What follows belongs to an exercise in optimizing a design on an open flow for small area and a short achievable clock period; a production flow would make more cautious choices.
Where RTL was checked, it was by simulation tests only, not by an equivalence proof against the original.
Some runs may be left out. An edit can pass the tests and still lose a function that they never use.
The RTL of runs 18 to 20 was laid out without a check of its function.
No activity file was given, so power comes from the tool's default toggle rates.

File: flow/flow/polarity.py
#!/usr/bin/env python3
"""Inverter clean-up around full adders in a flat sky130 gate netlist.

A full adder is self-dual: FA(~a, ~b, ~c) = (~sum, ~cout).  Each fa cell may
therefore run in inverted polarity.  This pass picks a polarity per fa cell
that needs the fewest inverters, removes the design's free inverters and adds
back one inverter per net whose complement some pin still needs.
Usage: polarity.py in.v out.v"""
import re, sys, collections

src = open(sys.argv[1]).read()
INV = re.compile(r'sky130_fd_sc_hd__(inv|clkinv)_\d+$')
FA = re.compile(r'sky130_fd_sc_hd__fa_\d+$')
OUTP = {'X', 'Y', 'Q', 'Q_N', 'SUM', 'COUT', 'HI', 'LO'}

m = re.search(r'\bmodule\s+(\w+)\s*\((.*?)\);(.*)\bendmodule', src, re.S)
top, portlist, body = m.group(1), m.group(2), m.group(3)
stmts = [s.strip() for s in body.split(';')]
cells = []      # [typ, name, {pin: net}]
other = []      # non-cell statements, kept verbatim
cre = re.compile(r'^(sky130_fd_sc_hd__\w+)\s+(\S+)\s*\((.*)\)$', re.S)
for s in stmts:
    if not s:
        continue
    mm = cre.match(s)
    if mm:
        pins = {p: n.strip() for p, n in re.findall(r'\.(\w+)\(([^()]*)\)', mm.group(3))}
        cells.append([mm.group(1), mm.group(2), pins])
    else:
        other.append(s)

# nets used by non-cell statements (assigns, ports) stay fixed
fixed_nets = set()
for s in other:
    if s.startswith('assign'):
        for tok in re.findall(r'\\\S+|[A-Za-z_][\w$]*(?:\[\d+\])?', s[len('assign'):]):
            fixed_nets.add(tok)
ports = set()
for s in other:
    mm = re.match(r'^(input|output|inout)\s*(\[(\d+):(\d+)\])?\s*(.*)$', s, re.S)
    if mm:
        names = [x.strip() for x in mm.group(5).split(',')]
        for n in names:
            if mm.group(2):
                a, b = int(mm.group(3)), int(mm.group(4))
                for i in range(min(a, b), max(a, b) + 1):
                    ports.add('%s[%d]' % (n, i))
            ports.add(n)
fixed_nets |= ports

driver = {}
for c in cells:
    for p, n in c[2].items():
        if p in OUTP:
            driver[n] = c

def is_free_inv(c):
    return INV.match(c[0]) and c[2]['Y'] not in fixed_nets

def root(n):
    par = 0
    seen = 0
    while n in driver and is_free_inv(driver[n]) and seen < 100:
        n = driver[n][2]['A']
        par ^= 1
        seen += 1
    return n, par

fas = [c for c in cells if FA.match(c[0])]
fa_idx = {c[1]: i for i, c in enumerate(fas)}
out_of = {}    # net -> fa index (physical driver)
for i, c in enumerate(fas):
    out_of[c[2]['SUM']] = i
    out_of[c[2]['COUT']] = i

# consumers: (cell, pin, root, parity, fa_index or None)
cons = []
for c in cells:
    if is_free_inv(c):
        continue
    for p, n in c[2].items():
        if p in OUTP:
            continue
        r, k = root(n)
        cons.append((c, p, r, k, fa_idx.get(c[1]) if FA.match(c[0]) else None))

f = [0] * len(fas)
def need(ci):
    c, p, r, k, w = cons[ci]
    ph = f[out_of[r]] if r in out_of else 0
    return k ^ ph ^ (f[w] if w is not None else 0)

by_root = collections.defaultdict(list)
for i, cc in enumerate(cons):
    by_root[cc[2]].append(i)
touch = collections.defaultdict(set)
for i, cc in enumerate(cons):
    if cc[4] is not None:
        touch[cc[4]].add(cc[2])
for i, c in enumerate(fas):
    touch[i].add(c[2]['SUM'])
    touch[i].add(c[2]['COUT'])

def cost_root(r):
    return 1 if any(need(i) for i in by_root[r]) else 0

def total():
    return sum(cost_root(r) for r in by_root)

before = total()
improved = True
it = 0
while improved and it < 50:
    improved = False
    it += 1
    for i in range(len(fas)):
        rs = touch[i]
        c0 = sum(cost_root(r) for r in rs)
        f[i] ^= 1
        c1 = sum(cost_root(r) for r in rs)
        if c1 < c0:
            improved = True
        else:
            f[i] ^= 1
after = total()

# rebuild
new_cells = [c for c in cells if not is_free_inv(c)]
old_inv = len(cells) - len(new_cells)
inv_net = {}
extra = []
wires = []
k = 0
for i, cc in enumerate(cons):
    c, p, r, par, w = cc
    if need(i):
        if r not in inv_net:
            k += 1
            nn = 'polinv_%d' % k
            inv_net[r] = nn
            wires.append(nn)
            extra.append(['sky130_fd_sc_hd__inv_1', 'polinv_cell_%d' % k, {'A': r, 'Y': nn}])
        c[2][p] = inv_net[r]
    else:
        c[2][p] = r

def emit(c):
    pins = ',\n'.join('    .%s(%s)' % (p, n + (' ' if n.startswith('\\') else '')) for p, n in c[2].items())
    return '  %s %s (\n%s\n  );' % (c[0], c[1], pins)

out = ['module %s(%s);' % (top, portlist)]
for s in other:
    out.append('  ' + s + ' ;')
for w_ in wires:
    out.append('  wire %s;' % w_)
for c in new_cells + extra:
    out.append(emit(c))
out.append('endmodule')
head = src[:m.start()]
open(sys.argv[2], 'w').write(head + '\n'.join(out) + '\n')
sys.stderr.write('polarity: %d fa cells, %d flipped, inverters %d -> %d (cost %d -> %d)\n'
                 % (len(fas), sum(f), old_inv, len(extra), before, after))
File: flow/constraint.sdc
create_clock -name core_clock -period 35.0 [get_ports {clk}]
set_input_delay 7.0000 -clock core_clock [delete_from_list [all_inputs] [get_ports {clk}]]
set_output_delay 7.0000 -clock core_clock [all_outputs]
set_load 0.01 [all_outputs]
File: flow/flow/abc_f.script
strash
&get -n
&dch -f
&nf -a
&put
strash
dch -f
map -a
topo
buffer -c
upsize -c
dnsize -c
File: flow/flow/abc_e.script
strash
dc2
dch -f
map -a
strash
dc2
dch -f
map -a
strash
dch -f
map -a
topo
buffer -c
upsize -c
dnsize -c
File: flow/flow/pick.tcl
# Report area and worst setup slack of a candidate netlist (no wires).
# env: PICK_NET, PICK_LIB, PICK_SDC
read_liberty $::env(PICK_LIB)
read_verilog $::env(PICK_NET)
link_design balance_cntrl
read_sdc $::env(PICK_SDC)
set area 0.0
foreach inst [get_cells *] {
  set area [expr {$area + [get_property [get_lib_cells -of_objects $inst] area]}]
}
puts "PICK area $area slack [sta::worst_slack_cmd max]"
File: flow/flow/run.sh
#!/bin/bash
# Layout flow: the standard synthesis, then an inverter clean-up around the
# full-adder cells (polarity.py) and a re-map of the remaining gates
# (remap.tcl, ABC area script), then the standard layout steps with plain
# buf_1 port buffers and a setup-repair target of MARGIN ns.
set -euo pipefail
MARGIN=12
R=orfs/results/sky130hd/balance_cntrl/base
bash standard.sh  synth > 1_standard_synth.log 2>&1
cp $R/1_2_yosys.v std_1_2_yosys.v
python3 flow/polarity.py std_1_2_yosys.v pol.v > 2_polarity.log 2>&1
export REMAP_LIB=$FLOW_HOME/platforms/sky130hd/lib/sky130_fd_sc_hd__tt_025C_1v80.lib
export REMAP_DONT_USE="$(sed -n '/DONT_USE_CELLS += /,/^$/p' $FLOW_HOME/platforms/sky130hd/config.mk | grep -o 'sky130_fd_sc_hd__[a-z0-9_]*' | tr '\n' ' ')"
STA=$(dirname $(command -v openroad))/sta
best=""; bestm=""
for s in flow/abc_*.script; do
  k=$(basename $s .script)
  REMAP_IN=pol.v REMAP_OUT=remap_$k.v REMAP_ABC_SCRIPT=$s yosys -c flow/remap.tcl > 3_remap_$k.log 2>&1 || continue
  PICK_NET=remap_$k.v PICK_LIB=$REMAP_LIB PICK_SDC=constraint.sdc $STA -no_init -exit flow/pick.tcl > 3_pick_$k.log 2>&1 || continue
  line=$(grep '^PICK' 3_pick_$k.log) || continue
  m=$(echo "$line" | awk '{print $3 * (37.5 - $5 * 1e9)}')
  echo "$k $line metric $m" >> 3_pick_summary.log
  if [ -z "$bestm" ] || awk "BEGIN {exit !($m < $bestm)}"; then best=$k; bestm=$m; fi
done
echo "chosen $best" >> 3_pick_summary.log
cp remap_$best.v remap.v
cp remap.v $R/1_2_yosys.v
rm -f $R/1_synth.odb $R/1_synth.sdc
ARGS=( "BUFFER_PORTS_ARGS=-buffer_cell sky130_fd_sc_hd__buf_1")
if [ "$MARGIN" != "none" ]; then
  ARGS+=("SETUP_SLACK_MARGIN=$MARGIN")
fi
bash standard.sh "${ARGS[@]}" finish > 4_standard_finish.log 2>&1
File: flow/flow/abc_c.script
strash
&get -n
&fraig -x
&put
scorr
dc2
dretime
strash
&get -n
&dch -f
&nf -a
&put
buffer -c
upsize -c
dnsize -c
File: flow/flow/abc_a.script
strash
dch
map -B 0.9
topo
stime -c
buffer -c
upsize -c
dnsize -c
File: flow/flow/remap.tcl
# Re-map the random logic around the kept adder cells and flip-flops.
# env: REMAP_IN, REMAP_OUT, REMAP_LIB, REMAP_ABC_SCRIPT, REMAP_DONT_USE
yosys -import
set L $::env(REMAP_LIB)
read_liberty -ignore_miss_func -ignore_buses $L
read_verilog -defer $::env(REMAP_IN)
hierarchy -top balance_cntrl
foreach c {fa_1 fa_2 fa_4 dfrtp_1 dfrtp_2 dfrtp_4 dfxtp_1 conb_1} {
  catch { blackbox sky130_fd_sc_hd__$c }
}
flatten
opt_clean -purge
techmap
opt -fast
set dont_use {}
foreach c $::env(REMAP_DONT_USE) { lappend dont_use -dont_use $c }
abc -script $::env(REMAP_ABC_SCRIPT) -liberty $L {*}$dont_use
opt_clean -purge

stat -liberty $L
write_verilog -noattr -noexpr -nohex -nodec -selected $::env(REMAP_OUT)
File: flow/standard.sh
#!/bin/bash
# synth_recipe.tcl (not shown) runs the flow's synth.tcl, then flattens the netlist and writes it again
# the make line also repeats each setting of config.mk as NAME=value (left out here)
make -C /OpenROAD-flow-scripts/flow DESIGN_CONFIG=/design/flow/config.mk WORK_HOME=/design/flow/orfs CLKGATE_MAP_FILE= SYNTH_SCRIPT=/design/flow/synth_recipe.tcl "${@:-finish}"
File: flow/flow/abc_b.script
strash
dc2
dch -f
map -a
strash
dch -f
map -a
topo
buffer -c
upsize -c
dnsize -c
File: flow/design.v
module PID(
input clk, rst_n,
input pwr_up,
input logic [17:0] integrator_in,
output logic signed [17:0] integrator,
output logic [7:0] ss_tmr
);
logic [10:0] pre;
logic [7:0] ss_inc;
logic [8:0] sc;
wire pre_fb = ~(pre[10] ^ pre[8]) ^ (&pre[9:0]);
wire pre_wrap = pre[10] && !(|pre[9:0]);
always_comb begin
  sc[0] = pre_wrap & !(&ss_tmr);
  for (int k = 0; k < 8; k++) begin
    ss_inc[k] = ss_tmr[k] ^ sc[k];
    sc[k+1] = sc[k] & ss_tmr[k];
  end
end
always_ff @(posedge clk, negedge rst_n) begin
  if (!rst_n)
    integrator <= 18'h00000;
  else
    integrator <= integrator_in;
end
always_ff @(posedge clk, negedge rst_n) begin
  if (!rst_n) begin
    pre <= 11'h000;
    ss_tmr <= 8'h00;
  end else if (!pwr_up) begin
    pre <= 11'h000;
    ss_tmr <= 8'h00;
  end else begin
    pre <= {pre[9:0], pre_fb};
    ss_tmr <= ss_inc;
  end
end
endmodule
module SegwayMath(
input vld, pwr_up, rider_off,
input logic signed [15:0] ptch,
input logic signed [15:0] ptch_rt,
input logic [11:0] steer_pot,
input logic en_steer,
input logic signed [17:0] integrator,
input logic [7:0] ss_tmr,
output logic [17:0] integrator_in,
output logic signed [11:0] lft_spd,
output logic signed [11:0] rght_spd,
output logic too_fast
);
wire e_pos = !ptch[15] && |ptch[14:9];
wire e_neg = ptch[15] && !(&ptch[14:9]);
wire [9:0] e = e_pos ? 10'h1FF : e_neg ? 10'h200 : ptch[9:0];
wire [17:0] isum;
wire ov = (integrator[17] == e[9]) && (isum[17] != integrator[17]);
assign integrator_in = rider_off ? 18'h00000 : (vld && !ov) ? isum : integrator;
wire i_pos = !integrator[17] && |integrator[16:14];
wire i_neg = integrator[17] && !(&integrator[16:14]);
wire [13:0] I_term = i_pos ? 14'h1FFF : i_neg ? 14'h2000 : integrator[14:1];
wire [9:0] r = ptch_rt[15:6];
wire pot_hi = (&steer_pot[11:9]) && (|steer_pot[8:0]);
wire pot_lo = !(|steer_pot[11:9]);
wire [11:0] lim = pot_hi ? 12'hE00 : pot_lo ? 12'h200 : steer_pot;
wire [9:0] st3;
wire [9:0] st = en_steer ? st3 : 10'h000;
wire [14:0] PID_sum;
wire pos_sat = !PID_sum[14] && |PID_sum[13:11];
wire neg_sat = PID_sum[14] && !(&PID_sum[13:11]);
wire [11:0] X = pos_sat ? 12'h7FF : neg_sat ? 12'h800 : PID_sum[11:0];
wire [12:0] lt, rt;
wire [12:0] PID_ss;
wire [8:0] la, ra;
wire l_hi, l_pos, l_sm, l_lo, l_fast, r_hi, r_pos, r_sm, r_lo, r_fast;
wire n1 = integrator[0] ^ e[0];
wire n2 = integrator[0] & e[0];
wire n3, n4;
fa_cell un3 (.a(integrator[1]), .b(e[1]), .c(n2), .s(n3), .co(n4));
wire n5, n6;
fa_cell un5 (.a(integrator[2]), .b(e[2]), .c(n4), .s(n5), .co(n6));
wire n7, n8;
fa_cell un7 (.a(integrator[3]), .b(e[3]), .c(n6), .s(n7), .co(n8));
wire n9, n10;
fa_cell un9 (.a(integrator[4]), .b(e[4]), .c(n8), .s(n9), .co(n10));
wire n11, n12;
fa_cell un11 (.a(integrator[5]), .b(e[5]), .c(n10), .s(n11), .co(n12));
wire n13, n14;
fa_cell un13 (.a(integrator[6]), .b(e[6]), .c(n12), .s(n13), .co(n14));
wire n15, n16;
fa_cell un15 (.a(integrator[7]), .b(e[7]), .c(n14), .s(n15), .co(n16));
wire n17, n18;
fa_cell un17 (.a(integrator[8]), .b(e[8]), .c(n16), .s(n17), .co(n18));
wire n19, n20;
fa_cell un19 (.a(integrator[9]), .b(e[9]), .c(n18), .s(n19), .co(n20));
wire n21, n22;
fa_cell un21 (.a(integrator[10]), .b(e[9]), .c(n20), .s(n21), .co(n22));
wire n23, n24;
fa_cell un23 (.a(integrator[11]), .b(e[9]), .c(n22), .s(n23), .co(n24));
wire n25, n26;
fa_cell un25 (.a(integrator[12]), .b(e[9]), .c(n24), .s(n25), .co(n26));
wire n27, n28;
fa_cell un27 (.a(integrator[13]), .b(e[9]), .c(n26), .s(n27), .co(n28));
wire n29, n30;
fa_cell un29 (.a(integrator[14]), .b(e[9]), .c(n28), .s(n29), .co(n30));
wire n31, n32;
fa_cell un31 (.a(integrator[15]), .b(e[9]), .c(n30), .s(n31), .co(n32));
wire n33, n34;
fa_cell un33 (.a(integrator[16]), .b(e[9]), .c(n32), .s(n33), .co(n34));
wire n35, n36;
fa_cell un35 (.a(integrator[17]), .b(e[9]), .c(n34), .s(n35), .co(n36));
wire n37 = I_term[1] ^ r[1];
wire n38 = I_term[1] & ~r[1];
wire n39 = I_term[2] ^ r[2];
wire n40 = I_term[2] & ~r[2];
wire n41, n42;
fa_cell un41 (.a(I_term[3]), .b(e[3]), .c(e[0]), .s(n41), .co(n42));
wire n43, n44;
fa_cell un43 (.a(I_term[4]), .b(e[4]), .c(e[1]), .s(n43), .co(n44));
wire n45, n46;
fa_cell un45 (.a(I_term[5]), .b(e[5]), .c(e[2]), .s(n45), .co(n46));
wire n47, n48;
fa_cell un47 (.a(I_term[6]), .b(e[6]), .c(e[3]), .s(n47), .co(n48));
wire n49, n50;
fa_cell un49 (.a(I_term[7]), .b(e[7]), .c(e[4]), .s(n49), .co(n50));
wire n51, n52;
fa_cell un51 (.a(I_term[8]), .b(e[8]), .c(e[5]), .s(n51), .co(n52));
wire n53, n54;
fa_cell un53 (.a(I_term[9]), .b(r[9]), .c(e[6]), .s(n53), .co(n54));
wire n55 = I_term[0] ^ r[0];
wire n56 = ~I_term[0] & ~r[0];
wire n57 = ~n37;
wire n58, n59;
fa_cell un58 (.a(I_term[0]), .b(e[1]), .c(n57), .s(n58), .co(n59));
wire n60 = ~n39;
wire n61, n62;
fa_cell un61 (.a(n38), .b(e[2]), .c(n60), .s(n61), .co(n62));
wire n63 = ~r[3];
wire n64, n65;
fa_cell un64 (.a(n63), .b(n40), .c(n41), .s(n64), .co(n65));
wire n66 = ~r[4];
wire n67, n68;
fa_cell un67 (.a(n66), .b(n42), .c(n43), .s(n67), .co(n68));
wire n69 = ~r[5];
wire n70, n71;
fa_cell un70 (.a(n69), .b(n44), .c(n45), .s(n70), .co(n71));
wire n72 = ~r[6];
wire n73, n74;
fa_cell un73 (.a(n72), .b(n46), .c(n47), .s(n73), .co(n74));
wire n75 = ~r[7];
wire n76, n77;
fa_cell un76 (.a(n75), .b(n48), .c(n49), .s(n76), .co(n77));
wire n78 = ~r[8];
wire n79, n80;
fa_cell un79 (.a(n78), .b(n50), .c(n51), .s(n79), .co(n80));
wire n81 = ~e[9];
wire n82, n83;
fa_cell un82 (.a(n81), .b(n52), .c(n53), .s(n82), .co(n83));
wire n84 = ~I_term[10];
wire n85, n86;
fa_cell un85 (.a(n84), .b(e[7]), .c(n54), .s(n85), .co(n86));
wire n87 = ~I_term[11];
wire n88, n89;
fa_cell un88 (.a(I_term[10]), .b(n87), .c(e[8]), .s(n88), .co(n89));
wire n90 = ~e[9];
wire n91, n92;
fa_cell un91 (.a(I_term[11]), .b(I_term[12]), .c(n90), .s(n91), .co(n92));
wire n93 = n55 ^ e[0];
wire n94 = n55 & e[0];
wire n95 = n56 ^ n58;
wire n96 = n56 & n58;
wire n97 = n59 ^ n61;
wire n98 = n59 & n61;
wire n99 = n62 ^ n64;
wire n100 = n62 & n64;
wire n101 = n65 ^ n67;
wire n102 = n65 & n67;
wire n103 = n68 ^ n70;
wire n104 = n68 & n70;
wire n105 = n71 ^ n73;
wire n106 = n71 & n73;
wire n107 = n74 ^ n76;
wire n108 = n74 & n76;
wire n109 = n77 ^ n79;
wire n110 = n77 & n79;
wire n111 = n80 ^ n82;
wire n112 = n80 & n82;
wire n113 = n83 ^ n85;
wire n114 = n83 & n85;
wire n115 = n86 ^ n88;
wire n116 = n86 & n88;
wire n117 = n89 ^ n91;
wire n118 = n89 & n91;
wire n119 = n92 ^ I_term[13];
wire n120 = n92 & ~I_term[13];
wire n121 = n97 & n96;
wire n122 = n98 | n121;
wire n123 = n97 & n95;
wire n124 = n101 & n100;
wire n125 = n102 | n124;
wire n126 = n101 & n99;
wire n127 = n105 & n104;
wire n128 = n106 | n127;
wire n129 = n105 & n103;
wire n130 = n109 & n108;
wire n131 = n110 | n130;
wire n132 = n109 & n107;
wire n133 = n113 & n112;
wire n134 = n114 | n133;
wire n135 = n113 & n111;
wire n136 = n117 & n116;
wire n137 = n118 | n136;
wire n138 = n117 & n115;
wire n139 = n95 & n94;
wire n140 = n96 | n139;
wire n141 = n123 & n94;
wire n142 = n122 | n141;
wire n143 = n103 & n125;
wire n144 = n104 | n143;
wire n145 = n103 & n126;
wire n146 = n129 & n125;
wire n147 = n128 | n146;
wire n148 = n129 & n126;
wire n149 = n111 & n131;
wire n150 = n112 | n149;
wire n151 = n111 & n132;
wire n152 = n135 & n131;
wire n153 = n134 | n152;
wire n154 = n135 & n132;
wire n155 = ~n119 & n137;
wire n156 = n120 | n155;
wire n157 = ~n119 & n138;
wire n158 = ~n119 & n137;
wire n159 = n120 | n158;
wire n160 = ~n119 & n138;
wire n161 = n99 & n142;
wire n162 = n100 | n161;
wire n163 = n126 & n142;
wire n164 = n125 | n163;
wire n165 = n145 & n142;
wire n166 = n144 | n165;
wire n167 = n148 & n142;
wire n168 = n147 | n167;
wire n169 = n115 & n153;
wire n170 = n116 | n169;
wire n171 = n115 & n154;
wire n172 = n138 & n153;
wire n173 = n137 | n172;
wire n174 = n138 & n154;
wire n175 = n157 & n153;
wire n176 = n156 | n175;
wire n177 = n157 & n154;
wire n178 = n160 & n153;
wire n179 = n159 | n178;
wire n180 = n160 & n154;
wire n181 = n107 & n168;
wire n182 = n108 | n181;
wire n183 = n132 & n168;
wire n184 = n131 | n183;
wire n185 = n151 & n168;
wire n186 = n150 | n185;
wire n187 = n154 & n168;
wire n188 = n153 | n187;
wire n189 = n171 & n168;
wire n190 = n170 | n189;
wire n191 = n174 & n168;
wire n192 = n173 | n191;
wire n193 = n177 & n168;
wire n194 = n176 | n193;
wire n195 = n180 & n168;
wire n196 = n179 | n195;
wire n197 = n95 ^ n94;
wire n198 = n97 ^ n140;
wire n199 = n99 ^ n142;
wire n200 = n101 ^ n162;
wire n201 = n103 ^ n164;
wire n202 = n105 ^ n166;
wire n203 = n107 ^ n168;
wire n204 = n109 ^ n182;
wire n205 = n111 ^ n184;
wire n206 = n113 ^ n186;
wire n207 = n115 ^ n188;
wire n208 = n117 ^ n190;
wire n209 = n119 ^ n192;
wire n210 = ~(ss_tmr[0] & X[0]);
wire n211 = ~(ss_tmr[0] & X[1]);
wire n212 = ~(ss_tmr[0] & X[2]);
wire n213 = ~(ss_tmr[0] & X[3]);
wire n214 = ~(ss_tmr[0] & X[4]);
wire n215 = ~(ss_tmr[0] & X[5]);
wire n216 = ~(ss_tmr[0] & X[6]);
wire n217 = ~(ss_tmr[0] & X[7]);
wire n218 = ~(ss_tmr[0] & X[8]);
wire n219 = ~(ss_tmr[0] & X[9]);
wire n220 = ~(ss_tmr[0] & X[10]);
wire n221 = ~(ss_tmr[0] & X[11]);
wire n222 = ~(ss_tmr[1] & X[0]);
wire n223 = ~(ss_tmr[1] & X[1]);
wire n224 = ~(ss_tmr[1] & X[2]);
wire n225 = ~(ss_tmr[1] & X[3]);
wire n226 = ~(ss_tmr[1] & X[4]);
wire n227 = ~(ss_tmr[1] & X[5]);
wire n228 = ~(ss_tmr[1] & X[6]);
wire n229 = ~(ss_tmr[1] & X[7]);
wire n230 = ~(ss_tmr[1] & X[8]);
wire n231 = ~(ss_tmr[1] & X[9]);
wire n232 = ~(ss_tmr[1] & X[10]);
wire n233 = ~(ss_tmr[1] & X[11]);
wire n234 = ~(ss_tmr[2] & X[0]);
wire n235 = ~(ss_tmr[2] & X[1]);
wire n236 = ~(ss_tmr[2] & X[2]);
wire n237 = ~(ss_tmr[2] & X[3]);
wire n238 = ~(ss_tmr[2] & X[4]);
wire n239 = ~(ss_tmr[2] & X[5]);
wire n240 = ~(ss_tmr[2] & X[6]);
wire n241 = ~(ss_tmr[2] & X[7]);
wire n242 = ~(ss_tmr[2] & X[8]);
wire n243 = ~(ss_tmr[2] & X[9]);
wire n244 = ~(ss_tmr[2] & X[10]);
wire n245 = ~(ss_tmr[2] & X[11]);
wire n246 = ~(ss_tmr[3] & X[0]);
wire n247 = ~(ss_tmr[3] & X[1]);
wire n248 = ~(ss_tmr[3] & X[2]);
wire n249 = ~(ss_tmr[3] & X[3]);
wire n250 = ~(ss_tmr[3] & X[4]);
wire n251 = ~(ss_tmr[3] & X[5]);
wire n252 = ~(ss_tmr[3] & X[6]);
wire n253 = ~(ss_tmr[3] & X[7]);
wire n254 = ~(ss_tmr[3] & X[8]);
wire n255 = ~(ss_tmr[3] & X[9]);
wire n256 = ~(ss_tmr[3] & X[10]);
wire n257 = ~(ss_tmr[3] & X[11]);
wire n258 = ~(ss_tmr[4] & X[0]);
wire n259 = ~(ss_tmr[4] & X[1]);
wire n260 = ~(ss_tmr[4] & X[2]);
wire n261 = ~(ss_tmr[4] & X[3]);
wire n262 = ~(ss_tmr[4] & X[4]);
wire n263 = ~(ss_tmr[4] & X[5]);
wire n264 = ~(ss_tmr[4] & X[6]);
wire n265 = ~(ss_tmr[4] & X[7]);
wire n266 = ~(ss_tmr[4] & X[8]);
wire n267 = ~(ss_tmr[4] & X[9]);
wire n268 = ~(ss_tmr[4] & X[10]);
wire n269 = ~(ss_tmr[4] & X[11]);
wire n270 = ~(ss_tmr[5] & X[0]);
wire n271 = ~(ss_tmr[5] & X[1]);
wire n272 = ~(ss_tmr[5] & X[2]);
wire n273 = ~(ss_tmr[5] & X[3]);
wire n274 = ~(ss_tmr[5] & X[4]);
wire n275 = ~(ss_tmr[5] & X[5]);
wire n276 = ~(ss_tmr[5] & X[6]);
wire n277 = ~(ss_tmr[5] & X[7]);
wire n278 = ~(ss_tmr[5] & X[8]);
wire n279 = ~(ss_tmr[5] & X[9]);
wire n280 = ~(ss_tmr[5] & X[10]);
wire n281 = ~(ss_tmr[5] & X[11]);
wire n282 = ~(ss_tmr[6] & X[0]);
wire n283 = ~(ss_tmr[6] & X[1]);
wire n284 = ~(ss_tmr[6] & X[2]);
wire n285 = ~(ss_tmr[6] & X[3]);
wire n286 = ~(ss_tmr[6] & X[4]);
wire n287 = ~(ss_tmr[6] & X[5]);
wire n288 = ~(ss_tmr[6] & X[6]);
wire n289 = ~(ss_tmr[6] & X[7]);
wire n290 = ~(ss_tmr[6] & X[8]);
wire n291 = ~(ss_tmr[6] & X[9]);
wire n292 = ~(ss_tmr[6] & X[10]);
wire n293 = ~(ss_tmr[6] & X[11]);
wire n294 = ~(ss_tmr[7] & X[0]);
wire n295 = ~(ss_tmr[7] & X[1]);
wire n296 = ~(ss_tmr[7] & X[2]);
wire n297 = ~(ss_tmr[7] & X[3]);
wire n298 = ~(ss_tmr[7] & X[4]);
wire n299 = ~(ss_tmr[7] & X[5]);
wire n300 = ~(ss_tmr[7] & X[6]);
wire n301 = ~(ss_tmr[7] & X[7]);
wire n302 = ~(ss_tmr[7] & X[8]);
wire n303 = ~(ss_tmr[7] & X[9]);
wire n304 = ~(ss_tmr[7] & X[10]);
wire n305 = ~(ss_tmr[7] & X[11]);
wire n306 = n216 ^ n227;
wire n307 = ~n216 & ~n227;
wire n308, n309;
fa_cell un308 (.a(n217), .b(n228), .c(n239), .s(n308), .co(n309));
wire n310 = n250 ^ n261;
wire n311 = ~n250 & ~n261;
wire n312, n313;
fa_cell un312 (.a(n218), .b(n229), .c(n240), .s(n312), .co(n313));
wire n314, n315;
fa_cell un314 (.a(n251), .b(n262), .c(n273), .s(n314), .co(n315));
wire n316, n317;
fa_cell un316 (.a(n219), .b(n230), .c(n241), .s(n316), .co(n317));
wire n318, n319;
fa_cell un318 (.a(n252), .b(n263), .c(n274), .s(n318), .co(n319));
wire n320, n321;
fa_cell un320 (.a(n220), .b(n231), .c(n242), .s(n320), .co(n321));
wire n322, n323;
fa_cell un322 (.a(n253), .b(n264), .c(n275), .s(n322), .co(n323));
wire n324 = n221 ^ n232;
wire n325 = n221 | ~n232;
wire n326, n327;
fa_cell un326 (.a(n243), .b(n254), .c(n265), .s(n326), .co(n327));
wire n328 = n276 ^ n287;
wire n329 = ~n276 & ~n287;
wire n330 = ~n233;
wire n331, n332;
fa_cell un331 (.a(n330), .b(n244), .c(n255), .s(n331), .co(n332));
wire n333, n334;
fa_cell un333 (.a(n266), .b(n277), .c(n288), .s(n333), .co(n334));
wire n335 = ~n245;
wire n336, n337;
fa_cell un336 (.a(n335), .b(n256), .c(n267), .s(n336), .co(n337));
wire n338 = n214 ^ n225;
wire n339 = ~n214 & ~n225;
wire n340, n341;
fa_cell un340 (.a(n215), .b(n226), .c(n237), .s(n340), .co(n341));
wire n342 = n248 ^ n259;
wire n343 = ~n248 & ~n259;
wire n344, n345;
fa_cell un344 (.a(n238), .b(n249), .c(n260), .s(n344), .co(n345));
wire n346 = ~n306;
wire n347, n348;
fa_cell un347 (.a(n271), .b(n282), .c(n346), .s(n347), .co(n348));
wire n349, n350;
fa_cell un349 (.a(n272), .b(n283), .c(n294), .s(n349), .co(n350));
wire n351 = ~n308;
wire n352, n353;
fa_cell un352 (.a(n307), .b(n310), .c(n351), .s(n352), .co(n353));
wire n354 = ~n311;
wire n355, n356;
fa_cell un355 (.a(n284), .b(n295), .c(n354), .s(n355), .co(n356));
wire n357, n358;
fa_cell un357 (.a(n309), .b(n312), .c(n314), .s(n357), .co(n358));
wire n359, n360;
fa_cell un359 (.a(n285), .b(n296), .c(n313), .s(n359), .co(n360));
wire n361, n362;
fa_cell un361 (.a(n315), .b(n316), .c(n318), .s(n361), .co(n362));
wire n363, n364;
fa_cell un363 (.a(n286), .b(n297), .c(n317), .s(n363), .co(n364));
wire n365, n366;
fa_cell un365 (.a(n319), .b(n320), .c(n322), .s(n365), .co(n366));
wire n367, n368;
fa_cell un367 (.a(n298), .b(n321), .c(n323), .s(n367), .co(n368));
wire n369 = ~n326;
wire n370, n371;
fa_cell un370 (.a(n324), .b(n328), .c(n369), .s(n370), .co(n371));
wire n372 = ~n299;
wire n373, n374;
fa_cell un373 (.a(n372), .b(n325), .c(n329), .s(n373), .co(n374));
wire n375, n376;
fa_cell un375 (.a(n327), .b(n333), .c(n331), .s(n375), .co(n376));
wire n377, n378;
fa_cell un377 (.a(n278), .b(n289), .c(n300), .s(n377), .co(n378));
wire n379, n380;
fa_cell un379 (.a(n334), .b(n332), .c(n336), .s(n379), .co(n380));
wire n381 = ~n257;
wire n382, n383;
fa_cell un382 (.a(n381), .b(n268), .c(n279), .s(n382), .co(n383));
wire n384, n385;
fa_cell un384 (.a(n290), .b(n301), .c(n337), .s(n384), .co(n385));
wire n386 = ~n269;
wire n387, n388;
fa_cell un387 (.a(n386), .b(n280), .c(n291), .s(n387), .co(n388));
wire n389 = n213 ^ n224;
wire n390 = ~n213 & ~n224;
wire n391, n392;
fa_cell un391 (.a(n236), .b(n247), .c(n258), .s(n391), .co(n392));
wire n393 = ~n270;
wire n394, n395;
fa_cell un394 (.a(n393), .b(n339), .c(n342), .s(n394), .co(n395));
wire n396 = ~n343;
wire n397, n398;
fa_cell un397 (.a(n396), .b(n341), .c(n344), .s(n397), .co(n398));
wire n399, n400;
fa_cell un399 (.a(n345), .b(n349), .c(n348), .s(n399), .co(n400));
wire n401, n402;
fa_cell un401 (.a(n350), .b(n355), .c(n357), .s(n401), .co(n402));
wire n403, n404;
fa_cell un403 (.a(n356), .b(n358), .c(n359), .s(n403), .co(n404));
wire n405, n406;
fa_cell un405 (.a(n360), .b(n362), .c(n363), .s(n405), .co(n406));
wire n407, n408;
fa_cell un407 (.a(n364), .b(n366), .c(n367), .s(n407), .co(n408));
wire n409 = ~n368;
wire n410, n411;
fa_cell un410 (.a(n373), .b(n409), .c(n371), .s(n410), .co(n411));
wire n412, n413;
fa_cell un412 (.a(n377), .b(n376), .c(n379), .s(n412), .co(n413));
wire n414, n415;
fa_cell un414 (.a(n378), .b(n382), .c(n380), .s(n414), .co(n415));
wire n416, n417;
fa_cell un416 (.a(n302), .b(n383), .c(n387), .s(n416), .co(n417));
wire n418 = ~n281;
wire n419, n420;
fa_cell un419 (.a(n418), .b(n292), .c(n303), .s(n419), .co(n420));
wire n421 = n212 ^ n223;
wire n422 = ~n212 & ~n223;
wire n423 = ~n389;
wire n424, n425;
fa_cell un424 (.a(n235), .b(n246), .c(n423), .s(n424), .co(n425));
wire n426 = ~n391;
wire n427, n428;
fa_cell un427 (.a(n390), .b(n338), .c(n426), .s(n427), .co(n428));
wire n429 = ~n394;
wire n430, n431;
fa_cell un430 (.a(n392), .b(n340), .c(n429), .s(n430), .co(n431));
wire n432 = ~n395;
wire n433, n434;
fa_cell un433 (.a(n432), .b(n347), .c(n397), .s(n433), .co(n434));
wire n435 = ~n352;
wire n436, n437;
fa_cell un436 (.a(n398), .b(n435), .c(n399), .s(n436), .co(n437));
wire n438 = ~n353;
wire n439, n440;
fa_cell un439 (.a(n438), .b(n400), .c(n401), .s(n439), .co(n440));
wire n441, n442;
fa_cell un441 (.a(n361), .b(n402), .c(n403), .s(n441), .co(n442));
wire n443, n444;
fa_cell un443 (.a(n365), .b(n404), .c(n405), .s(n443), .co(n444));
wire n445 = ~n370;
wire n446, n447;
fa_cell un446 (.a(n445), .b(n406), .c(n407), .s(n446), .co(n447));
wire n448 = ~n410;
wire n449, n450;
fa_cell un449 (.a(n375), .b(n408), .c(n448), .s(n449), .co(n450));
wire n451 = ~n412;
wire n452, n453;
fa_cell un452 (.a(n374), .b(n411), .c(n451), .s(n452), .co(n453));
wire n454, n455;
fa_cell un454 (.a(n384), .b(n413), .c(n414), .s(n454), .co(n455));
wire n456, n457;
fa_cell un456 (.a(n416), .b(n385), .c(n415), .s(n456), .co(n457));
wire n458, n459;
fa_cell un458 (.a(n419), .b(n388), .c(n417), .s(n458), .co(n459));
wire n460 = ~n293;
wire n461, n462;
fa_cell un461 (.a(n460), .b(n304), .c(n420), .s(n461), .co(n462));
wire n463 = n211 ^ n222;
wire n464 = ~n211 & ~n222;
wire n465 = n421 ^ n234;
wire n466 = n421 & ~n234;
wire n467 = n422 ^ n424;
wire n468 = n422 & ~n424;
wire n469 = n425 ^ n427;
wire n470 = ~n425 & n427;
wire n471 = n428 ^ n430;
wire n472 = n428 & ~n430;
wire n473 = n431 ^ n433;
wire n474 = ~n431 & ~n433;
wire n475 = n434 ^ n436;
wire n476 = ~n434 & ~n436;
wire n477 = ~n465 & n464;
wire n478 = n466 | n477;
wire n479 = ~n465 & n463;
wire n480 = ~n469 & n468;
wire n481 = n470 | n480;
wire n482 = ~n469 & ~n467;
wire n483 = n473 & n472;
wire n484 = n474 | n483;
wire n485 = n473 & ~n471;
wire n486 = n485 & n481;
wire n487 = n484 | n486;
wire n488 = n485 & n482;
wire n489 = n488 & n478;
wire n490 = n487 | n489;
wire n491 = n475 & n490;
wire n492 = n476 | n491;
wire n493 = &lim[2:0];
wire n494 = &lim[3:0];
wire n495 = n493 & ~lim[3];
wire n496, n497;
fa_cell un496 (.a(lim[4]), .b(lim[5]), .c(n494), .s(n496), .co(n497));
wire n498, n499;
fa_cell un498 (.a(lim[5]), .b(lim[6]), .c(n497), .s(n498), .co(n499));
wire n500, n501;
fa_cell un500 (.a(lim[6]), .b(lim[7]), .c(n499), .s(n500), .co(n501));
wire n502, n503;
fa_cell un502 (.a(lim[7]), .b(lim[8]), .c(n501), .s(n502), .co(n503));
wire n504, n505;
fa_cell un504 (.a(lim[8]), .b(lim[9]), .c(n503), .s(n504), .co(n505));
wire n506, n507;
fa_cell un506 (.a(lim[9]), .b(lim[10]), .c(n505), .s(n506), .co(n507));
wire n508 = ~lim[11];
wire n509, n510;
fa_cell un509 (.a(lim[10]), .b(n508), .c(n507), .s(n509), .co(n510));
wire n511 = ~n510;
wire n512, n513;
fa_cell un512 (.a(lim[11]), .b(lim[11]), .c(n511), .s(n512), .co(n513));
wire n514, n515;
fa_cell un514 (.a(lim[11]), .b(lim[11]), .c(n513), .s(n514), .co(n515));
wire n516, n517;
fa_cell un516 (.a(lim[3]), .b(lim[4]), .c(n495), .s(n516), .co(n517));
wire n518 = n496 ^ n517;
wire n519 = n496 & n517;
wire n520 = n498 ^ n519;
wire n521 = n498 & n519;
wire n522 = n500 ^ n521;
wire n523 = n500 & n521;
wire n524 = n502 ^ n523;
wire n525 = n502 & n523;
wire n526 = n504 ^ n525;
wire n527 = n504 & n525;
wire n528 = n506 ^ n527;
wire n529 = n506 & n527;
wire n530 = n509 ^ n529;
wire n531 = n509 & n529;
wire n532 = n512 ^ n531;
wire n533 = ~n512 & n531;
wire n534 = n514 ^ n533;
wire n535 = ~n514 & n533;
wire n536 = ~st[0];
wire n537, n538;
fa_cell un537 (.a(n437), .b(n439), .c(n536), .s(n537), .co(n538));
wire n539 = ~st[1];
wire n540, n541;
fa_cell un540 (.a(n440), .b(n441), .c(n539), .s(n540), .co(n541));
wire n542 = ~st[2];
wire n543, n544;
fa_cell un543 (.a(n442), .b(n443), .c(n542), .s(n543), .co(n544));
wire n545 = ~st[3];
wire n546, n547;
fa_cell un546 (.a(n444), .b(n446), .c(n545), .s(n546), .co(n547));
wire n548 = ~st[4];
wire n549, n550;
fa_cell un549 (.a(n447), .b(n449), .c(n548), .s(n549), .co(n550));
wire n551 = ~n450;
wire n552, n553;
fa_cell un552 (.a(n551), .b(n452), .c(st[5]), .s(n552), .co(n553));
wire n554 = ~n454;
wire n555, n556;
fa_cell un555 (.a(n453), .b(n554), .c(st[6]), .s(n555), .co(n556));
wire n557 = ~st[7];
wire n558, n559;
fa_cell un558 (.a(n455), .b(n456), .c(n557), .s(n558), .co(n559));
wire n560 = ~st[8];
wire n561, n562;
fa_cell un561 (.a(n457), .b(n458), .c(n560), .s(n561), .co(n562));
wire n563 = ~st[9];
wire n564, n565;
fa_cell un564 (.a(n459), .b(n461), .c(n563), .s(n564), .co(n565));
wire n566 = ~n462;
wire n567, n568;
fa_cell un567 (.a(n566), .b(n305), .c(st[9]), .s(n567), .co(n568));
wire n569 = n537 ^ n492;
wire n570 = ~n537 & n492;
wire n571 = n540 ^ n538;
wire n572 = ~n540 & ~n538;
wire n573 = n543 ^ n541;
wire n574 = ~n543 & ~n541;
wire n575 = n546 ^ n544;
wire n576 = ~n546 & ~n544;
wire n577 = n549 ^ n547;
wire n578 = ~n549 & ~n547;
wire n579 = n552 ^ n550;
wire n580 = n552 & ~n550;
wire n581 = n555 ^ n553;
wire n582 = n555 & n553;
wire n583 = n558 ^ n556;
wire n584 = ~n558 & n556;
wire n585 = n561 ^ n559;
wire n586 = ~n561 & ~n559;
wire n587 = n564 ^ n562;
wire n588 = ~n564 & ~n562;
wire n589 = n567 ^ n565;
wire n590 = n567 & ~n565;
wire n591 = st[9] ^ n568;
wire n592 = ~st[9] & n568;
wire n593 = st[9] ^ st[9];
wire n594 = ~st[9] & st[9];
wire n595 = n573 & n572;
wire n596 = n574 | n595;
wire n597 = n573 & n571;
wire n598 = n577 & n576;
wire n599 = n578 | n598;
wire n600 = n577 & n575;
wire n601 = n581 & n580;
wire n602 = n582 | n601;
wire n603 = n581 & ~n579;
wire n604 = n585 & n584;
wire n605 = n586 | n604;
wire n606 = n585 & ~n583;
wire n607 = ~n589 & n588;
wire n608 = n590 | n607;
wire n609 = ~n589 & n587;
wire n610 = ~n593 & n592;
wire n611 = n594 | n610;
wire n612 = ~n593 & ~n591;
wire n613 = n571 & n570;
wire n614 = n572 | n613;
wire n615 = n597 & n570;
wire n616 = n596 | n615;
wire n617 = ~n579 & n599;
wire n618 = n580 | n617;
wire n619 = ~n579 & n600;
wire n620 = n603 & n599;
wire n621 = n602 | n620;
wire n622 = n603 & n600;
wire n623 = n587 & n605;
wire n624 = n588 | n623;
wire n625 = n587 & n606;
wire n626 = n609 & n605;
wire n627 = n608 | n626;
wire n628 = n609 & n606;
wire n629 = n575 & n616;
wire n630 = n576 | n629;
wire n631 = n600 & n616;
wire n632 = n599 | n631;
wire n633 = n619 & n616;
wire n634 = n618 | n633;
wire n635 = n622 & n616;
wire n636 = n621 | n635;
wire n637 = ~n591 & n627;
wire n638 = n592 | n637;
wire n639 = ~n591 & n628;
wire n640 = n612 & n627;
wire n641 = n611 | n640;
wire n642 = n612 & n628;
wire n643 = ~n583 & n636;
wire n644 = n584 | n643;
wire n645 = n606 & n636;
wire n646 = n605 | n645;
wire n647 = n625 & n636;
wire n648 = n624 | n647;
wire n649 = n628 & n636;
wire n650 = n627 | n649;
wire n651 = n639 & n636;
wire n652 = n638 | n651;
wire n653 = n642 & n636;
wire n654 = n641 | n653;
wire n655 = n571 ^ n570;
wire n656 = n573 ^ n614;
wire n657 = n575 ^ n616;
wire n658 = n577 ^ n630;
wire n659 = n579 ^ n632;
wire n660 = n581 ^ n634;
wire n661 = n583 ^ n636;
wire n662 = n585 ^ n644;
wire n663 = n587 ^ n646;
wire n664 = n589 ^ n648;
wire n665 = n591 ^ n650;
wire n666 = n593 ^ n652;
wire n667 = lt[4] & lt[3];
wire n668 = ~lt[5] & n667;
wire n669 = lt[5] | n668;
wire n670 = lt[6] & n669;
wire n671 = ~lt[7] & n670;
wire n672 = lt[7] | n671;
wire n673 = lt[8] & n672;
wire n674 = lt[9] & n673;
wire n675 = lt[10] & n674;
wire n676 = lt[11] & n675;
wire n677 = lt[4] ^ lt[3];
wire n678 = lt[5] ^ n667;
wire n679 = lt[6] ^ n669;
wire n680 = lt[7] ^ n670;
wire n681 = lt[8] ^ n672;
wire n682 = lt[9] ^ n673;
wire n683 = lt[10] ^ n674;
wire n684 = lt[11] ^ n675;
wire n685 = ~lt[4] & lt[3];
wire n686 = lt[4] | n685;
wire n687 = lt[5] & n686;
wire n688 = ~lt[6] & n687;
wire n689 = lt[6] | n688;
wire n690 = lt[7] & n689;
wire n691 = ~lt[8] & n690;
wire n692 = lt[8] | n691;
wire n693 = ~lt[9] & n692;
wire n694 = lt[9] | n693;
wire n695 = ~lt[10] & n694;
wire n696 = lt[10] | n695;
wire n697 = ~lt[11] & n696;
wire n698 = lt[11] | n697;
wire n699 = lt[4] ^ lt[3];
wire n700 = lt[5] ^ n686;
wire n701 = lt[6] ^ n687;
wire n702 = lt[7] ^ n689;
wire n703 = lt[8] ^ n690;
wire n704 = lt[9] ^ n692;
wire n705 = lt[10] ^ n694;
wire n706 = lt[11] ^ n696;
wire n707 = (lt[9] & (lt[8] & (lt[7] | (lt[6] & (lt[5] | (lt[4] & lt[3]))))));
wire n708 = (lt[6] | (lt[5] & (lt[4] | (lt[3] & (lt[2] | (lt[1] & lt[0]))))));
wire n709 = (lt[7] & (lt[6] & (lt[5] | (lt[4] & (lt[3] | (lt[2] & lt[1]))))));
wire n710 = (lt[9] | (lt[8] | (lt[7] & (lt[6] | (lt[5] & (lt[4] | lt[3]))))));
wire n711 = (lt[6] & (lt[5] | (lt[4] & (lt[3] & (lt[2] | (lt[1] | lt[0]))))));
wire n712, n713;
fa_cell un712 (.a(n437), .b(n439), .c(st[0]), .s(n712), .co(n713));
wire n714, n715;
fa_cell un714 (.a(n440), .b(n441), .c(st[1]), .s(n714), .co(n715));
wire n716, n717;
fa_cell un716 (.a(n442), .b(n443), .c(st[2]), .s(n716), .co(n717));
wire n718, n719;
fa_cell un718 (.a(n444), .b(n446), .c(st[3]), .s(n718), .co(n719));
wire n720, n721;
fa_cell un720 (.a(n447), .b(n449), .c(st[4]), .s(n720), .co(n721));
wire n722 = ~n452;
wire n723, n724;
fa_cell un723 (.a(n450), .b(n722), .c(st[5]), .s(n723), .co(n724));
wire n725 = ~n453;
wire n726, n727;
fa_cell un726 (.a(n725), .b(n454), .c(st[6]), .s(n726), .co(n727));
wire n728, n729;
fa_cell un728 (.a(n455), .b(n456), .c(st[7]), .s(n728), .co(n729));
wire n730, n731;
fa_cell un730 (.a(n457), .b(n458), .c(st[8]), .s(n730), .co(n731));
wire n732, n733;
fa_cell un732 (.a(n459), .b(n461), .c(st[9]), .s(n732), .co(n733));
wire n734 = ~n305;
wire n735, n736;
fa_cell un735 (.a(n462), .b(n734), .c(st[9]), .s(n735), .co(n736));
wire n737 = n712 ^ n492;
wire n738 = ~n712 & n492;
wire n739 = n714 ^ n713;
wire n740 = ~n714 & ~n713;
wire n741 = n716 ^ n715;
wire n742 = ~n716 & ~n715;
wire n743 = n718 ^ n717;
wire n744 = ~n718 & ~n717;
wire n745 = n720 ^ n719;
wire n746 = ~n720 & ~n719;
wire n747 = n723 ^ n721;
wire n748 = ~n723 & ~n721;
wire n749 = n726 ^ n724;
wire n750 = ~n726 & ~n724;
wire n751 = n728 ^ n727;
wire n752 = ~n728 & ~n727;
wire n753 = n730 ^ n729;
wire n754 = ~n730 & ~n729;
wire n755 = n732 ^ n731;
wire n756 = ~n732 & ~n731;
wire n757 = n735 ^ n733;
wire n758 = ~n735 & ~n733;
wire n759 = st[9] ^ n736;
wire n760 = st[9] & ~n736;
wire n761 = st[9] ^ st[9];
wire n762 = st[9] & ~st[9];
wire n763 = n738 | ~n737;
wire n764 = n741 & n740;
wire n765 = n742 | n764;
wire n766 = n741 & n739;
wire n767 = n745 & n744;
wire n768 = n746 | n767;
wire n769 = n745 & n743;
wire n770 = n749 & n748;
wire n771 = n750 | n770;
wire n772 = n749 & n747;
wire n773 = n753 & n752;
wire n774 = n754 | n773;
wire n775 = n753 & n751;
wire n776 = n757 & n756;
wire n777 = n758 | n776;
wire n778 = n757 & n755;
wire n779 = ~n761 & n760;
wire n780 = n762 | n779;
wire n781 = ~n761 & ~n759;
wire n782 = n739 & n763;
wire n783 = n740 | n782;
wire n784 = n766 & n763;
wire n785 = n765 | n784;
wire n786 = n747 & n768;
wire n787 = n748 | n786;
wire n788 = n747 & n769;
wire n789 = n772 & n768;
wire n790 = n771 | n789;
wire n791 = n772 & n769;
wire n792 = n755 & n774;
wire n793 = n756 | n792;
wire n794 = n755 & n775;
wire n795 = n778 & n774;
wire n796 = n777 | n795;
wire n797 = n778 & n775;
wire n798 = n743 & n785;
wire n799 = n744 | n798;
wire n800 = n769 & n785;
wire n801 = n768 | n800;
wire n802 = n788 & n785;
wire n803 = n787 | n802;
wire n804 = n791 & n785;
wire n805 = n790 | n804;
wire n806 = ~n759 & n796;
wire n807 = n760 | n806;
wire n808 = ~n759 & n797;
wire n809 = n781 & n796;
wire n810 = n780 | n809;
wire n811 = n781 & n797;
wire n812 = n751 & n805;
wire n813 = n752 | n812;
wire n814 = n775 & n805;
wire n815 = n774 | n814;
wire n816 = n794 & n805;
wire n817 = n793 | n816;
wire n818 = n797 & n805;
wire n819 = n796 | n818;
wire n820 = n808 & n805;
wire n821 = n807 | n820;
wire n822 = n811 & n805;
wire n823 = n810 | n822;
wire n824 = n739 ^ n763;
wire n825 = n741 ^ n783;
wire n826 = n743 ^ n785;
wire n827 = n745 ^ n799;
wire n828 = n747 ^ n801;
wire n829 = n749 ^ n803;
wire n830 = n751 ^ n805;
wire n831 = n753 ^ n813;
wire n832 = n755 ^ n815;
wire n833 = n757 ^ n817;
wire n834 = n759 ^ n819;
wire n835 = n761 ^ n821;
wire n836 = rt[4] & rt[3];
wire n837 = ~rt[5] & n836;
wire n838 = rt[5] | n837;
wire n839 = rt[6] & n838;
wire n840 = ~rt[7] & n839;
wire n841 = rt[7] | n840;
wire n842 = rt[8] & n841;
wire n843 = rt[9] & n842;
wire n844 = rt[10] & n843;
wire n845 = rt[11] & n844;
wire n846 = rt[4] ^ rt[3];
wire n847 = rt[5] ^ n836;
wire n848 = rt[6] ^ n838;
wire n849 = rt[7] ^ n839;
wire n850 = rt[8] ^ n841;
wire n851 = rt[9] ^ n842;
wire n852 = rt[10] ^ n843;
wire n853 = rt[11] ^ n844;
wire n854 = ~rt[4] & rt[3];
wire n855 = rt[4] | n854;
wire n856 = rt[5] & n855;
wire n857 = ~rt[6] & n856;
wire n858 = rt[6] | n857;
wire n859 = rt[7] & n858;
wire n860 = ~rt[8] & n859;
wire n861 = rt[8] | n860;
wire n862 = ~rt[9] & n861;
wire n863 = rt[9] | n862;
wire n864 = ~rt[10] & n863;
wire n865 = rt[10] | n864;
wire n866 = ~rt[11] & n865;
wire n867 = rt[11] | n866;
wire n868 = rt[4] ^ rt[3];
wire n869 = rt[5] ^ n855;
wire n870 = rt[6] ^ n856;
wire n871 = rt[7] ^ n858;
wire n872 = rt[8] ^ n859;
wire n873 = rt[9] ^ n861;
wire n874 = rt[10] ^ n863;
wire n875 = rt[11] ^ n865;
wire n876 = (rt[9] & (rt[8] & (rt[7] | (rt[6] & (rt[5] | (rt[4] & rt[3]))))));
wire n877 = (rt[6] | (rt[5] & (rt[4] | (rt[3] & (rt[2] | (rt[1] & rt[0]))))));
wire n878 = (rt[7] & (rt[6] & (rt[5] | (rt[4] & (rt[3] | (rt[2] & rt[1]))))));
wire n879 = (rt[9] | (rt[8] | (rt[7] & (rt[6] | (rt[5] & (rt[4] | rt[3]))))));
wire n880 = (rt[6] & (rt[5] | (rt[4] & (rt[3] & (rt[2] | (rt[1] | rt[0]))))));
assign isum[0] = n1;
assign isum[1] = n3;
assign isum[2] = n5;
assign isum[3] = n7;
assign isum[4] = n9;
assign isum[5] = n11;
assign isum[6] = n13;
assign isum[7] = n15;
assign isum[8] = n17;
assign isum[9] = n19;
assign isum[10] = n21;
assign isum[11] = n23;
assign isum[12] = n25;
assign isum[13] = n27;
assign isum[14] = n29;
assign isum[15] = n31;
assign isum[16] = n33;
assign isum[17] = n35;
assign PID_sum[0] = n93;
assign PID_sum[1] = n197;
assign PID_sum[2] = n198;
assign PID_sum[3] = n199;
assign PID_sum[4] = n200;
assign PID_sum[5] = n201;
assign PID_sum[6] = n202;
assign PID_sum[7] = n203;
assign PID_sum[8] = n204;
assign PID_sum[9] = n205;
assign PID_sum[10] = n206;
assign PID_sum[11] = n207;
assign PID_sum[12] = n208;
assign PID_sum[13] = ~n209;
assign PID_sum[14] = ~n194;
assign st3[0] = n516;
assign st3[1] = n518;
assign st3[2] = n520;
assign st3[3] = n522;
assign st3[4] = n524;
assign st3[5] = n526;
assign st3[6] = n528;
assign st3[7] = n530;
assign st3[8] = ~n532;
assign st3[9] = ~n534;
assign lt[0] = ~n569;
assign lt[1] = n655;
assign lt[2] = n656;
assign lt[3] = n657;
assign lt[4] = n658;
assign lt[5] = ~n659;
assign lt[6] = n660;
assign lt[7] = ~n661;
assign lt[8] = n662;
assign lt[9] = n663;
assign lt[10] = ~n664;
assign lt[11] = ~n665;
assign lt[12] = ~n666;
assign la[0] = lt[12] ? ~lt[3] : ~lt[3];
assign la[1] = lt[12] ? ~n699 : n677;
assign la[2] = lt[12] ? n700 : ~n678;
assign la[3] = lt[12] ? ~n701 : n679;
assign la[4] = lt[12] ? n702 : ~n680;
assign la[5] = lt[12] ? ~n703 : n681;
assign la[6] = lt[12] ? ~n704 : n682;
assign la[7] = lt[12] ? ~n705 : n683;
assign la[8] = lt[12] ? ~n706 : n684;
assign l_hi = (lt[11] | (lt[10] & n707));
assign l_pos = (lt[11] | (lt[10] | (lt[9] | (lt[8] | (lt[7] | n708)))));
assign l_sm = (lt[11] & (lt[10] & (lt[9] & (lt[8] & n709))));
assign l_lo = (lt[11] & (lt[10] | n710));
assign l_fast = (lt[11] | (lt[10] & (lt[9] | (lt[8] & (lt[7] | n711)))));
assign rt[0] = n737;
assign rt[1] = n824;
assign rt[2] = n825;
assign rt[3] = n826;
assign rt[4] = n827;
assign rt[5] = n828;
assign rt[6] = n829;
assign rt[7] = n830;
assign rt[8] = n831;
assign rt[9] = n832;
assign rt[10] = n833;
assign rt[11] = ~n834;
assign rt[12] = ~n835;
assign ra[0] = rt[12] ? ~rt[3] : ~rt[3];
assign ra[1] = rt[12] ? ~n868 : n846;
assign ra[2] = rt[12] ? n869 : ~n847;
assign ra[3] = rt[12] ? ~n870 : n848;
assign ra[4] = rt[12] ? n871 : ~n849;
assign ra[5] = rt[12] ? ~n872 : n850;
assign ra[6] = rt[12] ? ~n873 : n851;
assign ra[7] = rt[12] ? ~n874 : n852;
assign ra[8] = rt[12] ? ~n875 : n853;
assign r_hi = (rt[11] | (rt[10] & n876));
assign r_pos = (rt[11] | (rt[10] | (rt[9] | (rt[8] | (rt[7] | n877)))));
assign r_sm = (rt[11] & (rt[10] & (rt[9] & (rt[8] & n878))));
assign r_lo = (rt[11] & (rt[10] | n879));
assign r_fast = (rt[11] | (rt[10] & (rt[9] | (rt[8] & (rt[7] | n880)))));
wire [11:0] l_y = !lt[12] ? (l_hi ? 12'h7FF : l_pos ? {la, lt[2:0]} : {lt[9:0], 2'b00})
                          : (l_sm ? {lt[9:0], 2'b00} : l_lo ? {la, lt[2:0]} : 12'h800);
wire [11:0] r_y = !rt[12] ? (r_hi ? 12'h7FF : r_pos ? {ra, rt[2:0]} : {rt[9:0], 2'b00})
                          : (r_sm ? {rt[9:0], 2'b00} : r_lo ? {ra, rt[2:0]} : 12'h800);
assign lft_spd = pwr_up ? l_y : 12'h000;
assign rght_spd = pwr_up ? r_y : 12'h000;
assign too_fast = pwr_up && ((!lt[12] && l_fast) || (!rt[12] && r_fast));
endmodule
module fa_cell(input a, b, c, output s, co);
assign s = a ^ b ^ c;
assign co = (a & b) | (a & c) | (b & c);
endmodule
module balance_cntrl
# (parameter fast_sim=1)
(
input clk, rst_n,
input vld, pwr_up, rider_off,
input logic signed [15:0] ptch,
input logic signed [15:0] ptch_rt,
input logic [11:0] steer_pot,
input logic en_steer,
output logic signed [11:0] lft_spd,
output logic signed [11:0] rght_spd,
output logic too_fast
);
logic signed [17:0] integrator;
logic [17:0] integrator_in;
logic [7:0] ss_tmr;
PID PID_balance (.clk(clk), .rst_n(rst_n), .pwr_up(pwr_up), .integrator_in(integrator_in),
                 .integrator(integrator), .ss_tmr(ss_tmr));
SegwayMath SegwayMath_balance (.vld(vld), .pwr_up(pwr_up), .rider_off(rider_off), .ptch(ptch),
                 .ptch_rt(ptch_rt), .steer_pot(steer_pot), .en_steer(en_steer),
                 .integrator(integrator), .ss_tmr(ss_tmr), .integrator_in(integrator_in),
                 .lft_spd(lft_spd), .rght_spd(rght_spd), .too_fast(too_fast));
endmodule
File: flow/config.mk
export PLATFORM = sky130hd
export DESIGN_NAME = balance_cntrl
export DESIGN_NICKNAME = balance_cntrl
export VERILOG_FILES = /design/flow/design.v
export SDC_FILE = /design/flow/constraint.sdc
export NUM_CORES = 4
export LEC_CHECK = 0
export ABC_AREA = 1
export CAP_MARGIN = 20
export CORE_MARGIN = 2
export CORE_UTILIZATION = 65
export SLEW_MARGIN = 20
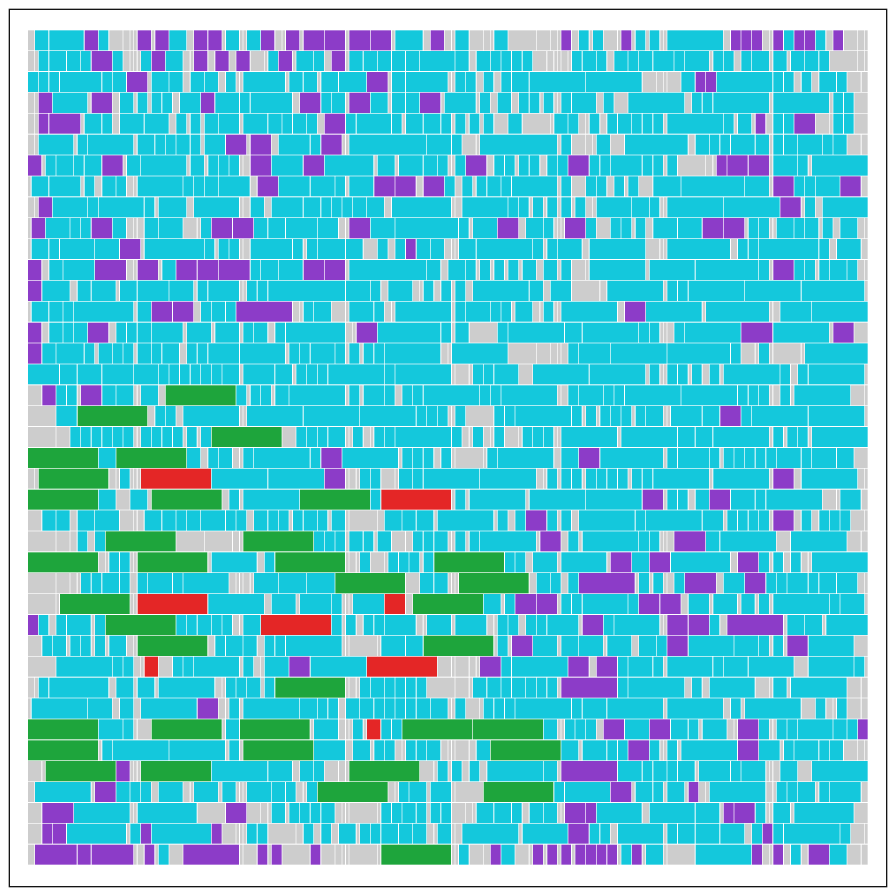
(run_1/cell_classes.png)
Fill, decap, tap and diode cells in grey.
Key: red = clock drivers and dummy loads [cells 8]; cyan = all other logic [cells 1055]; purple = other buffers and delay cells [cells 174]; green = flip-flops [cells 37]
Design Area, Final: 10210 sq um
fin util: 0.8570
Cell Rows: 40

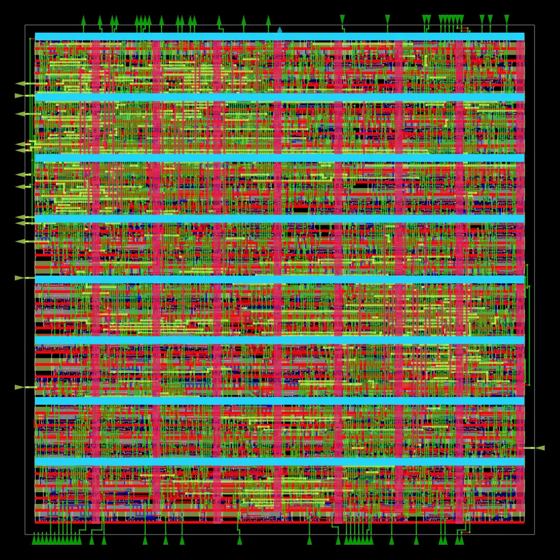
(run_1/final_all.png)
Ports: 75
die area: 13020 sq um
Die X: 114.1 um
final std cells w/o fill: 1421
die boundary height: 114.1 um

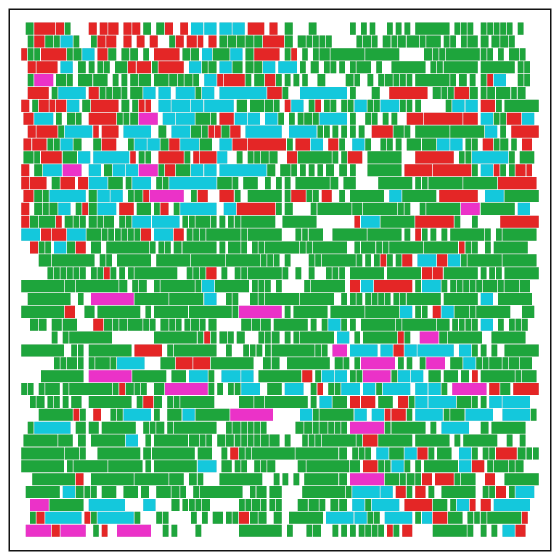
(run_1/drive_strength.png)
Key: magenta = drive 6 and up [cells 23, share 1.8%]; red = drive 2 [cells 181, share 14%]; cyan = drive 3 to 4 [cells 160, share 13%]; green = drive 1 or less [cells 910, share 71%]
nonclk buf count: 174
worst setup margin: 10680 ps
Area growth syn-to-layout: 29.57%

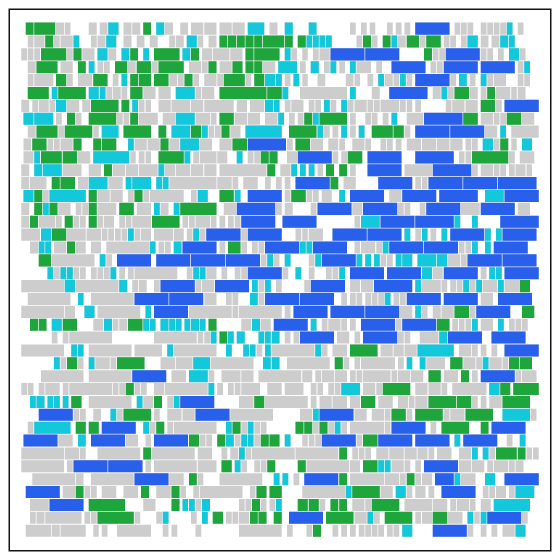
(run_1/gate_families.png)
Key: blue = adder and majority cells [cells 116, most used fa_1, where spread over the die]; cyan = NOR gates [cells 237, most used nor2_1, where spread over the die]; green = inverting AOI/OAI gates [cells 190, most used a21oi_1, where spread over the die]
commonest non-fill, non-tap cell in the layout: inv_1
multi-input combinational area share: 0.6764

run 1: worst max-delay path, delay by kind of cell:
family,cells,cell delay [ps]
fa+ha+maj,8,4110
simple gates,18,2380
compound gates,15,2280
buf+inv,11,1110
xor+xnor,2,390
run 1: what timing repair did:
action	CTS	global route
setup endpoints to repair	25	25
buffers inserted	64	39
gates resized for setup	115	97
pin swaps	78	79
run 1: registers in the layout (all words and copies together), names as in the netlist:
name                    count
PID_balance.ss_tmr          8
PID_balance.integrator     18
PID_balance.pre            11
run 1: final timing paths:
kind                                      startpoint                          to  slack, ps  depth (start not counted)
max                                         ptch[12]                 rght_spd[4]      10680                         54
min                               PID_balance.pre[8]          PID_balance.pre[9]        510                          2
max reg2reg                PID_balance.integrator[0]   PID_balance.integrator[1]      28020                         30
min reg2reg                       PID_balance.pre[8]          PID_balance.pre[9]        510                          2
max in group asynchronous                      rst_n   PID_balance.integrator[0]      27560                          1
min in group asynchronous                      rst_n  PID_balance.integrator[11]       6850                          1
run 1: routing by layer:
layer | GRT usage | vias up | share of wire
met5 | 0 | - | 0
met4 | 0.08374 | 0 | 0.035
met3 | 0.04976 | 110 | 0.091
met2 | 0.5421 | 500 | 0.48
met1 | 0.4713 | 3974 | 0.39
li1 | - | 3835 | -
run 1: metrics by stage:
step | utilization | hold slack [ps] | instances | power (W)
2_1_floorplan | - | 470.7 | 1099 | 0.0004637
3_3_place_gp | 0.7143 | 491.1 | 1310 | 0.0005659
3_5_place_dp | 0.7143 | 494.0 | 1310 | 0.0005707
4_1_cts | 0.8003 | 513.8 | 1382 | 0.0008202
5_1_grt | 0.8570 | 540.1 | 1421 | 0.001008
6_report | 0.8570 | 513.9 | 1421 | 0.0009556
run 1: final cells by class:
type | instances | area share
Timing Repair Buffer | 174 | 0.1184
Tap cell | 147 | 0.01802
Clock buffer | 5 | 0.01226
Sequential cell | 37 | 0.09070
Inverter | 215 | 0.08249
Clock inverter | 3 | 0.001716
Multi-Input combinational cell | 840 | 0.6764
run 1: report_power, final:
part           leakage, nW  internal, W   total, W  switching, W
sequential           0.502    0.0000468  0.0000508    0.00000400
combinational         4.16     0.000350   0.000861      0.000510
clock               0.0696    0.0000261  0.0000441     0.0000180
total                 4.73     0.000423   0.000956      0.000532
==> impl_metrics.yaml, run 1 <==
setup_path:
  cp_slowest_cell: "fa_1"
  worstSetupPathType: "in2out"
  worstPathRequired_ps: 28000
  cp.arrival_ps: 17320
  critPathLaunchType: "primary input"
  path_max_fanout: 6
  cp_common_cell: "inv_2"
  cpPeakStageDelay_ps: 650
  end_kind: "output pin"
layout:
  fillCellCount: 675
  nets: 1438
  drive_gt1_frac: 0.2857
  mostFrequentLayoutCells: "inv_1 (167), nand2_1 (163), nor2_1 (160)"
  antenna_cells: 0
  multi_input_area_sq_um: 6905
  seq_area_sq_um: 925.9
die:
  initial_core_util: 0.6614
  core_sq_um: 11910
timing:
  period_needed_ps: 24320
  maxSlewHeadroom: 0.3784
  drv_slew: 0
  rsz0062_at_grt: "yes"
  finalCritPeriodShare: 0.6948
  finClkSkew_ps: 5.027
  tightestPinTransition_ps: 932.3
  setup_tns_ps: 0
  fmax_ghz: 0.04112
  hold_viol: 0
  finalSetupViolCount: 0
cts:
  cts_tree: "yes"
  clk_path_buf_depth: 2
  cts_htree_levels: 2
  cts_hold_buf: 0
  root_buffer: "clkbuf_16"
  path_clk_slew_ps: 60
  numClockSinks: 37
  numCtsBuffers: 5
  clk_latency_ps: 280
global_route:
  grt_antenna_before_repair: 0
  grtUsageTotal: 0.3323
  first_global_vias: 7538
  grt_max_degree: 38
  grt_pass1_wl_um: 34770
  grt-ovfl-total: 0
placement:
  place_area_sq_um: 8508
  io_buffer_count: 68
  place_ws_ps: 10430
  dp_hpwl_um: 15170
  gp_congestion: 0.9225
power_and_ir_drop:
  vdd_drop_max_mv: 0.09513
  powerDensity_nw_per_um2: 93.61
  cellLeakagePower_nw: 4.728
outcome:
  run_status: "finished clean"
drt:
  vias: 8419
  routed_wl_um: 24380
  antenna_left: 0
  vias_per_cell: 5.925
  first_pass_iters: 6
  drc: 0
  drt_iter0_drc: 1105
  avgRoutedWirePerCell_um: 17.15
synthesis:
  synth_area_sq_um: 7879
  postSynthAreaPerCell_sq_um: 7.169
  yosysWarnings: 1
  synthCells: 1099
  synth_nets: 1264
flow_run:
  maxCapViolations: 0
hold_path:
  hp-class: "reg2reg"
--- run 2 (diff from run 1) ---
--- a/flow/flow/run.sh
+++ b/flow/flow/run.sh
@@ -4,7 +4,7 @@
 # (remap.tcl, ABC area script), then the standard layout steps with plain
 # buf_1 port buffers and a setup-repair target of MARGIN ns.
 set -euo pipefail
-MARGIN=12
+MARGIN=11
 R=orfs/results/sky130hd/balance_cntrl/base
 bash standard.sh  synth > 1_standard_synth.log 2>&1
 cp $R/1_2_yosys.v std_1_2_yosys.v
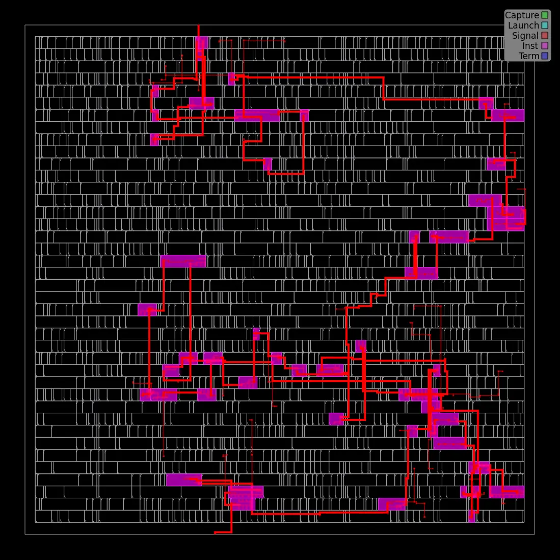
(run_2/final_worst_path.png)
post-layout min period: 24120 ps
fin util: 0.8368
final std cells w/o fill: 1401
setup TNS: 0 ps
worst setup margin: 10890 ps

==> impl_metrics.yaml, run 2 <==
timing:
  drv_slew: 0
  finalSetupViolCount: 0
  finalCritPeriodShare: 0.6890
  finClkSkew_ps: 4.588
  maxSlewHeadroom: 0.4026
  tightestPinTransition_ps: 893.0
  hold_viol: 0
  fmax_ghz: 0.04147
  rsz0062_at_grt: "yes"
hold_path:
  hp-class: "reg2reg"
global_route:
  first_global_vias: 7325
  grt_antenna_before_repair: 0
  grt-ovfl-total: 0
  grt_max_degree: 38
  grt_pass1_wl_um: 33540
  grtUsageTotal: 0.3169
cts:
  cts_hold_buf: 0
  numClockSinks: 37
  path_clk_slew_ps: 60
  clk_path_buf_depth: 2
  cts_tree: "yes"
  numCtsBuffers: 5
  root_buffer: "clkbuf_16"
  clk_latency_ps: 280
  cts_htree_levels: 2
layout:
  final_common_cell: "inv_1"
  antenna_cells: 0
  largest_reg_flops: 18
  fillCellCount: 769
  top_register: "PID_balance.integrator"
  nets: 1418
  drive_gt1_frac: 0.2616
  reg_top3: "PID_balance.integrator x18, PID_balance.pre x11, PID_balance.ss_tmr x8"
  areaGrowthSynthToFinish_pct: 26.50
  mostFrequentLayoutCells: "inv_1 (170), nor2_1 (165), nand2_1 (159)"
synthesis:
  yosysWarnings: 1
  synth_nets: 1264
  postSynthAreaPerCell_sq_um: 7.169
  synthCells: 1099
  synth_area_sq_um: 7879
drt:
  antenna_left: 0
  avgRoutedWirePerCell_um: 15.90
  first_pass_iters: 6
  vias: 8111
  drt_iter0_drc: 818
  vias_per_cell: 5.789
  drc: 0
  routed_wl_um: 22280
setup_path:
  cp.arrival_ps: 17110
  cp_common_cell: "nand2_2"
  cp_slowest_cell: "fa_2"
  end_kind: "output pin"
  critPathLaunchType: "primary input"
  path_max_fanout: 8
  worstPathRequired_ps: 28000
  worstSetupPathType: "in2out"
  cpPeakStageDelay_ps: 630
outcome:
  run_status: "finished clean"
placement:
  gp_congestion: 0.9204
  dp_cells: 1309
  dp_hpwl_um: 14970
  io_buffer_count: 68
  place_ws_ps: 9579
power_and_ir_drop:
  powerDensity_nw_per_um2: 85.71
  vdd_drop_max_mv: 0.09548
  cellLeakagePower_nw: 4.594
die:
  chipHeight_um: 114.1
  initial_core_util: 0.6614
  rows: 40
  io_pins: 75
  die_x_um: 114.1
  die_area_sq_um: 13020
flow_run:
  maxCapViolations: 0
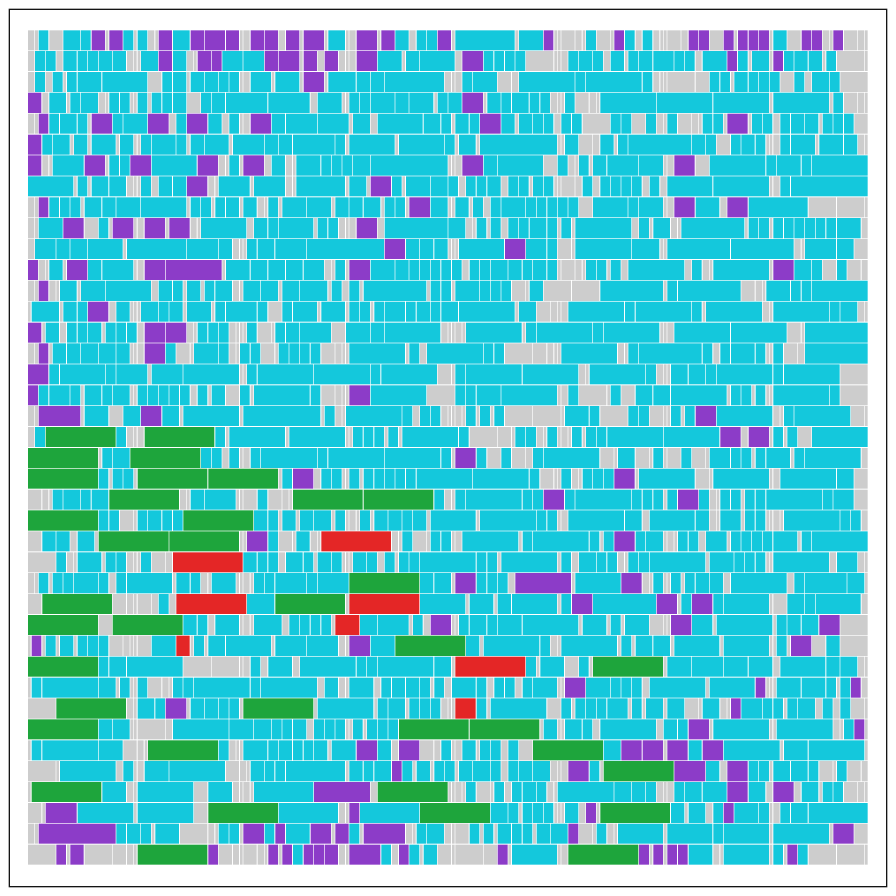
(run_2/cell_classes.png)
Fill, decap, tap and diode cells in grey.
Key: red = clock drivers and dummy loads [cells 8]; purple = other buffers and delay cells [cells 154]; cyan = all other logic [cells 1055]; green = flip-flops [cells 37]
Core Box Area: 11910 sq um
Design Area, Final: 9967 sq um
register share of the cell area: 0.09289

run 2: changes by cell type in the layout (fill, tap and decap cells not counted), sizes merged:
cell,delta
buf,-26
clkbuf,+6
clkinv,-2
inv,+2
run 2: layout make-up:
cell class                 instances  area (sq um)  share of cell area
inverter                         215         843.3             0.08461
multi-input combinational        840          6848              0.6870
timing repair buffer             154          1020              0.1023
clock inverter                     3         21.27            0.002134
tap                              147         183.9             0.01845
sequential                        37         925.9             0.09289
clock buffer                       5         125.1             0.01255
run 2: routing by layer:
metal  track usage  part of all wire
met5             0                 0
met4       0.04959             0.023
met3       0.03494             0.085
met2        0.5131              0.48
met1        0.4748              0.41
run 2: through the flow:
stage | power (W) | hold WS [ps] | area (sq um)
finish | 0.0008543 | 512.1 | 9967
global route | 0.0009111 | 530.4 | 9967
CTS | 0.0007322 | 513.5 | 9012
detailed placement | 0.0005072 | 499.1 | 8295
global placement | 0.0005011 | 491.3 | 8295
floorplan | 0.0004001 | 470.7 | 7879
run 2: final timing paths:
| kind | end | cells after the start | slack [ps] | start |
|---|---|---|---|---|
| worst max-delay path | lft_spd[3] | 53 | 10890 | ptch[9] |
| worst min-delay path | PID_balance.pre[1] | 2 | 510 | PID_balance.pre[0] |
| worst max register to register | PID_balance.integrator[13] | 30 | 27860 | PID_balance.integrator[0] |
| worst min register to register | PID_balance.pre[1] | 2 | 510 | PID_balance.pre[0] |
| max in group asynchronous | PID_balance.ss_tmr[1] | 2 | 27830 | rst_n |
| min in group asynchronous | PID_balance.integrator[14] | 1 | 6690 | rst_n |
run 2: critical path, delay by kind of cell:
kind | cells | cell delay (ps)
adders and majority gates | 8 | 3860
and+or+nand+nor | 21 | 2320
AOI/OAI and AO/OA | 10 | 1900
buffers and inverters | 11 | 1300
xor gates and xnor gates | 3 | 680
run 2: power by group:
group          switching (W)  internal, W  leakage, nW   total, W
logic               0.000465     0.000293         4.02   0.000758
clock network      0.0000187    0.0000265       0.0702  0.0000453
registers         0.00000377    0.0000468        0.502  0.0000506
total               0.000488     0.000367         4.59   0.000854
run 2: timing repair:
item | 4_1_cts | 5_1_grt
pin swaps | 43 | 69
buffers inserted | 33 | 49
hold endpoints to repair | 0 | 0
gates resized for setup | 87 | 156
endpoints found under the setup margin | 25 | 25
--- run 3 (diff from run 2) ---
--- a/flow/flow/run.sh
+++ b/flow/flow/run.sh
@@ -4,7 +4,7 @@
 # (remap.tcl, ABC area script), then the standard layout steps with plain
 # buf_1 port buffers and a setup-repair target of MARGIN ns.
 set -euo pipefail
-MARGIN=11
+MARGIN=9
 R=orfs/results/sky130hd/balance_cntrl/base
 bash standard.sh  synth > 1_standard_synth.log 2>&1
 cp $R/1_2_yosys.v std_1_2_yosys.v
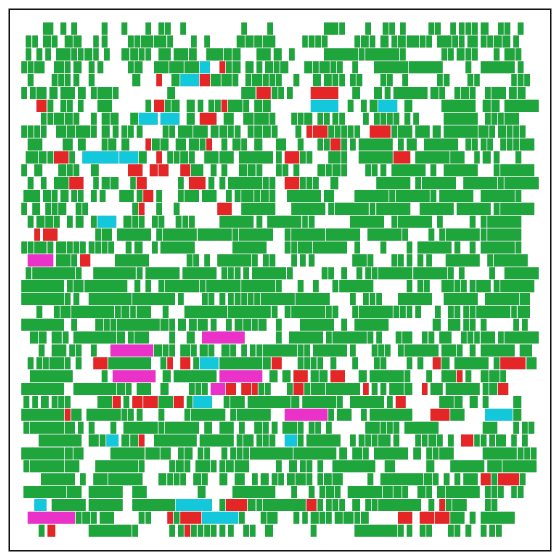
(run_3/drive_strength.png)
Key: red = drive 2 [cells 70, share 6.0%]; magenta = drive 6 and up [cells 8, share 0.68%]; green = drive 1 or less [cells 1077, share 92%]; cyan = drive 3 to 4 [cells 17, share 1.5%]
worst setup margin: 9888 ps
nonclk buf count: 72
Area growth syn-to-layout: 7.781%

==> impl_metrics.yaml, run 3 <==
outcome:
  run_status: "finished clean"
drt:
  drc: 0
  vias_per_cell: 5.605
  routed_wl_um: 18260
  first_pass_iters: 5
  antenna_left: 0
  drt_iter0_drc: 669
  avgRoutedWirePerCell_um: 13.84
  vias: 7393
timing:
  tightestPinTransition_ps: 849.7
  drv_slew: 0
  rsz0062_at_grt: "no"
  fmax_ghz: 0.03982
  finalCritPeriodShare: 0.7175
  period_needed_ps: 25110
  setup_tns_ps: 0
  finClkSkew_ps: 4.396
  hold_viol: 0
  maxSlewHeadroom: 0.4315
  finalSetupViolCount: 0
global_route:
  grt_antenna_before_repair: 0
  grt_pass1_wl_um: 31370
  first_global_vias: 6848
  grt-ovfl-total: 0
  grt_max_degree: 38
  grtUsageTotal: 0.2953
cts:
  cts_resized: 0
  numCtsBuffers: 5
  path_clk_slew_ps: 60
  numClockSinks: 37
  cts_htree_levels: 2
  clk_path_buf_depth: 2
  post-cts-setup-buffers: 0
  cts_tree: "yes"
  root_buffer: "clkbuf_16"
  cts_hold_buf: 0
  clk_latency_ps: 280
setup_path:
  path_max_fanout: 9
  critPathTopFamily: "adder cells"
  cpPeakStageDelay_ps: 580
  critPathLaunchType: "primary input"
  worstSetupPathType: "in2out"
  cp_slowest_cell: "fa_1"
  cp.arrival_ps: 18110
  end_kind: "output pin"
  crit_buf_inv: 10
  worstPathRequired_ps: 28000
layout:
  mostFrequentLayoutCells: "inv_1 (190), nor2_1 (187), nand2_1 (185)"
  top_register: "PID_balance.integrator"
  drive_gt1_frac: 0.08106
  antenna_cells: 0
  final_common_cell: "inv_1"
  largest_reg_flops: 18
  reg_top3: "PID_balance.integrator x18, PID_balance.pre x11, PID_balance.ss_tmr x8"
  nets: 1336
synthesis:
  synth_nets: 1264
  postSynthAreaPerCell_sq_um: 7.169
  yosysWarnings: 1
  synthCells: 1099
  synth_area_sq_um: 7879
placement:
  io_buffer_count: 68
  gp_congestion: 0.9204
  dp_hpwl_um: 14970
power_and_ir_drop:
  vdd_drop_max_mv: 0.07166
  cellLeakagePower_nw: 4.006
  powerDensity_nw_per_um2: 67.20
  p_total_w: 0.0005707
hold_path:
  hp-class: "reg2reg"
flow_run:
  maxCapViolations: 0
die:
  initial_core_util: 0.6614
  rows: 40
  io_pins: 75
  chipHeight_um: 114.1
  die_x_um: 114.1
  die_area_sq_um: 13020
  core_sq_um: 11910
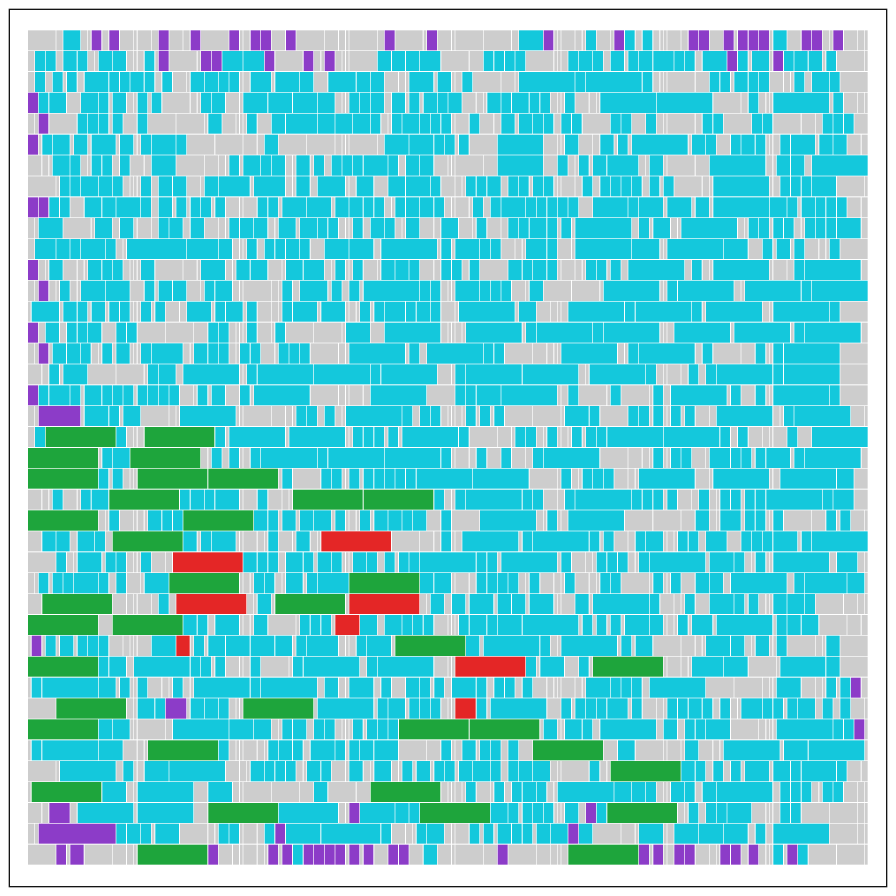
(run_3/cell_classes.png)
Fill, decap, tap and diode cells in grey.
Key: red = clock drivers and dummy loads [cells 8]; green = flip-flops [cells 37]; purple = other buffers and delay cells [cells 72]; cyan = all other logic [cells 1055]
fin util: 0.7129
register share of the cell area: 0.1090

[run 3: changes by cell type in the layout (fill, tap and decap cells not counted), moves of 16 or more]
cell and delta:
buf_1 +23, buf_4 -77, inv_1 +20, nand2_1 +26
nand2_2 -20, nor2_1 +22, o21ai_4 -16
[run 3: final cells by class]
type | count | area (sq um)
Tap cell | 147 | 183.9
Clock buffer | 5 | 125.1
Sequential cell | 37 | 925.9
Inverter | 215 | 812.0
Timing Repair Buffer | 72 | 314.1
Fill cell | 1062 | 3420
Multi-Input combinational cell | 840 | 6110
Clock inverter | 3 | 21.27
[run 3: worst min-delay path, delay by kind of cell, from the launching register on]
family,cells,cell delay (ps)
flops,1,340
simple gates,1,80
buf+inv,1,50
[run 3: final timing paths]
path,from,endpoint,slack (ps),cells past startpoint
max in group asynchronous,rst_n,PID_balance.ss_tmr[4],27840,2
worst max-delay path,ptch[9],rght_spd[4],9890,58
worst min register to register,PID_balance.pre[0],PID_balance.pre[1],520,2
min in group asynchronous,rst_n,PID_balance.integrator[14],6680,1
worst max register to register,PID_balance.integrator[0],PID_balance.integrator[13],27850,30
worst min-delay path,PID_balance.pre[0],PID_balance.pre[1],520,2
[run 3: metal layers]
layer	vias up	GRT usage	part of all wire
li1	3630	-	-
met1	3523	0.4626	0.47
met2	230	0.4698	0.46
met3	10	0.02541	0.060
met4	0	0.02764	0.0041
met5	-	0	0
[run 3: through the flow]
stage / instance area (sq um) / cells / hold slack [ps] / util / setup WS [ps]
3_5_place_dp: 8295 / 1309 / 499.1 / 0.6964 / 9579
6_report: 8492 / 1319 / 516.8 / 0.7129 / 9888
3_3_place_gp: 8295 / 1309 / 491.3 / 0.6964 / 9732
5_1_grt: 8492 / 1319 / 530.5 / 0.7129 / 9026
2_1_floorplan: 7879 / 1099 / 470.7 / - / 11430
4_1_cts: 8442 / 1317 / 513.5 / 0.7087 / 9494
[run 3: power by group]
group | leakage (nW) | internal [W] | switching, W | total (W)
registers | 0.502 | 0.0000468 | 0.00000367 | 0.0000505
logic | 3.43 | 0.000140 | 0.000336 | 0.000475
clock network | 0.0702 | 0.0000265 | 0.0000187 | 0.0000452
total | 4.01 | 0.000213 | 0.000358 | 0.000571
--- run 4 (diff from run 3) ---
--- a/flow/flow/run.sh
+++ b/flow/flow/run.sh
@@ -4,7 +4,7 @@
 # (remap.tcl, ABC area script), then the standard layout steps with plain
 # buf_1 port buffers and a setup-repair target of MARGIN ns.
 set -euo pipefail
-MARGIN=9
+MARGIN=11
 R=orfs/results/sky130hd/balance_cntrl/base
 bash standard.sh  synth > 1_standard_synth.log 2>&1
 cp $R/1_2_yosys.v std_1_2_yosys.v
--- a/flow/config.mk
+++ b/flow/config.mk
@@ -8,5 +8,5 @@
 export ABC_AREA = 1
 export CAP_MARGIN = 20
 export CORE_MARGIN = 2
-export CORE_UTILIZATION = 65
+export CORE_UTILIZATION = 75
 export SLEW_MARGIN = 20
==> impl_metrics.yaml, run 4 <==
synthesis:
  yosysWarnings: 1
  postSynthAreaPerCell_sq_um: 7.169
  synth_area_sq_um: 7879
  synthCells: 1099
  synth_nets: 1264
cts:
  clk_path_buf_depth: 2
  root_buffer: "clkbuf_8"
  numCtsBuffers: 5
  cts_hold_buf: 0
  cts_htree_levels: 2
global_route:
  grtUsageTotal: 0.8485
  grt-ovfl-total: 126
  grt_max_degree: 38
timing:
  worst_endpoint: "rght_spd[7]"
  worst_endpoint_kind: "output port"
outcome:
  error_line: "[ERROR GRT-0232] Routing congestion too high. Check the congestion heatmap in the GUI."
  run_status: "aborted with a tool error"
  stop_stage: "global routing (5_1_grt)"
placement:
  gp_congestion: 0.9537
  dp_hpwl_um: 15420
  io_buffer_count: 68
die:
  die_x_um: 106.5
  rows: 37
  io_pins: 75
  initial_core_util: 0.7666
  chipHeight_um: 106.5
-- run 4: timing repair --
item | in CTS
setup buffers | 27
gates resized for setup | 68
setup endpoints to repair | 25
pin swaps | 32
-- run 4: stage by stage --
step	hold slack (ps)	instance area [sq um]	util	setup slack [ps]	cells
after floorplan	470.7	7879	-	11430	1099
after global placement	479.5	8274	0.8051	9847	1297
after detailed placement	490.7	8274	0.8051	9749	1297
after CTS	517.7	8832	0.8594	11010	1332
-- run 4: layer usage --
layer  track usage  overflow
met2         1.003        71
met4        0.9323        55
met1        0.8030         0
met5        0.3952         0
met3        0.7124         0
-- run 4: worst min path at each step --
stage | from | to | slack [ps]
2_1_floorplan | PID_balance.pre[7] | PID_balance.pre[8] | 470
3_3_place_gp | PID_balance.pre[6] | PID_balance.pre[7] | 480
3_5_place_dp | PID_balance.pre[6] | PID_balance.pre[7] | 490
4_1_cts | PID_balance.pre[5] | PID_balance.pre[6] | 520
-- run 4: power by group through the flow --
stage / Clock, W / Sequential, W / Combinational, W
floorplan: 0 / 0.0000504 / 0.000350
global placement: 0 / 0.0000511 / 0.000442
detailed placement: 0 / 0.0000514 / 0.000457
CTS: 0.0000316 / 0.0000505 / 0.000602
--- run 5 (diff from run 4) ---
--- a/flow/flow/run.sh
+++ b/flow/flow/run.sh
@@ -4,7 +4,7 @@
 # (remap.tcl, ABC area script), then the standard layout steps with plain
 # buf_1 port buffers and a setup-repair target of MARGIN ns.
 set -euo pipefail
-MARGIN=11
+MARGIN=10
 R=orfs/results/sky130hd/balance_cntrl/base
 bash standard.sh  synth > 1_standard_synth.log 2>&1
 cp $R/1_2_yosys.v std_1_2_yosys.v
--- a/flow/config.mk
+++ b/flow/config.mk
@@ -8,5 +8,5 @@
 export ABC_AREA = 1
 export CAP_MARGIN = 20
 export CORE_MARGIN = 2
-export CORE_UTILIZATION = 75
+export CORE_UTILIZATION = 55
 export SLEW_MARGIN = 20
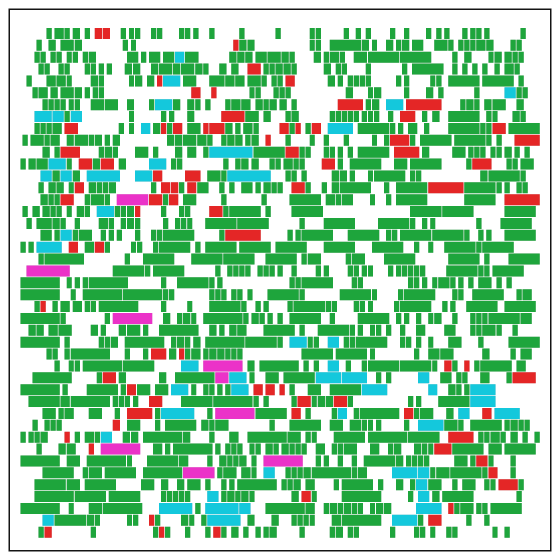
(run_5/drive_strength.png)
Key: cyan = drive 3 to 4 [cells 54, share 4.5%]; red = drive 2 [cells 81, share 6.8%]; magenta = drive 6 and up [cells 9, share 0.76%]; green = drive 1 or less [cells 1044, share 88%]
Design Area, Final: 8951 sq um
nonclk buf count: 88
worst setup margin: 10640 ps
Area growth syn-to-layout: 13.61%

==> impl_metrics.yaml, run 5 <==
outcome:
  run_status: "finished clean"
synthesis:
  synth_nets: 1264
  synthCells: 1099
  synth_area_sq_um: 7879
  postSynthAreaPerCell_sq_um: 7.169
  yosysWarnings: 1
setup_path:
  r2r-end: "PID_balance.integrator[7]"
  startpoint: "ptch[10]"
  end_kind: "output pin"
  cp_slowest_cell: "fa_2"
  r2r_start: "PID_balance.integrator[0]"
  worstSetupPathType: "in2out"
  cp_common_cell: "nand2_1"
  worstPathRequired_ps: 28000
  crit_end: "rght_spd[6]"
  critPathLaunchType: "primary input"
  cp.arrival_ps: 17360
  rr_worst_depth: 30
  reg2reg_setup_slack_ps: 27870
  path_max_fanout: 8
  cpPeakStageDelay_ps: 580
layout:
  final_util: 0.6424
  top_register: "PID_balance.integrator"
  drive_gt1_frac: 0.1212
  nets: 1352
  multi_input_area_sq_um: 6379
  reg_top3: "PID_balance.integrator x18, PID_balance.pre x11, PID_balance.ss_tmr x8"
  largest_reg_flops: 18
  fillCellCount: 1321
  final_common_cell: "inv_1"
  mostFrequentLayoutCells: "inv_1 (189), nand2_1 (184), nor2_1 (183)"
  seq_area_sq_um: 925.9
  antenna_cells: 0
placement:
  dp_cells: 1343
  gp_congestion: 0.9364
  place_area_sq_um: 8344
  dp_hpwl_um: 15780
  io_buffer_count: 68
drt:
  antenna_left: 0
  drc: 0
  avgRoutedWirePerCell_um: 14.24
  vias_per_cell: 5.463
  routed_wl_um: 19480
  vias: 7473
  drt_iter0_drc: 545
  first_pass_iters: 5
cts:
  path_clk_slew_ps: 60
  clk_path_buf_depth: 2
  numCtsBuffers: 5
  numClockSinks: 37
  cts_tree: "yes"
  clk_latency_ps: 280
  cts_htree_levels: 2
  root_buffer: "clkbuf_16"
  cts_hold_buf: 0
global_route:
  first_global_vias: 6892
  grt_pass1_wl_um: 31990
  grt_antenna_before_repair: 0
  grtUsageTotal: 0.2624
  grt_max_degree: 38
  grt-ovfl-total: 0
flow_run:
  maxCapViolations: 0
timing:
  tightestPinTransition_ps: 973.8
  fmax_ghz: 0.04106
  hold_viol: 0
  setup_tns_ps: 0
  finalSetupViolCount: 0
  rsz0062_at_grt: "yes"
  period_needed_ps: 24360
  finalCritPeriodShare: 0.6959
  maxSlewHeadroom: 0.3508
  drv_slew: 0
  finClkSkew_ps: 5.778
die:
  initial_core_util: 0.5654
  core_sq_um: 13930
  chipHeight_um: 123.7
  die_area_sq_um: 15300
  die_x_um: 123.7
  rows: 43
  io_pins: 75
power_and_ir_drop:
  vdd_drop_max_mv: 0.07122
  p_total_w: 0.0006650
  cellLeakagePower_nw: 4.153
  powerDensity_nw_per_um2: 74.29
hold_path:
  hp-class: "reg2reg"
  holdPathStages: 2
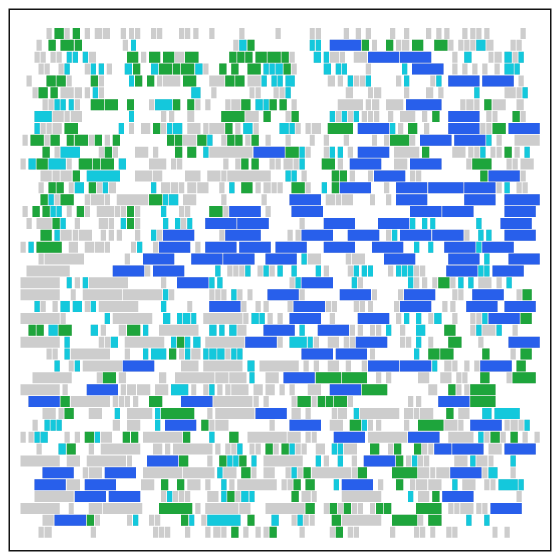
(run_5/gate_families.png)
Key: green = inverting AOI/OAI gates [cells 190, most used a21oi_1, where spread over the die]; blue = adder and majority cells [cells 116, most used fa_1]; cyan = NOR gates [cells 237, most used nor2_1, where spread over the die]
final std cells w/o fill: 1368
multi-input combinational area share: 0.7126

==> run 5: critical path: cells and delay by family <==
family | cells | cell delay (ps)
AND/OR/NAND/NOR | 25 | 3080
adder cells (fa/ha/maj) | 8 | 3660
XOR/XNOR | 3 | 570
buffers and inverters | 11 | 1070
AO/OA/AOI/OAI | 14 | 1930
==> run 5: per-stage QoR <==
stage	hold WS (ps)	worst slack, ps
2_1_floorplan	470.7	11430
3_3_place_gp	492.1	9638
3_5_place_dp	495.7	9521
4_1_cts	513.7	10050
5_1_grt	533.8	9871
6_report	508.1	10640
==> run 5: worst min-delay path by stage <==
stage / start / to / slack, ps
6_report: PID_balance.pre[3] / PID_balance.pre[4] / 510
5_1_grt: PID_balance.pre[1] / PID_balance.pre[2] / 530
4_1_cts: PID_balance.pre[0] / PID_balance.pre[1] / 510
3_5_place_dp: PID_balance.pre[4] / PID_balance.pre[5] / 500
3_3_place_gp: PID_balance.pre[0] / PID_balance.pre[1] / 490
2_1_floorplan: PID_balance.pre[7] / PID_balance.pre[8] / 470
==> run 5: where the power goes <==
| part | total, W | internal (W) | leakage (nW) | switching, W |
|---|---|---|---|---|
| registers | 0.0000506 | 0.0000468 | 0.502 | 0.00000377 |
| clock network | 0.0000451 | 0.0000265 | 0.0702 | 0.0000186 |
| logic | 0.000569 | 0.000189 | 3.58 | 0.000380 |
| total | 0.000665 | 0.000262 | 4.15 | 0.000403 |
==> run 5: routing by layer <==
metal,part of all wire,vias up,track usage
li1,-,3657,-
met1,0.47,3534,0.4012
met2,0.46,244,0.4114
met3,0.061,38,0.02427
met4,0.015,0,0.04616
met5,0,-,0
==> run 5: what timing repair did <==
action | in CTS | in global routing
resized for setup | 12 | 59
endpoints found under the setup margin | 19 | 23
pin swaps | 0 | 15
buffers inserted | 0 | 16
==> run 5: layout make-up <==
class	instances	share of cell area
inverter	215	0.09156
clock buffer	5	0.01398
timing repair buffer	88	0.05088
clock inverter	3	0.002376
multi-input combinational	840	0.7126
sequential	37	0.1034
tap	180	0.02516
--- run 6 (diff from run 5) ---
--- a/flow/config.mk
+++ b/flow/config.mk
@@ -8,5 +8,5 @@
 export ABC_AREA = 1
 export CAP_MARGIN = 20
 export CORE_MARGIN = 2
-export CORE_UTILIZATION = 55
+export CORE_UTILIZATION = 65
 export SLEW_MARGIN = 20
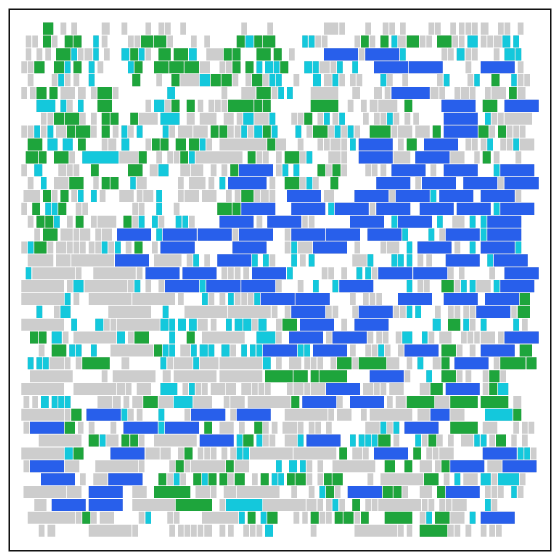
(run_6/gate_families.png)
Key: green = inverting AOI/OAI gates [cells 190, most used a21oi_1, where spread over the die]; blue = adder and majority cells [cells 116, most used fa_1]; cyan = NOR gates [cells 237, most used nor2_1, where spread over the die]
final std cells w/o fill: 1329
multi-input combinational area share: 0.7189

==> impl_metrics.yaml, run 6 <==
drt:
  avgRoutedWirePerCell_um: 14.19
  drc: 0
  vias_per_cell: 5.623
  antenna_left: 0
  vias: 7473
  drt_iter0_drc: 752
  first_pass_iters: 6
  routed_wl_um: 18850
layout:
  multi_input_area_sq_um: 6335
  drive_gt1_frac: 0.1074
  reg_top3: "PID_balance.integrator x18, PID_balance.pre x11, PID_balance.ss_tmr x8"
  largest_reg_flops: 18
  areaGrowthSynthToFinish_pct: 11.85
  seq_area_sq_um: 925.9
  top_register: "PID_balance.integrator"
  antenna_cells: 0
  final_common_cell: "inv_1"
  finalInstanceArea_sq_um: 8812
  fillCellCount: 998
  nets: 1346
  mostFrequentLayoutCells: "inv_1 (190), nor2_1 (186), nand2_1 (185)"
setup_path:
  cp_common_cell: "nand2_1"
  startpoint: "ptch[11]"
  crit_buf_inv: 11
  cp_slowest_cell: "fa_1"
  end_kind: "output pin"
  r2r-end: "PID_balance.integrator[13]"
  critPathLaunchType: "primary input"
  r2r_start: "PID_balance.integrator[0]"
  rr_worst_depth: 30
  reg2reg_setup_slack_ps: 27880
  crit_end: "rght_spd[1]"
  critPathTopFamily: "adder cells"
  worstPathRequired_ps: 28000
  worst-path-stages: 61
  cp.arrival_ps: 17440
  cpPeakStageDelay_ps: 570
  worstSetupPathType: "in2out"
  path_max_fanout: 8
global_route:
  grt-ovfl-total: 0
  grt_antenna_before_repair: 0
  first_global_vias: 6850
  grtUsageTotal: 0.2951
  grt_pass1_wl_um: 31350
  grt_max_degree: 38
timing:
  hold_viol: 0
  finClkSkew_ps: 3.447
  drv_slew: 0
  finalCritPeriodShare: 0.6983
  fmax_ghz: 0.04091
  maxSlewHeadroom: 0.4257
  tightestPinTransition_ps: 858.2
  finalSetupViolCount: 0
  rsz0062_at_grt: "no"
  setup_tns_ps: 0
synthesis:
  synth_area_sq_um: 7879
  synthCells: 1099
  postSynthAreaPerCell_sq_um: 7.169
  yosysWarnings: 1
  synth_nets: 1264
die:
  die_x_um: 114.1
  io_pins: 75
  core_sq_um: 11910
  die_area_sq_um: 13020
  initial_core_util: 0.6614
  rows: 40
  chipHeight_um: 114.1
power_and_ir_drop:
  powerDensity_nw_per_um2: 76.43
  vdd_drop_max_mv: 0.08957
  cellLeakagePower_nw: 4.114
placement:
  place_area_sq_um: 8295
  io_buffer_count: 68
  place_ws_ps: 9579
  gp_congestion: 0.9204
  dp_hpwl_um: 14970
cts:
  cts_htree_levels: 2
  numClockSinks: 37
  cts_tree: "yes"
  clk_latency_ps: 280
  clk_path_buf_depth: 2
  root_buffer: "clkbuf_16"
  numCtsBuffers: 5
  path_clk_slew_ps: 60
  cts_hold_buf: 0
hold_path:
  hp-class: "reg2reg"
  holdPathStages: 2
flow_run:
  maxCapViolations: 0
outcome:
  run_status: "finished clean"
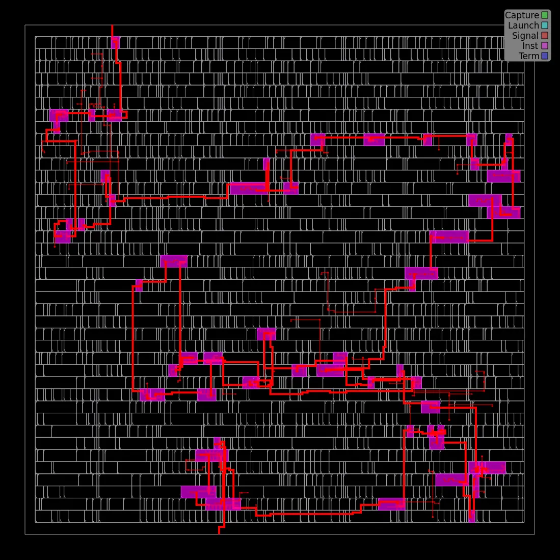
(run_6/final_worst_path.png)
worst setup margin: 10560 ps
post-layout min period: 24440 ps
fin util: 0.7398

## run 6: changes by cell type in the layout (fill, tap and decap cells not counted), sizes merged
cell,delta
buf,-5
clkbuf,-1
## run 6: repair_timing
item,CTS,global route
setup buffers,0,10
gates resized for setup,10,47
pin swaps,0,15
endpoints found under the setup margin,19,23
## run 6: area by class of cell
type	instances	area share
clock buffers	5	0.01420
inverters	215	0.09272
multi-input cells	840	0.7189
clock inverters	3	0.002414
repair buffers	82	0.04586
well taps	147	0.02087
flip-flops and latches	37	0.1051
## run 6: worst min-delay path by stage
stage / endpoint / startpoint / slack (ps)
CTS: PID_balance.pre[1] / PID_balance.pre[0] / 510
finish: PID_balance.pre[1] / PID_balance.pre[0] / 520
global placement: PID_balance.pre[1] / PID_balance.pre[0] / 490
detailed placement: PID_balance.pre[8] / PID_balance.pre[7] / 500
floorplan: PID_balance.pre[8] / PID_balance.pre[7] / 470
global route: PID_balance.pre[1] / PID_balance.pre[0] / 530
## run 6: worst min-delay path, stage by stage (launching register included)
cell and delay [ps]:
dfrtp_1 340, inv_1 50, nor2_1 80
## run 6: per-layer routing
| layer | GRT usage | routed length (um) | vias to the layer above |
|---|---|---|---|
| li1 | - | - | 3655 |
| met1 | 0.4626 | 8875 | 3543 |
| met2 | 0.4690 | 8789 | 255 |
| met3 | 0.02541 | 1050 | 20 |
| met4 | 0.02764 | 137 | 0 |
| met5 | 0 | 0 | - |
## run 6: power breakdown
group	leakage [nW]	internal, W	switching, W
logic	3.54	0.000189	0.000389
clock network	0.0702	0.0000265	0.0000181
registers	0.502	0.0000468	0.00000375
## run 6: through the flow
step | power (W) | std cells | hold WS [ps]
detailed placement | 0.0005072 | 1309 | 499.1
floorplan | 0.0004001 | 1099 | 470.7
global placement | 0.0005011 | 1309 | 491.3
CTS | 0.0005631 | 1317 | 513.5
finish | 0.0006735 | 1329 | 516.5
global route | 0.0007299 | 1329 | 530.6
--- run 7 (diff from run 6) ---
--- a/flow/flow/run.sh
+++ b/flow/flow/run.sh
@@ -4,7 +4,7 @@
 # (remap.tcl, ABC area script), then the standard layout steps with plain
 # buf_1 port buffers and a setup-repair target of MARGIN ns.
 set -euo pipefail
-MARGIN=10
+MARGIN=9
 R=orfs/results/sky130hd/balance_cntrl/base
 bash standard.sh  synth > 1_standard_synth.log 2>&1
 cp $R/1_2_yosys.v std_1_2_yosys.v
@@ -27,6 +27,11 @@
 cp remap.v $R/1_2_yosys.v
 rm -f $R/1_synth.odb $R/1_synth.sdc
 ARGS=( "BUFFER_PORTS_ARGS=-buffer_cell sky130_fd_sc_hd__buf_1")
+LATE=1
+if [ "$LATE" = "1" ]; then
+  # floorplan (and its first sizing pass) without the setup-repair target
+  bash standard.sh "${ARGS[@]}" floorplan > 4_standard_floorplan.log 2>&1
+fi
 if [ "$MARGIN" != "none" ]; then
   ARGS+=("SETUP_SLACK_MARGIN=$MARGIN")
 fi
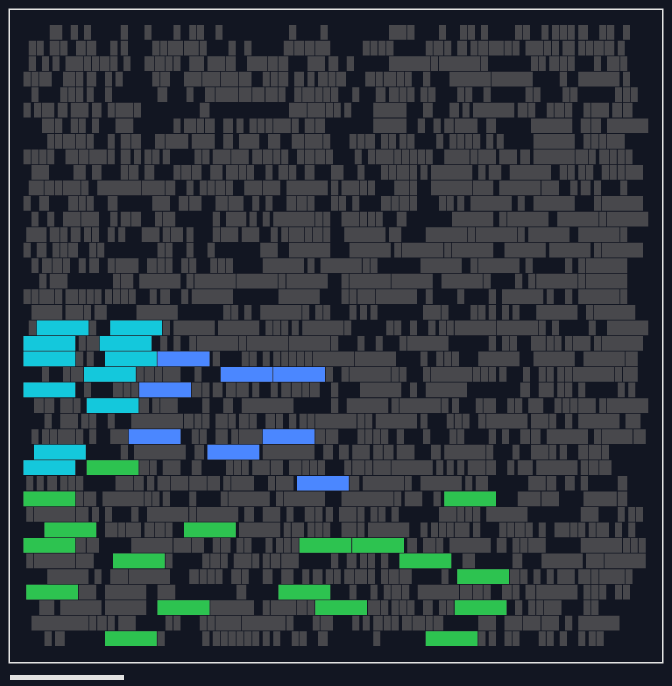
(run_7/registers.png)
The bar under the picture is 20 um long. Other cells in grey.
Key: cyan = `PID_balance.pre` [sequential cells 11, where west]; blue = `PID_balance.ss_tmr` [sequential cells 8]; green = `PID_balance.integrator` [sequential cells 18]
Register Area: 925.9 sq um
P_seq: 0.0000505 W
fin util: 0.7129

==> impl_metrics.yaml, run 7 <==
outcome:
  run_status: "finished clean"
setup_path:
  reg2reg_setup_slack_ps: 27850
  rr_worst_depth: 30
  worstPathRequired_ps: 28000
  cp_slowest_cell: "fa_1"
  r2r_start: "PID_balance.integrator[0]"
  cpPeakStageDelay_ps: 580
  critPathLaunchType: "primary input"
  crit_buf_inv: 10
  r2r-end: "PID_balance.integrator[13]"
  cp.arrival_ps: 18110
  path_max_fanout: 9
  worstSetupPathType: "in2out"
  end_kind: "output pin"
  critPathTopFamily: "adder cells"
timing:
  period_needed_ps: 25110
  finalCritPeriodShare: 0.7175
  maxSlewHeadroom: 0.4315
  tightestPinTransition_ps: 849.7
  finalSetupViolCount: 0
  fmax_ghz: 0.03982
  rsz0062_at_grt: "no"
  whs_ps: 516.8
  hold_viol: 0
  fin_ws_ps: 9888
  drv_slew: 0
  finClkSkew_ps: 4.396
  setup_tns_ps: 0
power_and_ir_drop:
  vdd_drop_max_mv: 0.07166
  p_seq_frac: 0.088
  p_clk_frac: 0.079
  powerDensity_nw_per_um2: 67.20
  power.switching_w: 0.0003579
  switching_share: 0.6271
  p_int_w: 0.0002128
  combPwrFrac: 0.832
  cellLeakagePower_nw: 4.006
layout:
  antenna_cells: 0
  nets: 1336
  fillCellCount: 1062
  mostFrequentLayoutCells: "inv_1 (190), nor2_1 (187), nand2_1 (185)"
  final_common_cell: "inv_1"
  finalInstanceArea_sq_um: 8492
  areaGrowthSynthToFinish_pct: 7.781
  largest_reg_flops: 18
  reg_top3: "PID_balance.integrator x18, PID_balance.pre x11, PID_balance.ss_tmr x8"
  drive_gt1_frac: 0.08106
  top_register: "PID_balance.integrator"
drt:
  routed_wl_um: 18260
  vias: 7393
  vias_per_cell: 5.605
  first_pass_iters: 5
  avgRoutedWirePerCell_um: 13.84
  antenna_left: 0
  drc: 0
  drt_iter0_drc: 669
global_route:
  grt_pass1_wl_um: 31370
  first_global_vias: 6848
  grt_max_degree: 38
  grtUsageTotal: 0.2953
  grt-ovfl-total: 0
  grt_antenna_before_repair: 0
cts:
  root_buffer: "clkbuf_16"
  cts_tree: "yes"
  cts_htree_levels: 2
  clk_latency_ps: 280
  clk_path_buf_depth: 2
  numClockSinks: 37
  numCtsBuffers: 5
  path_clk_slew_ps: 60
  post-cts-setup-buffers: 0
placement:
  gp_congestion: 0.9204
  place_area_sq_um: 8295
  dp_hpwl_um: 14970
  place_ws_ps: 9579
  io_buffer_count: 68
die:
  die_x_um: 114.1
  chipHeight_um: 114.1
  rows: 40
  io_pins: 75
  initial_core_util: 0.6614
  core_sq_um: 11910
  die_area_sq_um: 13020
flow_run:
  maxCapViolations: 0
synthesis:
  synth_nets: 1264
  synth_area_sq_um: 7879
  synthCells: 1099
  yosysWarnings: 1
  postSynthAreaPerCell_sq_um: 7.169
hold_path:
  min_from: "PID_balance.pre[0]"
  hold_end: "PID_balance.pre[1]"
  holdPathStages: 2
  hp-class: "reg2reg"
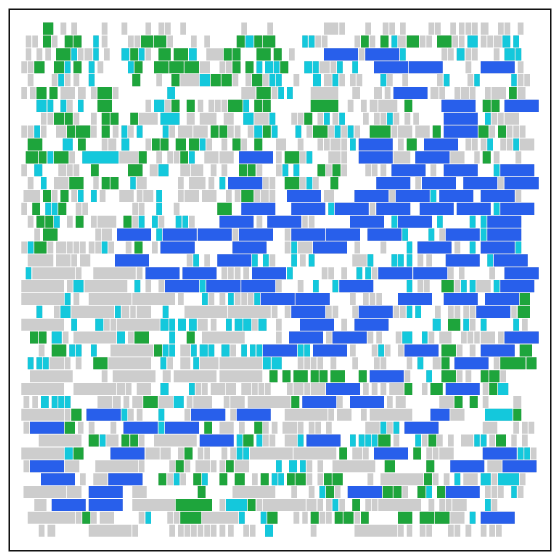
(run_7/gate_families.png)
Key: green = inverting AOI/OAI gates [cells 190, most used a21oi_1, where spread over the die]; cyan = NOR gates [cells 237, most used nor2_1, where spread over the die]; blue = adder and majority cells [cells 116, most used fa_1]
final std cells w/o fill: 1319
multi-input combinational area share: 0.7195

==> run 7: changes by cell type in the layout (fill, tap and decap cells not counted), moves of 3 or more <==
cell     previous run  this run
o21ai_4            10         0
buf_4              11         2
o21ai_1             9        17
nor2_4              4         1
o21ai_0            36        39
==> run 7: repair_timing <==
action | in CTS | in global routing
gates resized for setup | 0 | 9
endpoints found under the setup margin | 0 | 22
hold buffers | 0 | 0
==> run 7: through the flow <==
| step | power (W) | std cells | util |
|---|---|---|---|
| floorplan | 0.0004001 | 1099 | - |
| global placement | 0.0005011 | 1309 | 0.6964 |
| detailed placement | 0.0005072 | 1309 | 0.6964 |
| CTS | 0.0005566 | 1317 | 0.7087 |
| global route | 0.0006249 | 1319 | 0.7129 |
| finish | 0.0005707 | 1319 | 0.7129 |
==> run 7: worst max-delay path by stage <==
stage | startpoint | endpoint | cells after the start
2_1_floorplan | ptch[9] | lft_spd[5] | 57
3_3_place_gp | ptch[9] | rght_spd[4] | 59
3_5_place_dp | ptch[9] | rght_spd[4] | 59
4_1_cts | ptch[9] | rght_spd[4] | 59
5_1_grt | ptch[9] | lft_spd[5] | 58
6_report | ptch[9] | rght_spd[4] | 58
==> run 7: routing by layer <==
layer / up-vias / GRT usage / routed length [um]
met5: - / 0 / 0
met4: 0 / 0.02764 / 74
met3: 10 / 0.02541 / 1098
met2: 230 / 0.4698 / 8431
met1: 3523 / 0.4626 / 8655
li1: 3630 / - / -
==> run 7: power groups by stage <==
| stage | Sequential, W | Combinational, W | Clock [W] |
|---|---|---|---|
| CTS | 0.0000505 | 0.000461 | 0.0000453 |
| detailed placement | 0.0000512 | 0.000456 | 0 |
| finish | 0.0000505 | 0.000475 | 0.0000452 |
| global placement | 0.0000511 | 0.000450 | 0 |
| global route | 0.0000512 | 0.000526 | 0.0000474 |
| floorplan | 0.0000504 | 0.000350 | 0 |
==> run 7: final cells by class <==
type / count / area [sq um] / area share
clock buffers: 5 / 125.1 / 0.01473
clock inverters: 3 / 21.27 / 0.002505
inverters: 215 / 812.0 / 0.09562
multi-input cells: 840 / 6110 / 0.7195
flip-flops and latches: 37 / 925.9 / 0.1090
well taps: 147 / 183.9 / 0.02166
repair buffers: 72 / 314.1 / 0.03698
--- run 8 (diff from run 7) ---
--- a/flow/flow/run.sh
+++ b/flow/flow/run.sh
@@ -27,7 +27,7 @@
 cp remap.v $R/1_2_yosys.v
 rm -f $R/1_synth.odb $R/1_synth.sdc
 ARGS=( "BUFFER_PORTS_ARGS=-buffer_cell sky130_fd_sc_hd__buf_1")
-LATE=1
+LATE=0
 if [ "$LATE" = "1" ]; then
   # floorplan (and its first sizing pass) without the setup-repair target
   bash standard.sh "${ARGS[@]}" floorplan > 4_standard_floorplan.log 2>&1
--- a/flow/config.mk
+++ b/flow/config.mk
@@ -8,5 +8,5 @@
 export ABC_AREA = 1
 export CAP_MARGIN = 20
 export CORE_MARGIN = 2
-export CORE_UTILIZATION = 65
+export CORE_UTILIZATION = 70
 export SLEW_MARGIN = 20
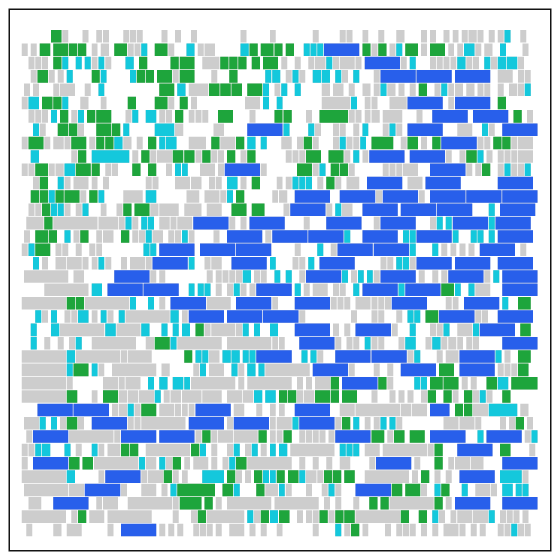
(run_8/gate_families.png)
Key: green = inverting AOI/OAI gates [cells 190, most used a21oi_1, where spread over the die]; cyan = NOR gates [cells 237, most used nor2_1, where spread over the die]; blue = adder and majority cells [cells 116, most used fa_1]
final std cells w/o fill: 1310
multi-input combinational area share: 0.7286

==> impl_metrics.yaml, run 8 <==
drt:
  vias: 7493
  vias_per_cell: 5.720
  avgRoutedWirePerCell_um: 14.39
  drt_iter0_drc: 695
  first_pass_iters: 6
  wl_met1_um: 8192
  top_layer: "met4"
  routed_wl_um: 18850
  drc: 0
  antenna_left: 0
  wl_met2_um: 8998
  dr_wl_met3_um: 1483
die:
  initial_core_util: 0.7236
  chipHeight_um: 110.1
  io_pins: 75
  core_sq_um: 10890
  die_x_um: 110.1
  die_area_sq_um: 12120
global_route:
  grtUsageTotal: 0.3301
  grt_pass1_wl_um: 31600
  grt_antenna_before_repair: 0
  grt-ovfl-total: 0
  grt_max_degree: 38
  first_global_vias: 7115
synthesis:
  synth_nets: 1264
  postSynthAreaPerCell_sq_um: 7.169
  yosysWarnings: 1
  synthCells: 1099
  synth_area_sq_um: 7879
setup_path:
  end_kind: "output pin"
  path_max_fanout: 9
  cp_slowest_cell: "fa_1"
  cp.arrival_ps: 18170
  worstPathRequired_ps: 28000
  worstSetupPathType: "in2out"
  cp_common_cell: "nand2_1"
  critPathLaunchType: "primary input"
  cpPeakStageDelay_ps: 590
outcome:
  run_status: "finished clean"
placement:
  io_buffer_count: 68
  place_ws_ps: 9586
  gp_congestion: 0.9429
  place_area_sq_um: 8287
  dp_hpwl_um: 15800
layout:
  antenna_cells: 0
  top_register: "PID_balance.integrator"
  seq_area_sq_um: 925.9
  largest_reg_flops: 18
  fillCellCount: 882
  mostFrequentLayoutCells: "inv_1 (190), nor2_1 (187), nand2_1 (185)"
  finalInstanceArea_sq_um: 8381
  final_common_cell: "inv_1"
  areaGrowthSynthToFinish_pct: 6.368
  drive_gt1_frac: 0.07863
  reg_top3: "PID_balance.integrator x18, PID_balance.pre x11, PID_balance.ss_tmr x8"
  multi_input_area_sq_um: 6106
  nets: 1334
flow_run:
  maxCapViolations: 0
cts:
  clk_latency_ps: 300
  cts_hold_buf: 0
  path_clk_slew_ps: 90
  cts_htree_levels: 2
  root_buffer: "clkbuf_8"
  numCtsBuffers: 5
  clk_path_buf_depth: 2
  numClockSinks: 37
  cts_tree: "yes"
timing:
  finalCritPeriodShare: 0.7191
  finClkSkew_ps: 12.66
  fmax_ghz: 0.03973
  rsz0062_at_grt: "no"
  setup_tns_ps: 0
  tightestPinTransition_ps: 1006
  maxSlewHeadroom: 0.3252
  hold_viol: 0
  drv_slew: 0
  finalSetupViolCount: 0
  fin_ws_ps: 9831
  period_needed_ps: 25170
hold_path:
  hp-class: "reg2reg"
power_and_ir_drop:
  cellLeakagePower_nw: 3.959
  vdd_drop_max_mv: 0.1449
  powerDensity_nw_per_um2: 66.14
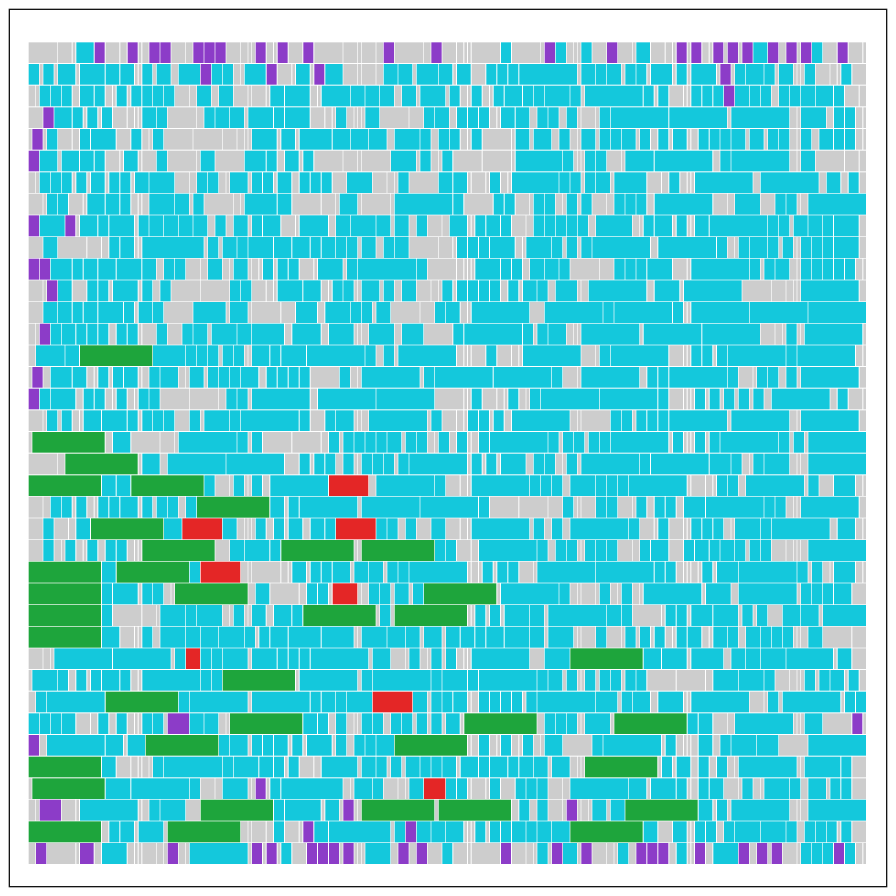
(run_8/cell_classes.png)
Fill, decap, tap and diode cells in grey.
Key: green = flip-flops [cells 37]; purple = other buffers and delay cells [cells 70]; cyan = all other logic [cells 1055]; red = clock drivers and dummy loads [cells 8]
fin util: 0.7697
Cell Rows: 38

-- run 8: where the power goes --
| part | total (W) | switching (W) | internal (W) | leakage [nW] |
|---|---|---|---|---|
| Sequential | 0.0000506 | 0.00000387 | 0.0000467 | 0.502 |
| Combinational | 0.000473 | 0.000333 | 0.000140 | 3.41 |
| Clock | 0.0000311 | 0.0000170 | 0.0000141 | 0.0445 |
-- run 8: final timing paths --
check                                               start                          to  depth (start not counted)  slack, ps
min in group asynchronous                           rst_n  PID_balance.integrator[13]                          1       6810
worst max-delay path                              ptch[9]                 rght_spd[7]                         59       9830
worst min-delay path                   PID_balance.pre[9]         PID_balance.pre[10]                          2        520
max in group asynchronous                           rst_n   PID_balance.integrator[7]                          1      27640
worst min register to register         PID_balance.pre[9]         PID_balance.pre[10]                          2        520
worst max register to register  PID_balance.integrator[0]   PID_balance.integrator[7]                         30      27740
-- run 8: through the flow --
stage	hold WS, ps	instances	total power (W)
2_1_floorplan	470.7	1099	0.0004001
3_5_place_dp	508.5	1302	0.0005077
3_3_place_gp	480.8	1302	0.0004974
5_1_grt	546.3	1310	0.0006045
6_report	521.9	1310	0.0005543
4_1_cts	524.9	1310	0.0005408
-- run 8: final cells by class --
class,count,share of cell area
Clock buffer,5,0.008211
Multi-Input combinational cell,840,0.7286
Inverter,215,0.09689
Tap cell,140,0.02090
Clock inverter,3,0.002538
Timing Repair Buffer,70,0.03240
Sequential cell,37,0.1105
-- run 8: layer usage --
layer | GRT usage | vias to the layer above
met3 | 0.03057 | 26
met5 | 0 | -
met4 | 0.05625 | 0
met2 | 0.5491 | 320
li1 | - | 3624
met1 | 0.4826 | 3523
-- run 8: worst max-delay path: cells and delay by family --
kind            cells  cell delay (ps)
simple gates       24             3230
compound gates     15             2620
xor+xnor            2              530
buf+inv            10             1160
fa+ha+maj           8             3640
-- run 8: repair_timing --
action	4_1_cts	5_1_grt
gates resized for setup	0	7
setup buffers	0	0
setup endpoints to repair	0	19
endpoints found under the hold margin	0	0
--- run 9 (diff from run 8) ---
--- a/flow/config.mk
+++ b/flow/config.mk
@@ -10,3 +10,4 @@
 export CORE_MARGIN = 2
 export CORE_UTILIZATION = 70
 export SLEW_MARGIN = 20
+export TNS_END_PERCENT = 0
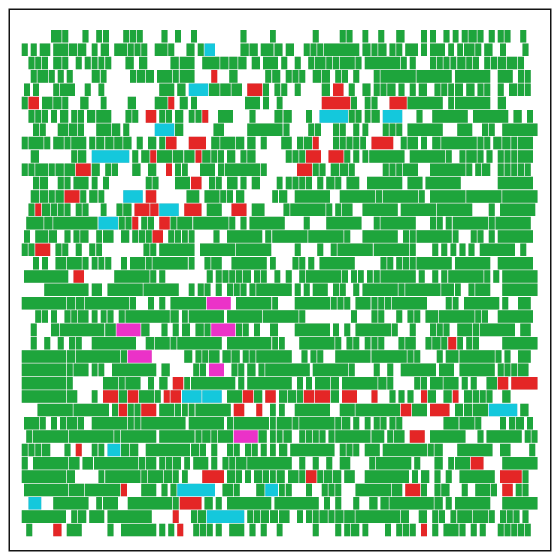
(run_9/drive_strength.png)
Key: green = drive 1 or less [cells 1078, share 92%]; red = drive 2 [cells 69, share 5.9%]; magenta = drive 6 and up [cells 6, share 0.51%]; cyan = drive 3 to 4 [cells 17, share 1.5%]
nonclk buf count: 70
worst setup margin: 9831 ps
Area growth syn-to-layout: 6.368%
Design Area, Final: 8381 sq um

==> impl_metrics.yaml, run 9 <==
layout:
  mostFrequentLayoutCells: "inv_1 (190), nor2_1 (187), nand2_1 (185)"
  final_common_cell: "inv_1"
  top_register: "PID_balance.integrator"
  nets: 1334
  stdcell_count: 1310
  largest_reg_flops: 18
  drive_gt1_frac: 0.07863
  reg_top3: "PID_balance.integrator x18, PID_balance.pre x11, PID_balance.ss_tmr x8"
  antenna_cells: 0
cts:
  numCtsBuffers: 5
  cts_resized: 0
  cts_hold_buf: 0
  clk_latency_ps: 300
  numClockSinks: 37
  root_buffer: "clkbuf_8"
  clk_path_buf_depth: 2
  cts_tree: "yes"
  cts_htree_levels: 2
  post-cts-setup-buffers: 0
  path_clk_slew_ps: 90
drt:
  vias: 7493
  first_pass_iters: 6
  vias_per_cell: 5.720
  drc: 0
  antenna_left: 0
  drt_iter0_drc: 695
  avgRoutedWirePerCell_um: 14.39
timing:
  finalSetupViolCount: 0
  fmax_ghz: 0.03973
  finalCritPeriodShare: 0.7191
  rsz0062_at_grt: "no"
  whs_ps: 521.9
  tightestPinTransition_ps: 1006
  hold_viol: 0
  setup_tns_ps: 0
  period_needed_ps: 25170
  finClkSkew_ps: 12.66
  maxSlewHeadroom: 0.3252
  drv_slew: 0
outcome:
  run_status: "finished clean"
setup_path:
  cp.arrival_ps: 18170
  end_kind: "output pin"
  worstSetupPathType: "in2out"
  reg2reg_setup_slack_ps: 27740
  cpPeakStageDelay_ps: 590
  path_max_fanout: 9
  cp_slowest_cell: "fa_1"
  critPathLaunchType: "primary input"
  worstPathRequired_ps: 28000
  cp_common_cell: "nand2_1"
placement:
  io_buffer_count: 68
  gp_congestion: 0.9429
  dp_hpwl_um: 15800
  place_ws_ps: 9586
  dp_cells: 1302
power_and_ir_drop:
  p_total_w: 0.0005543
  p_seq_frac: 0.091
  switching_share: 0.6384
  power.switching_w: 0.0003538
  cellLeakagePower_nw: 3.959
  combPwrFrac: 0.853
  p_clk_frac: 0.056
  vdd_drop_max_mv: 0.1449
  powerDensity_nw_per_um2: 66.14
  p_int_w: 0.0002004
die:
  die_x_um: 110.1
  die_area_sq_um: 12120
  rows: 38
  core_sq_um: 10890
  io_pins: 75
  initial_core_util: 0.7236
global_route:
  grt_antenna_before_repair: 0
  first_global_vias: 7115
  grt_pass1_wl_um: 31600
  grt_max_degree: 38
  grt-ovfl-total: 0
  grtUsageTotal: 0.3301
flow_run:
  maxCapViolations: 0
hold_path:
  hp-class: "reg2reg"
synthesis:
  synthCells: 1099
  postSynthAreaPerCell_sq_um: 7.169
  yosysWarnings: 1
  synth_nets: 1264
  synth_area_sq_um: 7879
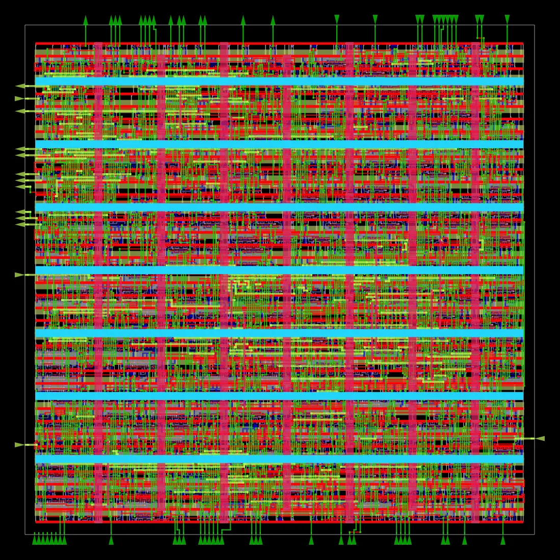
(run_9/final_all.png)
Detailed Route WL: 18850 um
die boundary height: 110.1 um

==> run 9: cell counts in the layout (fill, tap and decap cells not counted) <==
No cell type changed its count.
==> run 9: worst max-delay path: cells and delay by family <==
family,cells,cell delay [ps]
and+or+nand+nor,24,3230
adders and majority gates,8,3640
buffers and inverters,10,1160
AOI/OAI and AO/OA,15,2620
xor gates and xnor gates,2,530
==> run 9: power groups by stage <==
stage                     clock network [W]  registers, W  logic, W
after floorplan                           0     0.0000504  0.000350
after global placement                    0     0.0000511  0.000446
after detailed placement                  0     0.0000513  0.000456
after CTS                         0.0000313     0.0000505  0.000459
after global routing              0.0000333     0.0000511  0.000520
final                             0.0000311     0.0000506  0.000473
==> run 9: through the flow <==
step / utilization / instance area, sq um
after floorplan: - / 7879
after global placement: 0.7611 / 8287
after detailed placement: 0.7611 / 8287
after CTS: 0.7694 / 8377
after global routing: 0.7697 / 8381
final: 0.7697 / 8381
==> run 9: final cells by class <==
class,instances,area (sq um)
tap,140,175.2
fill,882,2507
timing repair buffer,70,271.5
sequential,37,925.9
clock buffer,5,68.82
inverter,215,812.0
clock inverter,3,21.27
multi-input combinational,840,6106
==> run 9: final timing paths <==
path                       cells past startpoint                         end                      start
min in group asynchronous                      1  PID_balance.integrator[13]                      rst_n
max reg2reg                                   30   PID_balance.integrator[7]  PID_balance.integrator[0]
min reg2reg                                    2         PID_balance.pre[10]         PID_balance.pre[9]
max in group asynchronous                      1   PID_balance.integrator[7]                      rst_n
min                                            2         PID_balance.pre[10]         PID_balance.pre[9]
max                                           59                 rght_spd[7]                    ptch[9]
==> run 9: metal layers <==
| metal | GRT usage | share of wire |
|---|---|---|
| met1 | 0.4826 | 0.43 |
| met5 | 0 | 0 |
| met4 | 0.05625 | 0.0093 |
| met3 | 0.03057 | 0.079 |
| met2 | 0.5491 | 0.48 |
--- run 10 (diff from run 9) ---
--- a/flow/config.mk
+++ b/flow/config.mk
@@ -10,4 +10,4 @@
 export CORE_MARGIN = 2
 export CORE_UTILIZATION = 70
 export SLEW_MARGIN = 20
-export TNS_END_PERCENT = 0
+export TNS_END_PERCENT = 10
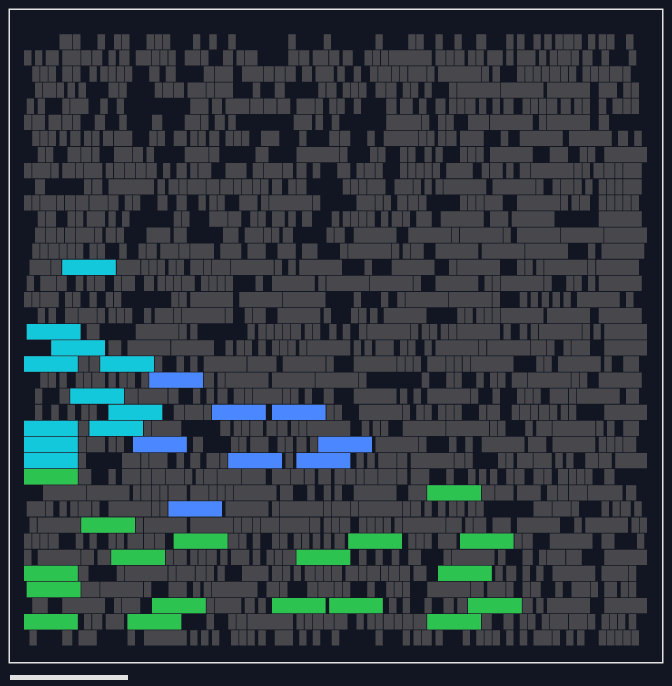
(run_10/registers.png)
The bar under the picture is 20 um long. Other cells in grey.
Key: green = `PID_balance.integrator` [sequential cells 18]; cyan = `PID_balance.pre` [sequential cells 11, where west]; blue = `PID_balance.ss_tmr` [sequential cells 8]
register share of the cell area: 0.1105
P_seq: 0.0000506 W

==> impl_metrics.yaml, run 10 <==
power_and_ir_drop:
  cellLeakagePower_nw: 3.959
  powerDensity_nw_per_um2: 66.14
  vdd_drop_max_mv: 0.1449
setup_path:
  cp.arrival_ps: 18170
  worstPathRequired_ps: 28000
  reg2reg_setup_slack_ps: 27740
  r2r-end: "PID_balance.integrator[7]"
  cp_common_cell: "nand2_1"
  worstSetupPathType: "in2out"
  end_kind: "output pin"
  critPathLaunchType: "primary input"
  cpPeakStageDelay_ps: 590
  r2r_start: "PID_balance.integrator[0]"
  rr_worst_depth: 30
  path_max_fanout: 9
  cp_slowest_cell: "fa_1"
die:
  rows: 38
  initial_core_util: 0.7236
  die_area_sq_um: 12120
  core_sq_um: 10890
  io_pins: 75
  chipHeight_um: 110.1
  die_x_um: 110.1
synthesis:
  yosysWarnings: 1
  synthCells: 1099
  synth_nets: 1264
  synth_area_sq_um: 7879
  postSynthAreaPerCell_sq_um: 7.169
placement:
  dp_hpwl_um: 15800
  io_buffer_count: 68
  gp_congestion: 0.9429
global_route:
  grt_max_degree: 38
  grt_pass1_wl_um: 31600
  grt_antenna_before_repair: 0
  first_global_vias: 7115
  grt-ovfl-total: 0
  grtUsageTotal: 0.3301
timing:
  fmax_ghz: 0.03973
  maxSlewHeadroom: 0.3252
  finalCritPeriodShare: 0.7191
  hold_viol: 0
  drv_slew: 0
  tightestPinTransition_ps: 1006
  finClkSkew_ps: 12.66
  finalSetupViolCount: 0
  rsz0062_at_grt: "no"
  setup_tns_ps: 0
cts:
  clk_latency_ps: 300
  clk_path_buf_depth: 2
  root_buffer: "clkbuf_8"
  numClockSinks: 37
  cts_resized: 0
  post-cts-setup-buffers: 0
  path_clk_slew_ps: 90
  cts_hold_buf: 0
  cts_htree_levels: 2
  numCtsBuffers: 5
  cts_tree: "yes"
layout:
  multi_input_area_sq_um: 6106
  nets: 1334
  final_common_cell: "inv_1"
  reg_top3: "PID_balance.integrator x18, PID_balance.pre x11, PID_balance.ss_tmr x8"
  final_util: 0.7697
  seq_area_sq_um: 925.9
  largest_reg_flops: 18
  drive_gt1_frac: 0.07863
  top_register: "PID_balance.integrator"
  areaGrowthSynthToFinish_pct: 6.368
  mostFrequentLayoutCells: "inv_1 (190), nor2_1 (187), nand2_1 (185)"
  fillCellCount: 882
  antenna_cells: 0
drt:
  first_pass_iters: 6
  avgRoutedWirePerCell_um: 14.39
  antenna_left: 0
  routed_wl_um: 18850
  drt_iter0_drc: 695
  vias_per_cell: 5.720
  drc: 0
  vias: 7493
hold_path:
  hp-class: "reg2reg"
  min_from: "PID_balance.pre[9]"
  holdPathStages: 2
  hold_end: "PID_balance.pre[10]"
outcome:
  run_status: "finished clean"
flow_run:
  maxCapViolations: 0
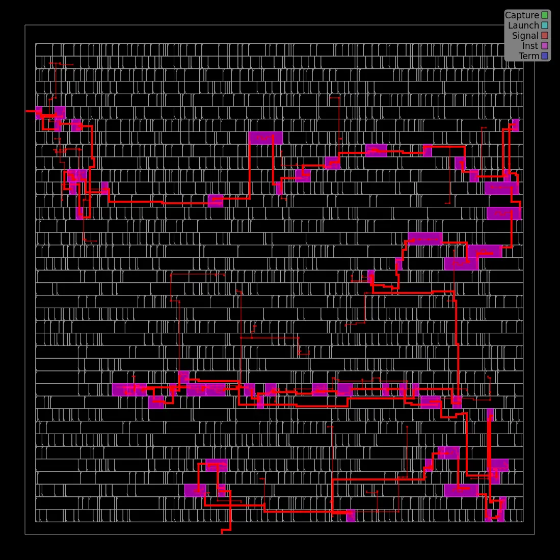
(run_10/final_worst_path.png)
post-layout min period: 25170 ps

## run 10: critical path, delay by kind of cell
family | cells | cell delay [ps]
adders and majority gates | 8 | 3640
xor gates and xnor gates | 2 | 530
buffers and inverters | 10 | 1160
AOI/OAI and AO/OA | 15 | 2620
and+or+nand+nor | 24 | 3230
## run 10: routing by layer
metal | part of all wire | up-vias | GRT usage
met5 | 0 | - | 0
met2 | 0.48 | 320 | 0.5491
met3 | 0.079 | 26 | 0.03057
met1 | 0.43 | 3523 | 0.4826
met4 | 0.0093 | 0 | 0.05625
li1 | - | 3624 | -
## run 10: through the flow
stage	total power, W	instance area, sq um	instances	hold WS (ps)	setup slack [ps]
CTS	0.0005408	8377	1310	524.9	9537
global placement	0.0004974	8287	1302	480.8	9714
global route	0.0006045	8381	1310	546.3	9045
detailed placement	0.0005077	8287	1302	508.5	9586
floorplan	0.0004001	7879	1099	470.7	11430
finish	0.0005543	8381	1310	521.9	9831
## run 10: worst max-delay path by stage
stage	end	slack [ps]	from	cells after the start
floorplan	lft_spd[5]	11430	ptch[9]	57
CTS	rght_spd[4]	9540	ptch[9]	59
detailed placement	rght_spd[4]	9590	ptch[9]	59
finish	rght_spd[7]	9830	ptch[9]	59
global route	lft_spd[5]	9040	ptch[9]	60
global placement	lft_spd[4]	9710	ptch[9]	58
## run 10: final cells by class
| cell class | count | share of cell area |
|---|---|---|
| multi-input combinational | 840 | 0.7286 |
| timing repair buffer | 70 | 0.03240 |
| tap | 140 | 0.02090 |
| sequential | 37 | 0.1105 |
| inverter | 215 | 0.09689 |
| clock buffer | 5 | 0.008211 |
| clock inverter | 3 | 0.002538 |
## run 10: power by group
group	leakage, nW	total, W	switching (W)	internal, W
sequential	0.502	0.0000506	0.00000387	0.0000467
clock	0.0445	0.0000311	0.0000170	0.0000141
combinational	3.41	0.000473	0.000333	0.000140
total	3.96	0.000554	0.000354	0.000200
--- run 11 (diff from run 10) ---
--- a/flow/flow/run.sh
+++ b/flow/flow/run.sh
@@ -4,7 +4,7 @@
 # (remap.tcl, ABC area script), then the standard layout steps with plain
 # buf_1 port buffers and a setup-repair target of MARGIN ns.
 set -euo pipefail
-MARGIN=9
+MARGIN=10
 R=orfs/results/sky130hd/balance_cntrl/base
 bash standard.sh  synth > 1_standard_synth.log 2>&1
 cp $R/1_2_yosys.v std_1_2_yosys.v
--- a/flow/config.mk
+++ b/flow/config.mk
@@ -10,4 +10,3 @@
 export CORE_MARGIN = 2
 export CORE_UTILIZATION = 70
 export SLEW_MARGIN = 20
-export TNS_END_PERCENT = 10
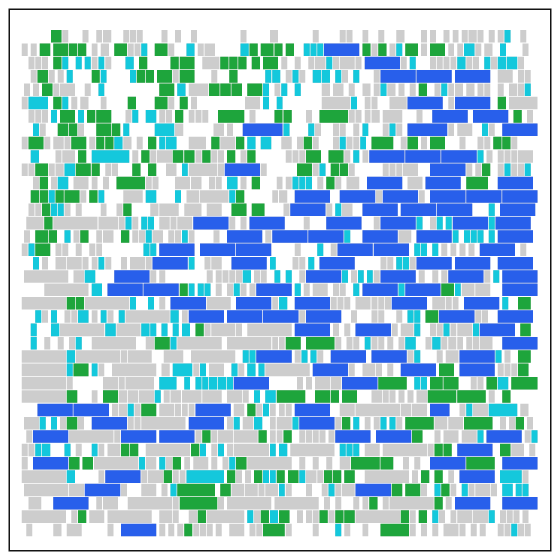
(run_11/gate_families.png)
Key: green = inverting AOI/OAI gates [cells 191, most used a21oi_1, where spread over the die]; blue = adder and majority cells [cells 116, most used fa_1]; cyan = NOR gates [cells 237, most used nor2_1, where spread over the die]
final std cells w/o fill: 1324
multi-input combinational area share: 0.7257

==> impl_metrics.yaml, run 11 <==
drt:
  vias: 7705
  first_pass_iters: 6
  drt_iter0_drc: 695
  vias_per_cell: 5.819
  drc: 0
  antenna_left: 0
  avgRoutedWirePerCell_um: 15.25
timing:
  tightestPinTransition_ps: 1041
  finalSetupViolCount: 0
  drv_slew: 0
  period_needed_ps: 24510
  finClkSkew_ps: 7.451
  finalCritPeriodShare: 0.7003
  fin_ws_ps: 10490
  fmax_ghz: 0.04080
  maxSlewHeadroom: 0.3015
  setup_tns_ps: 0
  rsz0062_at_grt: "no"
  hold_viol: 0
global_route:
  grt_antenna_before_repair: 0
  first_global_vias: 7125
  grt_pass1_wl_um: 31660
  grt_max_degree: 38
  grt-ovfl-total: 0
  grtUsageTotal: 0.3307
die:
  die_x_um: 110.1
  io_pins: 75
  rows: 38
  core_sq_um: 10890
  initial_core_util: 0.7236
  chipHeight_um: 110.1
synthesis:
  synth_area_sq_um: 7879
  yosysWarnings: 1
  postSynthAreaPerCell_sq_um: 7.169
  synthCells: 1099
  synth_nets: 1264
power_and_ir_drop:
  powerDensity_nw_per_um2: 76.96
  p_seq_frac: 0.075
  power.switching_w: 0.0004146
  cellLeakagePower_nw: 4.083
  switching_share: 0.6167
  vdd_drop_max_mv: 0.1565
  p_int_w: 0.0002576
  combPwrFrac: 0.878
  p_clk_frac: 0.047
outcome:
  run_status: "finished clean"
layout:
  largest_reg_flops: 18
  seq_area_sq_um: 925.9
  mostFrequentLayoutCells: "inv_1 (190), nand2_1 (185), nor2_1 (184)"
  nets: 1348
  drive_gt1_frac: 0.1123
  multi_input_area_sq_um: 6339
  antenna_cells: 0
  fillCellCount: 799
  top_register: "PID_balance.integrator"
  final_common_cell: "inv_1"
  reg_top3: "PID_balance.integrator x18, PID_balance.pre x11, PID_balance.ss_tmr x8"
  areaGrowthSynthToFinish_pct: 10.86
cts:
  numClockSinks: 37
  numCtsBuffers: 5
  clk_path_buf_depth: 2
  cts_tree: "yes"
  root_buffer: "clkbuf_8"
  cts_htree_levels: 2
  path_clk_slew_ps: 80
  clk_latency_ps: 290
setup_path:
  critPathLaunchType: "primary input"
  cp_common_cell: "nand2_1"
  startpoint: "ptch[10]"
  path_max_fanout: 9
  cp_slowest_cell: "fa_1"
  worstPathRequired_ps: 28000
  cp.arrival_ps: 17510
  worstSetupPathType: "in2out"
  cpPeakStageDelay_ps: 560
  r2r-end: "PID_balance.integrator[1]"
  end_kind: "output pin"
  reg2reg_setup_slack_ps: 27670
  rr_worst_depth: 30
  r2r_start: "PID_balance.integrator[0]"
placement:
  gp_congestion: 0.9429
  io_buffer_count: 68
  dp_hpwl_um: 15800
  place_ws_ps: 9586
hold_path:
  min_from: "PID_balance.pre[9]"
  holdPathStages: 2
  hp-class: "reg2reg"
  hold_end: "PID_balance.pre[10]"
flow_run:
  maxCapViolations: 0
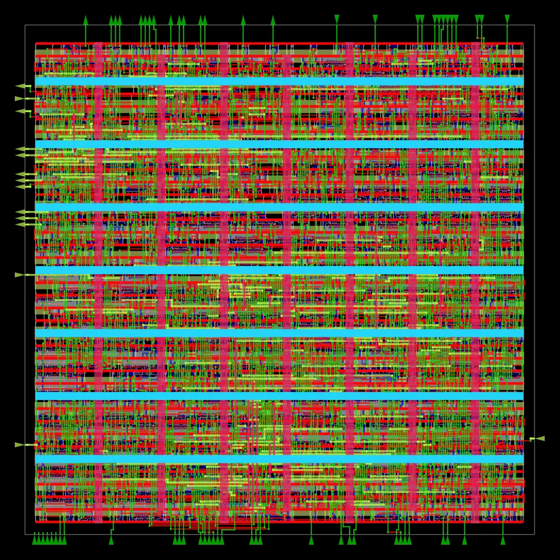
(run_11/final_all.png)
fin util: 0.8022
Detailed Route WL: 20190 um
die area: 12120 sq um

[run 11: area by class of cell]
cell class | count | area share
Clock buffer | 5 | 0.007879
Tap cell | 140 | 0.02005
Multi-Input combinational cell | 841 | 0.7257
Timing Repair Buffer | 83 | 0.04412
Sequential cell | 37 | 0.1060
Inverter | 215 | 0.09383
Clock inverter | 3 | 0.002435
[run 11: worst max path at each step]
stage	endpoint	cells after the start
final	rght_spd[1]	60
after detailed placement	rght_spd[4]	59
after global routing	rght_spd[0]	63
after floorplan	lft_spd[5]	57
after CTS	rght_spd[4]	58
after global placement	lft_spd[4]	58
[run 11: worst max-delay path, delay by kind of cell]
kind	cells	cell delay (ps)
AND/OR/NAND/NOR	24	2750
AO/OA/AOI/OAI	16	2520
XOR/XNOR	1	210
adder cells (fa/ha/maj)	8	3790
buffers and inverters	11	1260
[run 11: stage by stage]
| step | area [sq um] | power, W | cells | hold WS (ps) |
|---|---|---|---|---|
| 2_1_floorplan | 7879 | 0.0004001 | 1099 | 470.7 |
| 3_3_place_gp | 8287 | 0.0004974 | 1302 | 480.8 |
| 3_5_place_dp | 8287 | 0.0005077 | 1302 | 508.5 |
| 4_1_cts | 8384 | 0.0005442 | 1310 | 524.9 |
| 5_1_grt | 8735 | 0.0007230 | 1324 | 546.3 |
| 6_report | 8735 | 0.0006722 | 1324 | 525.4 |
[run 11: timing repair]
item / 4_1_cts / 5_1_grt
cloned: 0 / 1
resized for setup: 9 / 53
hold buffers: 0 / 0
pin swaps: 0 / 16
buffers inserted: 0 / 13
endpoints found under the hold margin: 0 / 0
setup endpoints to repair: 19 / 23
[run 11: power by group through the flow]
stage	clock network (W)	registers, W	logic [W]
3_5_place_dp	0	0.0000513	0.000456
5_1_grt	0.0000331	0.0000511	0.000639
2_1_floorplan	0	0.0000504	0.000350
4_1_cts	0.0000313	0.0000505	0.000462
6_report	0.0000315	0.0000506	0.000590
3_3_place_gp	0	0.0000511	0.000446
[run 11: per-layer routing]
metal	share of wire	global-route usage	up-vias
li1	-	-	3652
met1	0.42	0.4822	3675
met2	0.49	0.5521	343
met3	0.084	0.02998	35
met4	0.011	0.05625	0
met5	0	0	-
--- run 12 (diff from run 11) ---
--- a/flow/flow/run.sh
+++ b/flow/flow/run.sh
@@ -4,7 +4,7 @@
 # (remap.tcl, ABC area script), then the standard layout steps with plain
 # buf_1 port buffers and a setup-repair target of MARGIN ns.
 set -euo pipefail
-MARGIN=10
+MARGIN=8.5
 R=orfs/results/sky130hd/balance_cntrl/base
 bash standard.sh  synth > 1_standard_synth.log 2>&1
 cp $R/1_2_yosys.v std_1_2_yosys.v
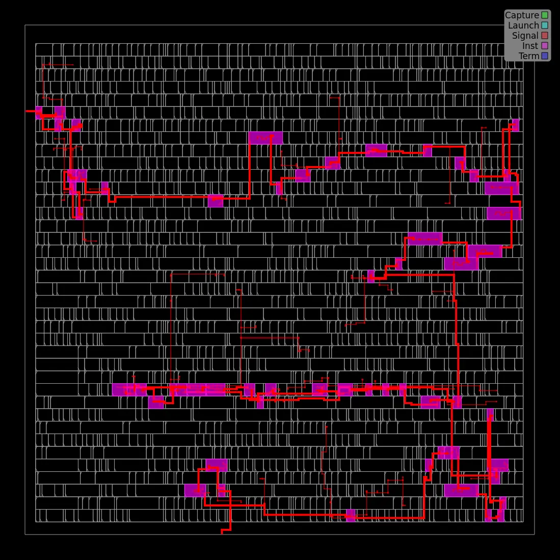
(run_12/final_worst_path.png)
post-layout min period: 25590 ps
worst setup margin: 9413 ps
fin util: 0.7694
final std cells w/o fill: 1310

==> impl_metrics.yaml, run 12 <==
cts:
  cts_resized: 0
  cts_htree_levels: 2
  numCtsBuffers: 5
  path_clk_slew_ps: 80
  post-cts-setup-buffers: 0
  cts_tree: "yes"
  clk_path_buf_depth: 2
  numClockSinks: 37
  clk_latency_ps: 290
  root_buffer: "clkbuf_8"
die:
  core_sq_um: 10890
  rows: 38
  initial_core_util: 0.7236
  die_area_sq_um: 12120
  die_x_um: 110.1
  io_pins: 75
  chipHeight_um: 110.1
setup_path:
  crit_buf_inv: 10
  rr_worst_depth: 30
  critPathLaunchType: "primary input"
  path_max_fanout: 9
  end_kind: "output pin"
  critPathTopFamily: "adder cells"
  worstPathRequired_ps: 28000
  cp.arrival_ps: 18590
  r2r-end: "PID_balance.integrator[7]"
  cp_slowest_cell: "o21ai_0"
  worstSetupPathType: "in2out"
  cp_common_cell: "nand2_1"
  reg2reg_setup_slack_ps: 27750
layout:
  seq_area_sq_um: 925.9
  antenna_cells: 0
  multi_input_area_sq_um: 6102
  largest_reg_flops: 18
  drive_gt1_frac: 0.07778
  final_common_cell: "inv_1"
  nets: 1334
  reg_top3: "PID_balance.integrator x18, PID_balance.pre x11, PID_balance.ss_tmr x8"
  mostFrequentLayoutCells: "inv_1 (190), nor2_1 (187), nand2_1 (185)"
  finalInstanceArea_sq_um: 8377
  areaGrowthSynthToFinish_pct: 6.320
  fillCellCount: 881
  top_register: "PID_balance.integrator"
power_and_ir_drop:
  switching_share: 0.6392
  p_seq_frac: 0.092
  powerDensity_nw_per_um2: 65.86
  power.switching_w: 0.0003526
  vdd_drop_max_mv: 0.1433
  p_total_w: 0.0005517
  cellLeakagePower_nw: 3.958
  p_int_w: 0.0001991
  combPwrFrac: 0.852
  p_clk_frac: 0.056
drt:
  vias_per_cell: 5.731
  drt_iter0_drc: 766
  avgRoutedWirePerCell_um: 14.40
  routed_wl_um: 18860
  vias: 7508
  first_pass_iters: 6
  drc: 0
  antenna_left: 0
global_route:
  grt_pass1_wl_um: 31600
  grt-ovfl-total: 0
  grtUsageTotal: 0.3301
  grt_antenna_before_repair: 0
  first_global_vias: 7115
  grt_max_degree: 38
timing:
  finalSetupViolCount: 0
  fmax_ghz: 0.03908
  finalCritPeriodShare: 0.7311
  drv_slew: 0
  rsz0062_at_grt: "no"
  tightestPinTransition_ps: 1006
  finClkSkew_ps: 10.60
  hold_viol: 0
  setup_tns_ps: 0
  maxSlewHeadroom: 0.3249
placement:
  io_buffer_count: 68
  dp_hpwl_um: 15800
  dp_cells: 1302
  place_area_sq_um: 8287
  gp_congestion: 0.9429
synthesis:
  yosysWarnings: 1
  synthCells: 1099
  synth_area_sq_um: 7879
  synth_nets: 1264
  postSynthAreaPerCell_sq_um: 7.169
outcome:
  run_status: "finished clean"
flow_run:
  maxCapViolations: 0
hold_path:
  min_from: "PID_balance.pre[9]"
  holdPathStages: 2
  hold_end: "PID_balance.pre[10]"
  hp-class: "reg2reg"
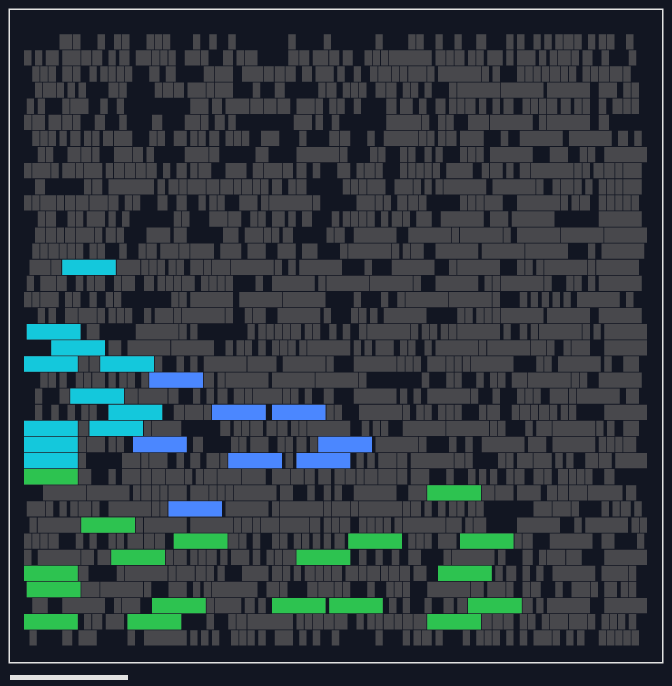
(run_12/registers.png)
The bar under the picture is 20 um long. Other cells in grey.
Key: blue = `PID_balance.ss_tmr` [sequential cells 8]; cyan = `PID_balance.pre` [sequential cells 11, where west]; green = `PID_balance.integrator` [sequential cells 18]
register share of the cell area: 0.1105

run 12: worst max path at each step:
stage,startpoint,endpoint,slack (ps),cells after the start
floorplan,ptch[9],lft_spd[5],11430,57
global placement,ptch[9],lft_spd[4],9710,58
detailed placement,ptch[9],rght_spd[4],9590,59
CTS,ptch[9],rght_spd[4],9540,59
global route,ptch[9],rght_spd[0],8660,61
finish,ptch[9],rght_spd[7],9410,59
run 12: worst min-delay path, stage by stage, from the launching register on:
cell	delay (ps)
dfrtp_1	350
inv_1	60
nor2_1	80
run 12: cell type report:
type                    instances  share of cell area
multi-input cells             840              0.7285
flip-flops and latches         37              0.1105
repair buffers                 70             0.03241
clock buffers                   5            0.008215
inverters                     215             0.09694
clock inverters                 3            0.002539
well taps                     140             0.02091
run 12: metrics by stage:
step / hold WS [ps] / worst slack (ps)
2_1_floorplan: 470.7 / 11430
3_3_place_gp: 480.8 / 9714
3_5_place_dp: 508.5 / 9586
4_1_cts: 524.9 / 9537
5_1_grt: 546.3 / 8657
6_report: 522.6 / 9413
run 12: power by group through the flow:
| stage | registers [W] | logic (W) | clock network (W) |
|---|---|---|---|
| finish | 0.0000506 | 0.000470 | 0.0000310 |
| global route | 0.0000511 | 0.000517 | 0.0000333 |
| global placement | 0.0000511 | 0.000446 | 0 |
| CTS | 0.0000505 | 0.000459 | 0.0000313 |
| detailed placement | 0.0000513 | 0.000456 | 0 |
| floorplan | 0.0000504 | 0.000350 | 0 |
run 12: metal layers:
layer,part of all wire,GRT usage
met1,0.44,0.4826
met2,0.47,0.5491
met3,0.078,0.03057
met4,0.010,0.05625
met5,0,0
--- run 13 (diff from run 12) ---
--- a/flow/flow/run.sh
+++ b/flow/flow/run.sh
@@ -4,7 +4,7 @@
 # (remap.tcl, ABC area script), then the standard layout steps with plain
 # buf_1 port buffers and a setup-repair target of MARGIN ns.
 set -euo pipefail
-MARGIN=8.5
+MARGIN=9.5
 R=orfs/results/sky130hd/balance_cntrl/base
 bash standard.sh  synth > 1_standard_synth.log 2>&1
 cp $R/1_2_yosys.v std_1_2_yosys.v
--- a/flow/config.mk
+++ b/flow/config.mk
@@ -9,4 +9,5 @@
 export CAP_MARGIN = 20
 export CORE_MARGIN = 2
 export CORE_UTILIZATION = 70
+export PLACE_DENSITY = 0.8
 export SLEW_MARGIN = 20
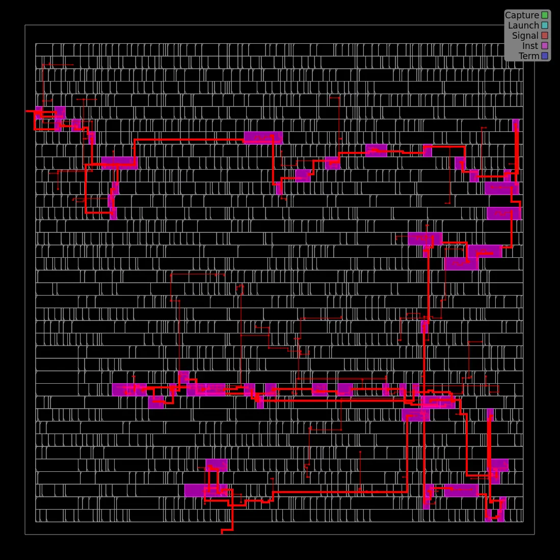
(run_13/final_worst_path.png)
worst setup margin: 10250 ps
final std cells w/o fill: 1311
post-layout min period: 24750 ps
fin util: 0.7794

==> impl_metrics.yaml, run 13 <==
outcome:
  run_status: "finished clean"
cts:
  cts_tree: "yes"
  clk_path_buf_depth: 2
  cts_hold_buf: 0
  cts_htree_levels: 2
  numClockSinks: 37
  path_clk_slew_ps: 90
  root_buffer: "clkbuf_8"
setup_path:
  cpPeakStageDelay_ps: 650
  critPathTopFamily: "adder cells"
  crit_buf_inv: 12
  worstPathRequired_ps: 28000
  path_max_fanout: 9
  worstSetupPathType: "in2out"
  end_kind: "output pin"
  cp.arrival_ps: 17750
  cp_common_cell: "inv_1"
synthesis:
  synth_nets: 1264
  synth_area_sq_um: 7879
  yosysWarnings: 1
  synthCells: 1099
  postSynthAreaPerCell_sq_um: 7.169
drt:
  avgRoutedWirePerCell_um: 14.69
  vias_per_cell: 5.728
  vias: 7510
  drc: 0
  routed_wl_um: 19260
  first_pass_iters: 6
  antenna_left: 0
placement:
  place_area_sq_um: 8287
  place_ws_ps: 9586
  dp_cells: 1302
  dp_hpwl_um: 15800
  io_buffer_count: 68
power_and_ir_drop:
  powerDensity_nw_per_um2: 67.99
  cellLeakagePower_nw: 3.989
  vdd_drop_max_mv: 0.1518
die:
  core_sq_um: 10890
  chipHeight_um: 110.1
  initial_core_util: 0.7236
  die_x_um: 110.1
  die_area_sq_um: 12120
  io_pins: 75
  rows: 38
timing:
  maxSlewHeadroom: 0.2992
  tightestPinTransition_ps: 1045
  setup_tns_ps: 0
  finClkSkew_ps: 12.34
  drv_slew: 0
  finalCritPeriodShare: 0.7071
  hold_viol: 0
  finalSetupViolCount: 0
global_route:
  grtUsageTotal: 0.3301
  grt_antenna_before_repair: 0
  grt-ovfl-total: 0
  grt_max_degree: 38
  first_global_vias: 7115
  grt_pass1_wl_um: 31600
layout:
  top_register: "PID_balance.integrator"
  areaGrowthSynthToFinish_pct: 7.702
  seq_area_sq_um: 925.9
  largest_reg_flops: 18
  drive_gt1_frac: 0.09137
  finalInstanceArea_sq_um: 8486
  final_common_cell: "inv_1"
  nets: 1335
  mostFrequentLayoutCells: "inv_1 (190), nor2_1 (186), nand2_1 (185)"
  reg_top3: "PID_balance.integrator x18, PID_balance.pre x11, PID_balance.ss_tmr x8"
  fillCellCount: 857
  multi_input_area_sq_um: 6191
  antenna_cells: 0
hold_path:
  hp-class: "reg2reg"
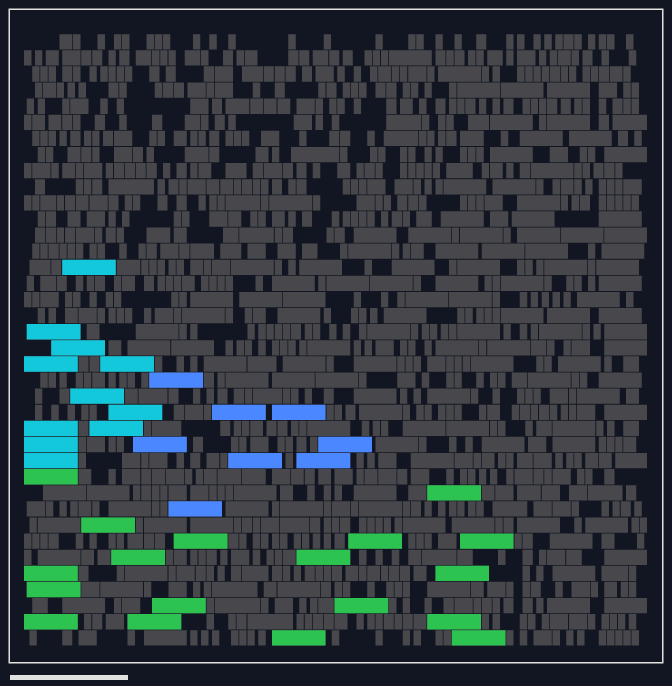
(run_13/registers.png)
The bar under the picture is 20 um long. Other cells in grey.
Key: green = `PID_balance.integrator` [sequential cells 18]; cyan = `PID_balance.pre` [sequential cells 11, where west]; blue = `PID_balance.ss_tmr` [sequential cells 8]
register share of the cell area: 0.1091

==> run 13: layer usage <==
| layer | track usage | vias to the layer above | wire length, um |
|---|---|---|---|
| li1 | - | 3628 | - |
| met2 | 0.5491 | 300 | 9345 |
| met5 | 0 | - | 0 |
| met1 | 0.4826 | 3554 | 8194 |
| met3 | 0.03057 | 28 | 1543 |
| met4 | 0.05625 | 0 | 172 |
==> run 13: worst paths after layout <==
path	to	cells past startpoint	start	slack, ps
hold reg to reg	PID_balance.pre[10]	2	PID_balance.pre[9]	520
max in group asynchronous	PID_balance.integrator[7]	1	rst_n	27650
setup / recovery	rght_spd[7]	57	ptch[9]	10250
setup reg to reg	PID_balance.integrator[1]	30	PID_balance.integrator[0]	27710
min in group asynchronous	PID_balance.integrator[13]	1	rst_n	6800
hold / removal	PID_balance.pre[10]	2	PID_balance.pre[9]	520
==> run 13: through the flow <==
stage	power [W]	hold slack (ps)
floorplan	0.0004001	470.7
global placement	0.0004974	480.8
detailed placement	0.0005077	508.5
CTS	0.0005408	524.9
global route	0.0006302	546.3
finish	0.0005769	524.1
==> run 13: what timing repair did <==
item | in CTS | in global routing
hold endpoints to repair | 0 | 0
resized for setup | 0 | 27
endpoints found under the setup margin | 0 | 23
setup buffers | 0 | 1
==> run 13: report_power, final <==
part           leakage, nW  switching [W]  internal [W]
clock               0.0445      0.0000172     0.0000141
sequential           0.502     0.00000392     0.0000467
combinational         3.44       0.000347      0.000148
total                 3.99       0.000368      0.000209
==> run 13: area by class of cell <==
type,count,share of cell area
repair buffers,71,0.03436
inverters,215,0.09569
clock buffers,5,0.008110
well taps,140,0.02064
flip-flops and latches,37,0.1091
multi-input cells,840,0.7296
clock inverters,3,0.002507
==> run 13: worst min-delay path, delay by kind of cell, from the launching register on <==
family,cells,cell delay (ps)
flops,1,350
simple gates,1,80
buf+inv,1,60
--- run 14 (diff from run 13) ---
--- a/flow/config.mk
+++ b/flow/config.mk
@@ -8,6 +8,6 @@
 export ABC_AREA = 1
 export CAP_MARGIN = 20
 export CORE_MARGIN = 2
-export CORE_UTILIZATION = 70
+export CORE_UTILIZATION = 60
 export PLACE_DENSITY = 0.8
 export SLEW_MARGIN = 20
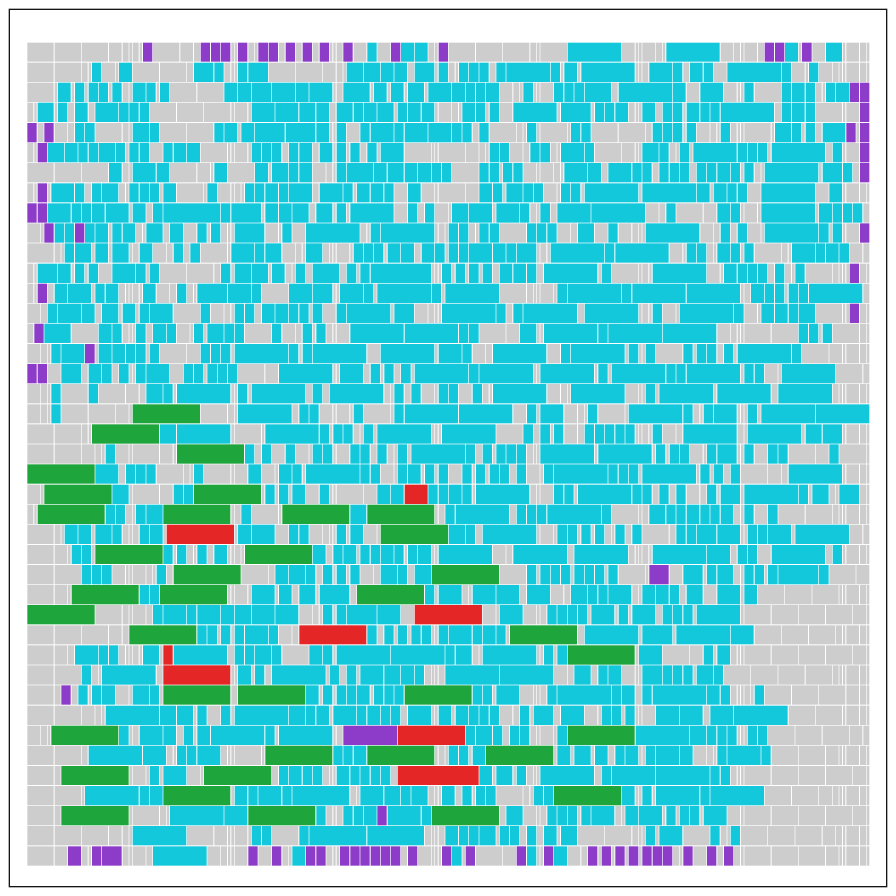
(run_14/cell_classes.png)
Fill, decap, tap and diode cells in grey.
Key: purple = other buffers and delay cells [cells 71]; green = flip-flops [cells 37]; red = clock drivers and dummy loads [cells 8]; cyan = all other logic [cells 1055]
fin util: 0.6759
Design Area, Final: 8600 sq um
Core Box Area: 12720 sq um
Cell Rows: 41
register share of the cell area: 0.1077

==> impl_metrics.yaml, run 14 <==
outcome:
  run_status: "finished clean"
drt:
  drc: 0
  vias_per_cell: 5.562
  vias: 7470
  first_pass_iters: 6
  routed_wl_um: 18350
  antenna_left: 0
  drt_iter0_drc: 908
  avgRoutedWirePerCell_um: 13.66
layout:
  top_register: "PID_balance.integrator"
  largest_reg_flops: 18
  nets: 1335
  areaGrowthSynthToFinish_pct: 9.147
  reg_top3: "PID_balance.integrator x18, PID_balance.pre x11, PID_balance.ss_tmr x8"
  mostFrequentLayoutCells: "inv_1 (190), nor2_1 (186), nand2_1 (185)"
  fillCellCount: 1125
  final_common_cell: "inv_1"
  drive_gt1_frac: 0.08967
  antenna_cells: 0
timing:
  fmax_ghz: 0.04046
  setup_tns_ps: 0
  period_needed_ps: 24710
  fin_ws_ps: 10290
  finClkSkew_ps: 4.164
  hold_viol: 0
  finalCritPeriodShare: 0.7061
  tightestPinTransition_ps: 1023
  finalSetupViolCount: 0
  rsz0062_at_grt: "no"
  maxSlewHeadroom: 0.3138
hold_path:
  hp-class: "reg2reg"
  min_from: "PID_balance.pre[1]"
  hold_end: "PID_balance.pre[2]"
cts:
  cts_htree_levels: 2
  path_clk_slew_ps: 60
  root_buffer: "clkbuf_16"
  clk_path_buf_depth: 2
  clk_latency_ps: 280
setup_path:
  rr_worst_depth: 30
  reg2reg_setup_slack_ps: 27820
  r2r-end: "PID_balance.integrator[7]"
  critPathTopFamily: "adder cells"
  worstPathRequired_ps: 28000
  path_max_fanout: 9
  end_kind: "output pin"
  crit_buf_inv: 11
  cpPeakStageDelay_ps: 590
  r2r_start: "PID_balance.integrator[0]"
  cp.arrival_ps: 17710
global_route:
  grt_pass1_wl_um: 31280
  grt_max_degree: 38
  grtUsageTotal: 0.2654
  grt-ovfl-total: 0
placement:
  io_buffer_count: 68
  dp_hpwl_um: 14850
  dp_cells: 1334
synthesis:
  yosysWarnings: 1
  postSynthAreaPerCell_sq_um: 7.169
  synthCells: 1099
power_and_ir_drop:
  vdd_drop_max_mv: 0.08523
  p_total_w: 0.0005858
  powerDensity_nw_per_um2: 68.11
die:
  die_x_um: 118.6
  chipHeight_um: 118.6
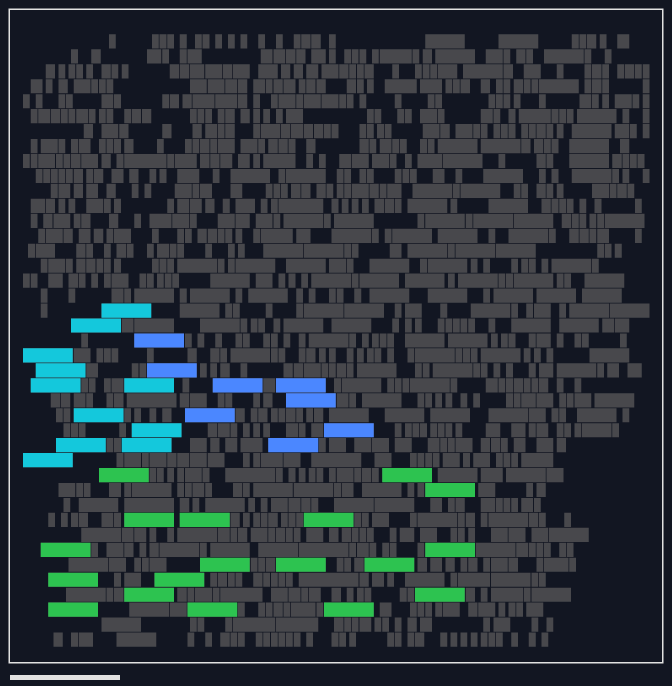
(run_14/registers.png)
The bar under the picture is 20 um long. Other cells in grey.
Key: cyan = `PID_balance.pre` [sequential cells 11, where west]; green = `PID_balance.integrator` [sequential cells 18]; blue = `PID_balance.ss_tmr` [sequential cells 8, where centre]
P_seq: 0.0000507 W

-- run 14: worst max-delay path by stage --
stage | endpoint | slack [ps] | start | depth (start not counted)
2_1_floorplan | lft_spd[5] | 11430 | ptch[9] | 57
5_1_grt | lft_spd[4] | 9540 | ptch[9] | 59
3_5_place_dp | rght_spd[4] | 9680 | ptch[9] | 59
4_1_cts | rght_spd[4] | 9640 | ptch[9] | 59
3_3_place_gp | rght_spd[7] | 9840 | ptch[9] | 59
6_report | lft_spd[4] | 10290 | ptch[9] | 58
-- run 14: tightest hold or removal path: stages, from the launching register on --
cell and delay (ps):
dfrtp_1 390, inv_1 60, nor2_1 30
-- run 14: timing repair --
action | in CTS | in global routing
endpoints found under the setup margin | 0 | 23
hold buffers | 0 | 0
gates resized for setup | 0 | 25
buffers inserted | 0 | 1
-- run 14: layer usage --
layer	up-vias	share of wire	GRT usage
met5	-	0	0
met4	0	0.014	0.04985
met3	36	0.087	0.03282
met2	305	0.46	0.4343
met1	3494	0.44	0.3835
li1	3635	-	-
-- run 14: layout make-up --
type	count	area, sq um	area share
flip-flops and latches	37	925.9	0.1077
clock buffers	6	128.9	0.01499
inverters	215	812.0	0.09443
multi-input cells	840	6187	0.7195
well taps	172	215.2	0.02503
repair buffers	71	291.5	0.03390
clock inverters	2	38.79	0.004510
-- run 14: metrics by stage --
step | area (sq um) | utilization
2_1_floorplan | 7879 | -
3_3_place_gp | 8327 | 0.6545
3_5_place_dp | 8327 | 0.6545
4_1_cts | 8494 | 0.6677
5_1_grt | 8600 | 0.6759
6_report | 8600 | 0.6759
-- run 14: power by group --
part	switching [W]	internal [W]
registers	0.00000389	0.0000468
clock network	0.0000174	0.0000337
logic	0.000334	0.000150
--- run 15 (diff from run 14) ---
--- a/flow/config.mk
+++ b/flow/config.mk
@@ -8,6 +8,5 @@
 export ABC_AREA = 1
 export CAP_MARGIN = 20
 export CORE_MARGIN = 2
-export CORE_UTILIZATION = 60
-export PLACE_DENSITY = 0.8
+export CORE_UTILIZATION = 70
 export SLEW_MARGIN = 20
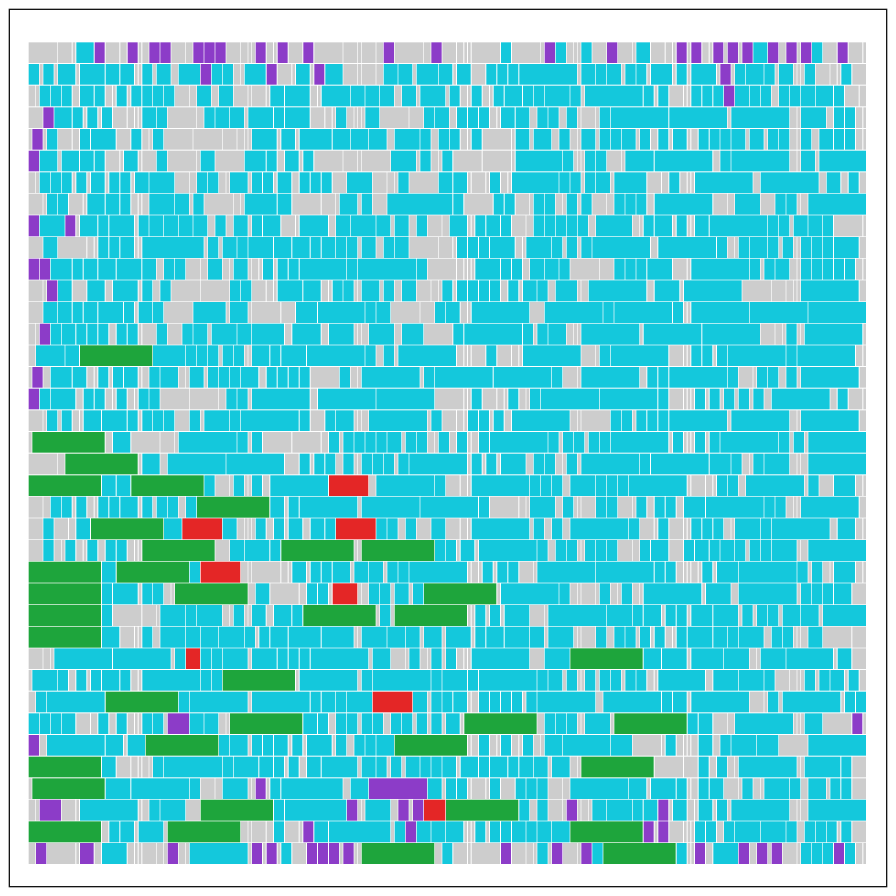
(run_15/cell_classes.png)
Fill, decap, tap and diode cells in grey.
Key: red = clock drivers and dummy loads [cells 8]; green = flip-flops [cells 37]; purple = other buffers and delay cells [cells 71]; cyan = all other logic [cells 1055]
fin util: 0.7794
register share of the cell area: 0.1091

==> impl_metrics.yaml, run 15 <==
outcome:
  run_status: "finished clean"
setup_path:
  cpPeakStageDelay_ps: 650
  path_max_fanout: 9
  worstSetupPathType: "in2out"
  worstPathRequired_ps: 28000
  critPathLaunchType: "primary input"
  end_kind: "output pin"
  cp_common_cell: "inv_1"
  cp_slowest_cell: "fa_2"
  reg2reg_setup_slack_ps: 27710
  cp.arrival_ps: 17750
layout:
  mostFrequentLayoutCells: "inv_1 (190), nor2_1 (186), nand2_1 (185)"
  areaGrowthSynthToFinish_pct: 7.702
  fillCellCount: 857
  largest_reg_flops: 18
  top_register: "PID_balance.integrator"
  nets: 1335
  final_common_cell: "inv_1"
  antenna_cells: 0
  multi_input_area_sq_um: 6191
  reg_top3: "PID_balance.integrator x18, PID_balance.pre x11, PID_balance.ss_tmr x8"
  seq_area_sq_um: 925.9
  drive_gt1_frac: 0.09137
timing:
  whs_ps: 524.1
  setup_tns_ps: 0
  tightestPinTransition_ps: 1045
  hold_viol: 0
  maxSlewHeadroom: 0.2992
  period_needed_ps: 24750
  drv_slew: 0
  fmax_ghz: 0.04040
  finalCritPeriodShare: 0.7071
  finClkSkew_ps: 12.34
  finalSetupViolCount: 0
  rsz0062_at_grt: "no"
  fin_ws_ps: 10250
power_and_ir_drop:
  combPwrFrac: 0.858
  p_seq_frac: 0.088
  power.switching_w: 0.0003679
  cellLeakagePower_nw: 3.989
  p_int_w: 0.0002090
  p_clk_frac: 0.054
  vdd_drop_max_mv: 0.1518
  p_total_w: 0.0005769
  powerDensity_nw_per_um2: 67.99
  switching_share: 0.6377
global_route:
  grt-ovfl-total: 0
  grt_pass1_wl_um: 31600
  use_met1: 0.4826
  grt-busiest-layer: "met2"
  grtUsageTotal: 0.3301
  grt_antenna_before_repair: 0
  first_global_vias: 7115
  met3_usage: 0.03057
  grt_max_degree: 38
  met2_usage: 0.5491
placement:
  gp_congestion: 0.9429
  place_ws_ps: 9586
  io_buffer_count: 68
  dp_hpwl_um: 15800
synthesis:
  yosysWarnings: 1
  synth_area_sq_um: 7879
  synthCells: 1099
  postSynthAreaPerCell_sq_um: 7.169
  synth_nets: 1264
cts:
  numCtsBuffers: 5
  clk_path_buf_depth: 2
  cts_hold_buf: 0
  cts_tree: "yes"
  numClockSinks: 37
  path_clk_slew_ps: 90
  root_buffer: "clkbuf_8"
  clk_latency_ps: 300
  cts_htree_levels: 2
die:
  die_area_sq_um: 12120
  io_pins: 75
  initial_core_util: 0.7236
  core_sq_um: 10890
flow_run:
  maxCapViolations: 0
hold_path:
  hp-class: "reg2reg"
drt:
  avgRoutedWirePerCell_um: 14.69
  drc: 0
  drt_iter0_drc: 748
  first_pass_iters: 6
  vias_per_cell: 5.728
  antenna_left: 0
  vias: 7510
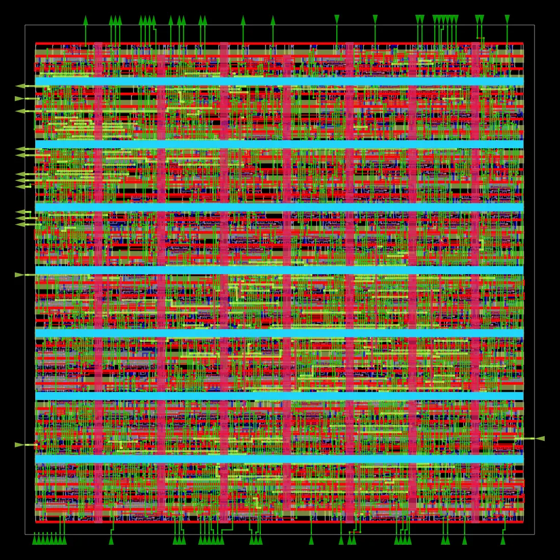
(run_15/final_all.png)
Design Area, Final: 8486 sq um
Die X: 110.1 um
Cell Rows: 38
Detailed Route WL: 19260 um

==> run 15: worst paths after layout <==
check / from / to / cells after the start
min in group asynchronous: rst_n / PID_balance.integrator[13] / 1
worst min register to register: PID_balance.pre[9] / PID_balance.pre[10] / 2
max in group asynchronous: rst_n / PID_balance.integrator[7] / 1
worst min-delay path: PID_balance.pre[9] / PID_balance.pre[10] / 2
worst max-delay path: ptch[9] / rght_spd[7] / 57
worst max register to register: PID_balance.integrator[0] / PID_balance.integrator[1] / 30
==> run 15: power groups by stage <==
| stage | Sequential, W | Clock, W | Combinational (W) |
|---|---|---|---|
| final | 0.0000506 | 0.0000313 | 0.000495 |
| after global placement | 0.0000511 | 0 | 0.000446 |
| after CTS | 0.0000505 | 0.0000313 | 0.000459 |
| after detailed placement | 0.0000513 | 0 | 0.000456 |
| after floorplan | 0.0000504 | 0 | 0.000350 |
| after global routing | 0.0000512 | 0.0000336 | 0.000545 |
==> run 15: metal layers <==
metal | part of all wire | wire (um)
met2 | 0.49 | 9345
met4 | 0.0089 | 172
met3 | 0.080 | 1543
met5 | 0 | 0
met1 | 0.43 | 8194
==> run 15: worst max-delay path, delay by kind of cell <==
kind | cells | cell delay [ps]
buffers and inverters | 12 | 1340
adder cells (fa/ha/maj) | 8 | 3920
AND/OR/NAND/NOR | 21 | 2870
AO/OA/AOI/OAI | 16 | 2600
==> run 15: cell type report <==
cell class | instances | area share
multi-input combinational | 840 | 0.7296
sequential | 37 | 0.1091
inverter | 215 | 0.09569
timing repair buffer | 71 | 0.03436
tap | 140 | 0.02064
clock buffer | 5 | 0.008110
clock inverter | 3 | 0.002507
==> run 15: through the flow <==
stage                 util  std cells  area, sq um
global route        0.7794       1311         8486
global placement    0.7611       1302         8287
finish              0.7794       1311         8486
detailed placement  0.7611       1302         8287
CTS                 0.7694       1310         8377
floorplan                -       1099         7879
==> run 15: what timing repair did <==
item | CTS | global route
endpoints found under the setup margin | 0 | 23
gates resized for setup | 0 | 27
setup buffers | 0 | 1
--- run 16 (diff from run 15) ---
--- a/flow/flow/run.sh
+++ b/flow/flow/run.sh
@@ -26,7 +26,7 @@
 cp remap_$best.v remap.v
 cp remap.v $R/1_2_yosys.v
 rm -f $R/1_synth.odb $R/1_synth.sdc
-ARGS=( "BUFFER_PORTS_ARGS=-buffer_cell sky130_fd_sc_hd__buf_1")
+ARGS=( "BUFFER_PORTS_ARGS=-buffer_cell sky130_fd_sc_hd__buf_1" RECOVER_POWER=100)
 LATE=0
 if [ "$LATE" = "1" ]; then
   # floorplan (and its first sizing pass) without the setup-repair target
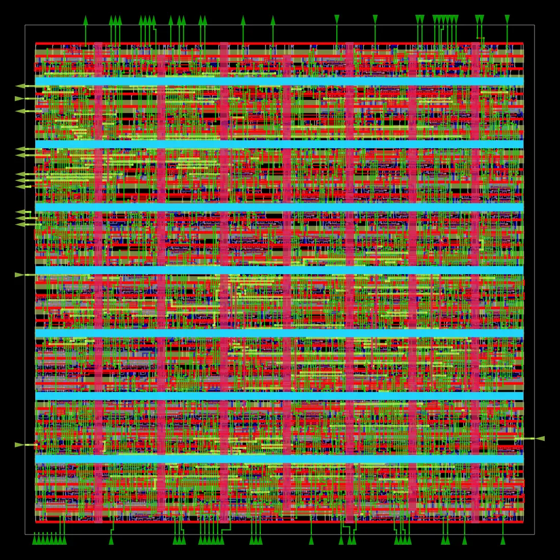
(run_16/final_all.png)
Detailed Route WL: 19260 um
Design Area, Final: 8357 sq um
fin util: 0.7675

==> impl_metrics.yaml, run 16 <==
layout:
  largest_reg_flops: 18
  reg_top3: "PID_balance.integrator x18, PID_balance.pre x11, PID_balance.ss_tmr x8"
  top_register: "PID_balance.integrator"
  nets: 1335
  drive_gt1_frac: 0.06832
  mostFrequentLayoutCells: "inv_1 (193), nor2_1 (189), nand2_1 (188)"
  antenna_cells: 0
  areaGrowthSynthToFinish_pct: 6.066
timing:
  fin_ws_ps: 8313
  finalCritPeriodShare: 0.7625
  tightestPinTransition_ps: 2041
  period_needed_ps: 26690
  hold_viol: 0
  finalSetupViolCount: 0
  maxSlewHeadroom: -0.3606
  whs_ps: 527.9
  rsz0062_at_grt: "no"
  drv_slew: 38
setup_path:
  cp.arrival_ps: 19690
  path_max_fanout: 9
  r2r_start: "PID_balance.integrator[0]"
  cpPeakStageDelay_ps: 700
  rr_worst_depth: 30
  startpoint: "ptch[9]"
  worstSetupPathType: "in2out"
  worstPathRequired_ps: 28000
  cp_common_cell: "inv_1"
  critPathLaunchType: "primary input"
  r2r-end: "PID_balance.integrator[1]"
  end_kind: "output pin"
  crit_end: "rght_spd[4]"
  reg2reg_setup_slack_ps: 27690
cts:
  root_buffer: "clkbuf_8"
  path_clk_slew_ps: 80
  clk_latency_ps: 290
  numClockSinks: 37
  cts_hold_buf: 0
  cts_tree: "yes"
  clk_path_buf_depth: 2
  numCtsBuffers: 5
hold_path:
  holdPathStages: 2
  hp-class: "reg2reg"
  min_from: "PID_balance.pre[7]"
synthesis:
  synth_area_sq_um: 7879
  postSynthAreaPerCell_sq_um: 7.169
  synthCells: 1099
  synth_nets: 1264
  yosysWarnings: 1
drt:
  antenna_left: 0
  drc: 0
  drt_iter0_drc: 773
  avgRoutedWirePerCell_um: 14.69
  vias: 7548
  vias_per_cell: 5.757
  first_pass_iters: 5
power_and_ir_drop:
  vdd_drop_max_mv: 0.1508
  p_total_w: 0.0005668
  cellLeakagePower_nw: 3.953
  powerDensity_nw_per_um2: 67.83
die:
  die_area_sq_um: 12120
  rows: 38
  die_x_um: 110.1
  io_pins: 75
  initial_core_util: 0.7236
global_route:
  grt_antenna_before_repair: 0
  grt-ovfl-total: 0
  grt-busiest-layer: "met2"
  grt_max_degree: 38
  met2_usage: 0.5491
  first_global_vias: 7115
  grt_pass1_wl_um: 31600
  met3_usage: 0.03057
placement:
  place_ws_ps: 9586
  dp_hpwl_um: 15800
  gp_congestion: 0.9429
  io_buffer_count: 68
outcome:
  violations: "max-capacitance violations, max-slew violations"
  run_status: "complete, but fails checks"
flow_run:
  maxCapViolations: 1
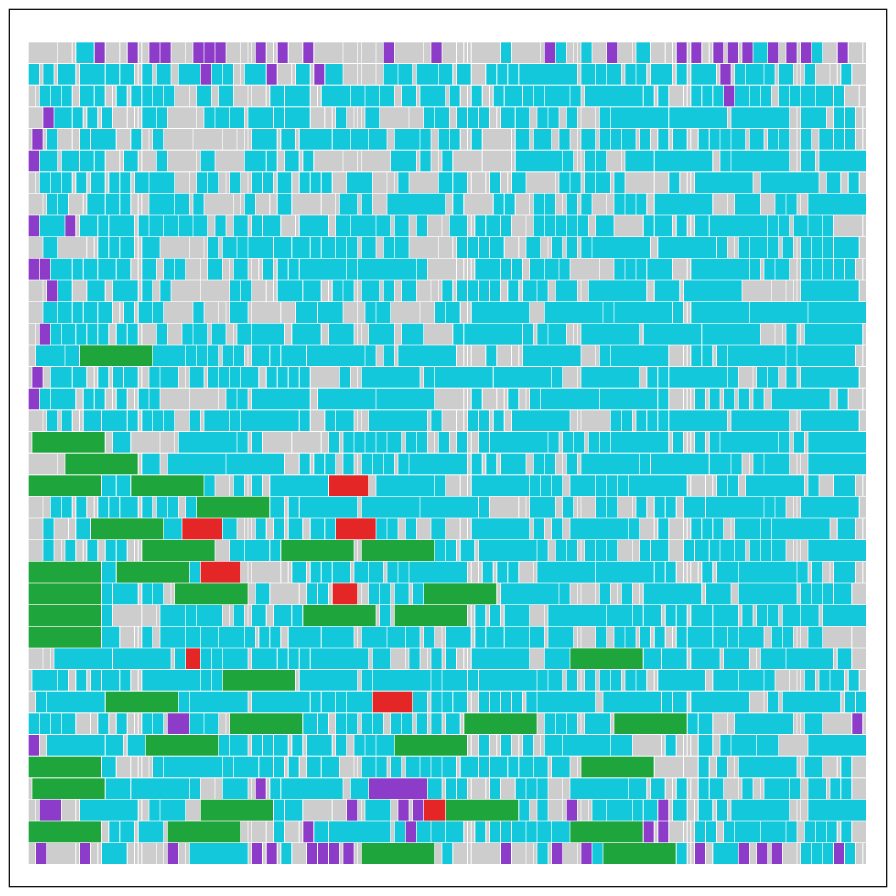
(run_16/cell_classes.png)
Fill, decap, tap and diode cells in grey.
Key: purple = other buffers and delay cells [cells 71]; cyan = all other logic [cells 1055]; green = flip-flops [cells 37]; red = clock drivers and dummy loads [cells 8]
register share of the cell area: 0.1108
Core Box Area: 10890 sq um

==> run 16: worst min-delay path by stage <==
stage	endpoint	slack, ps
floorplan	PID_balance.pre[8]	470
global placement	PID_balance.pre[4]	480
detailed placement	PID_balance.pre[8]	510
CTS	PID_balance.pre[8]	520
global route	PID_balance.pre[6]	550
finish	PID_balance.pre[8]	530
==> run 16: layout make-up <==
class	instances	area, sq um
Fill cell	890	2531
Clock inverter	3	21.27
Sequential cell	37	925.9
Timing Repair Buffer	71	290.3
Inverter	215	812.0
Multi-Input combinational cell	840	6063
Clock buffer	5	68.82
Tap cell	140	175.2
==> run 16: what timing repair did <==
action | in CTS | in global routing
resized for setup | 0 | 27
endpoints found under the setup margin | 0 | 23
buffers inserted | 0 | 1
==> run 16: critical path, delay by kind of cell <==
| kind | cells | cell delay, ps |
|---|---|---|
| adder cells (fa/ha/maj) | 8 | 4000 |
| AO/OA/AOI/OAI | 17 | 3930 |
| AND/OR/NAND/NOR | 19 | 3040 |
| buffers and inverters | 13 | 1680 |
==> run 16: layer usage <==
layer	vias up	share of wire
li1	3628	-
met1	3571	0.43
met2	317	0.48
met3	32	0.078
met4	0	0.011
met5	-	0
==> run 16: stage by stage <==
stage / instance area [sq um] / instances
finish: 8357 / 1311
global route: 8357 / 1311
CTS: 8377 / 1310
detailed placement: 8287 / 1302
global placement: 8287 / 1302
floorplan: 7879 / 1099
==> run 16: power breakdown <==
group	internal, W	switching [W]	total, W
logic	0.000143	0.000342	0.000485
registers	0.0000467	0.00000391	0.0000506
clock network	0.0000141	0.0000171	0.0000313
total	0.000204	0.000363	0.000567
--- run 17 (diff from run 16) ---
--- a/flow/flow/run.sh
+++ b/flow/flow/run.sh
@@ -26,7 +26,7 @@
 cp remap_$best.v remap.v
 cp remap.v $R/1_2_yosys.v
 rm -f $R/1_synth.odb $R/1_synth.sdc
-ARGS=( "BUFFER_PORTS_ARGS=-buffer_cell sky130_fd_sc_hd__buf_1" RECOVER_POWER=100)
+ARGS=( "BUFFER_PORTS_ARGS=-buffer_cell sky130_fd_sc_hd__buf_1" RECOVER_POWER=50)
 LATE=0
 if [ "$LATE" = "1" ]; then
   # floorplan (and its first sizing pass) without the setup-repair target
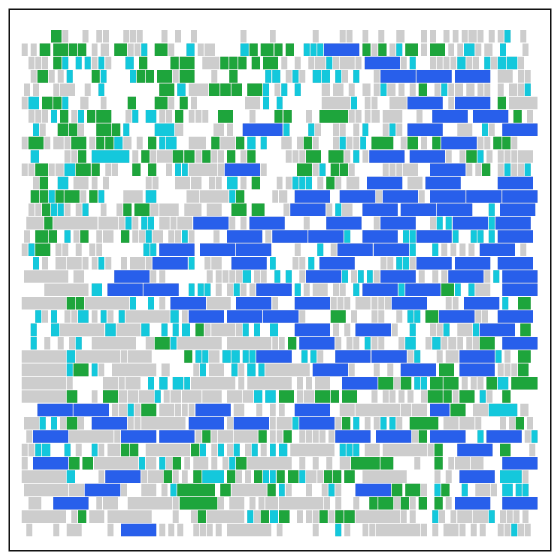
(run_17/gate_families.png)
Key: green = inverting AOI/OAI gates [cells 190, most used a21oi_1, where spread over the die]; blue = adder and majority cells [cells 116, most used fa_1]; cyan = NOR gates [cells 237, most used nor2_1, where spread over the die]
multi-input combinational area share: 0.7297

==> impl_metrics.yaml, run 17 <==
die:
  core_sq_um: 10890
  rows: 38
  initial_core_util: 0.7236
  die_area_sq_um: 12120
  die_x_um: 110.1
  io_pins: 75
  chipHeight_um: 110.1
global_route:
  grt-ovfl-total: 0
  met2_usage: 0.5491
  first_global_vias: 7115
  met3_usage: 0.03057
  grt_max_degree: 38
  grtUsageTotal: 0.3301
  use_met1: 0.4826
  grt_pass1_wl_um: 31600
  grt_antenna_before_repair: 0
  grt-busiest-layer: "met2"
layout:
  drive_gt1_frac: 0.09052
  reg_top3: "PID_balance.integrator x18, PID_balance.pre x11, PID_balance.ss_tmr x8"
  multi_input_area_sq_um: 6191
  final_common_cell: "inv_1"
  antenna_cells: 0
  mostFrequentLayoutCells: "inv_1 (190), nor2_1 (186), nand2_1 (185)"
  seq_area_sq_um: 925.9
  largest_reg_flops: 18
  top_register: "PID_balance.integrator"
  areaGrowthSynthToFinish_pct: 7.686
  fillCellCount: 858
  nets: 1335
cts:
  clk_path_buf_depth: 2
  cts_tree: "yes"
  cts_hold_buf: 0
  path_clk_slew_ps: 80
  numCtsBuffers: 5
  root_buffer: "clkbuf_8"
  clk_latency_ps: 290
  cts_htree_levels: 2
  numClockSinks: 37
timing:
  rsz0062_at_grt: "no"
  finalCritPeriodShare: 0.7073
  fmax_ghz: 0.04040
  period_needed_ps: 24750
  maxSlewHeadroom: -0.3571
  whs_ps: 523.5
  tightestPinTransition_ps: 2036
  finalSetupViolCount: 0
  drv_slew: 38
  hold_viol: 0
  fin_ws_ps: 10250
  setup_tns_ps: 0
  finClkSkew_ps: 10.72
placement:
  place_ws_ps: 9586
  gp_congestion: 0.9429
  dp_hpwl_um: 15800
  io_buffer_count: 68
setup_path:
  cp_common_cell: "inv_1"
  cpPeakStageDelay_ps: 650
  worstPathRequired_ps: 28000
  crit_buf_inv: 12
  worstSetupPathType: "in2out"
  cp_slowest_cell: "fa_2"
  path_max_fanout: 9
  cp.arrival_ps: 17750
  end_kind: "output pin"
  critPathLaunchType: "primary input"
  critPathTopFamily: "adder cells"
power_and_ir_drop:
  cellLeakagePower_nw: 3.987
  vdd_drop_max_mv: 0.1518
  powerDensity_nw_per_um2: 68.13
drt:
  drc: 0
  antenna_left: 0
  vias_per_cell: 5.750
  first_pass_iters: 6
  avgRoutedWirePerCell_um: 14.69
  vias: 7538
  routed_wl_um: 19260
  drt_iter0_drc: 748
flow_run:
  maxCapViolations: 1
hold_path:
  hp-class: "reg2reg"
synthesis:
  yosysWarnings: 1
  synthCells: 1099
  postSynthAreaPerCell_sq_um: 7.169
  synth_area_sq_um: 7879
  synth_nets: 1264
outcome:
  violations: "max-capacitance violations, max-slew violations"
  run_status: "complete, but fails checks"
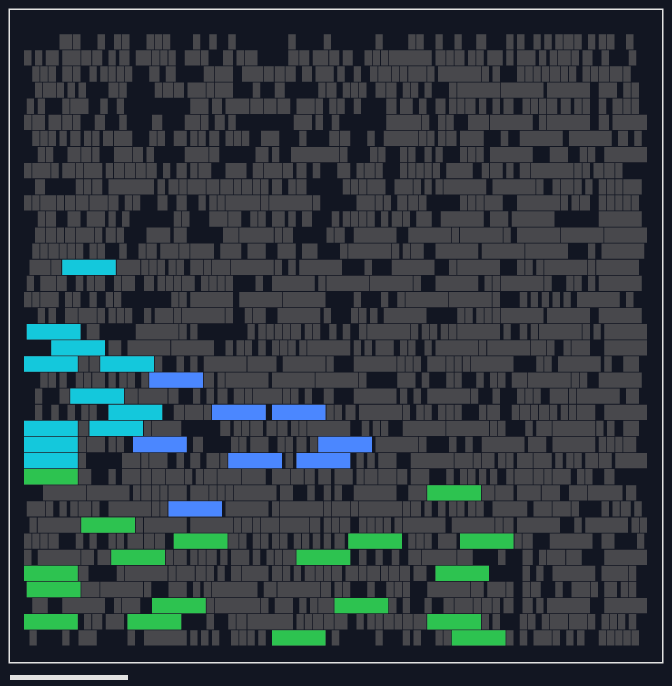
(run_17/registers.png)
The bar under the picture is 20 um long. Other cells in grey.
Key: blue = `PID_balance.ss_tmr` [sequential cells 8]; cyan = `PID_balance.pre` [sequential cells 11, where west]; green = `PID_balance.integrator` [sequential cells 18]
P_seq: 0.0000506 W
fin util: 0.7792
register share of the cell area: 0.1091

-- run 17: timing repair --
item,4_1_cts,5_1_grt
hold endpoints to repair,0,0
resized for setup,0,27
setup endpoints to repair,0,23
buffers inserted,0,1
-- run 17: path summary, 6_finish.rpt --
path | cells past startpoint | to | from | slack (ps)
worst max-delay path | 57 | rght_spd[7] | ptch[9] | 10250
worst min-delay path | 2 | PID_balance.pre[10] | PID_balance.pre[9] | 520
worst max register to register | 30 | PID_balance.integrator[1] | PID_balance.integrator[0] | 27710
worst min register to register | 2 | PID_balance.pre[10] | PID_balance.pre[9] | 520
max in group asynchronous | 1 | PID_balance.integrator[7] | rst_n | 26550
min in group asynchronous | 1 | PID_balance.integrator[13] | rst_n | 7280
-- run 17: final cells by class --
class,count,area share
Clock buffer,5,0.008111
Clock inverter,3,0.002507
Inverter,215,0.09571
Multi-Input combinational cell,840,0.7297
Sequential cell,37,0.1091
Tap cell,140,0.02065
Timing Repair Buffer,71,0.03421
-- run 17: worst reg2reg max path: cells and delay by family, from the launching register on --
kind	cells	cell delay [ps]
AO/OA/AOI/OAI	2	430
adder cells (fa/ha/maj)	11	3880
flip-flops	1	410
AND/OR/NAND/NOR	13	1880
buffers and inverters	4	600
-- run 17: power by group --
group | switching, W | internal [W] | leakage [nW]
logic | 0.000348 | 0.000148 | 3.44
registers | 0.00000392 | 0.0000467 | 0.502
clock network | 0.0000169 | 0.0000141 | 0.0445
-- run 17: per-stage QoR --
| stage | util | cells | instance area (sq um) | power [W] |
|---|---|---|---|---|
| global route | 0.7792 | 1311 | 8484 | 0.0006302 |
| finish | 0.7792 | 1311 | 8484 | 0.0005780 |
| detailed placement | 0.7611 | 1302 | 8287 | 0.0005077 |
| global placement | 0.7611 | 1302 | 8287 | 0.0004974 |
| CTS | 0.7694 | 1310 | 8377 | 0.0005408 |
| floorplan | - | 1099 | 7879 | 0.0004001 |
-- run 17: routing by layer --
metal	share of wire	vias to the layer above
li1	-	3628
met1	0.43	3566
met2	0.48	312
met3	0.079	32
met4	0.0096	0
met5	0	-
--- run 18 (diff from run 17) ---
--- a/flow/design.v
+++ b/flow/design.v
@@ -778,180 +778,176 @@
 wire n704 = lt[9] ^ n692;
 wire n705 = lt[10] ^ n694;
 wire n706 = lt[11] ^ n696;
-wire n707 = (lt[9] & (lt[8] & (lt[7] | (lt[6] & (lt[5] | (lt[4] & lt[3]))))));
-wire n708 = (lt[6] | (lt[5] & (lt[4] | (lt[3] & (lt[2] | (lt[1] & lt[0]))))));
-wire n709 = (lt[7] & (lt[6] & (lt[5] | (lt[4] & (lt[3] | (lt[2] & lt[1]))))));
-wire n710 = (lt[9] | (lt[8] | (lt[7] & (lt[6] | (lt[5] & (lt[4] | lt[3]))))));
-wire n711 = (lt[6] & (lt[5] | (lt[4] & (lt[3] & (lt[2] | (lt[1] | lt[0]))))));
+wire n707 = (lt[6] | (lt[5] & (lt[4] | (lt[3] & (lt[2] | (lt[1] & lt[0]))))));
+wire n708 = (lt[7] & (lt[6] & (lt[5] | (lt[4] & (lt[3] | (lt[2] & lt[1]))))));
+wire n709 = (lt[6] & (lt[5] | (lt[4] & (lt[3] & (lt[2] | (lt[1] | lt[0]))))));
+wire n710, n711;
+fa_cell un710 (.a(n437), .b(n439), .c(st[0]), .s(n710), .co(n711));
 wire n712, n713;
-fa_cell un712 (.a(n437), .b(n439), .c(st[0]), .s(n712), .co(n713));
+fa_cell un712 (.a(n440), .b(n441), .c(st[1]), .s(n712), .co(n713));
 wire n714, n715;
-fa_cell un714 (.a(n440), .b(n441), .c(st[1]), .s(n714), .co(n715));
+fa_cell un714 (.a(n442), .b(n443), .c(st[2]), .s(n714), .co(n715));
 wire n716, n717;
-fa_cell un716 (.a(n442), .b(n443), .c(st[2]), .s(n716), .co(n717));
+fa_cell un716 (.a(n444), .b(n446), .c(st[3]), .s(n716), .co(n717));
 wire n718, n719;
-fa_cell un718 (.a(n444), .b(n446), .c(st[3]), .s(n718), .co(n719));
-wire n720, n721;
-fa_cell un720 (.a(n447), .b(n449), .c(st[4]), .s(n720), .co(n721));
-wire n722 = ~n452;
-wire n723, n724;
-fa_cell un723 (.a(n450), .b(n722), .c(st[5]), .s(n723), .co(n724));
-wire n725 = ~n453;
+fa_cell un718 (.a(n447), .b(n449), .c(st[4]), .s(n718), .co(n719));
+wire n720 = ~n452;
+wire n721, n722;
+fa_cell un721 (.a(n450), .b(n720), .c(st[5]), .s(n721), .co(n722));
+wire n723 = ~n453;
+wire n724, n725;
+fa_cell un724 (.a(n723), .b(n454), .c(st[6]), .s(n724), .co(n725));
 wire n726, n727;
-fa_cell un726 (.a(n725), .b(n454), .c(st[6]), .s(n726), .co(n727));
+fa_cell un726 (.a(n455), .b(n456), .c(st[7]), .s(n726), .co(n727));
 wire n728, n729;
-fa_cell un728 (.a(n455), .b(n456), .c(st[7]), .s(n728), .co(n729));
+fa_cell un728 (.a(n457), .b(n458), .c(st[8]), .s(n728), .co(n729));
 wire n730, n731;
-fa_cell un730 (.a(n457), .b(n458), .c(st[8]), .s(n730), .co(n731));
-wire n732, n733;
-fa_cell un732 (.a(n459), .b(n461), .c(st[9]), .s(n732), .co(n733));
-wire n734 = ~n305;
-wire n735, n736;
-fa_cell un735 (.a(n462), .b(n734), .c(st[9]), .s(n735), .co(n736));
-wire n737 = n712 ^ n492;
-wire n738 = ~n712 & n492;
+fa_cell un730 (.a(n459), .b(n461), .c(st[9]), .s(n730), .co(n731));
+wire n732 = ~n305;
+wire n733, n734;
+fa_cell un733 (.a(n462), .b(n732), .c(st[9]), .s(n733), .co(n734));
+wire n735 = n710 ^ n492;
+wire n736 = ~n710 & n492;
+wire n737 = n712 ^ n711;
+wire n738 = ~n712 & ~n711;
 wire n739 = n714 ^ n713;
 wire n740 = ~n714 & ~n713;
 wire n741 = n716 ^ n715;
 wire n742 = ~n716 & ~n715;
 wire n743 = n718 ^ n717;
 wire n744 = ~n718 & ~n717;
-wire n745 = n720 ^ n719;
-wire n746 = ~n720 & ~n719;
-wire n747 = n723 ^ n721;
-wire n748 = ~n723 & ~n721;
-wire n749 = n726 ^ n724;
-wire n750 = ~n726 & ~n724;
+wire n745 = n721 ^ n719;
+wire n746 = ~n721 & ~n719;
+wire n747 = n724 ^ n722;
+wire n748 = ~n724 & ~n722;
+wire n749 = n726 ^ n725;
+wire n750 = ~n726 & ~n725;
 wire n751 = n728 ^ n727;
 wire n752 = ~n728 & ~n727;
 wire n753 = n730 ^ n729;
 wire n754 = ~n730 & ~n729;
-wire n755 = n732 ^ n731;
-wire n756 = ~n732 & ~n731;
-wire n757 = n735 ^ n733;
-wire n758 = ~n735 & ~n733;
-wire n759 = st[9] ^ n736;
-wire n760 = st[9] & ~n736;
-wire n761 = st[9] ^ st[9];
-wire n762 = st[9] & ~st[9];
-wire n763 = n738 | ~n737;
-wire n764 = n741 & n740;
-wire n765 = n742 | n764;
-wire n766 = n741 & n739;
-wire n767 = n745 & n744;
-wire n768 = n746 | n767;
-wire n769 = n745 & n743;
-wire n770 = n749 & n748;
-wire n771 = n750 | n770;
-wire n772 = n749 & n747;
-wire n773 = n753 & n752;
-wire n774 = n754 | n773;
-wire n775 = n753 & n751;
-wire n776 = n757 & n756;
-wire n777 = n758 | n776;
-wire n778 = n757 & n755;
-wire n779 = ~n761 & n760;
-wire n780 = n762 | n779;
-wire n781 = ~n761 & ~n759;
-wire n782 = n739 & n763;
-wire n783 = n740 | n782;
-wire n784 = n766 & n763;
-wire n785 = n765 | n784;
-wire n786 = n747 & n768;
-wire n787 = n748 | n786;
-wire n788 = n747 & n769;
-wire n789 = n772 & n768;
-wire n790 = n771 | n789;
-wire n791 = n772 & n769;
-wire n792 = n755 & n774;
-wire n793 = n756 | n792;
-wire n794 = n755 & n775;
-wire n795 = n778 & n774;
-wire n796 = n777 | n795;
-wire n797 = n778 & n775;
-wire n798 = n743 & n785;
-wire n799 = n744 | n798;
-wire n800 = n769 & n785;
-wire n801 = n768 | n800;
-wire n802 = n788 & n785;
-wire n803 = n787 | n802;
-wire n804 = n791 & n785;
-wire n805 = n790 | n804;
-wire n806 = ~n759 & n796;
-wire n807 = n760 | n806;
-wire n808 = ~n759 & n797;
-wire n809 = n781 & n796;
-wire n810 = n780 | n809;
-wire n811 = n781 & n797;
-wire n812 = n751 & n805;
-wire n813 = n752 | n812;
-wire n814 = n775 & n805;
-wire n815 = n774 | n814;
-wire n816 = n794 & n805;
-wire n817 = n793 | n816;
-wire n818 = n797 & n805;
-wire n819 = n796 | n818;
-wire n820 = n808 & n805;
-wire n821 = n807 | n820;
-wire n822 = n811 & n805;
-wire n823 = n810 | n822;
-wire n824 = n739 ^ n763;
-wire n825 = n741 ^ n783;
-wire n826 = n743 ^ n785;
-wire n827 = n745 ^ n799;
-wire n828 = n747 ^ n801;
-wire n829 = n749 ^ n803;
-wire n830 = n751 ^ n805;
-wire n831 = n753 ^ n813;
-wire n832 = n755 ^ n815;
-wire n833 = n757 ^ n817;
-wire n834 = n759 ^ n819;
-wire n835 = n761 ^ n821;
-wire n836 = rt[4] & rt[3];
-wire n837 = ~rt[5] & n836;
-wire n838 = rt[5] | n837;
-wire n839 = rt[6] & n838;
-wire n840 = ~rt[7] & n839;
-wire n841 = rt[7] | n840;
-wire n842 = rt[8] & n841;
-wire n843 = rt[9] & n842;
-wire n844 = rt[10] & n843;
-wire n845 = rt[11] & n844;
-wire n846 = rt[4] ^ rt[3];
-wire n847 = rt[5] ^ n836;
-wire n848 = rt[6] ^ n838;
-wire n849 = rt[7] ^ n839;
-wire n850 = rt[8] ^ n841;
-wire n851 = rt[9] ^ n842;
-wire n852 = rt[10] ^ n843;
-wire n853 = rt[11] ^ n844;
-wire n854 = ~rt[4] & rt[3];
-wire n855 = rt[4] | n854;
-wire n856 = rt[5] & n855;
-wire n857 = ~rt[6] & n856;
-wire n858 = rt[6] | n857;
-wire n859 = rt[7] & n858;
-wire n860 = ~rt[8] & n859;
-wire n861 = rt[8] | n860;
-wire n862 = ~rt[9] & n861;
-wire n863 = rt[9] | n862;
-wire n864 = ~rt[10] & n863;
-wire n865 = rt[10] | n864;
-wire n866 = ~rt[11] & n865;
-wire n867 = rt[11] | n866;
-wire n868 = rt[4] ^ rt[3];
-wire n869 = rt[5] ^ n855;
-wire n870 = rt[6] ^ n856;
-wire n871 = rt[7] ^ n858;
-wire n872 = rt[8] ^ n859;
-wire n873 = rt[9] ^ n861;
-wire n874 = rt[10] ^ n863;
-wire n875 = rt[11] ^ n865;
-wire n876 = (rt[9] & (rt[8] & (rt[7] | (rt[6] & (rt[5] | (rt[4] & rt[3]))))));
-wire n877 = (rt[6] | (rt[5] & (rt[4] | (rt[3] & (rt[2] | (rt[1] & rt[0]))))));
-wire n878 = (rt[7] & (rt[6] & (rt[5] | (rt[4] & (rt[3] | (rt[2] & rt[1]))))));
-wire n879 = (rt[9] | (rt[8] | (rt[7] & (rt[6] | (rt[5] & (rt[4] | rt[3]))))));
-wire n880 = (rt[6] & (rt[5] | (rt[4] & (rt[3] & (rt[2] | (rt[1] | rt[0]))))));
+wire n755 = n733 ^ n731;
+wire n756 = ~n733 & ~n731;
+wire n757 = st[9] ^ n734;
+wire n758 = st[9] & ~n734;
+wire n759 = st[9] ^ st[9];
+wire n760 = st[9] & ~st[9];
+wire n761 = n736 | ~n735;
+wire n762 = n739 & n738;
+wire n763 = n740 | n762;
+wire n764 = n739 & n737;
+wire n765 = n743 & n742;
+wire n766 = n744 | n765;
+wire n767 = n743 & n741;
+wire n768 = n747 & n746;
+wire n769 = n748 | n768;
+wire n770 = n747 & n745;
+wire n771 = n751 & n750;
+wire n772 = n752 | n771;
+wire n773 = n751 & n749;
+wire n774 = n755 & n754;
+wire n775 = n756 | n774;
+wire n776 = n755 & n753;
+wire n777 = ~n759 & n758;
+wire n778 = n760 | n777;
+wire n779 = ~n759 & ~n757;
+wire n780 = n737 & n761;
+wire n781 = n738 | n780;
+wire n782 = n764 & n761;
+wire n783 = n763 | n782;
+wire n784 = n745 & n766;
+wire n785 = n746 | n784;
+wire n786 = n745 & n767;
+wire n787 = n770 & n766;
+wire n788 = n769 | n787;
+wire n789 = n770 & n767;
+wire n790 = n753 & n772;
+wire n791 = n754 | n790;
+wire n792 = n753 & n773;
+wire n793 = n776 & n772;
+wire n794 = n775 | n793;
+wire n795 = n776 & n773;
+wire n796 = n741 & n783;
+wire n797 = n742 | n796;
+wire n798 = n767 & n783;
+wire n799 = n766 | n798;
+wire n800 = n786 & n783;
+wire n801 = n785 | n800;
+wire n802 = n789 & n783;
+wire n803 = n788 | n802;
+wire n804 = ~n757 & n794;
+wire n805 = n758 | n804;
+wire n806 = ~n757 & n795;
+wire n807 = n779 & n794;
+wire n808 = n778 | n807;
+wire n809 = n779 & n795;
+wire n810 = n749 & n803;
+wire n811 = n750 | n810;
+wire n812 = n773 & n803;
+wire n813 = n772 | n812;
+wire n814 = n792 & n803;
+wire n815 = n791 | n814;
+wire n816 = n795 & n803;
+wire n817 = n794 | n816;
+wire n818 = n806 & n803;
+wire n819 = n805 | n818;
+wire n820 = n809 & n803;
+wire n821 = n808 | n820;
+wire n822 = n737 ^ n761;
+wire n823 = n739 ^ n781;
+wire n824 = n741 ^ n783;
+wire n825 = n743 ^ n797;
+wire n826 = n745 ^ n799;
+wire n827 = n747 ^ n801;
+wire n828 = n749 ^ n803;
+wire n829 = n751 ^ n811;
+wire n830 = n753 ^ n813;
+wire n831 = n755 ^ n815;
+wire n832 = n757 ^ n817;
+wire n833 = n759 ^ n819;
+wire n834 = rt[4] & rt[3];
+wire n835 = ~rt[5] & n834;
+wire n836 = rt[5] | n835;
+wire n837 = rt[6] & n836;
+wire n838 = ~rt[7] & n837;
+wire n839 = rt[7] | n838;
+wire n840 = rt[8] & n839;
+wire n841 = rt[9] & n840;
+wire n842 = rt[10] & n841;
+wire n843 = rt[11] & n842;
+wire n844 = rt[4] ^ rt[3];
+wire n845 = rt[5] ^ n834;
+wire n846 = rt[6] ^ n836;
+wire n847 = rt[7] ^ n837;
+wire n848 = rt[8] ^ n839;
+wire n849 = rt[9] ^ n840;
+wire n850 = rt[10] ^ n841;
+wire n851 = rt[11] ^ n842;
+wire n852 = ~rt[4] & rt[3];
+wire n853 = rt[4] | n852;
+wire n854 = rt[5] & n853;
+wire n855 = ~rt[6] & n854;
+wire n856 = rt[6] | n855;
+wire n857 = rt[7] & n856;
+wire n858 = ~rt[8] & n857;
+wire n859 = rt[8] | n858;
+wire n860 = ~rt[9] & n859;
+wire n861 = rt[9] | n860;
+wire n862 = ~rt[10] & n861;
+wire n863 = rt[10] | n862;
+wire n864 = ~rt[11] & n863;
+wire n865 = rt[11] | n864;
+wire n866 = rt[4] ^ rt[3];
+wire n867 = rt[5] ^ n853;
+wire n868 = rt[6] ^ n854;
+wire n869 = rt[7] ^ n856;
+wire n870 = rt[8] ^ n857;
+wire n871 = rt[9] ^ n859;
+wire n872 = rt[10] ^ n861;
+wire n873 = rt[11] ^ n863;
+wire n874 = (rt[6] | (rt[5] & (rt[4] | (rt[3] & (rt[2] | (rt[1] & rt[0]))))));
+wire n875 = (rt[7] & (rt[6] & (rt[5] | (rt[4] & (rt[3] | (rt[2] & rt[1]))))));
+wire n876 = (rt[6] & (rt[5] | (rt[4] & (rt[3] & (rt[2] | (rt[1] | rt[0]))))));
 assign isum[0] = n1;
 assign isum[1] = n3;
 assign isum[2] = n5;
@@ -1017,38 +1013,38 @@
 assign la[6] = lt[12] ? ~n704 : n682;
 assign la[7] = lt[12] ? ~n705 : n683;
 assign la[8] = lt[12] ? ~n706 : n684;
-assign l_hi = (lt[11] | (lt[10] & n707));
-assign l_pos = (lt[11] | (lt[10] | (lt[9] | (lt[8] | (lt[7] | n708)))));
-assign l_sm = (lt[11] & (lt[10] & (lt[9] & (lt[8] & n709))));
-assign l_lo = (lt[11] & (lt[10] | n710));
-assign l_fast = (lt[11] | (lt[10] & (lt[9] | (lt[8] & (lt[7] | n711)))));
-assign rt[0] = n737;
-assign rt[1] = n824;
-assign rt[2] = n825;
-assign rt[3] = n826;
-assign rt[4] = n827;
-assign rt[5] = n828;
-assign rt[6] = n829;
-assign rt[7] = n830;
-assign rt[8] = n831;
-assign rt[9] = n832;
-assign rt[10] = n833;
-assign rt[11] = ~n834;
-assign rt[12] = ~n835;
+assign l_hi = n684;
+assign l_pos = (lt[11] | (lt[10] | (lt[9] | (lt[8] | (lt[7] | n707)))));
+assign l_sm = (lt[11] & (lt[10] & (lt[9] & (lt[8] & n708))));
+assign l_lo = ~n706;
+assign l_fast = (lt[11] | (lt[10] & (lt[9] | (lt[8] & (lt[7] | n709)))));
+assign rt[0] = n735;
+assign rt[1] = n822;
+assign rt[2] = n823;
+assign rt[3] = n824;
+assign rt[4] = n825;
+assign rt[5] = n826;
+assign rt[6] = n827;
+assign rt[7] = n828;
+assign rt[8] = n829;
+assign rt[9] = n830;
+assign rt[10] = n831;
+assign rt[11] = ~n832;
+assign rt[12] = ~n833;
 assign ra[0] = rt[12] ? ~rt[3] : ~rt[3];
-assign ra[1] = rt[12] ? ~n868 : n846;
-assign ra[2] = rt[12] ? n869 : ~n847;
-assign ra[3] = rt[12] ? ~n870 : n848;
-assign ra[4] = rt[12] ? n871 : ~n849;
-assign ra[5] = rt[12] ? ~n872 : n850;
-assign ra[6] = rt[12] ? ~n873 : n851;
-assign ra[7] = rt[12] ? ~n874 : n852;
-assign ra[8] = rt[12] ? ~n875 : n853;
-assign r_hi = (rt[11] | (rt[10] & n876));
-assign r_pos = (rt[11] | (rt[10] | (rt[9] | (rt[8] | (rt[7] | n877)))));
-assign r_sm = (rt[11] & (rt[10] & (rt[9] & (rt[8] & n878))));
-assign r_lo = (rt[11] & (rt[10] | n879));
-assign r_fast = (rt[11] | (rt[10] & (rt[9] | (rt[8] & (rt[7] | n880)))));
+assign ra[1] = rt[12] ? ~n866 : n844;
+assign ra[2] = rt[12] ? n867 : ~n845;
+assign ra[3] = rt[12] ? ~n868 : n846;
+assign ra[4] = rt[12] ? n869 : ~n847;
+assign ra[5] = rt[12] ? ~n870 : n848;
+assign ra[6] = rt[12] ? ~n871 : n849;
+assign ra[7] = rt[12] ? ~n872 : n850;
+assign ra[8] = rt[12] ? ~n873 : n851;
+assign r_hi = n851;
+assign r_pos = (rt[11] | (rt[10] | (rt[9] | (rt[8] | (rt[7] | n874)))));
+assign r_sm = (rt[11] & (rt[10] & (rt[9] & (rt[8] & n875))));
+assign r_lo = ~n873;
+assign r_fast = (rt[11] | (rt[10] & (rt[9] | (rt[8] & (rt[7] | n876)))));
 wire [11:0] l_y = !lt[12] ? (l_hi ? 12'h7FF : l_pos ? {la, lt[2:0]} : {lt[9:0], 2'b00})
                           : (l_sm ? {lt[9:0], 2'b00} : l_lo ? {la, lt[2:0]} : 12'h800);
 wire [11:0] r_y = !rt[12] ? (r_hi ? 12'h7FF : r_pos ? {ra, rt[2:0]} : {rt[9:0], 2'b00})
--- a/flow/flow/run.sh
+++ b/flow/flow/run.sh
@@ -4,7 +4,7 @@
 # (remap.tcl, ABC area script), then the standard layout steps with plain
 # buf_1 port buffers and a setup-repair target of MARGIN ns.
 set -euo pipefail
-MARGIN=9.5
+MARGIN=9
 R=orfs/results/sky130hd/balance_cntrl/base
 bash standard.sh  synth > 1_standard_synth.log 2>&1
 cp $R/1_2_yosys.v std_1_2_yosys.v
@@ -26,7 +26,7 @@
 cp remap_$best.v remap.v
 cp remap.v $R/1_2_yosys.v
 rm -f $R/1_synth.odb $R/1_synth.sdc
-ARGS=( "BUFFER_PORTS_ARGS=-buffer_cell sky130_fd_sc_hd__buf_1" RECOVER_POWER=50)
+ARGS=( "BUFFER_PORTS_ARGS=-buffer_cell sky130_fd_sc_hd__buf_1")
 LATE=0
 if [ "$LATE" = "1" ]; then
   # floorplan (and its first sizing pass) without the setup-repair target
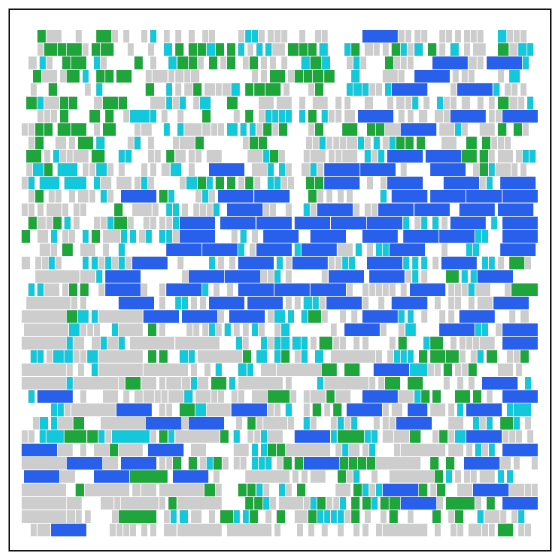
(run_18/gate_families.png)
Key: cyan = NOR gates [cells 259, most used nor2_1, where spread over the die]; green = inverting AOI/OAI gates [cells 198, most used a21oi_1, where spread over the die]; blue = adder and majority cells [cells 116, most used fa_1]
multi-input combinational area share: 0.7202
commonest non-fill, non-tap cell in the layout: nor2_1
final std cells w/o fill: 1333

==> impl_metrics.yaml, run 18 <==
drt:
  drt_iter0_drc: 585
  first_pass_iters: 5
  vias: 7434
  avgRoutedWirePerCell_um: 13.37
  vias_per_cell: 5.577
  drc: 0
  antenna_left: 0
flow_run:
  maxCapViolations: 0
setup_path:
  path_max_fanout: 13
  cp_slowest_cell: "fa_1"
  cpPeakStageDelay_ps: 640
  worstPathRequired_ps: 28000
  crit_buf_inv: 10
  cp.arrival_ps: 18040
  critPathLaunchType: "primary input"
  worstSetupPathType: "in2out"
  reg2reg_setup_slack_ps: 27360
  critPathTopFamily: "compound AO/OA/AOI/OAI gates"
  end_kind: "output pin"
cts:
  cts_htree_levels: 2
  path_clk_slew_ps: 80
  clk_path_buf_depth: 2
  numCtsBuffers: 5
  root_buffer: "clkbuf_8"
  cts_tree: "yes"
  clk_latency_ps: 300
  numClockSinks: 37
  cts_hold_buf: 0
global_route:
  first_global_vias: 6648
  grtUsageTotal: 0.3091
  grt-ovfl-total: 0
  grt_antenna_before_repair: 0
  grt_max_degree: 38
  grt_pass1_wl_um: 29720
timing:
  period_needed_ps: 25040
  tightestPinTransition_ps: 932.1
  finClkSkew_ps: 8.544
  drv_slew: 0
  fmax_ghz: 0.03993
  hold_viol: 0
  finalCritPeriodShare: 0.7155
  finalSetupViolCount: 0
  setup_tns_ps: 0
  maxSlewHeadroom: 0.3786
  rsz0062_at_grt: "no"
die:
  io_pins: 75
  initial_core_util: 0.7232
  rows: 38
  core_sq_um: 10890
outcome:
  run_status: "finished clean"
synthesis:
  yosysWarnings: 1
  synthCells: 1119
  postSynthAreaPerCell_sq_um: 7.036
  synth_area_sq_um: 7874
  synth_nets: 1284
layout:
  antenna_cells: 0
  areaGrowthSynthToFinish_pct: 7.119
  mostFrequentLayoutCells: "nor2_1 (210), inv_1 (207), nand2_1 (160)"
  top_register: "PID_balance.integrator"
  seq_area_sq_um: 925.9
  nets: 1357
  drive_gt1_frac: 0.07041
  multi_input_area_sq_um: 6075
  fillCellCount: 867
  largest_reg_flops: 18
  reg_top3: "PID_balance.integrator x18, PID_balance.pre x11, PID_balance.ss_tmr x8"
power_and_ir_drop:
  powerDensity_nw_per_um2: 66.90
  vdd_drop_max_mv: 0.1044
  cellLeakagePower_nw: 4.041
placement:
  io_buffer_count: 68
  gp_congestion: 0.9227
  dp_hpwl_um: 14680
hold_path:
  hp-class: "reg2reg"
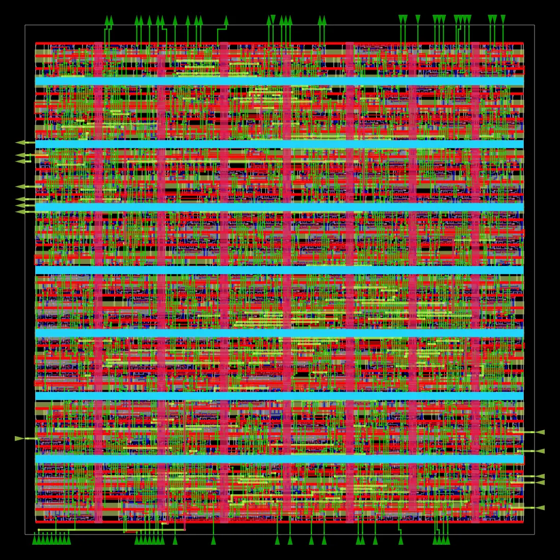
(run_18/final_all.png)
fin util: 0.7747
Detailed Route WL: 17820 um
die area: 12110 sq um
die boundary height: 110.1 um
Die X: 110.1 um

-- run 18: worst paths after layout --
| path | from | end | depth (start not counted) |
|---|---|---|---|
| min in group asynchronous | rst_n | PID_balance.integrator[13] | 1 |
| min | PID_balance.pre[5] | PID_balance.pre[6] | 2 |
| max reg2reg | PID_balance.integrator[0] | PID_balance.integrator[4] | 30 |
| max in group asynchronous | rst_n | PID_balance.integrator[6] | 1 |
| min reg2reg | PID_balance.pre[5] | PID_balance.pre[6] | 2 |
| max | ptch[10] | lft_spd[7] | 54 |
-- run 18: report_power, final --
part / switching [W] / internal, W / leakage (nW) / total [W]
sequential: 0.00000421 / 0.0000467 / 0.502 / 0.0000509
combinational: 0.000337 / 0.000146 / 3.49 / 0.000483
clock: 0.0000168 / 0.0000141 / 0.0445 / 0.0000309
-- run 18: metrics by stage --
stage | area, sq um | setup slack (ps) | std cells | total power (W) | hold slack, ps
3_5_place_dp | 8298 | 9488 | 1323 | 0.0005112 | 491.7
4_1_cts | 8388 | 9441 | 1331 | 0.0005449 | 510.2
5_1_grt | 8434 | 9023 | 1333 | 0.0006158 | 535.1
2_1_floorplan | 7874 | 11380 | 1119 | 0.0004049 | 470.9
6_report | 8434 | 9958 | 1333 | 0.0005643 | 509.5
3_3_place_gp | 8298 | 9764 | 1323 | 0.0005004 | 483.7
-- run 18: worst reg2reg max path, delay by kind of cell, from the launching register on --
family                   cells  cell delay (ps)
AO/OA/AOI/OAI                6              940
adder cells (fa/ha/maj)     11             4090
buffers and inverters        4              580
flip-flops                   1              400
AND/OR/NAND/NOR              9             1560
-- run 18: what timing repair did --
item	in CTS	in global routing
endpoints found under the setup margin	0	24
setup buffers	0	2
gates resized for setup	0	13
-- run 18: layout make-up --
cell class              count  area share
repair buffers             73     0.03486
multi-input cells         842      0.7202
clock buffers               5    0.008159
flip-flops and latches     37      0.1098
clock inverters             3    0.002522
inverters                 233      0.1037
well taps                 140     0.02077
-- run 18: metal layers --
metal | up-vias | routed length, um | global-route usage
li1 | 3664 | - | -
met1 | 3506 | 8236 | 0.4669
met2 | 240 | 8200 | 0.4917
met3 | 24 | 1194 | 0.03175
met4 | 0 | 192 | 0.05515
met5 | - | 0 | 0
==> run 19: too many edits to list; what changed since run 18 <==
flow/design.v: 1082 -> 1136 lines; modules unchanged: 3
  SegwayMath: edited, 1017 -> 1071 lines
--- a/flow/flow/run.sh
+++ b/flow/flow/run.sh
@@ -5,5 +5,5 @@
 # buf_1 port buffers and a setup-repair target of MARGIN ns.
 set -euo pipefail
-MARGIN=9
+MARGIN=9.5
 R=orfs/results/sky130hd/balance_cntrl/base
 bash standard.sh  synth > 1_standard_synth.log 2>&1
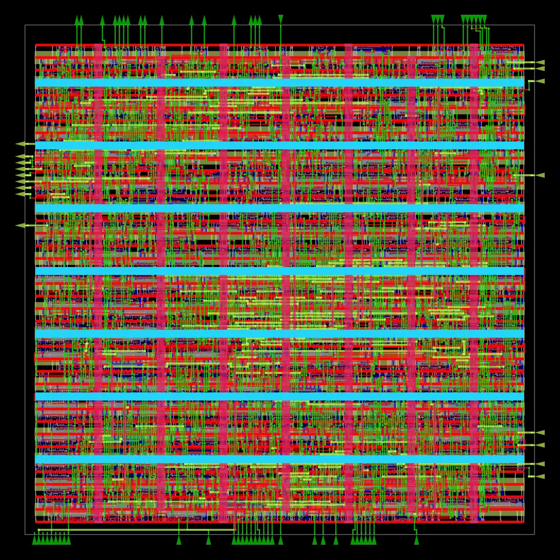
(run_19/final_all.png)
die boundary height: 110.4 um
final std cells w/o fill: 1373
die area: 12190 sq um

==> impl_metrics.yaml, run 19 <==
drt:
  drc: 0
  first_pass_iters: 6
  avgRoutedWirePerCell_um: 13.99
  vias: 7710
  vias_per_cell: 5.615
  routed_wl_um: 19210
  drt_iter0_drc: 767
  antenna_left: 0
flow_run:
  maxCapViolations: 0
timing:
  maxSlewHeadroom: 0.3260
  setup_tns_ps: 0
  hold_viol: 0
  rsz0062_at_grt: "no"
  finalSetupViolCount: 0
  period_needed_ps: 24700
  finClkSkew_ps: 4.298
  fmax_ghz: 0.04048
  tightestPinTransition_ps: 1007
  drv_slew: 0
  finalCritPeriodShare: 0.7058
die:
  io_pins: 75
  core_sq_um: 10940
  die_x_um: 110.4
  rows: 38
  initial_core_util: 0.7251
synthesis:
  synth_area_sq_um: 7929
  synth_nets: 1319
  yosysWarnings: 1
  postSynthAreaPerCell_sq_um: 6.847
  synthCells: 1158
cts:
  numClockSinks: 37
  cts_htree_levels: 2
  root_buffer: "clkbuf_16"
  clk_path_buf_depth: 2
  cts_hold_buf: 0
  clk_latency_ps: 290
  cts_tree: "yes"
  numCtsBuffers: 5
  path_clk_slew_ps: 60
power_and_ir_drop:
  cellLeakagePower_nw: 4.113
  p_int_w: 0.0002337
  vdd_drop_max_mv: 0.1413
  switching_share: 0.6268
  p_seq_frac: 0.083
  power.switching_w: 0.0003926
  p_clk_frac: 0.074
  combPwrFrac: 0.843
  powerDensity_nw_per_um2: 72.17
layout:
  mostFrequentLayoutCells: "inv_1 (215), nand2_1 (212), nor2_1 (211)"
  antenna_cells: 0
  final_common_cell: "inv_1"
  reg_top3: "PID_balance.integrator x18, PID_balance.pre x11, PID_balance.ss_tmr x8"
  top_register: "PID_balance.integrator"
  nets: 1393
  largest_reg_flops: 18
  drive_gt1_frac: 0.08435
outcome:
  run_status: "finished clean"
setup_path:
  r2r-end: "PID_balance.integrator[7]"
  worstPathRequired_ps: 28000
  cp_slowest_cell: "fa_2"
  worstSetupPathType: "in2out"
  rr_worst_depth: 32
  end_kind: "output pin"
  cp.arrival_ps: 17700
  path_max_fanout: 9
  crit_end: "lft_spd[5]"
  critPathLaunchType: "primary input"
  cp_common_cell: "nand2_1"
  reg2reg_setup_slack_ps: 27370
  startpoint: "ptch[11]"
  r2r_start: "PID_balance.integrator[0]"
  cpPeakStageDelay_ps: 650
global_route:
  first_global_vias: 7310
  grt_pass1_wl_um: 32530
  grt-ovfl-total: 0
  grtUsageTotal: 0.3207
  grt_antenna_before_repair: 0
  grt_max_degree: 38
placement:
  dp_hpwl_um: 15320
  io_buffer_count: 68
  gp_congestion: 0.9658
  place_ws_ps: 9498
hold_path:
  hp-class: "reg2reg"
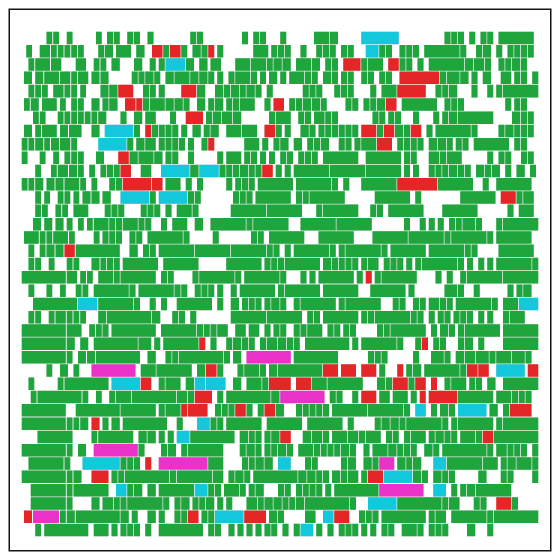
(run_19/drive_strength.png)
Key: cyan = drive 3 to 4 [cells 30, share 2.4%]; green = drive 1 or less [cells 1129, share 92%]; red = drive 2 [cells 66, share 5.4%]; magenta = drive 6 and up [cells 8, share 0.65%]
nonclk buf count: 76
worst setup margin: 10300 ps
Design Area, Final: 8678 sq um
Area growth syn-to-layout: 9.452%

## run 19: cell type report
cell class	count	area, sq um
fillers	814	2257
clock buffers	5	125.1
repair buffers	76	344.1
inverters	235	895.9
clock inverters	3	21.27
flip-flops and latches	37	925.9
multi-input cells	877	6191
well taps	140	175.2
## run 19: critical path: cells and delay by family
kind            cells  cell delay, ps
compound gates     15            2250
simple gates       33            3780
fa+ha+maj           6            2950
xor+xnor            3             550
buf+inv            14            1190
## run 19: worst min-delay path by stage
stage	slack (ps)	cells after the start	start	to
floorplan	460	2	PID_balance.pre[4]	PID_balance.pre[5]
global placement	480	2	PID_balance.pre[0]	PID_balance.pre[1]
detailed placement	490	2	PID_balance.pre[4]	PID_balance.pre[5]
CTS	510	2	PID_balance.pre[4]	PID_balance.pre[5]
global route	540	2	PID_balance.pre[4]	PID_balance.pre[5]
finish	510	2	PID_balance.pre[7]	PID_balance.pre[8]
## run 19: metrics by stage
step                  util  hold slack [ps]  power (W)  std cells  area, sq um
CTS                 0.7761            505.8  0.0005775       1367         8487
detailed placement  0.7627            494.6  0.0005261       1359         8341
global route        0.7936            535.3  0.0006816       1373         8678
floorplan                -            455.8  0.0004220       1158         7929
global placement    0.7627            475.2  0.0005158       1359         8341
finish              0.7936            508.3  0.0006263       1373         8678
## run 19: power groups by stage
stage / Clock (W) / Sequential [W] / Combinational [W]
2_1_floorplan: 0 / 0.0000515 / 0.000370
3_3_place_gp: 0 / 0.0000524 / 0.000463
3_5_place_dp: 0 / 0.0000526 / 0.000474
4_1_cts: 0.0000465 / 0.0000518 / 0.000479
5_1_grt: 0.0000485 / 0.0000524 / 0.000581
6_report: 0.0000464 / 0.0000520 / 0.000528
## run 19: routing by layer
layer	wire length, um	track usage
met5	0	0
met4	410	0.08083
met3	1526	0.05379
met2	8973	0.5145
met1	8299	0.4586
## run 19: repair_timing
action,CTS,global route
gates resized for setup,1,39
pin swaps,0,2
endpoints found under the setup margin,9,25
endpoints found under the hold margin,0,0
buffers inserted,0,5
--- run 20 (diff from run 19) ---
--- a/flow/flow/run.sh
+++ b/flow/flow/run.sh
@@ -4,7 +4,7 @@
 # (remap.tcl, ABC area script), then the standard layout steps with plain
 # buf_1 port buffers and a setup-repair target of MARGIN ns.
 set -euo pipefail
-MARGIN=9.5
+MARGIN=10.5
 R=orfs/results/sky130hd/balance_cntrl/base
 bash standard.sh  synth > 1_standard_synth.log 2>&1
 cp $R/1_2_yosys.v std_1_2_yosys.v
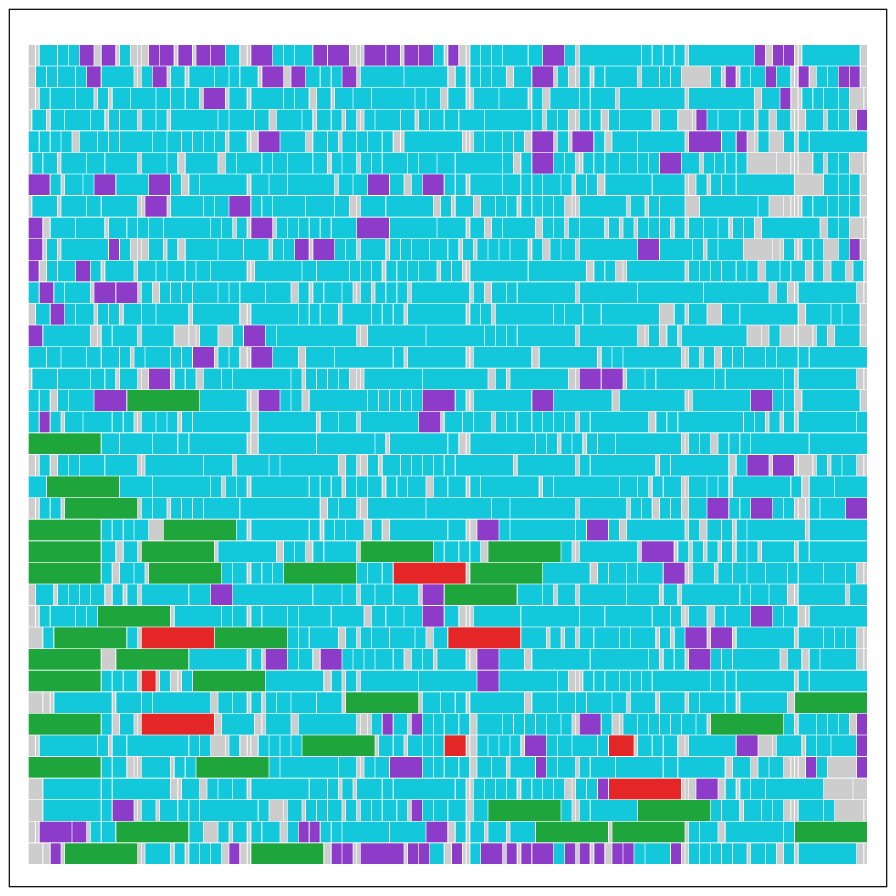
(run_20/cell_classes.png)
Fill, decap, tap and diode cells in grey.
Key: green = flip-flops [cells 37]; purple = other buffers and delay cells [cells 135]; cyan = all other logic [cells 1112]; red = clock drivers and dummy loads [cells 8]
fin util: 0.9026
register share of the cell area: 0.09380
Design Area, Final: 9871 sq um

==> impl_metrics.yaml, run 20 <==
cts:
  clk_path_buf_depth: 2
  cts_htree_levels: 2
  cts_hold_buf: 0
  numClockSinks: 37
  cts_tree: "yes"
  clk_latency_ps: 300
  numCtsBuffers: 5
  path_clk_slew_ps: 60
  root_buffer: "clkbuf_16"
placement:
  dp_hpwl_um: 15320
  io_buffer_count: 68
  gp_congestion: 0.9658
  place_ws_ps: 9498
  place_area_sq_um: 8341
power_and_ir_drop:
  vdd_drop_max_mv: 0.1452
  cellLeakagePower_nw: 4.600
  powerDensity_nw_per_um2: 92.52
global_route:
  grtUsageTotal: 0.3256
  grt_antenna_before_repair: 0
  grt_max_degree: 38
  first_global_vias: 7469
setup_path:
  end_kind: "output pin"
  worstPathRequired_ps: 28000
  rr_worst_depth: 32
  cp_slowest_cell: "fa_1"
  cpPeakStageDelay_ps: 560
  r2r_start: "PID_balance.integrator[0]"
  r2r-end: "PID_balance.integrator[7]"
  cp_common_cell: "inv_2"
  critPathTopFamily: "simple AND/OR/NAND/NOR gates"
  worstSetupPathType: "in2out"
  crit_buf_inv: 18
  reg2reg_setup_slack_ps: 26930
  worst-path-stages: 69
layout:
  reg_top3: "PID_balance.integrator x18, PID_balance.pre x11, PID_balance.ss_tmr x8"
  mostFrequentLayoutCells: "inv_1 (190), nand2_1 (180), nor2_1 (177)"
  antenna_cells: 0
  multi_input_area_sq_um: 6879
  nets: 1452
  drive_gt1_frac: 0.2593
  fillCellCount: 516
synthesis:
  synth_nets: 1319
  synth_area_sq_um: 7929
  synthCells: 1158
  postSynthAreaPerCell_sq_um: 6.847
  yosysWarnings: 1
die:
  initial_core_util: 0.7251
  die_x_um: 110.4
  io_pins: 75
  core_sq_um: 10940
  rows: 38
drt:
  avgRoutedWirePerCell_um: 18.80
  antenna_left: 0
  first_pass_iters: 8
  vias: 9047
  routed_wl_um: 26920
  vias_per_cell: 6.318
  drc: 0
timing:
  finalSetupViolCount: 0
  hold_viol: 0
  finClkSkew_ps: 8.383
  finalCritPeriodShare: 0.7104
  setup_tns_ps: 0
  maxSlewHeadroom: 0.2926
  fmax_ghz: 0.04022
  drv_slew: 0
  tightestPinTransition_ps: 1057
  rsz0062_at_grt: "yes"
hold_path:
  hold_end: "PID_balance.pre[5]"
  hp-class: "reg2reg"
  min_from: "PID_balance.pre[4]"
flow_run:
  maxCapViolations: 0
outcome:
  run_status: "finished clean"
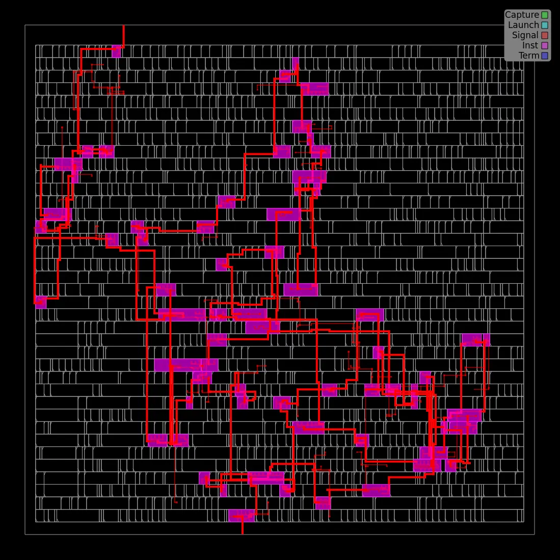
(run_20/final_worst_path.png)
post-layout min period: 24860 ps
worst setup margin: 10140 ps
final std cells w/o fill: 1432

[run 20: worst max-delay path by stage]
| stage | startpoint | endpoint | slack, ps |
|---|---|---|---|
| after floorplan | ptch[11] | lft_spd[3] | 11200 |
| after global placement | ptch[15] | lft_spd[7] | 9690 |
| after detailed placement | ptch[15] | rght_spd[10] | 9500 |
| after CTS | ptch[11] | lft_spd[6] | 10530 |
| after global routing | ptch[14] | rght_spd[2] | 9770 |
| final | ptch[12] | rght_spd[1] | 10140 |
[run 20: tightest hold or removal path, delay by kind of cell (launching register included)]
kind,cells,cell delay [ps]
DFF,1,320
and+or+nand+nor,1,90
buffers and inverters,1,60
[run 20: area by class of cell]
cell class,instances,share of cell area
Sequential cell,37,0.09380
Tap cell,140,0.01775
Clock buffer,5,0.01268
Multi-Input combinational cell,877,0.6969
Inverter,235,0.09291
Timing Repair Buffer,135,0.08379
Clock inverter,3,0.002155
[run 20: stage by stage]
| step | hold slack, ps | std cells | util | power, W |
|---|---|---|---|---|
| 2_1_floorplan | 455.8 | 1158 | - | 0.0004220 |
| 3_3_place_gp | 475.2 | 1359 | 0.7627 | 0.0005158 |
| 3_5_place_dp | 494.6 | 1359 | 0.7627 | 0.0005261 |
| 4_1_cts | 505.8 | 1372 | 0.7895 | 0.0006082 |
| 5_1_grt | 533.6 | 1432 | 0.9026 | 0.0009529 |
| 6_report | 517.0 | 1432 | 0.9026 | 0.0009132 |
[run 20: report_power, final]
part / internal, W / switching (W)
clock network: 0.0000266 / 0.0000210
registers: 0.0000470 / 0.00000520
logic: 0.000308 / 0.000506
[run 20: timing repair]
| item | CTS | global route |
|---|---|---|
| setup endpoints to repair | 25 | 25 |
| pin swaps | 3 | 85 |
| gates resized for setup | 37 | 266 |
| setup buffers | 5 | 60 |
| cloned | 0 | 0 |
[run 20: metal layers]
| metal | wire [um] | global-route usage |
|---|---|---|
| met2 | 12800 | 0.5231 |
| met4 | 1558 | 0.09417 |
| met3 | 3211 | 0.05982 |
| met5 | 0 | 0 |
| met1 | 9352 | 0.4560 |

==> layout pictures side by side <==
Sequential cells grouped by signal name.
The bar under the picture is 20 um long. Other cells in grey.
shot_01.png
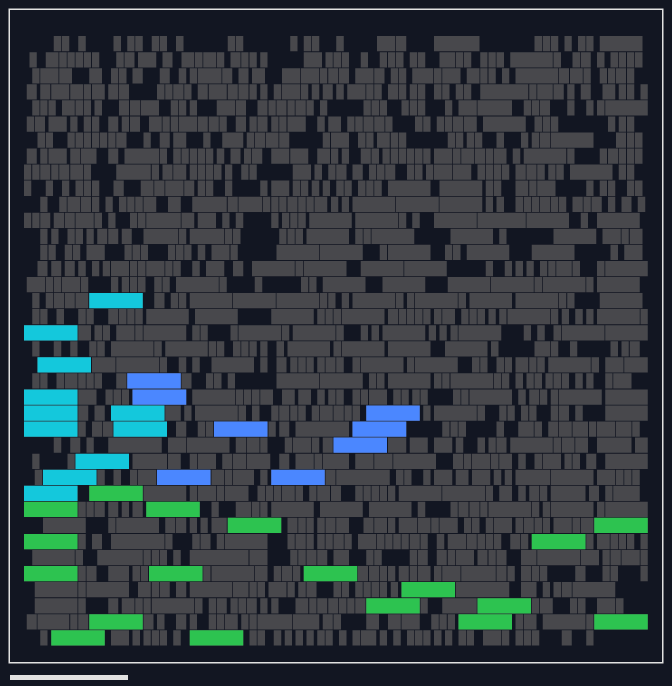
shot_02.png
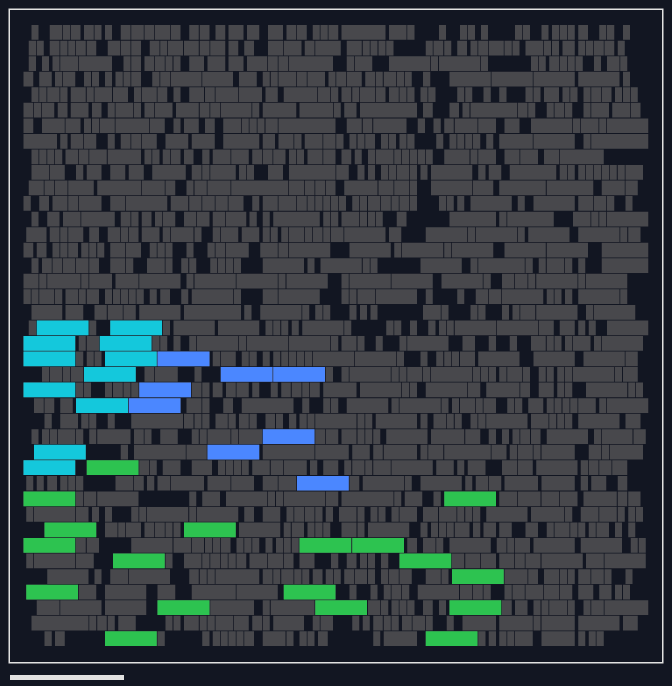
shot_03.png
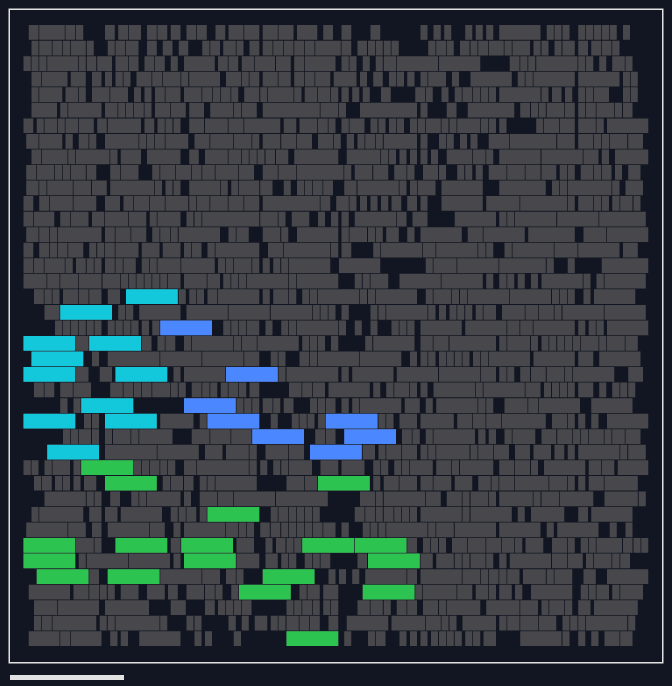
For run 2, see shot_02.png.
For run 19, see shot_01.png.
For run 1, see shot_03.png.

Key to shot_01.png:
Key: blue = `PID_balance.ss_tmr` [sequential cells 8]; green = `PID_balance.integrator` [sequential cells 18]; cyan = `PID_balance.pre` [sequential cells 11]


==> notes/layouts.md <==
Pictures saved along the way, in no particular order.

Drive-strength map.
Plate I
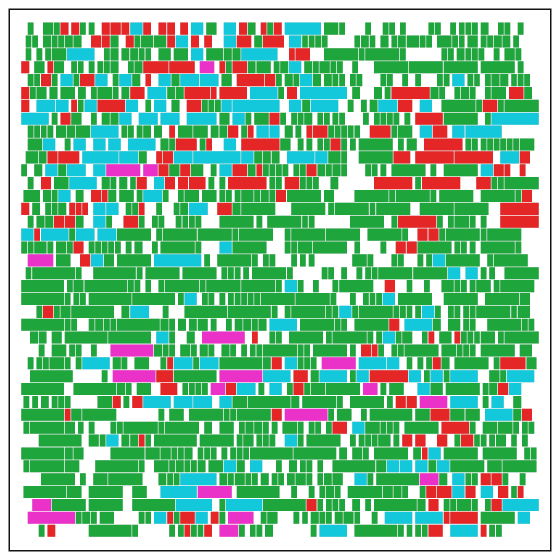
Plate II
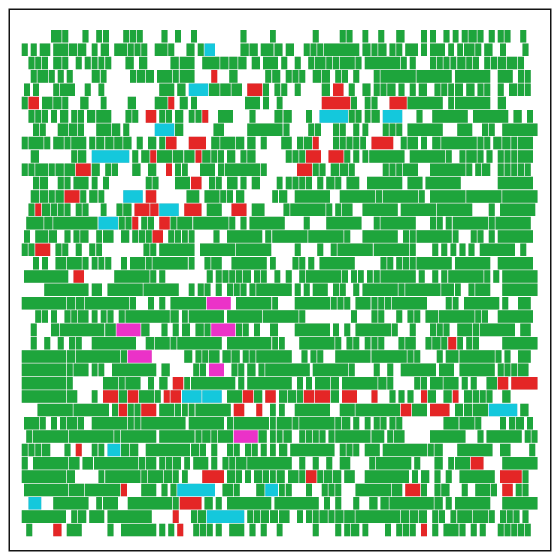
Plate III
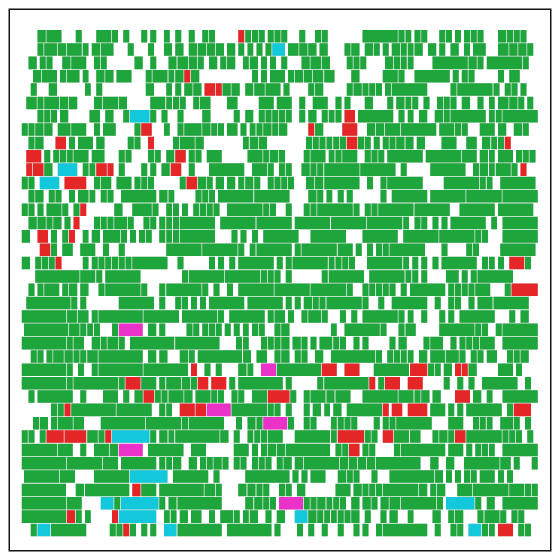
Plate IV
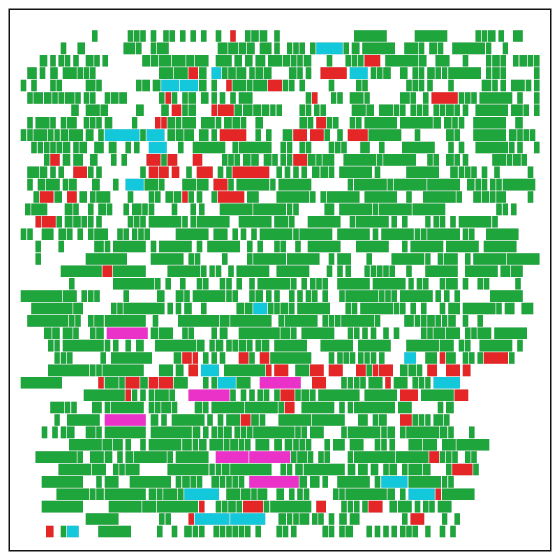
Plate V
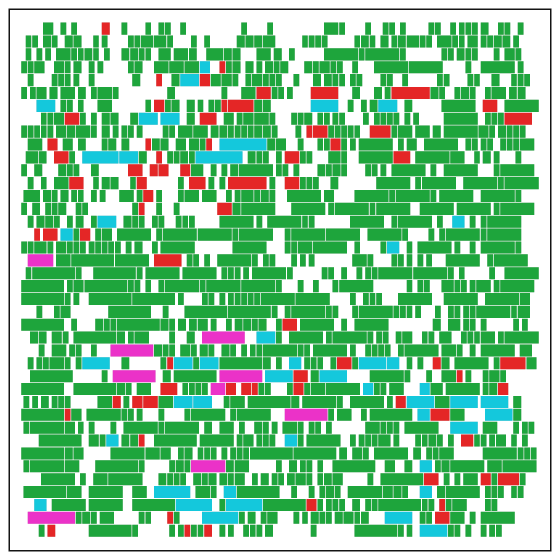
Plate VI
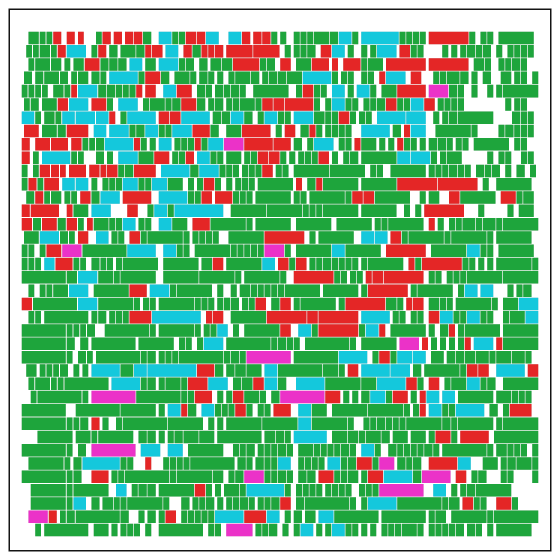
For run 14, see Plate IV.
For run 20, see Plate VI.
For run 6, see Plate V.
For run 2, see Plate I.
For run 12, see Plate II.
For run 18, see Plate III.

[separate check: timing with driven ports]
Ports are ideal in the flow. The routed layouts listed here were re-timed in OpenROAD. Step 1: set_driving_cell puts a clkbuf_16 on clk and a buf_2 on each other input, an assumption about the parent block. Step 2 times the ports against the registers' clock, not the clock port: input delays grow and output delays shrink by t, the midpoint of the rising clock arrivals with the driver on. a / b / c = no drivers / after step 1 / after step 2; a / b = the first two.
run | t, ns | setup WS [ns] | worst setup path after step 2 | slew at the worst register clock pin (ns) | worst data-port slew with drivers (ns)
run 1 | 0.310 | 10.681 / 10.643 / 10.643 | input to output | 0.06 / 0.06 | 0.05
run 2 | 0.309 | 10.885 / 10.844 / 10.844 | input to output | 0.06 / 0.06 | 0.05
run 3 | 0.308 | 9.888 / 9.867 / 9.867 | input to output | 0.06 / 0.06 | 0.03
run 5 | 0.314 | 10.645 / 10.623 / 10.623 | input to output | 0.06 / 0.06 | 0.03
run 6 | 0.307 | 10.559 / 10.513 / 10.513 | input to output | 0.06 / 0.06 | 0.05
run 7 | 0.308 | 9.888 / 9.867 / 9.867 | input to output | 0.06 / 0.06 | 0.03
run 8 | 0.316 | 9.831 / 9.806 / 9.806 | input to output | 0.09 / 0.09 | 0.03
run 9 | 0.316 | 9.831 / 9.806 / 9.806 | input to output | 0.09 / 0.09 | 0.03
run 10 | 0.316 | 9.831 / 9.806 / 9.806 | input to output | 0.09 / 0.09 | 0.03
run 11 | 0.316 | 10.490 / 10.471 / 10.471 | input to output | 0.08 / 0.08 | 0.04
run 12 | 0.315 | 9.413 / 9.388 / 9.388 | input to output | 0.08 / 0.08 | 0.03
run 13 | 0.316 | 10.250 / 10.224 / 10.224 | input to output | 0.09 / 0.09 | 0.03
run 14 | 0.307 | 10.286 / 10.266 / 10.266 | input to output | 0.06 / 0.06 | 0.03
run 15 | 0.316 | 10.250 / 10.224 / 10.224 | input to output | 0.09 / 0.09 | 0.03
run 16 | 0.315 | 8.313 / 8.288 / 8.288 | input to output | 0.08 / 0.08 | 0.03
run 17 | 0.313 | 10.246 / 10.220 / 10.220 | input to output | 0.08 / 0.08 | 0.03
run 18 | 0.322 | 9.958 / 9.927 / 9.927 | input to output | 0.08 / 0.08 | 0.05
run 19 | 0.325 | 10.298 / 10.277 / 10.277 | input to output | 0.06 / 0.06 | 0.04
run 20 | 0.331 | 10.138 / 10.099 / 10.099 | input to output | 0.07 / 0.07 | 0.05
The setup slack of run 6, which loses most, moves by -0.046 ns with the drivers and by -0.046 ns with both steps.
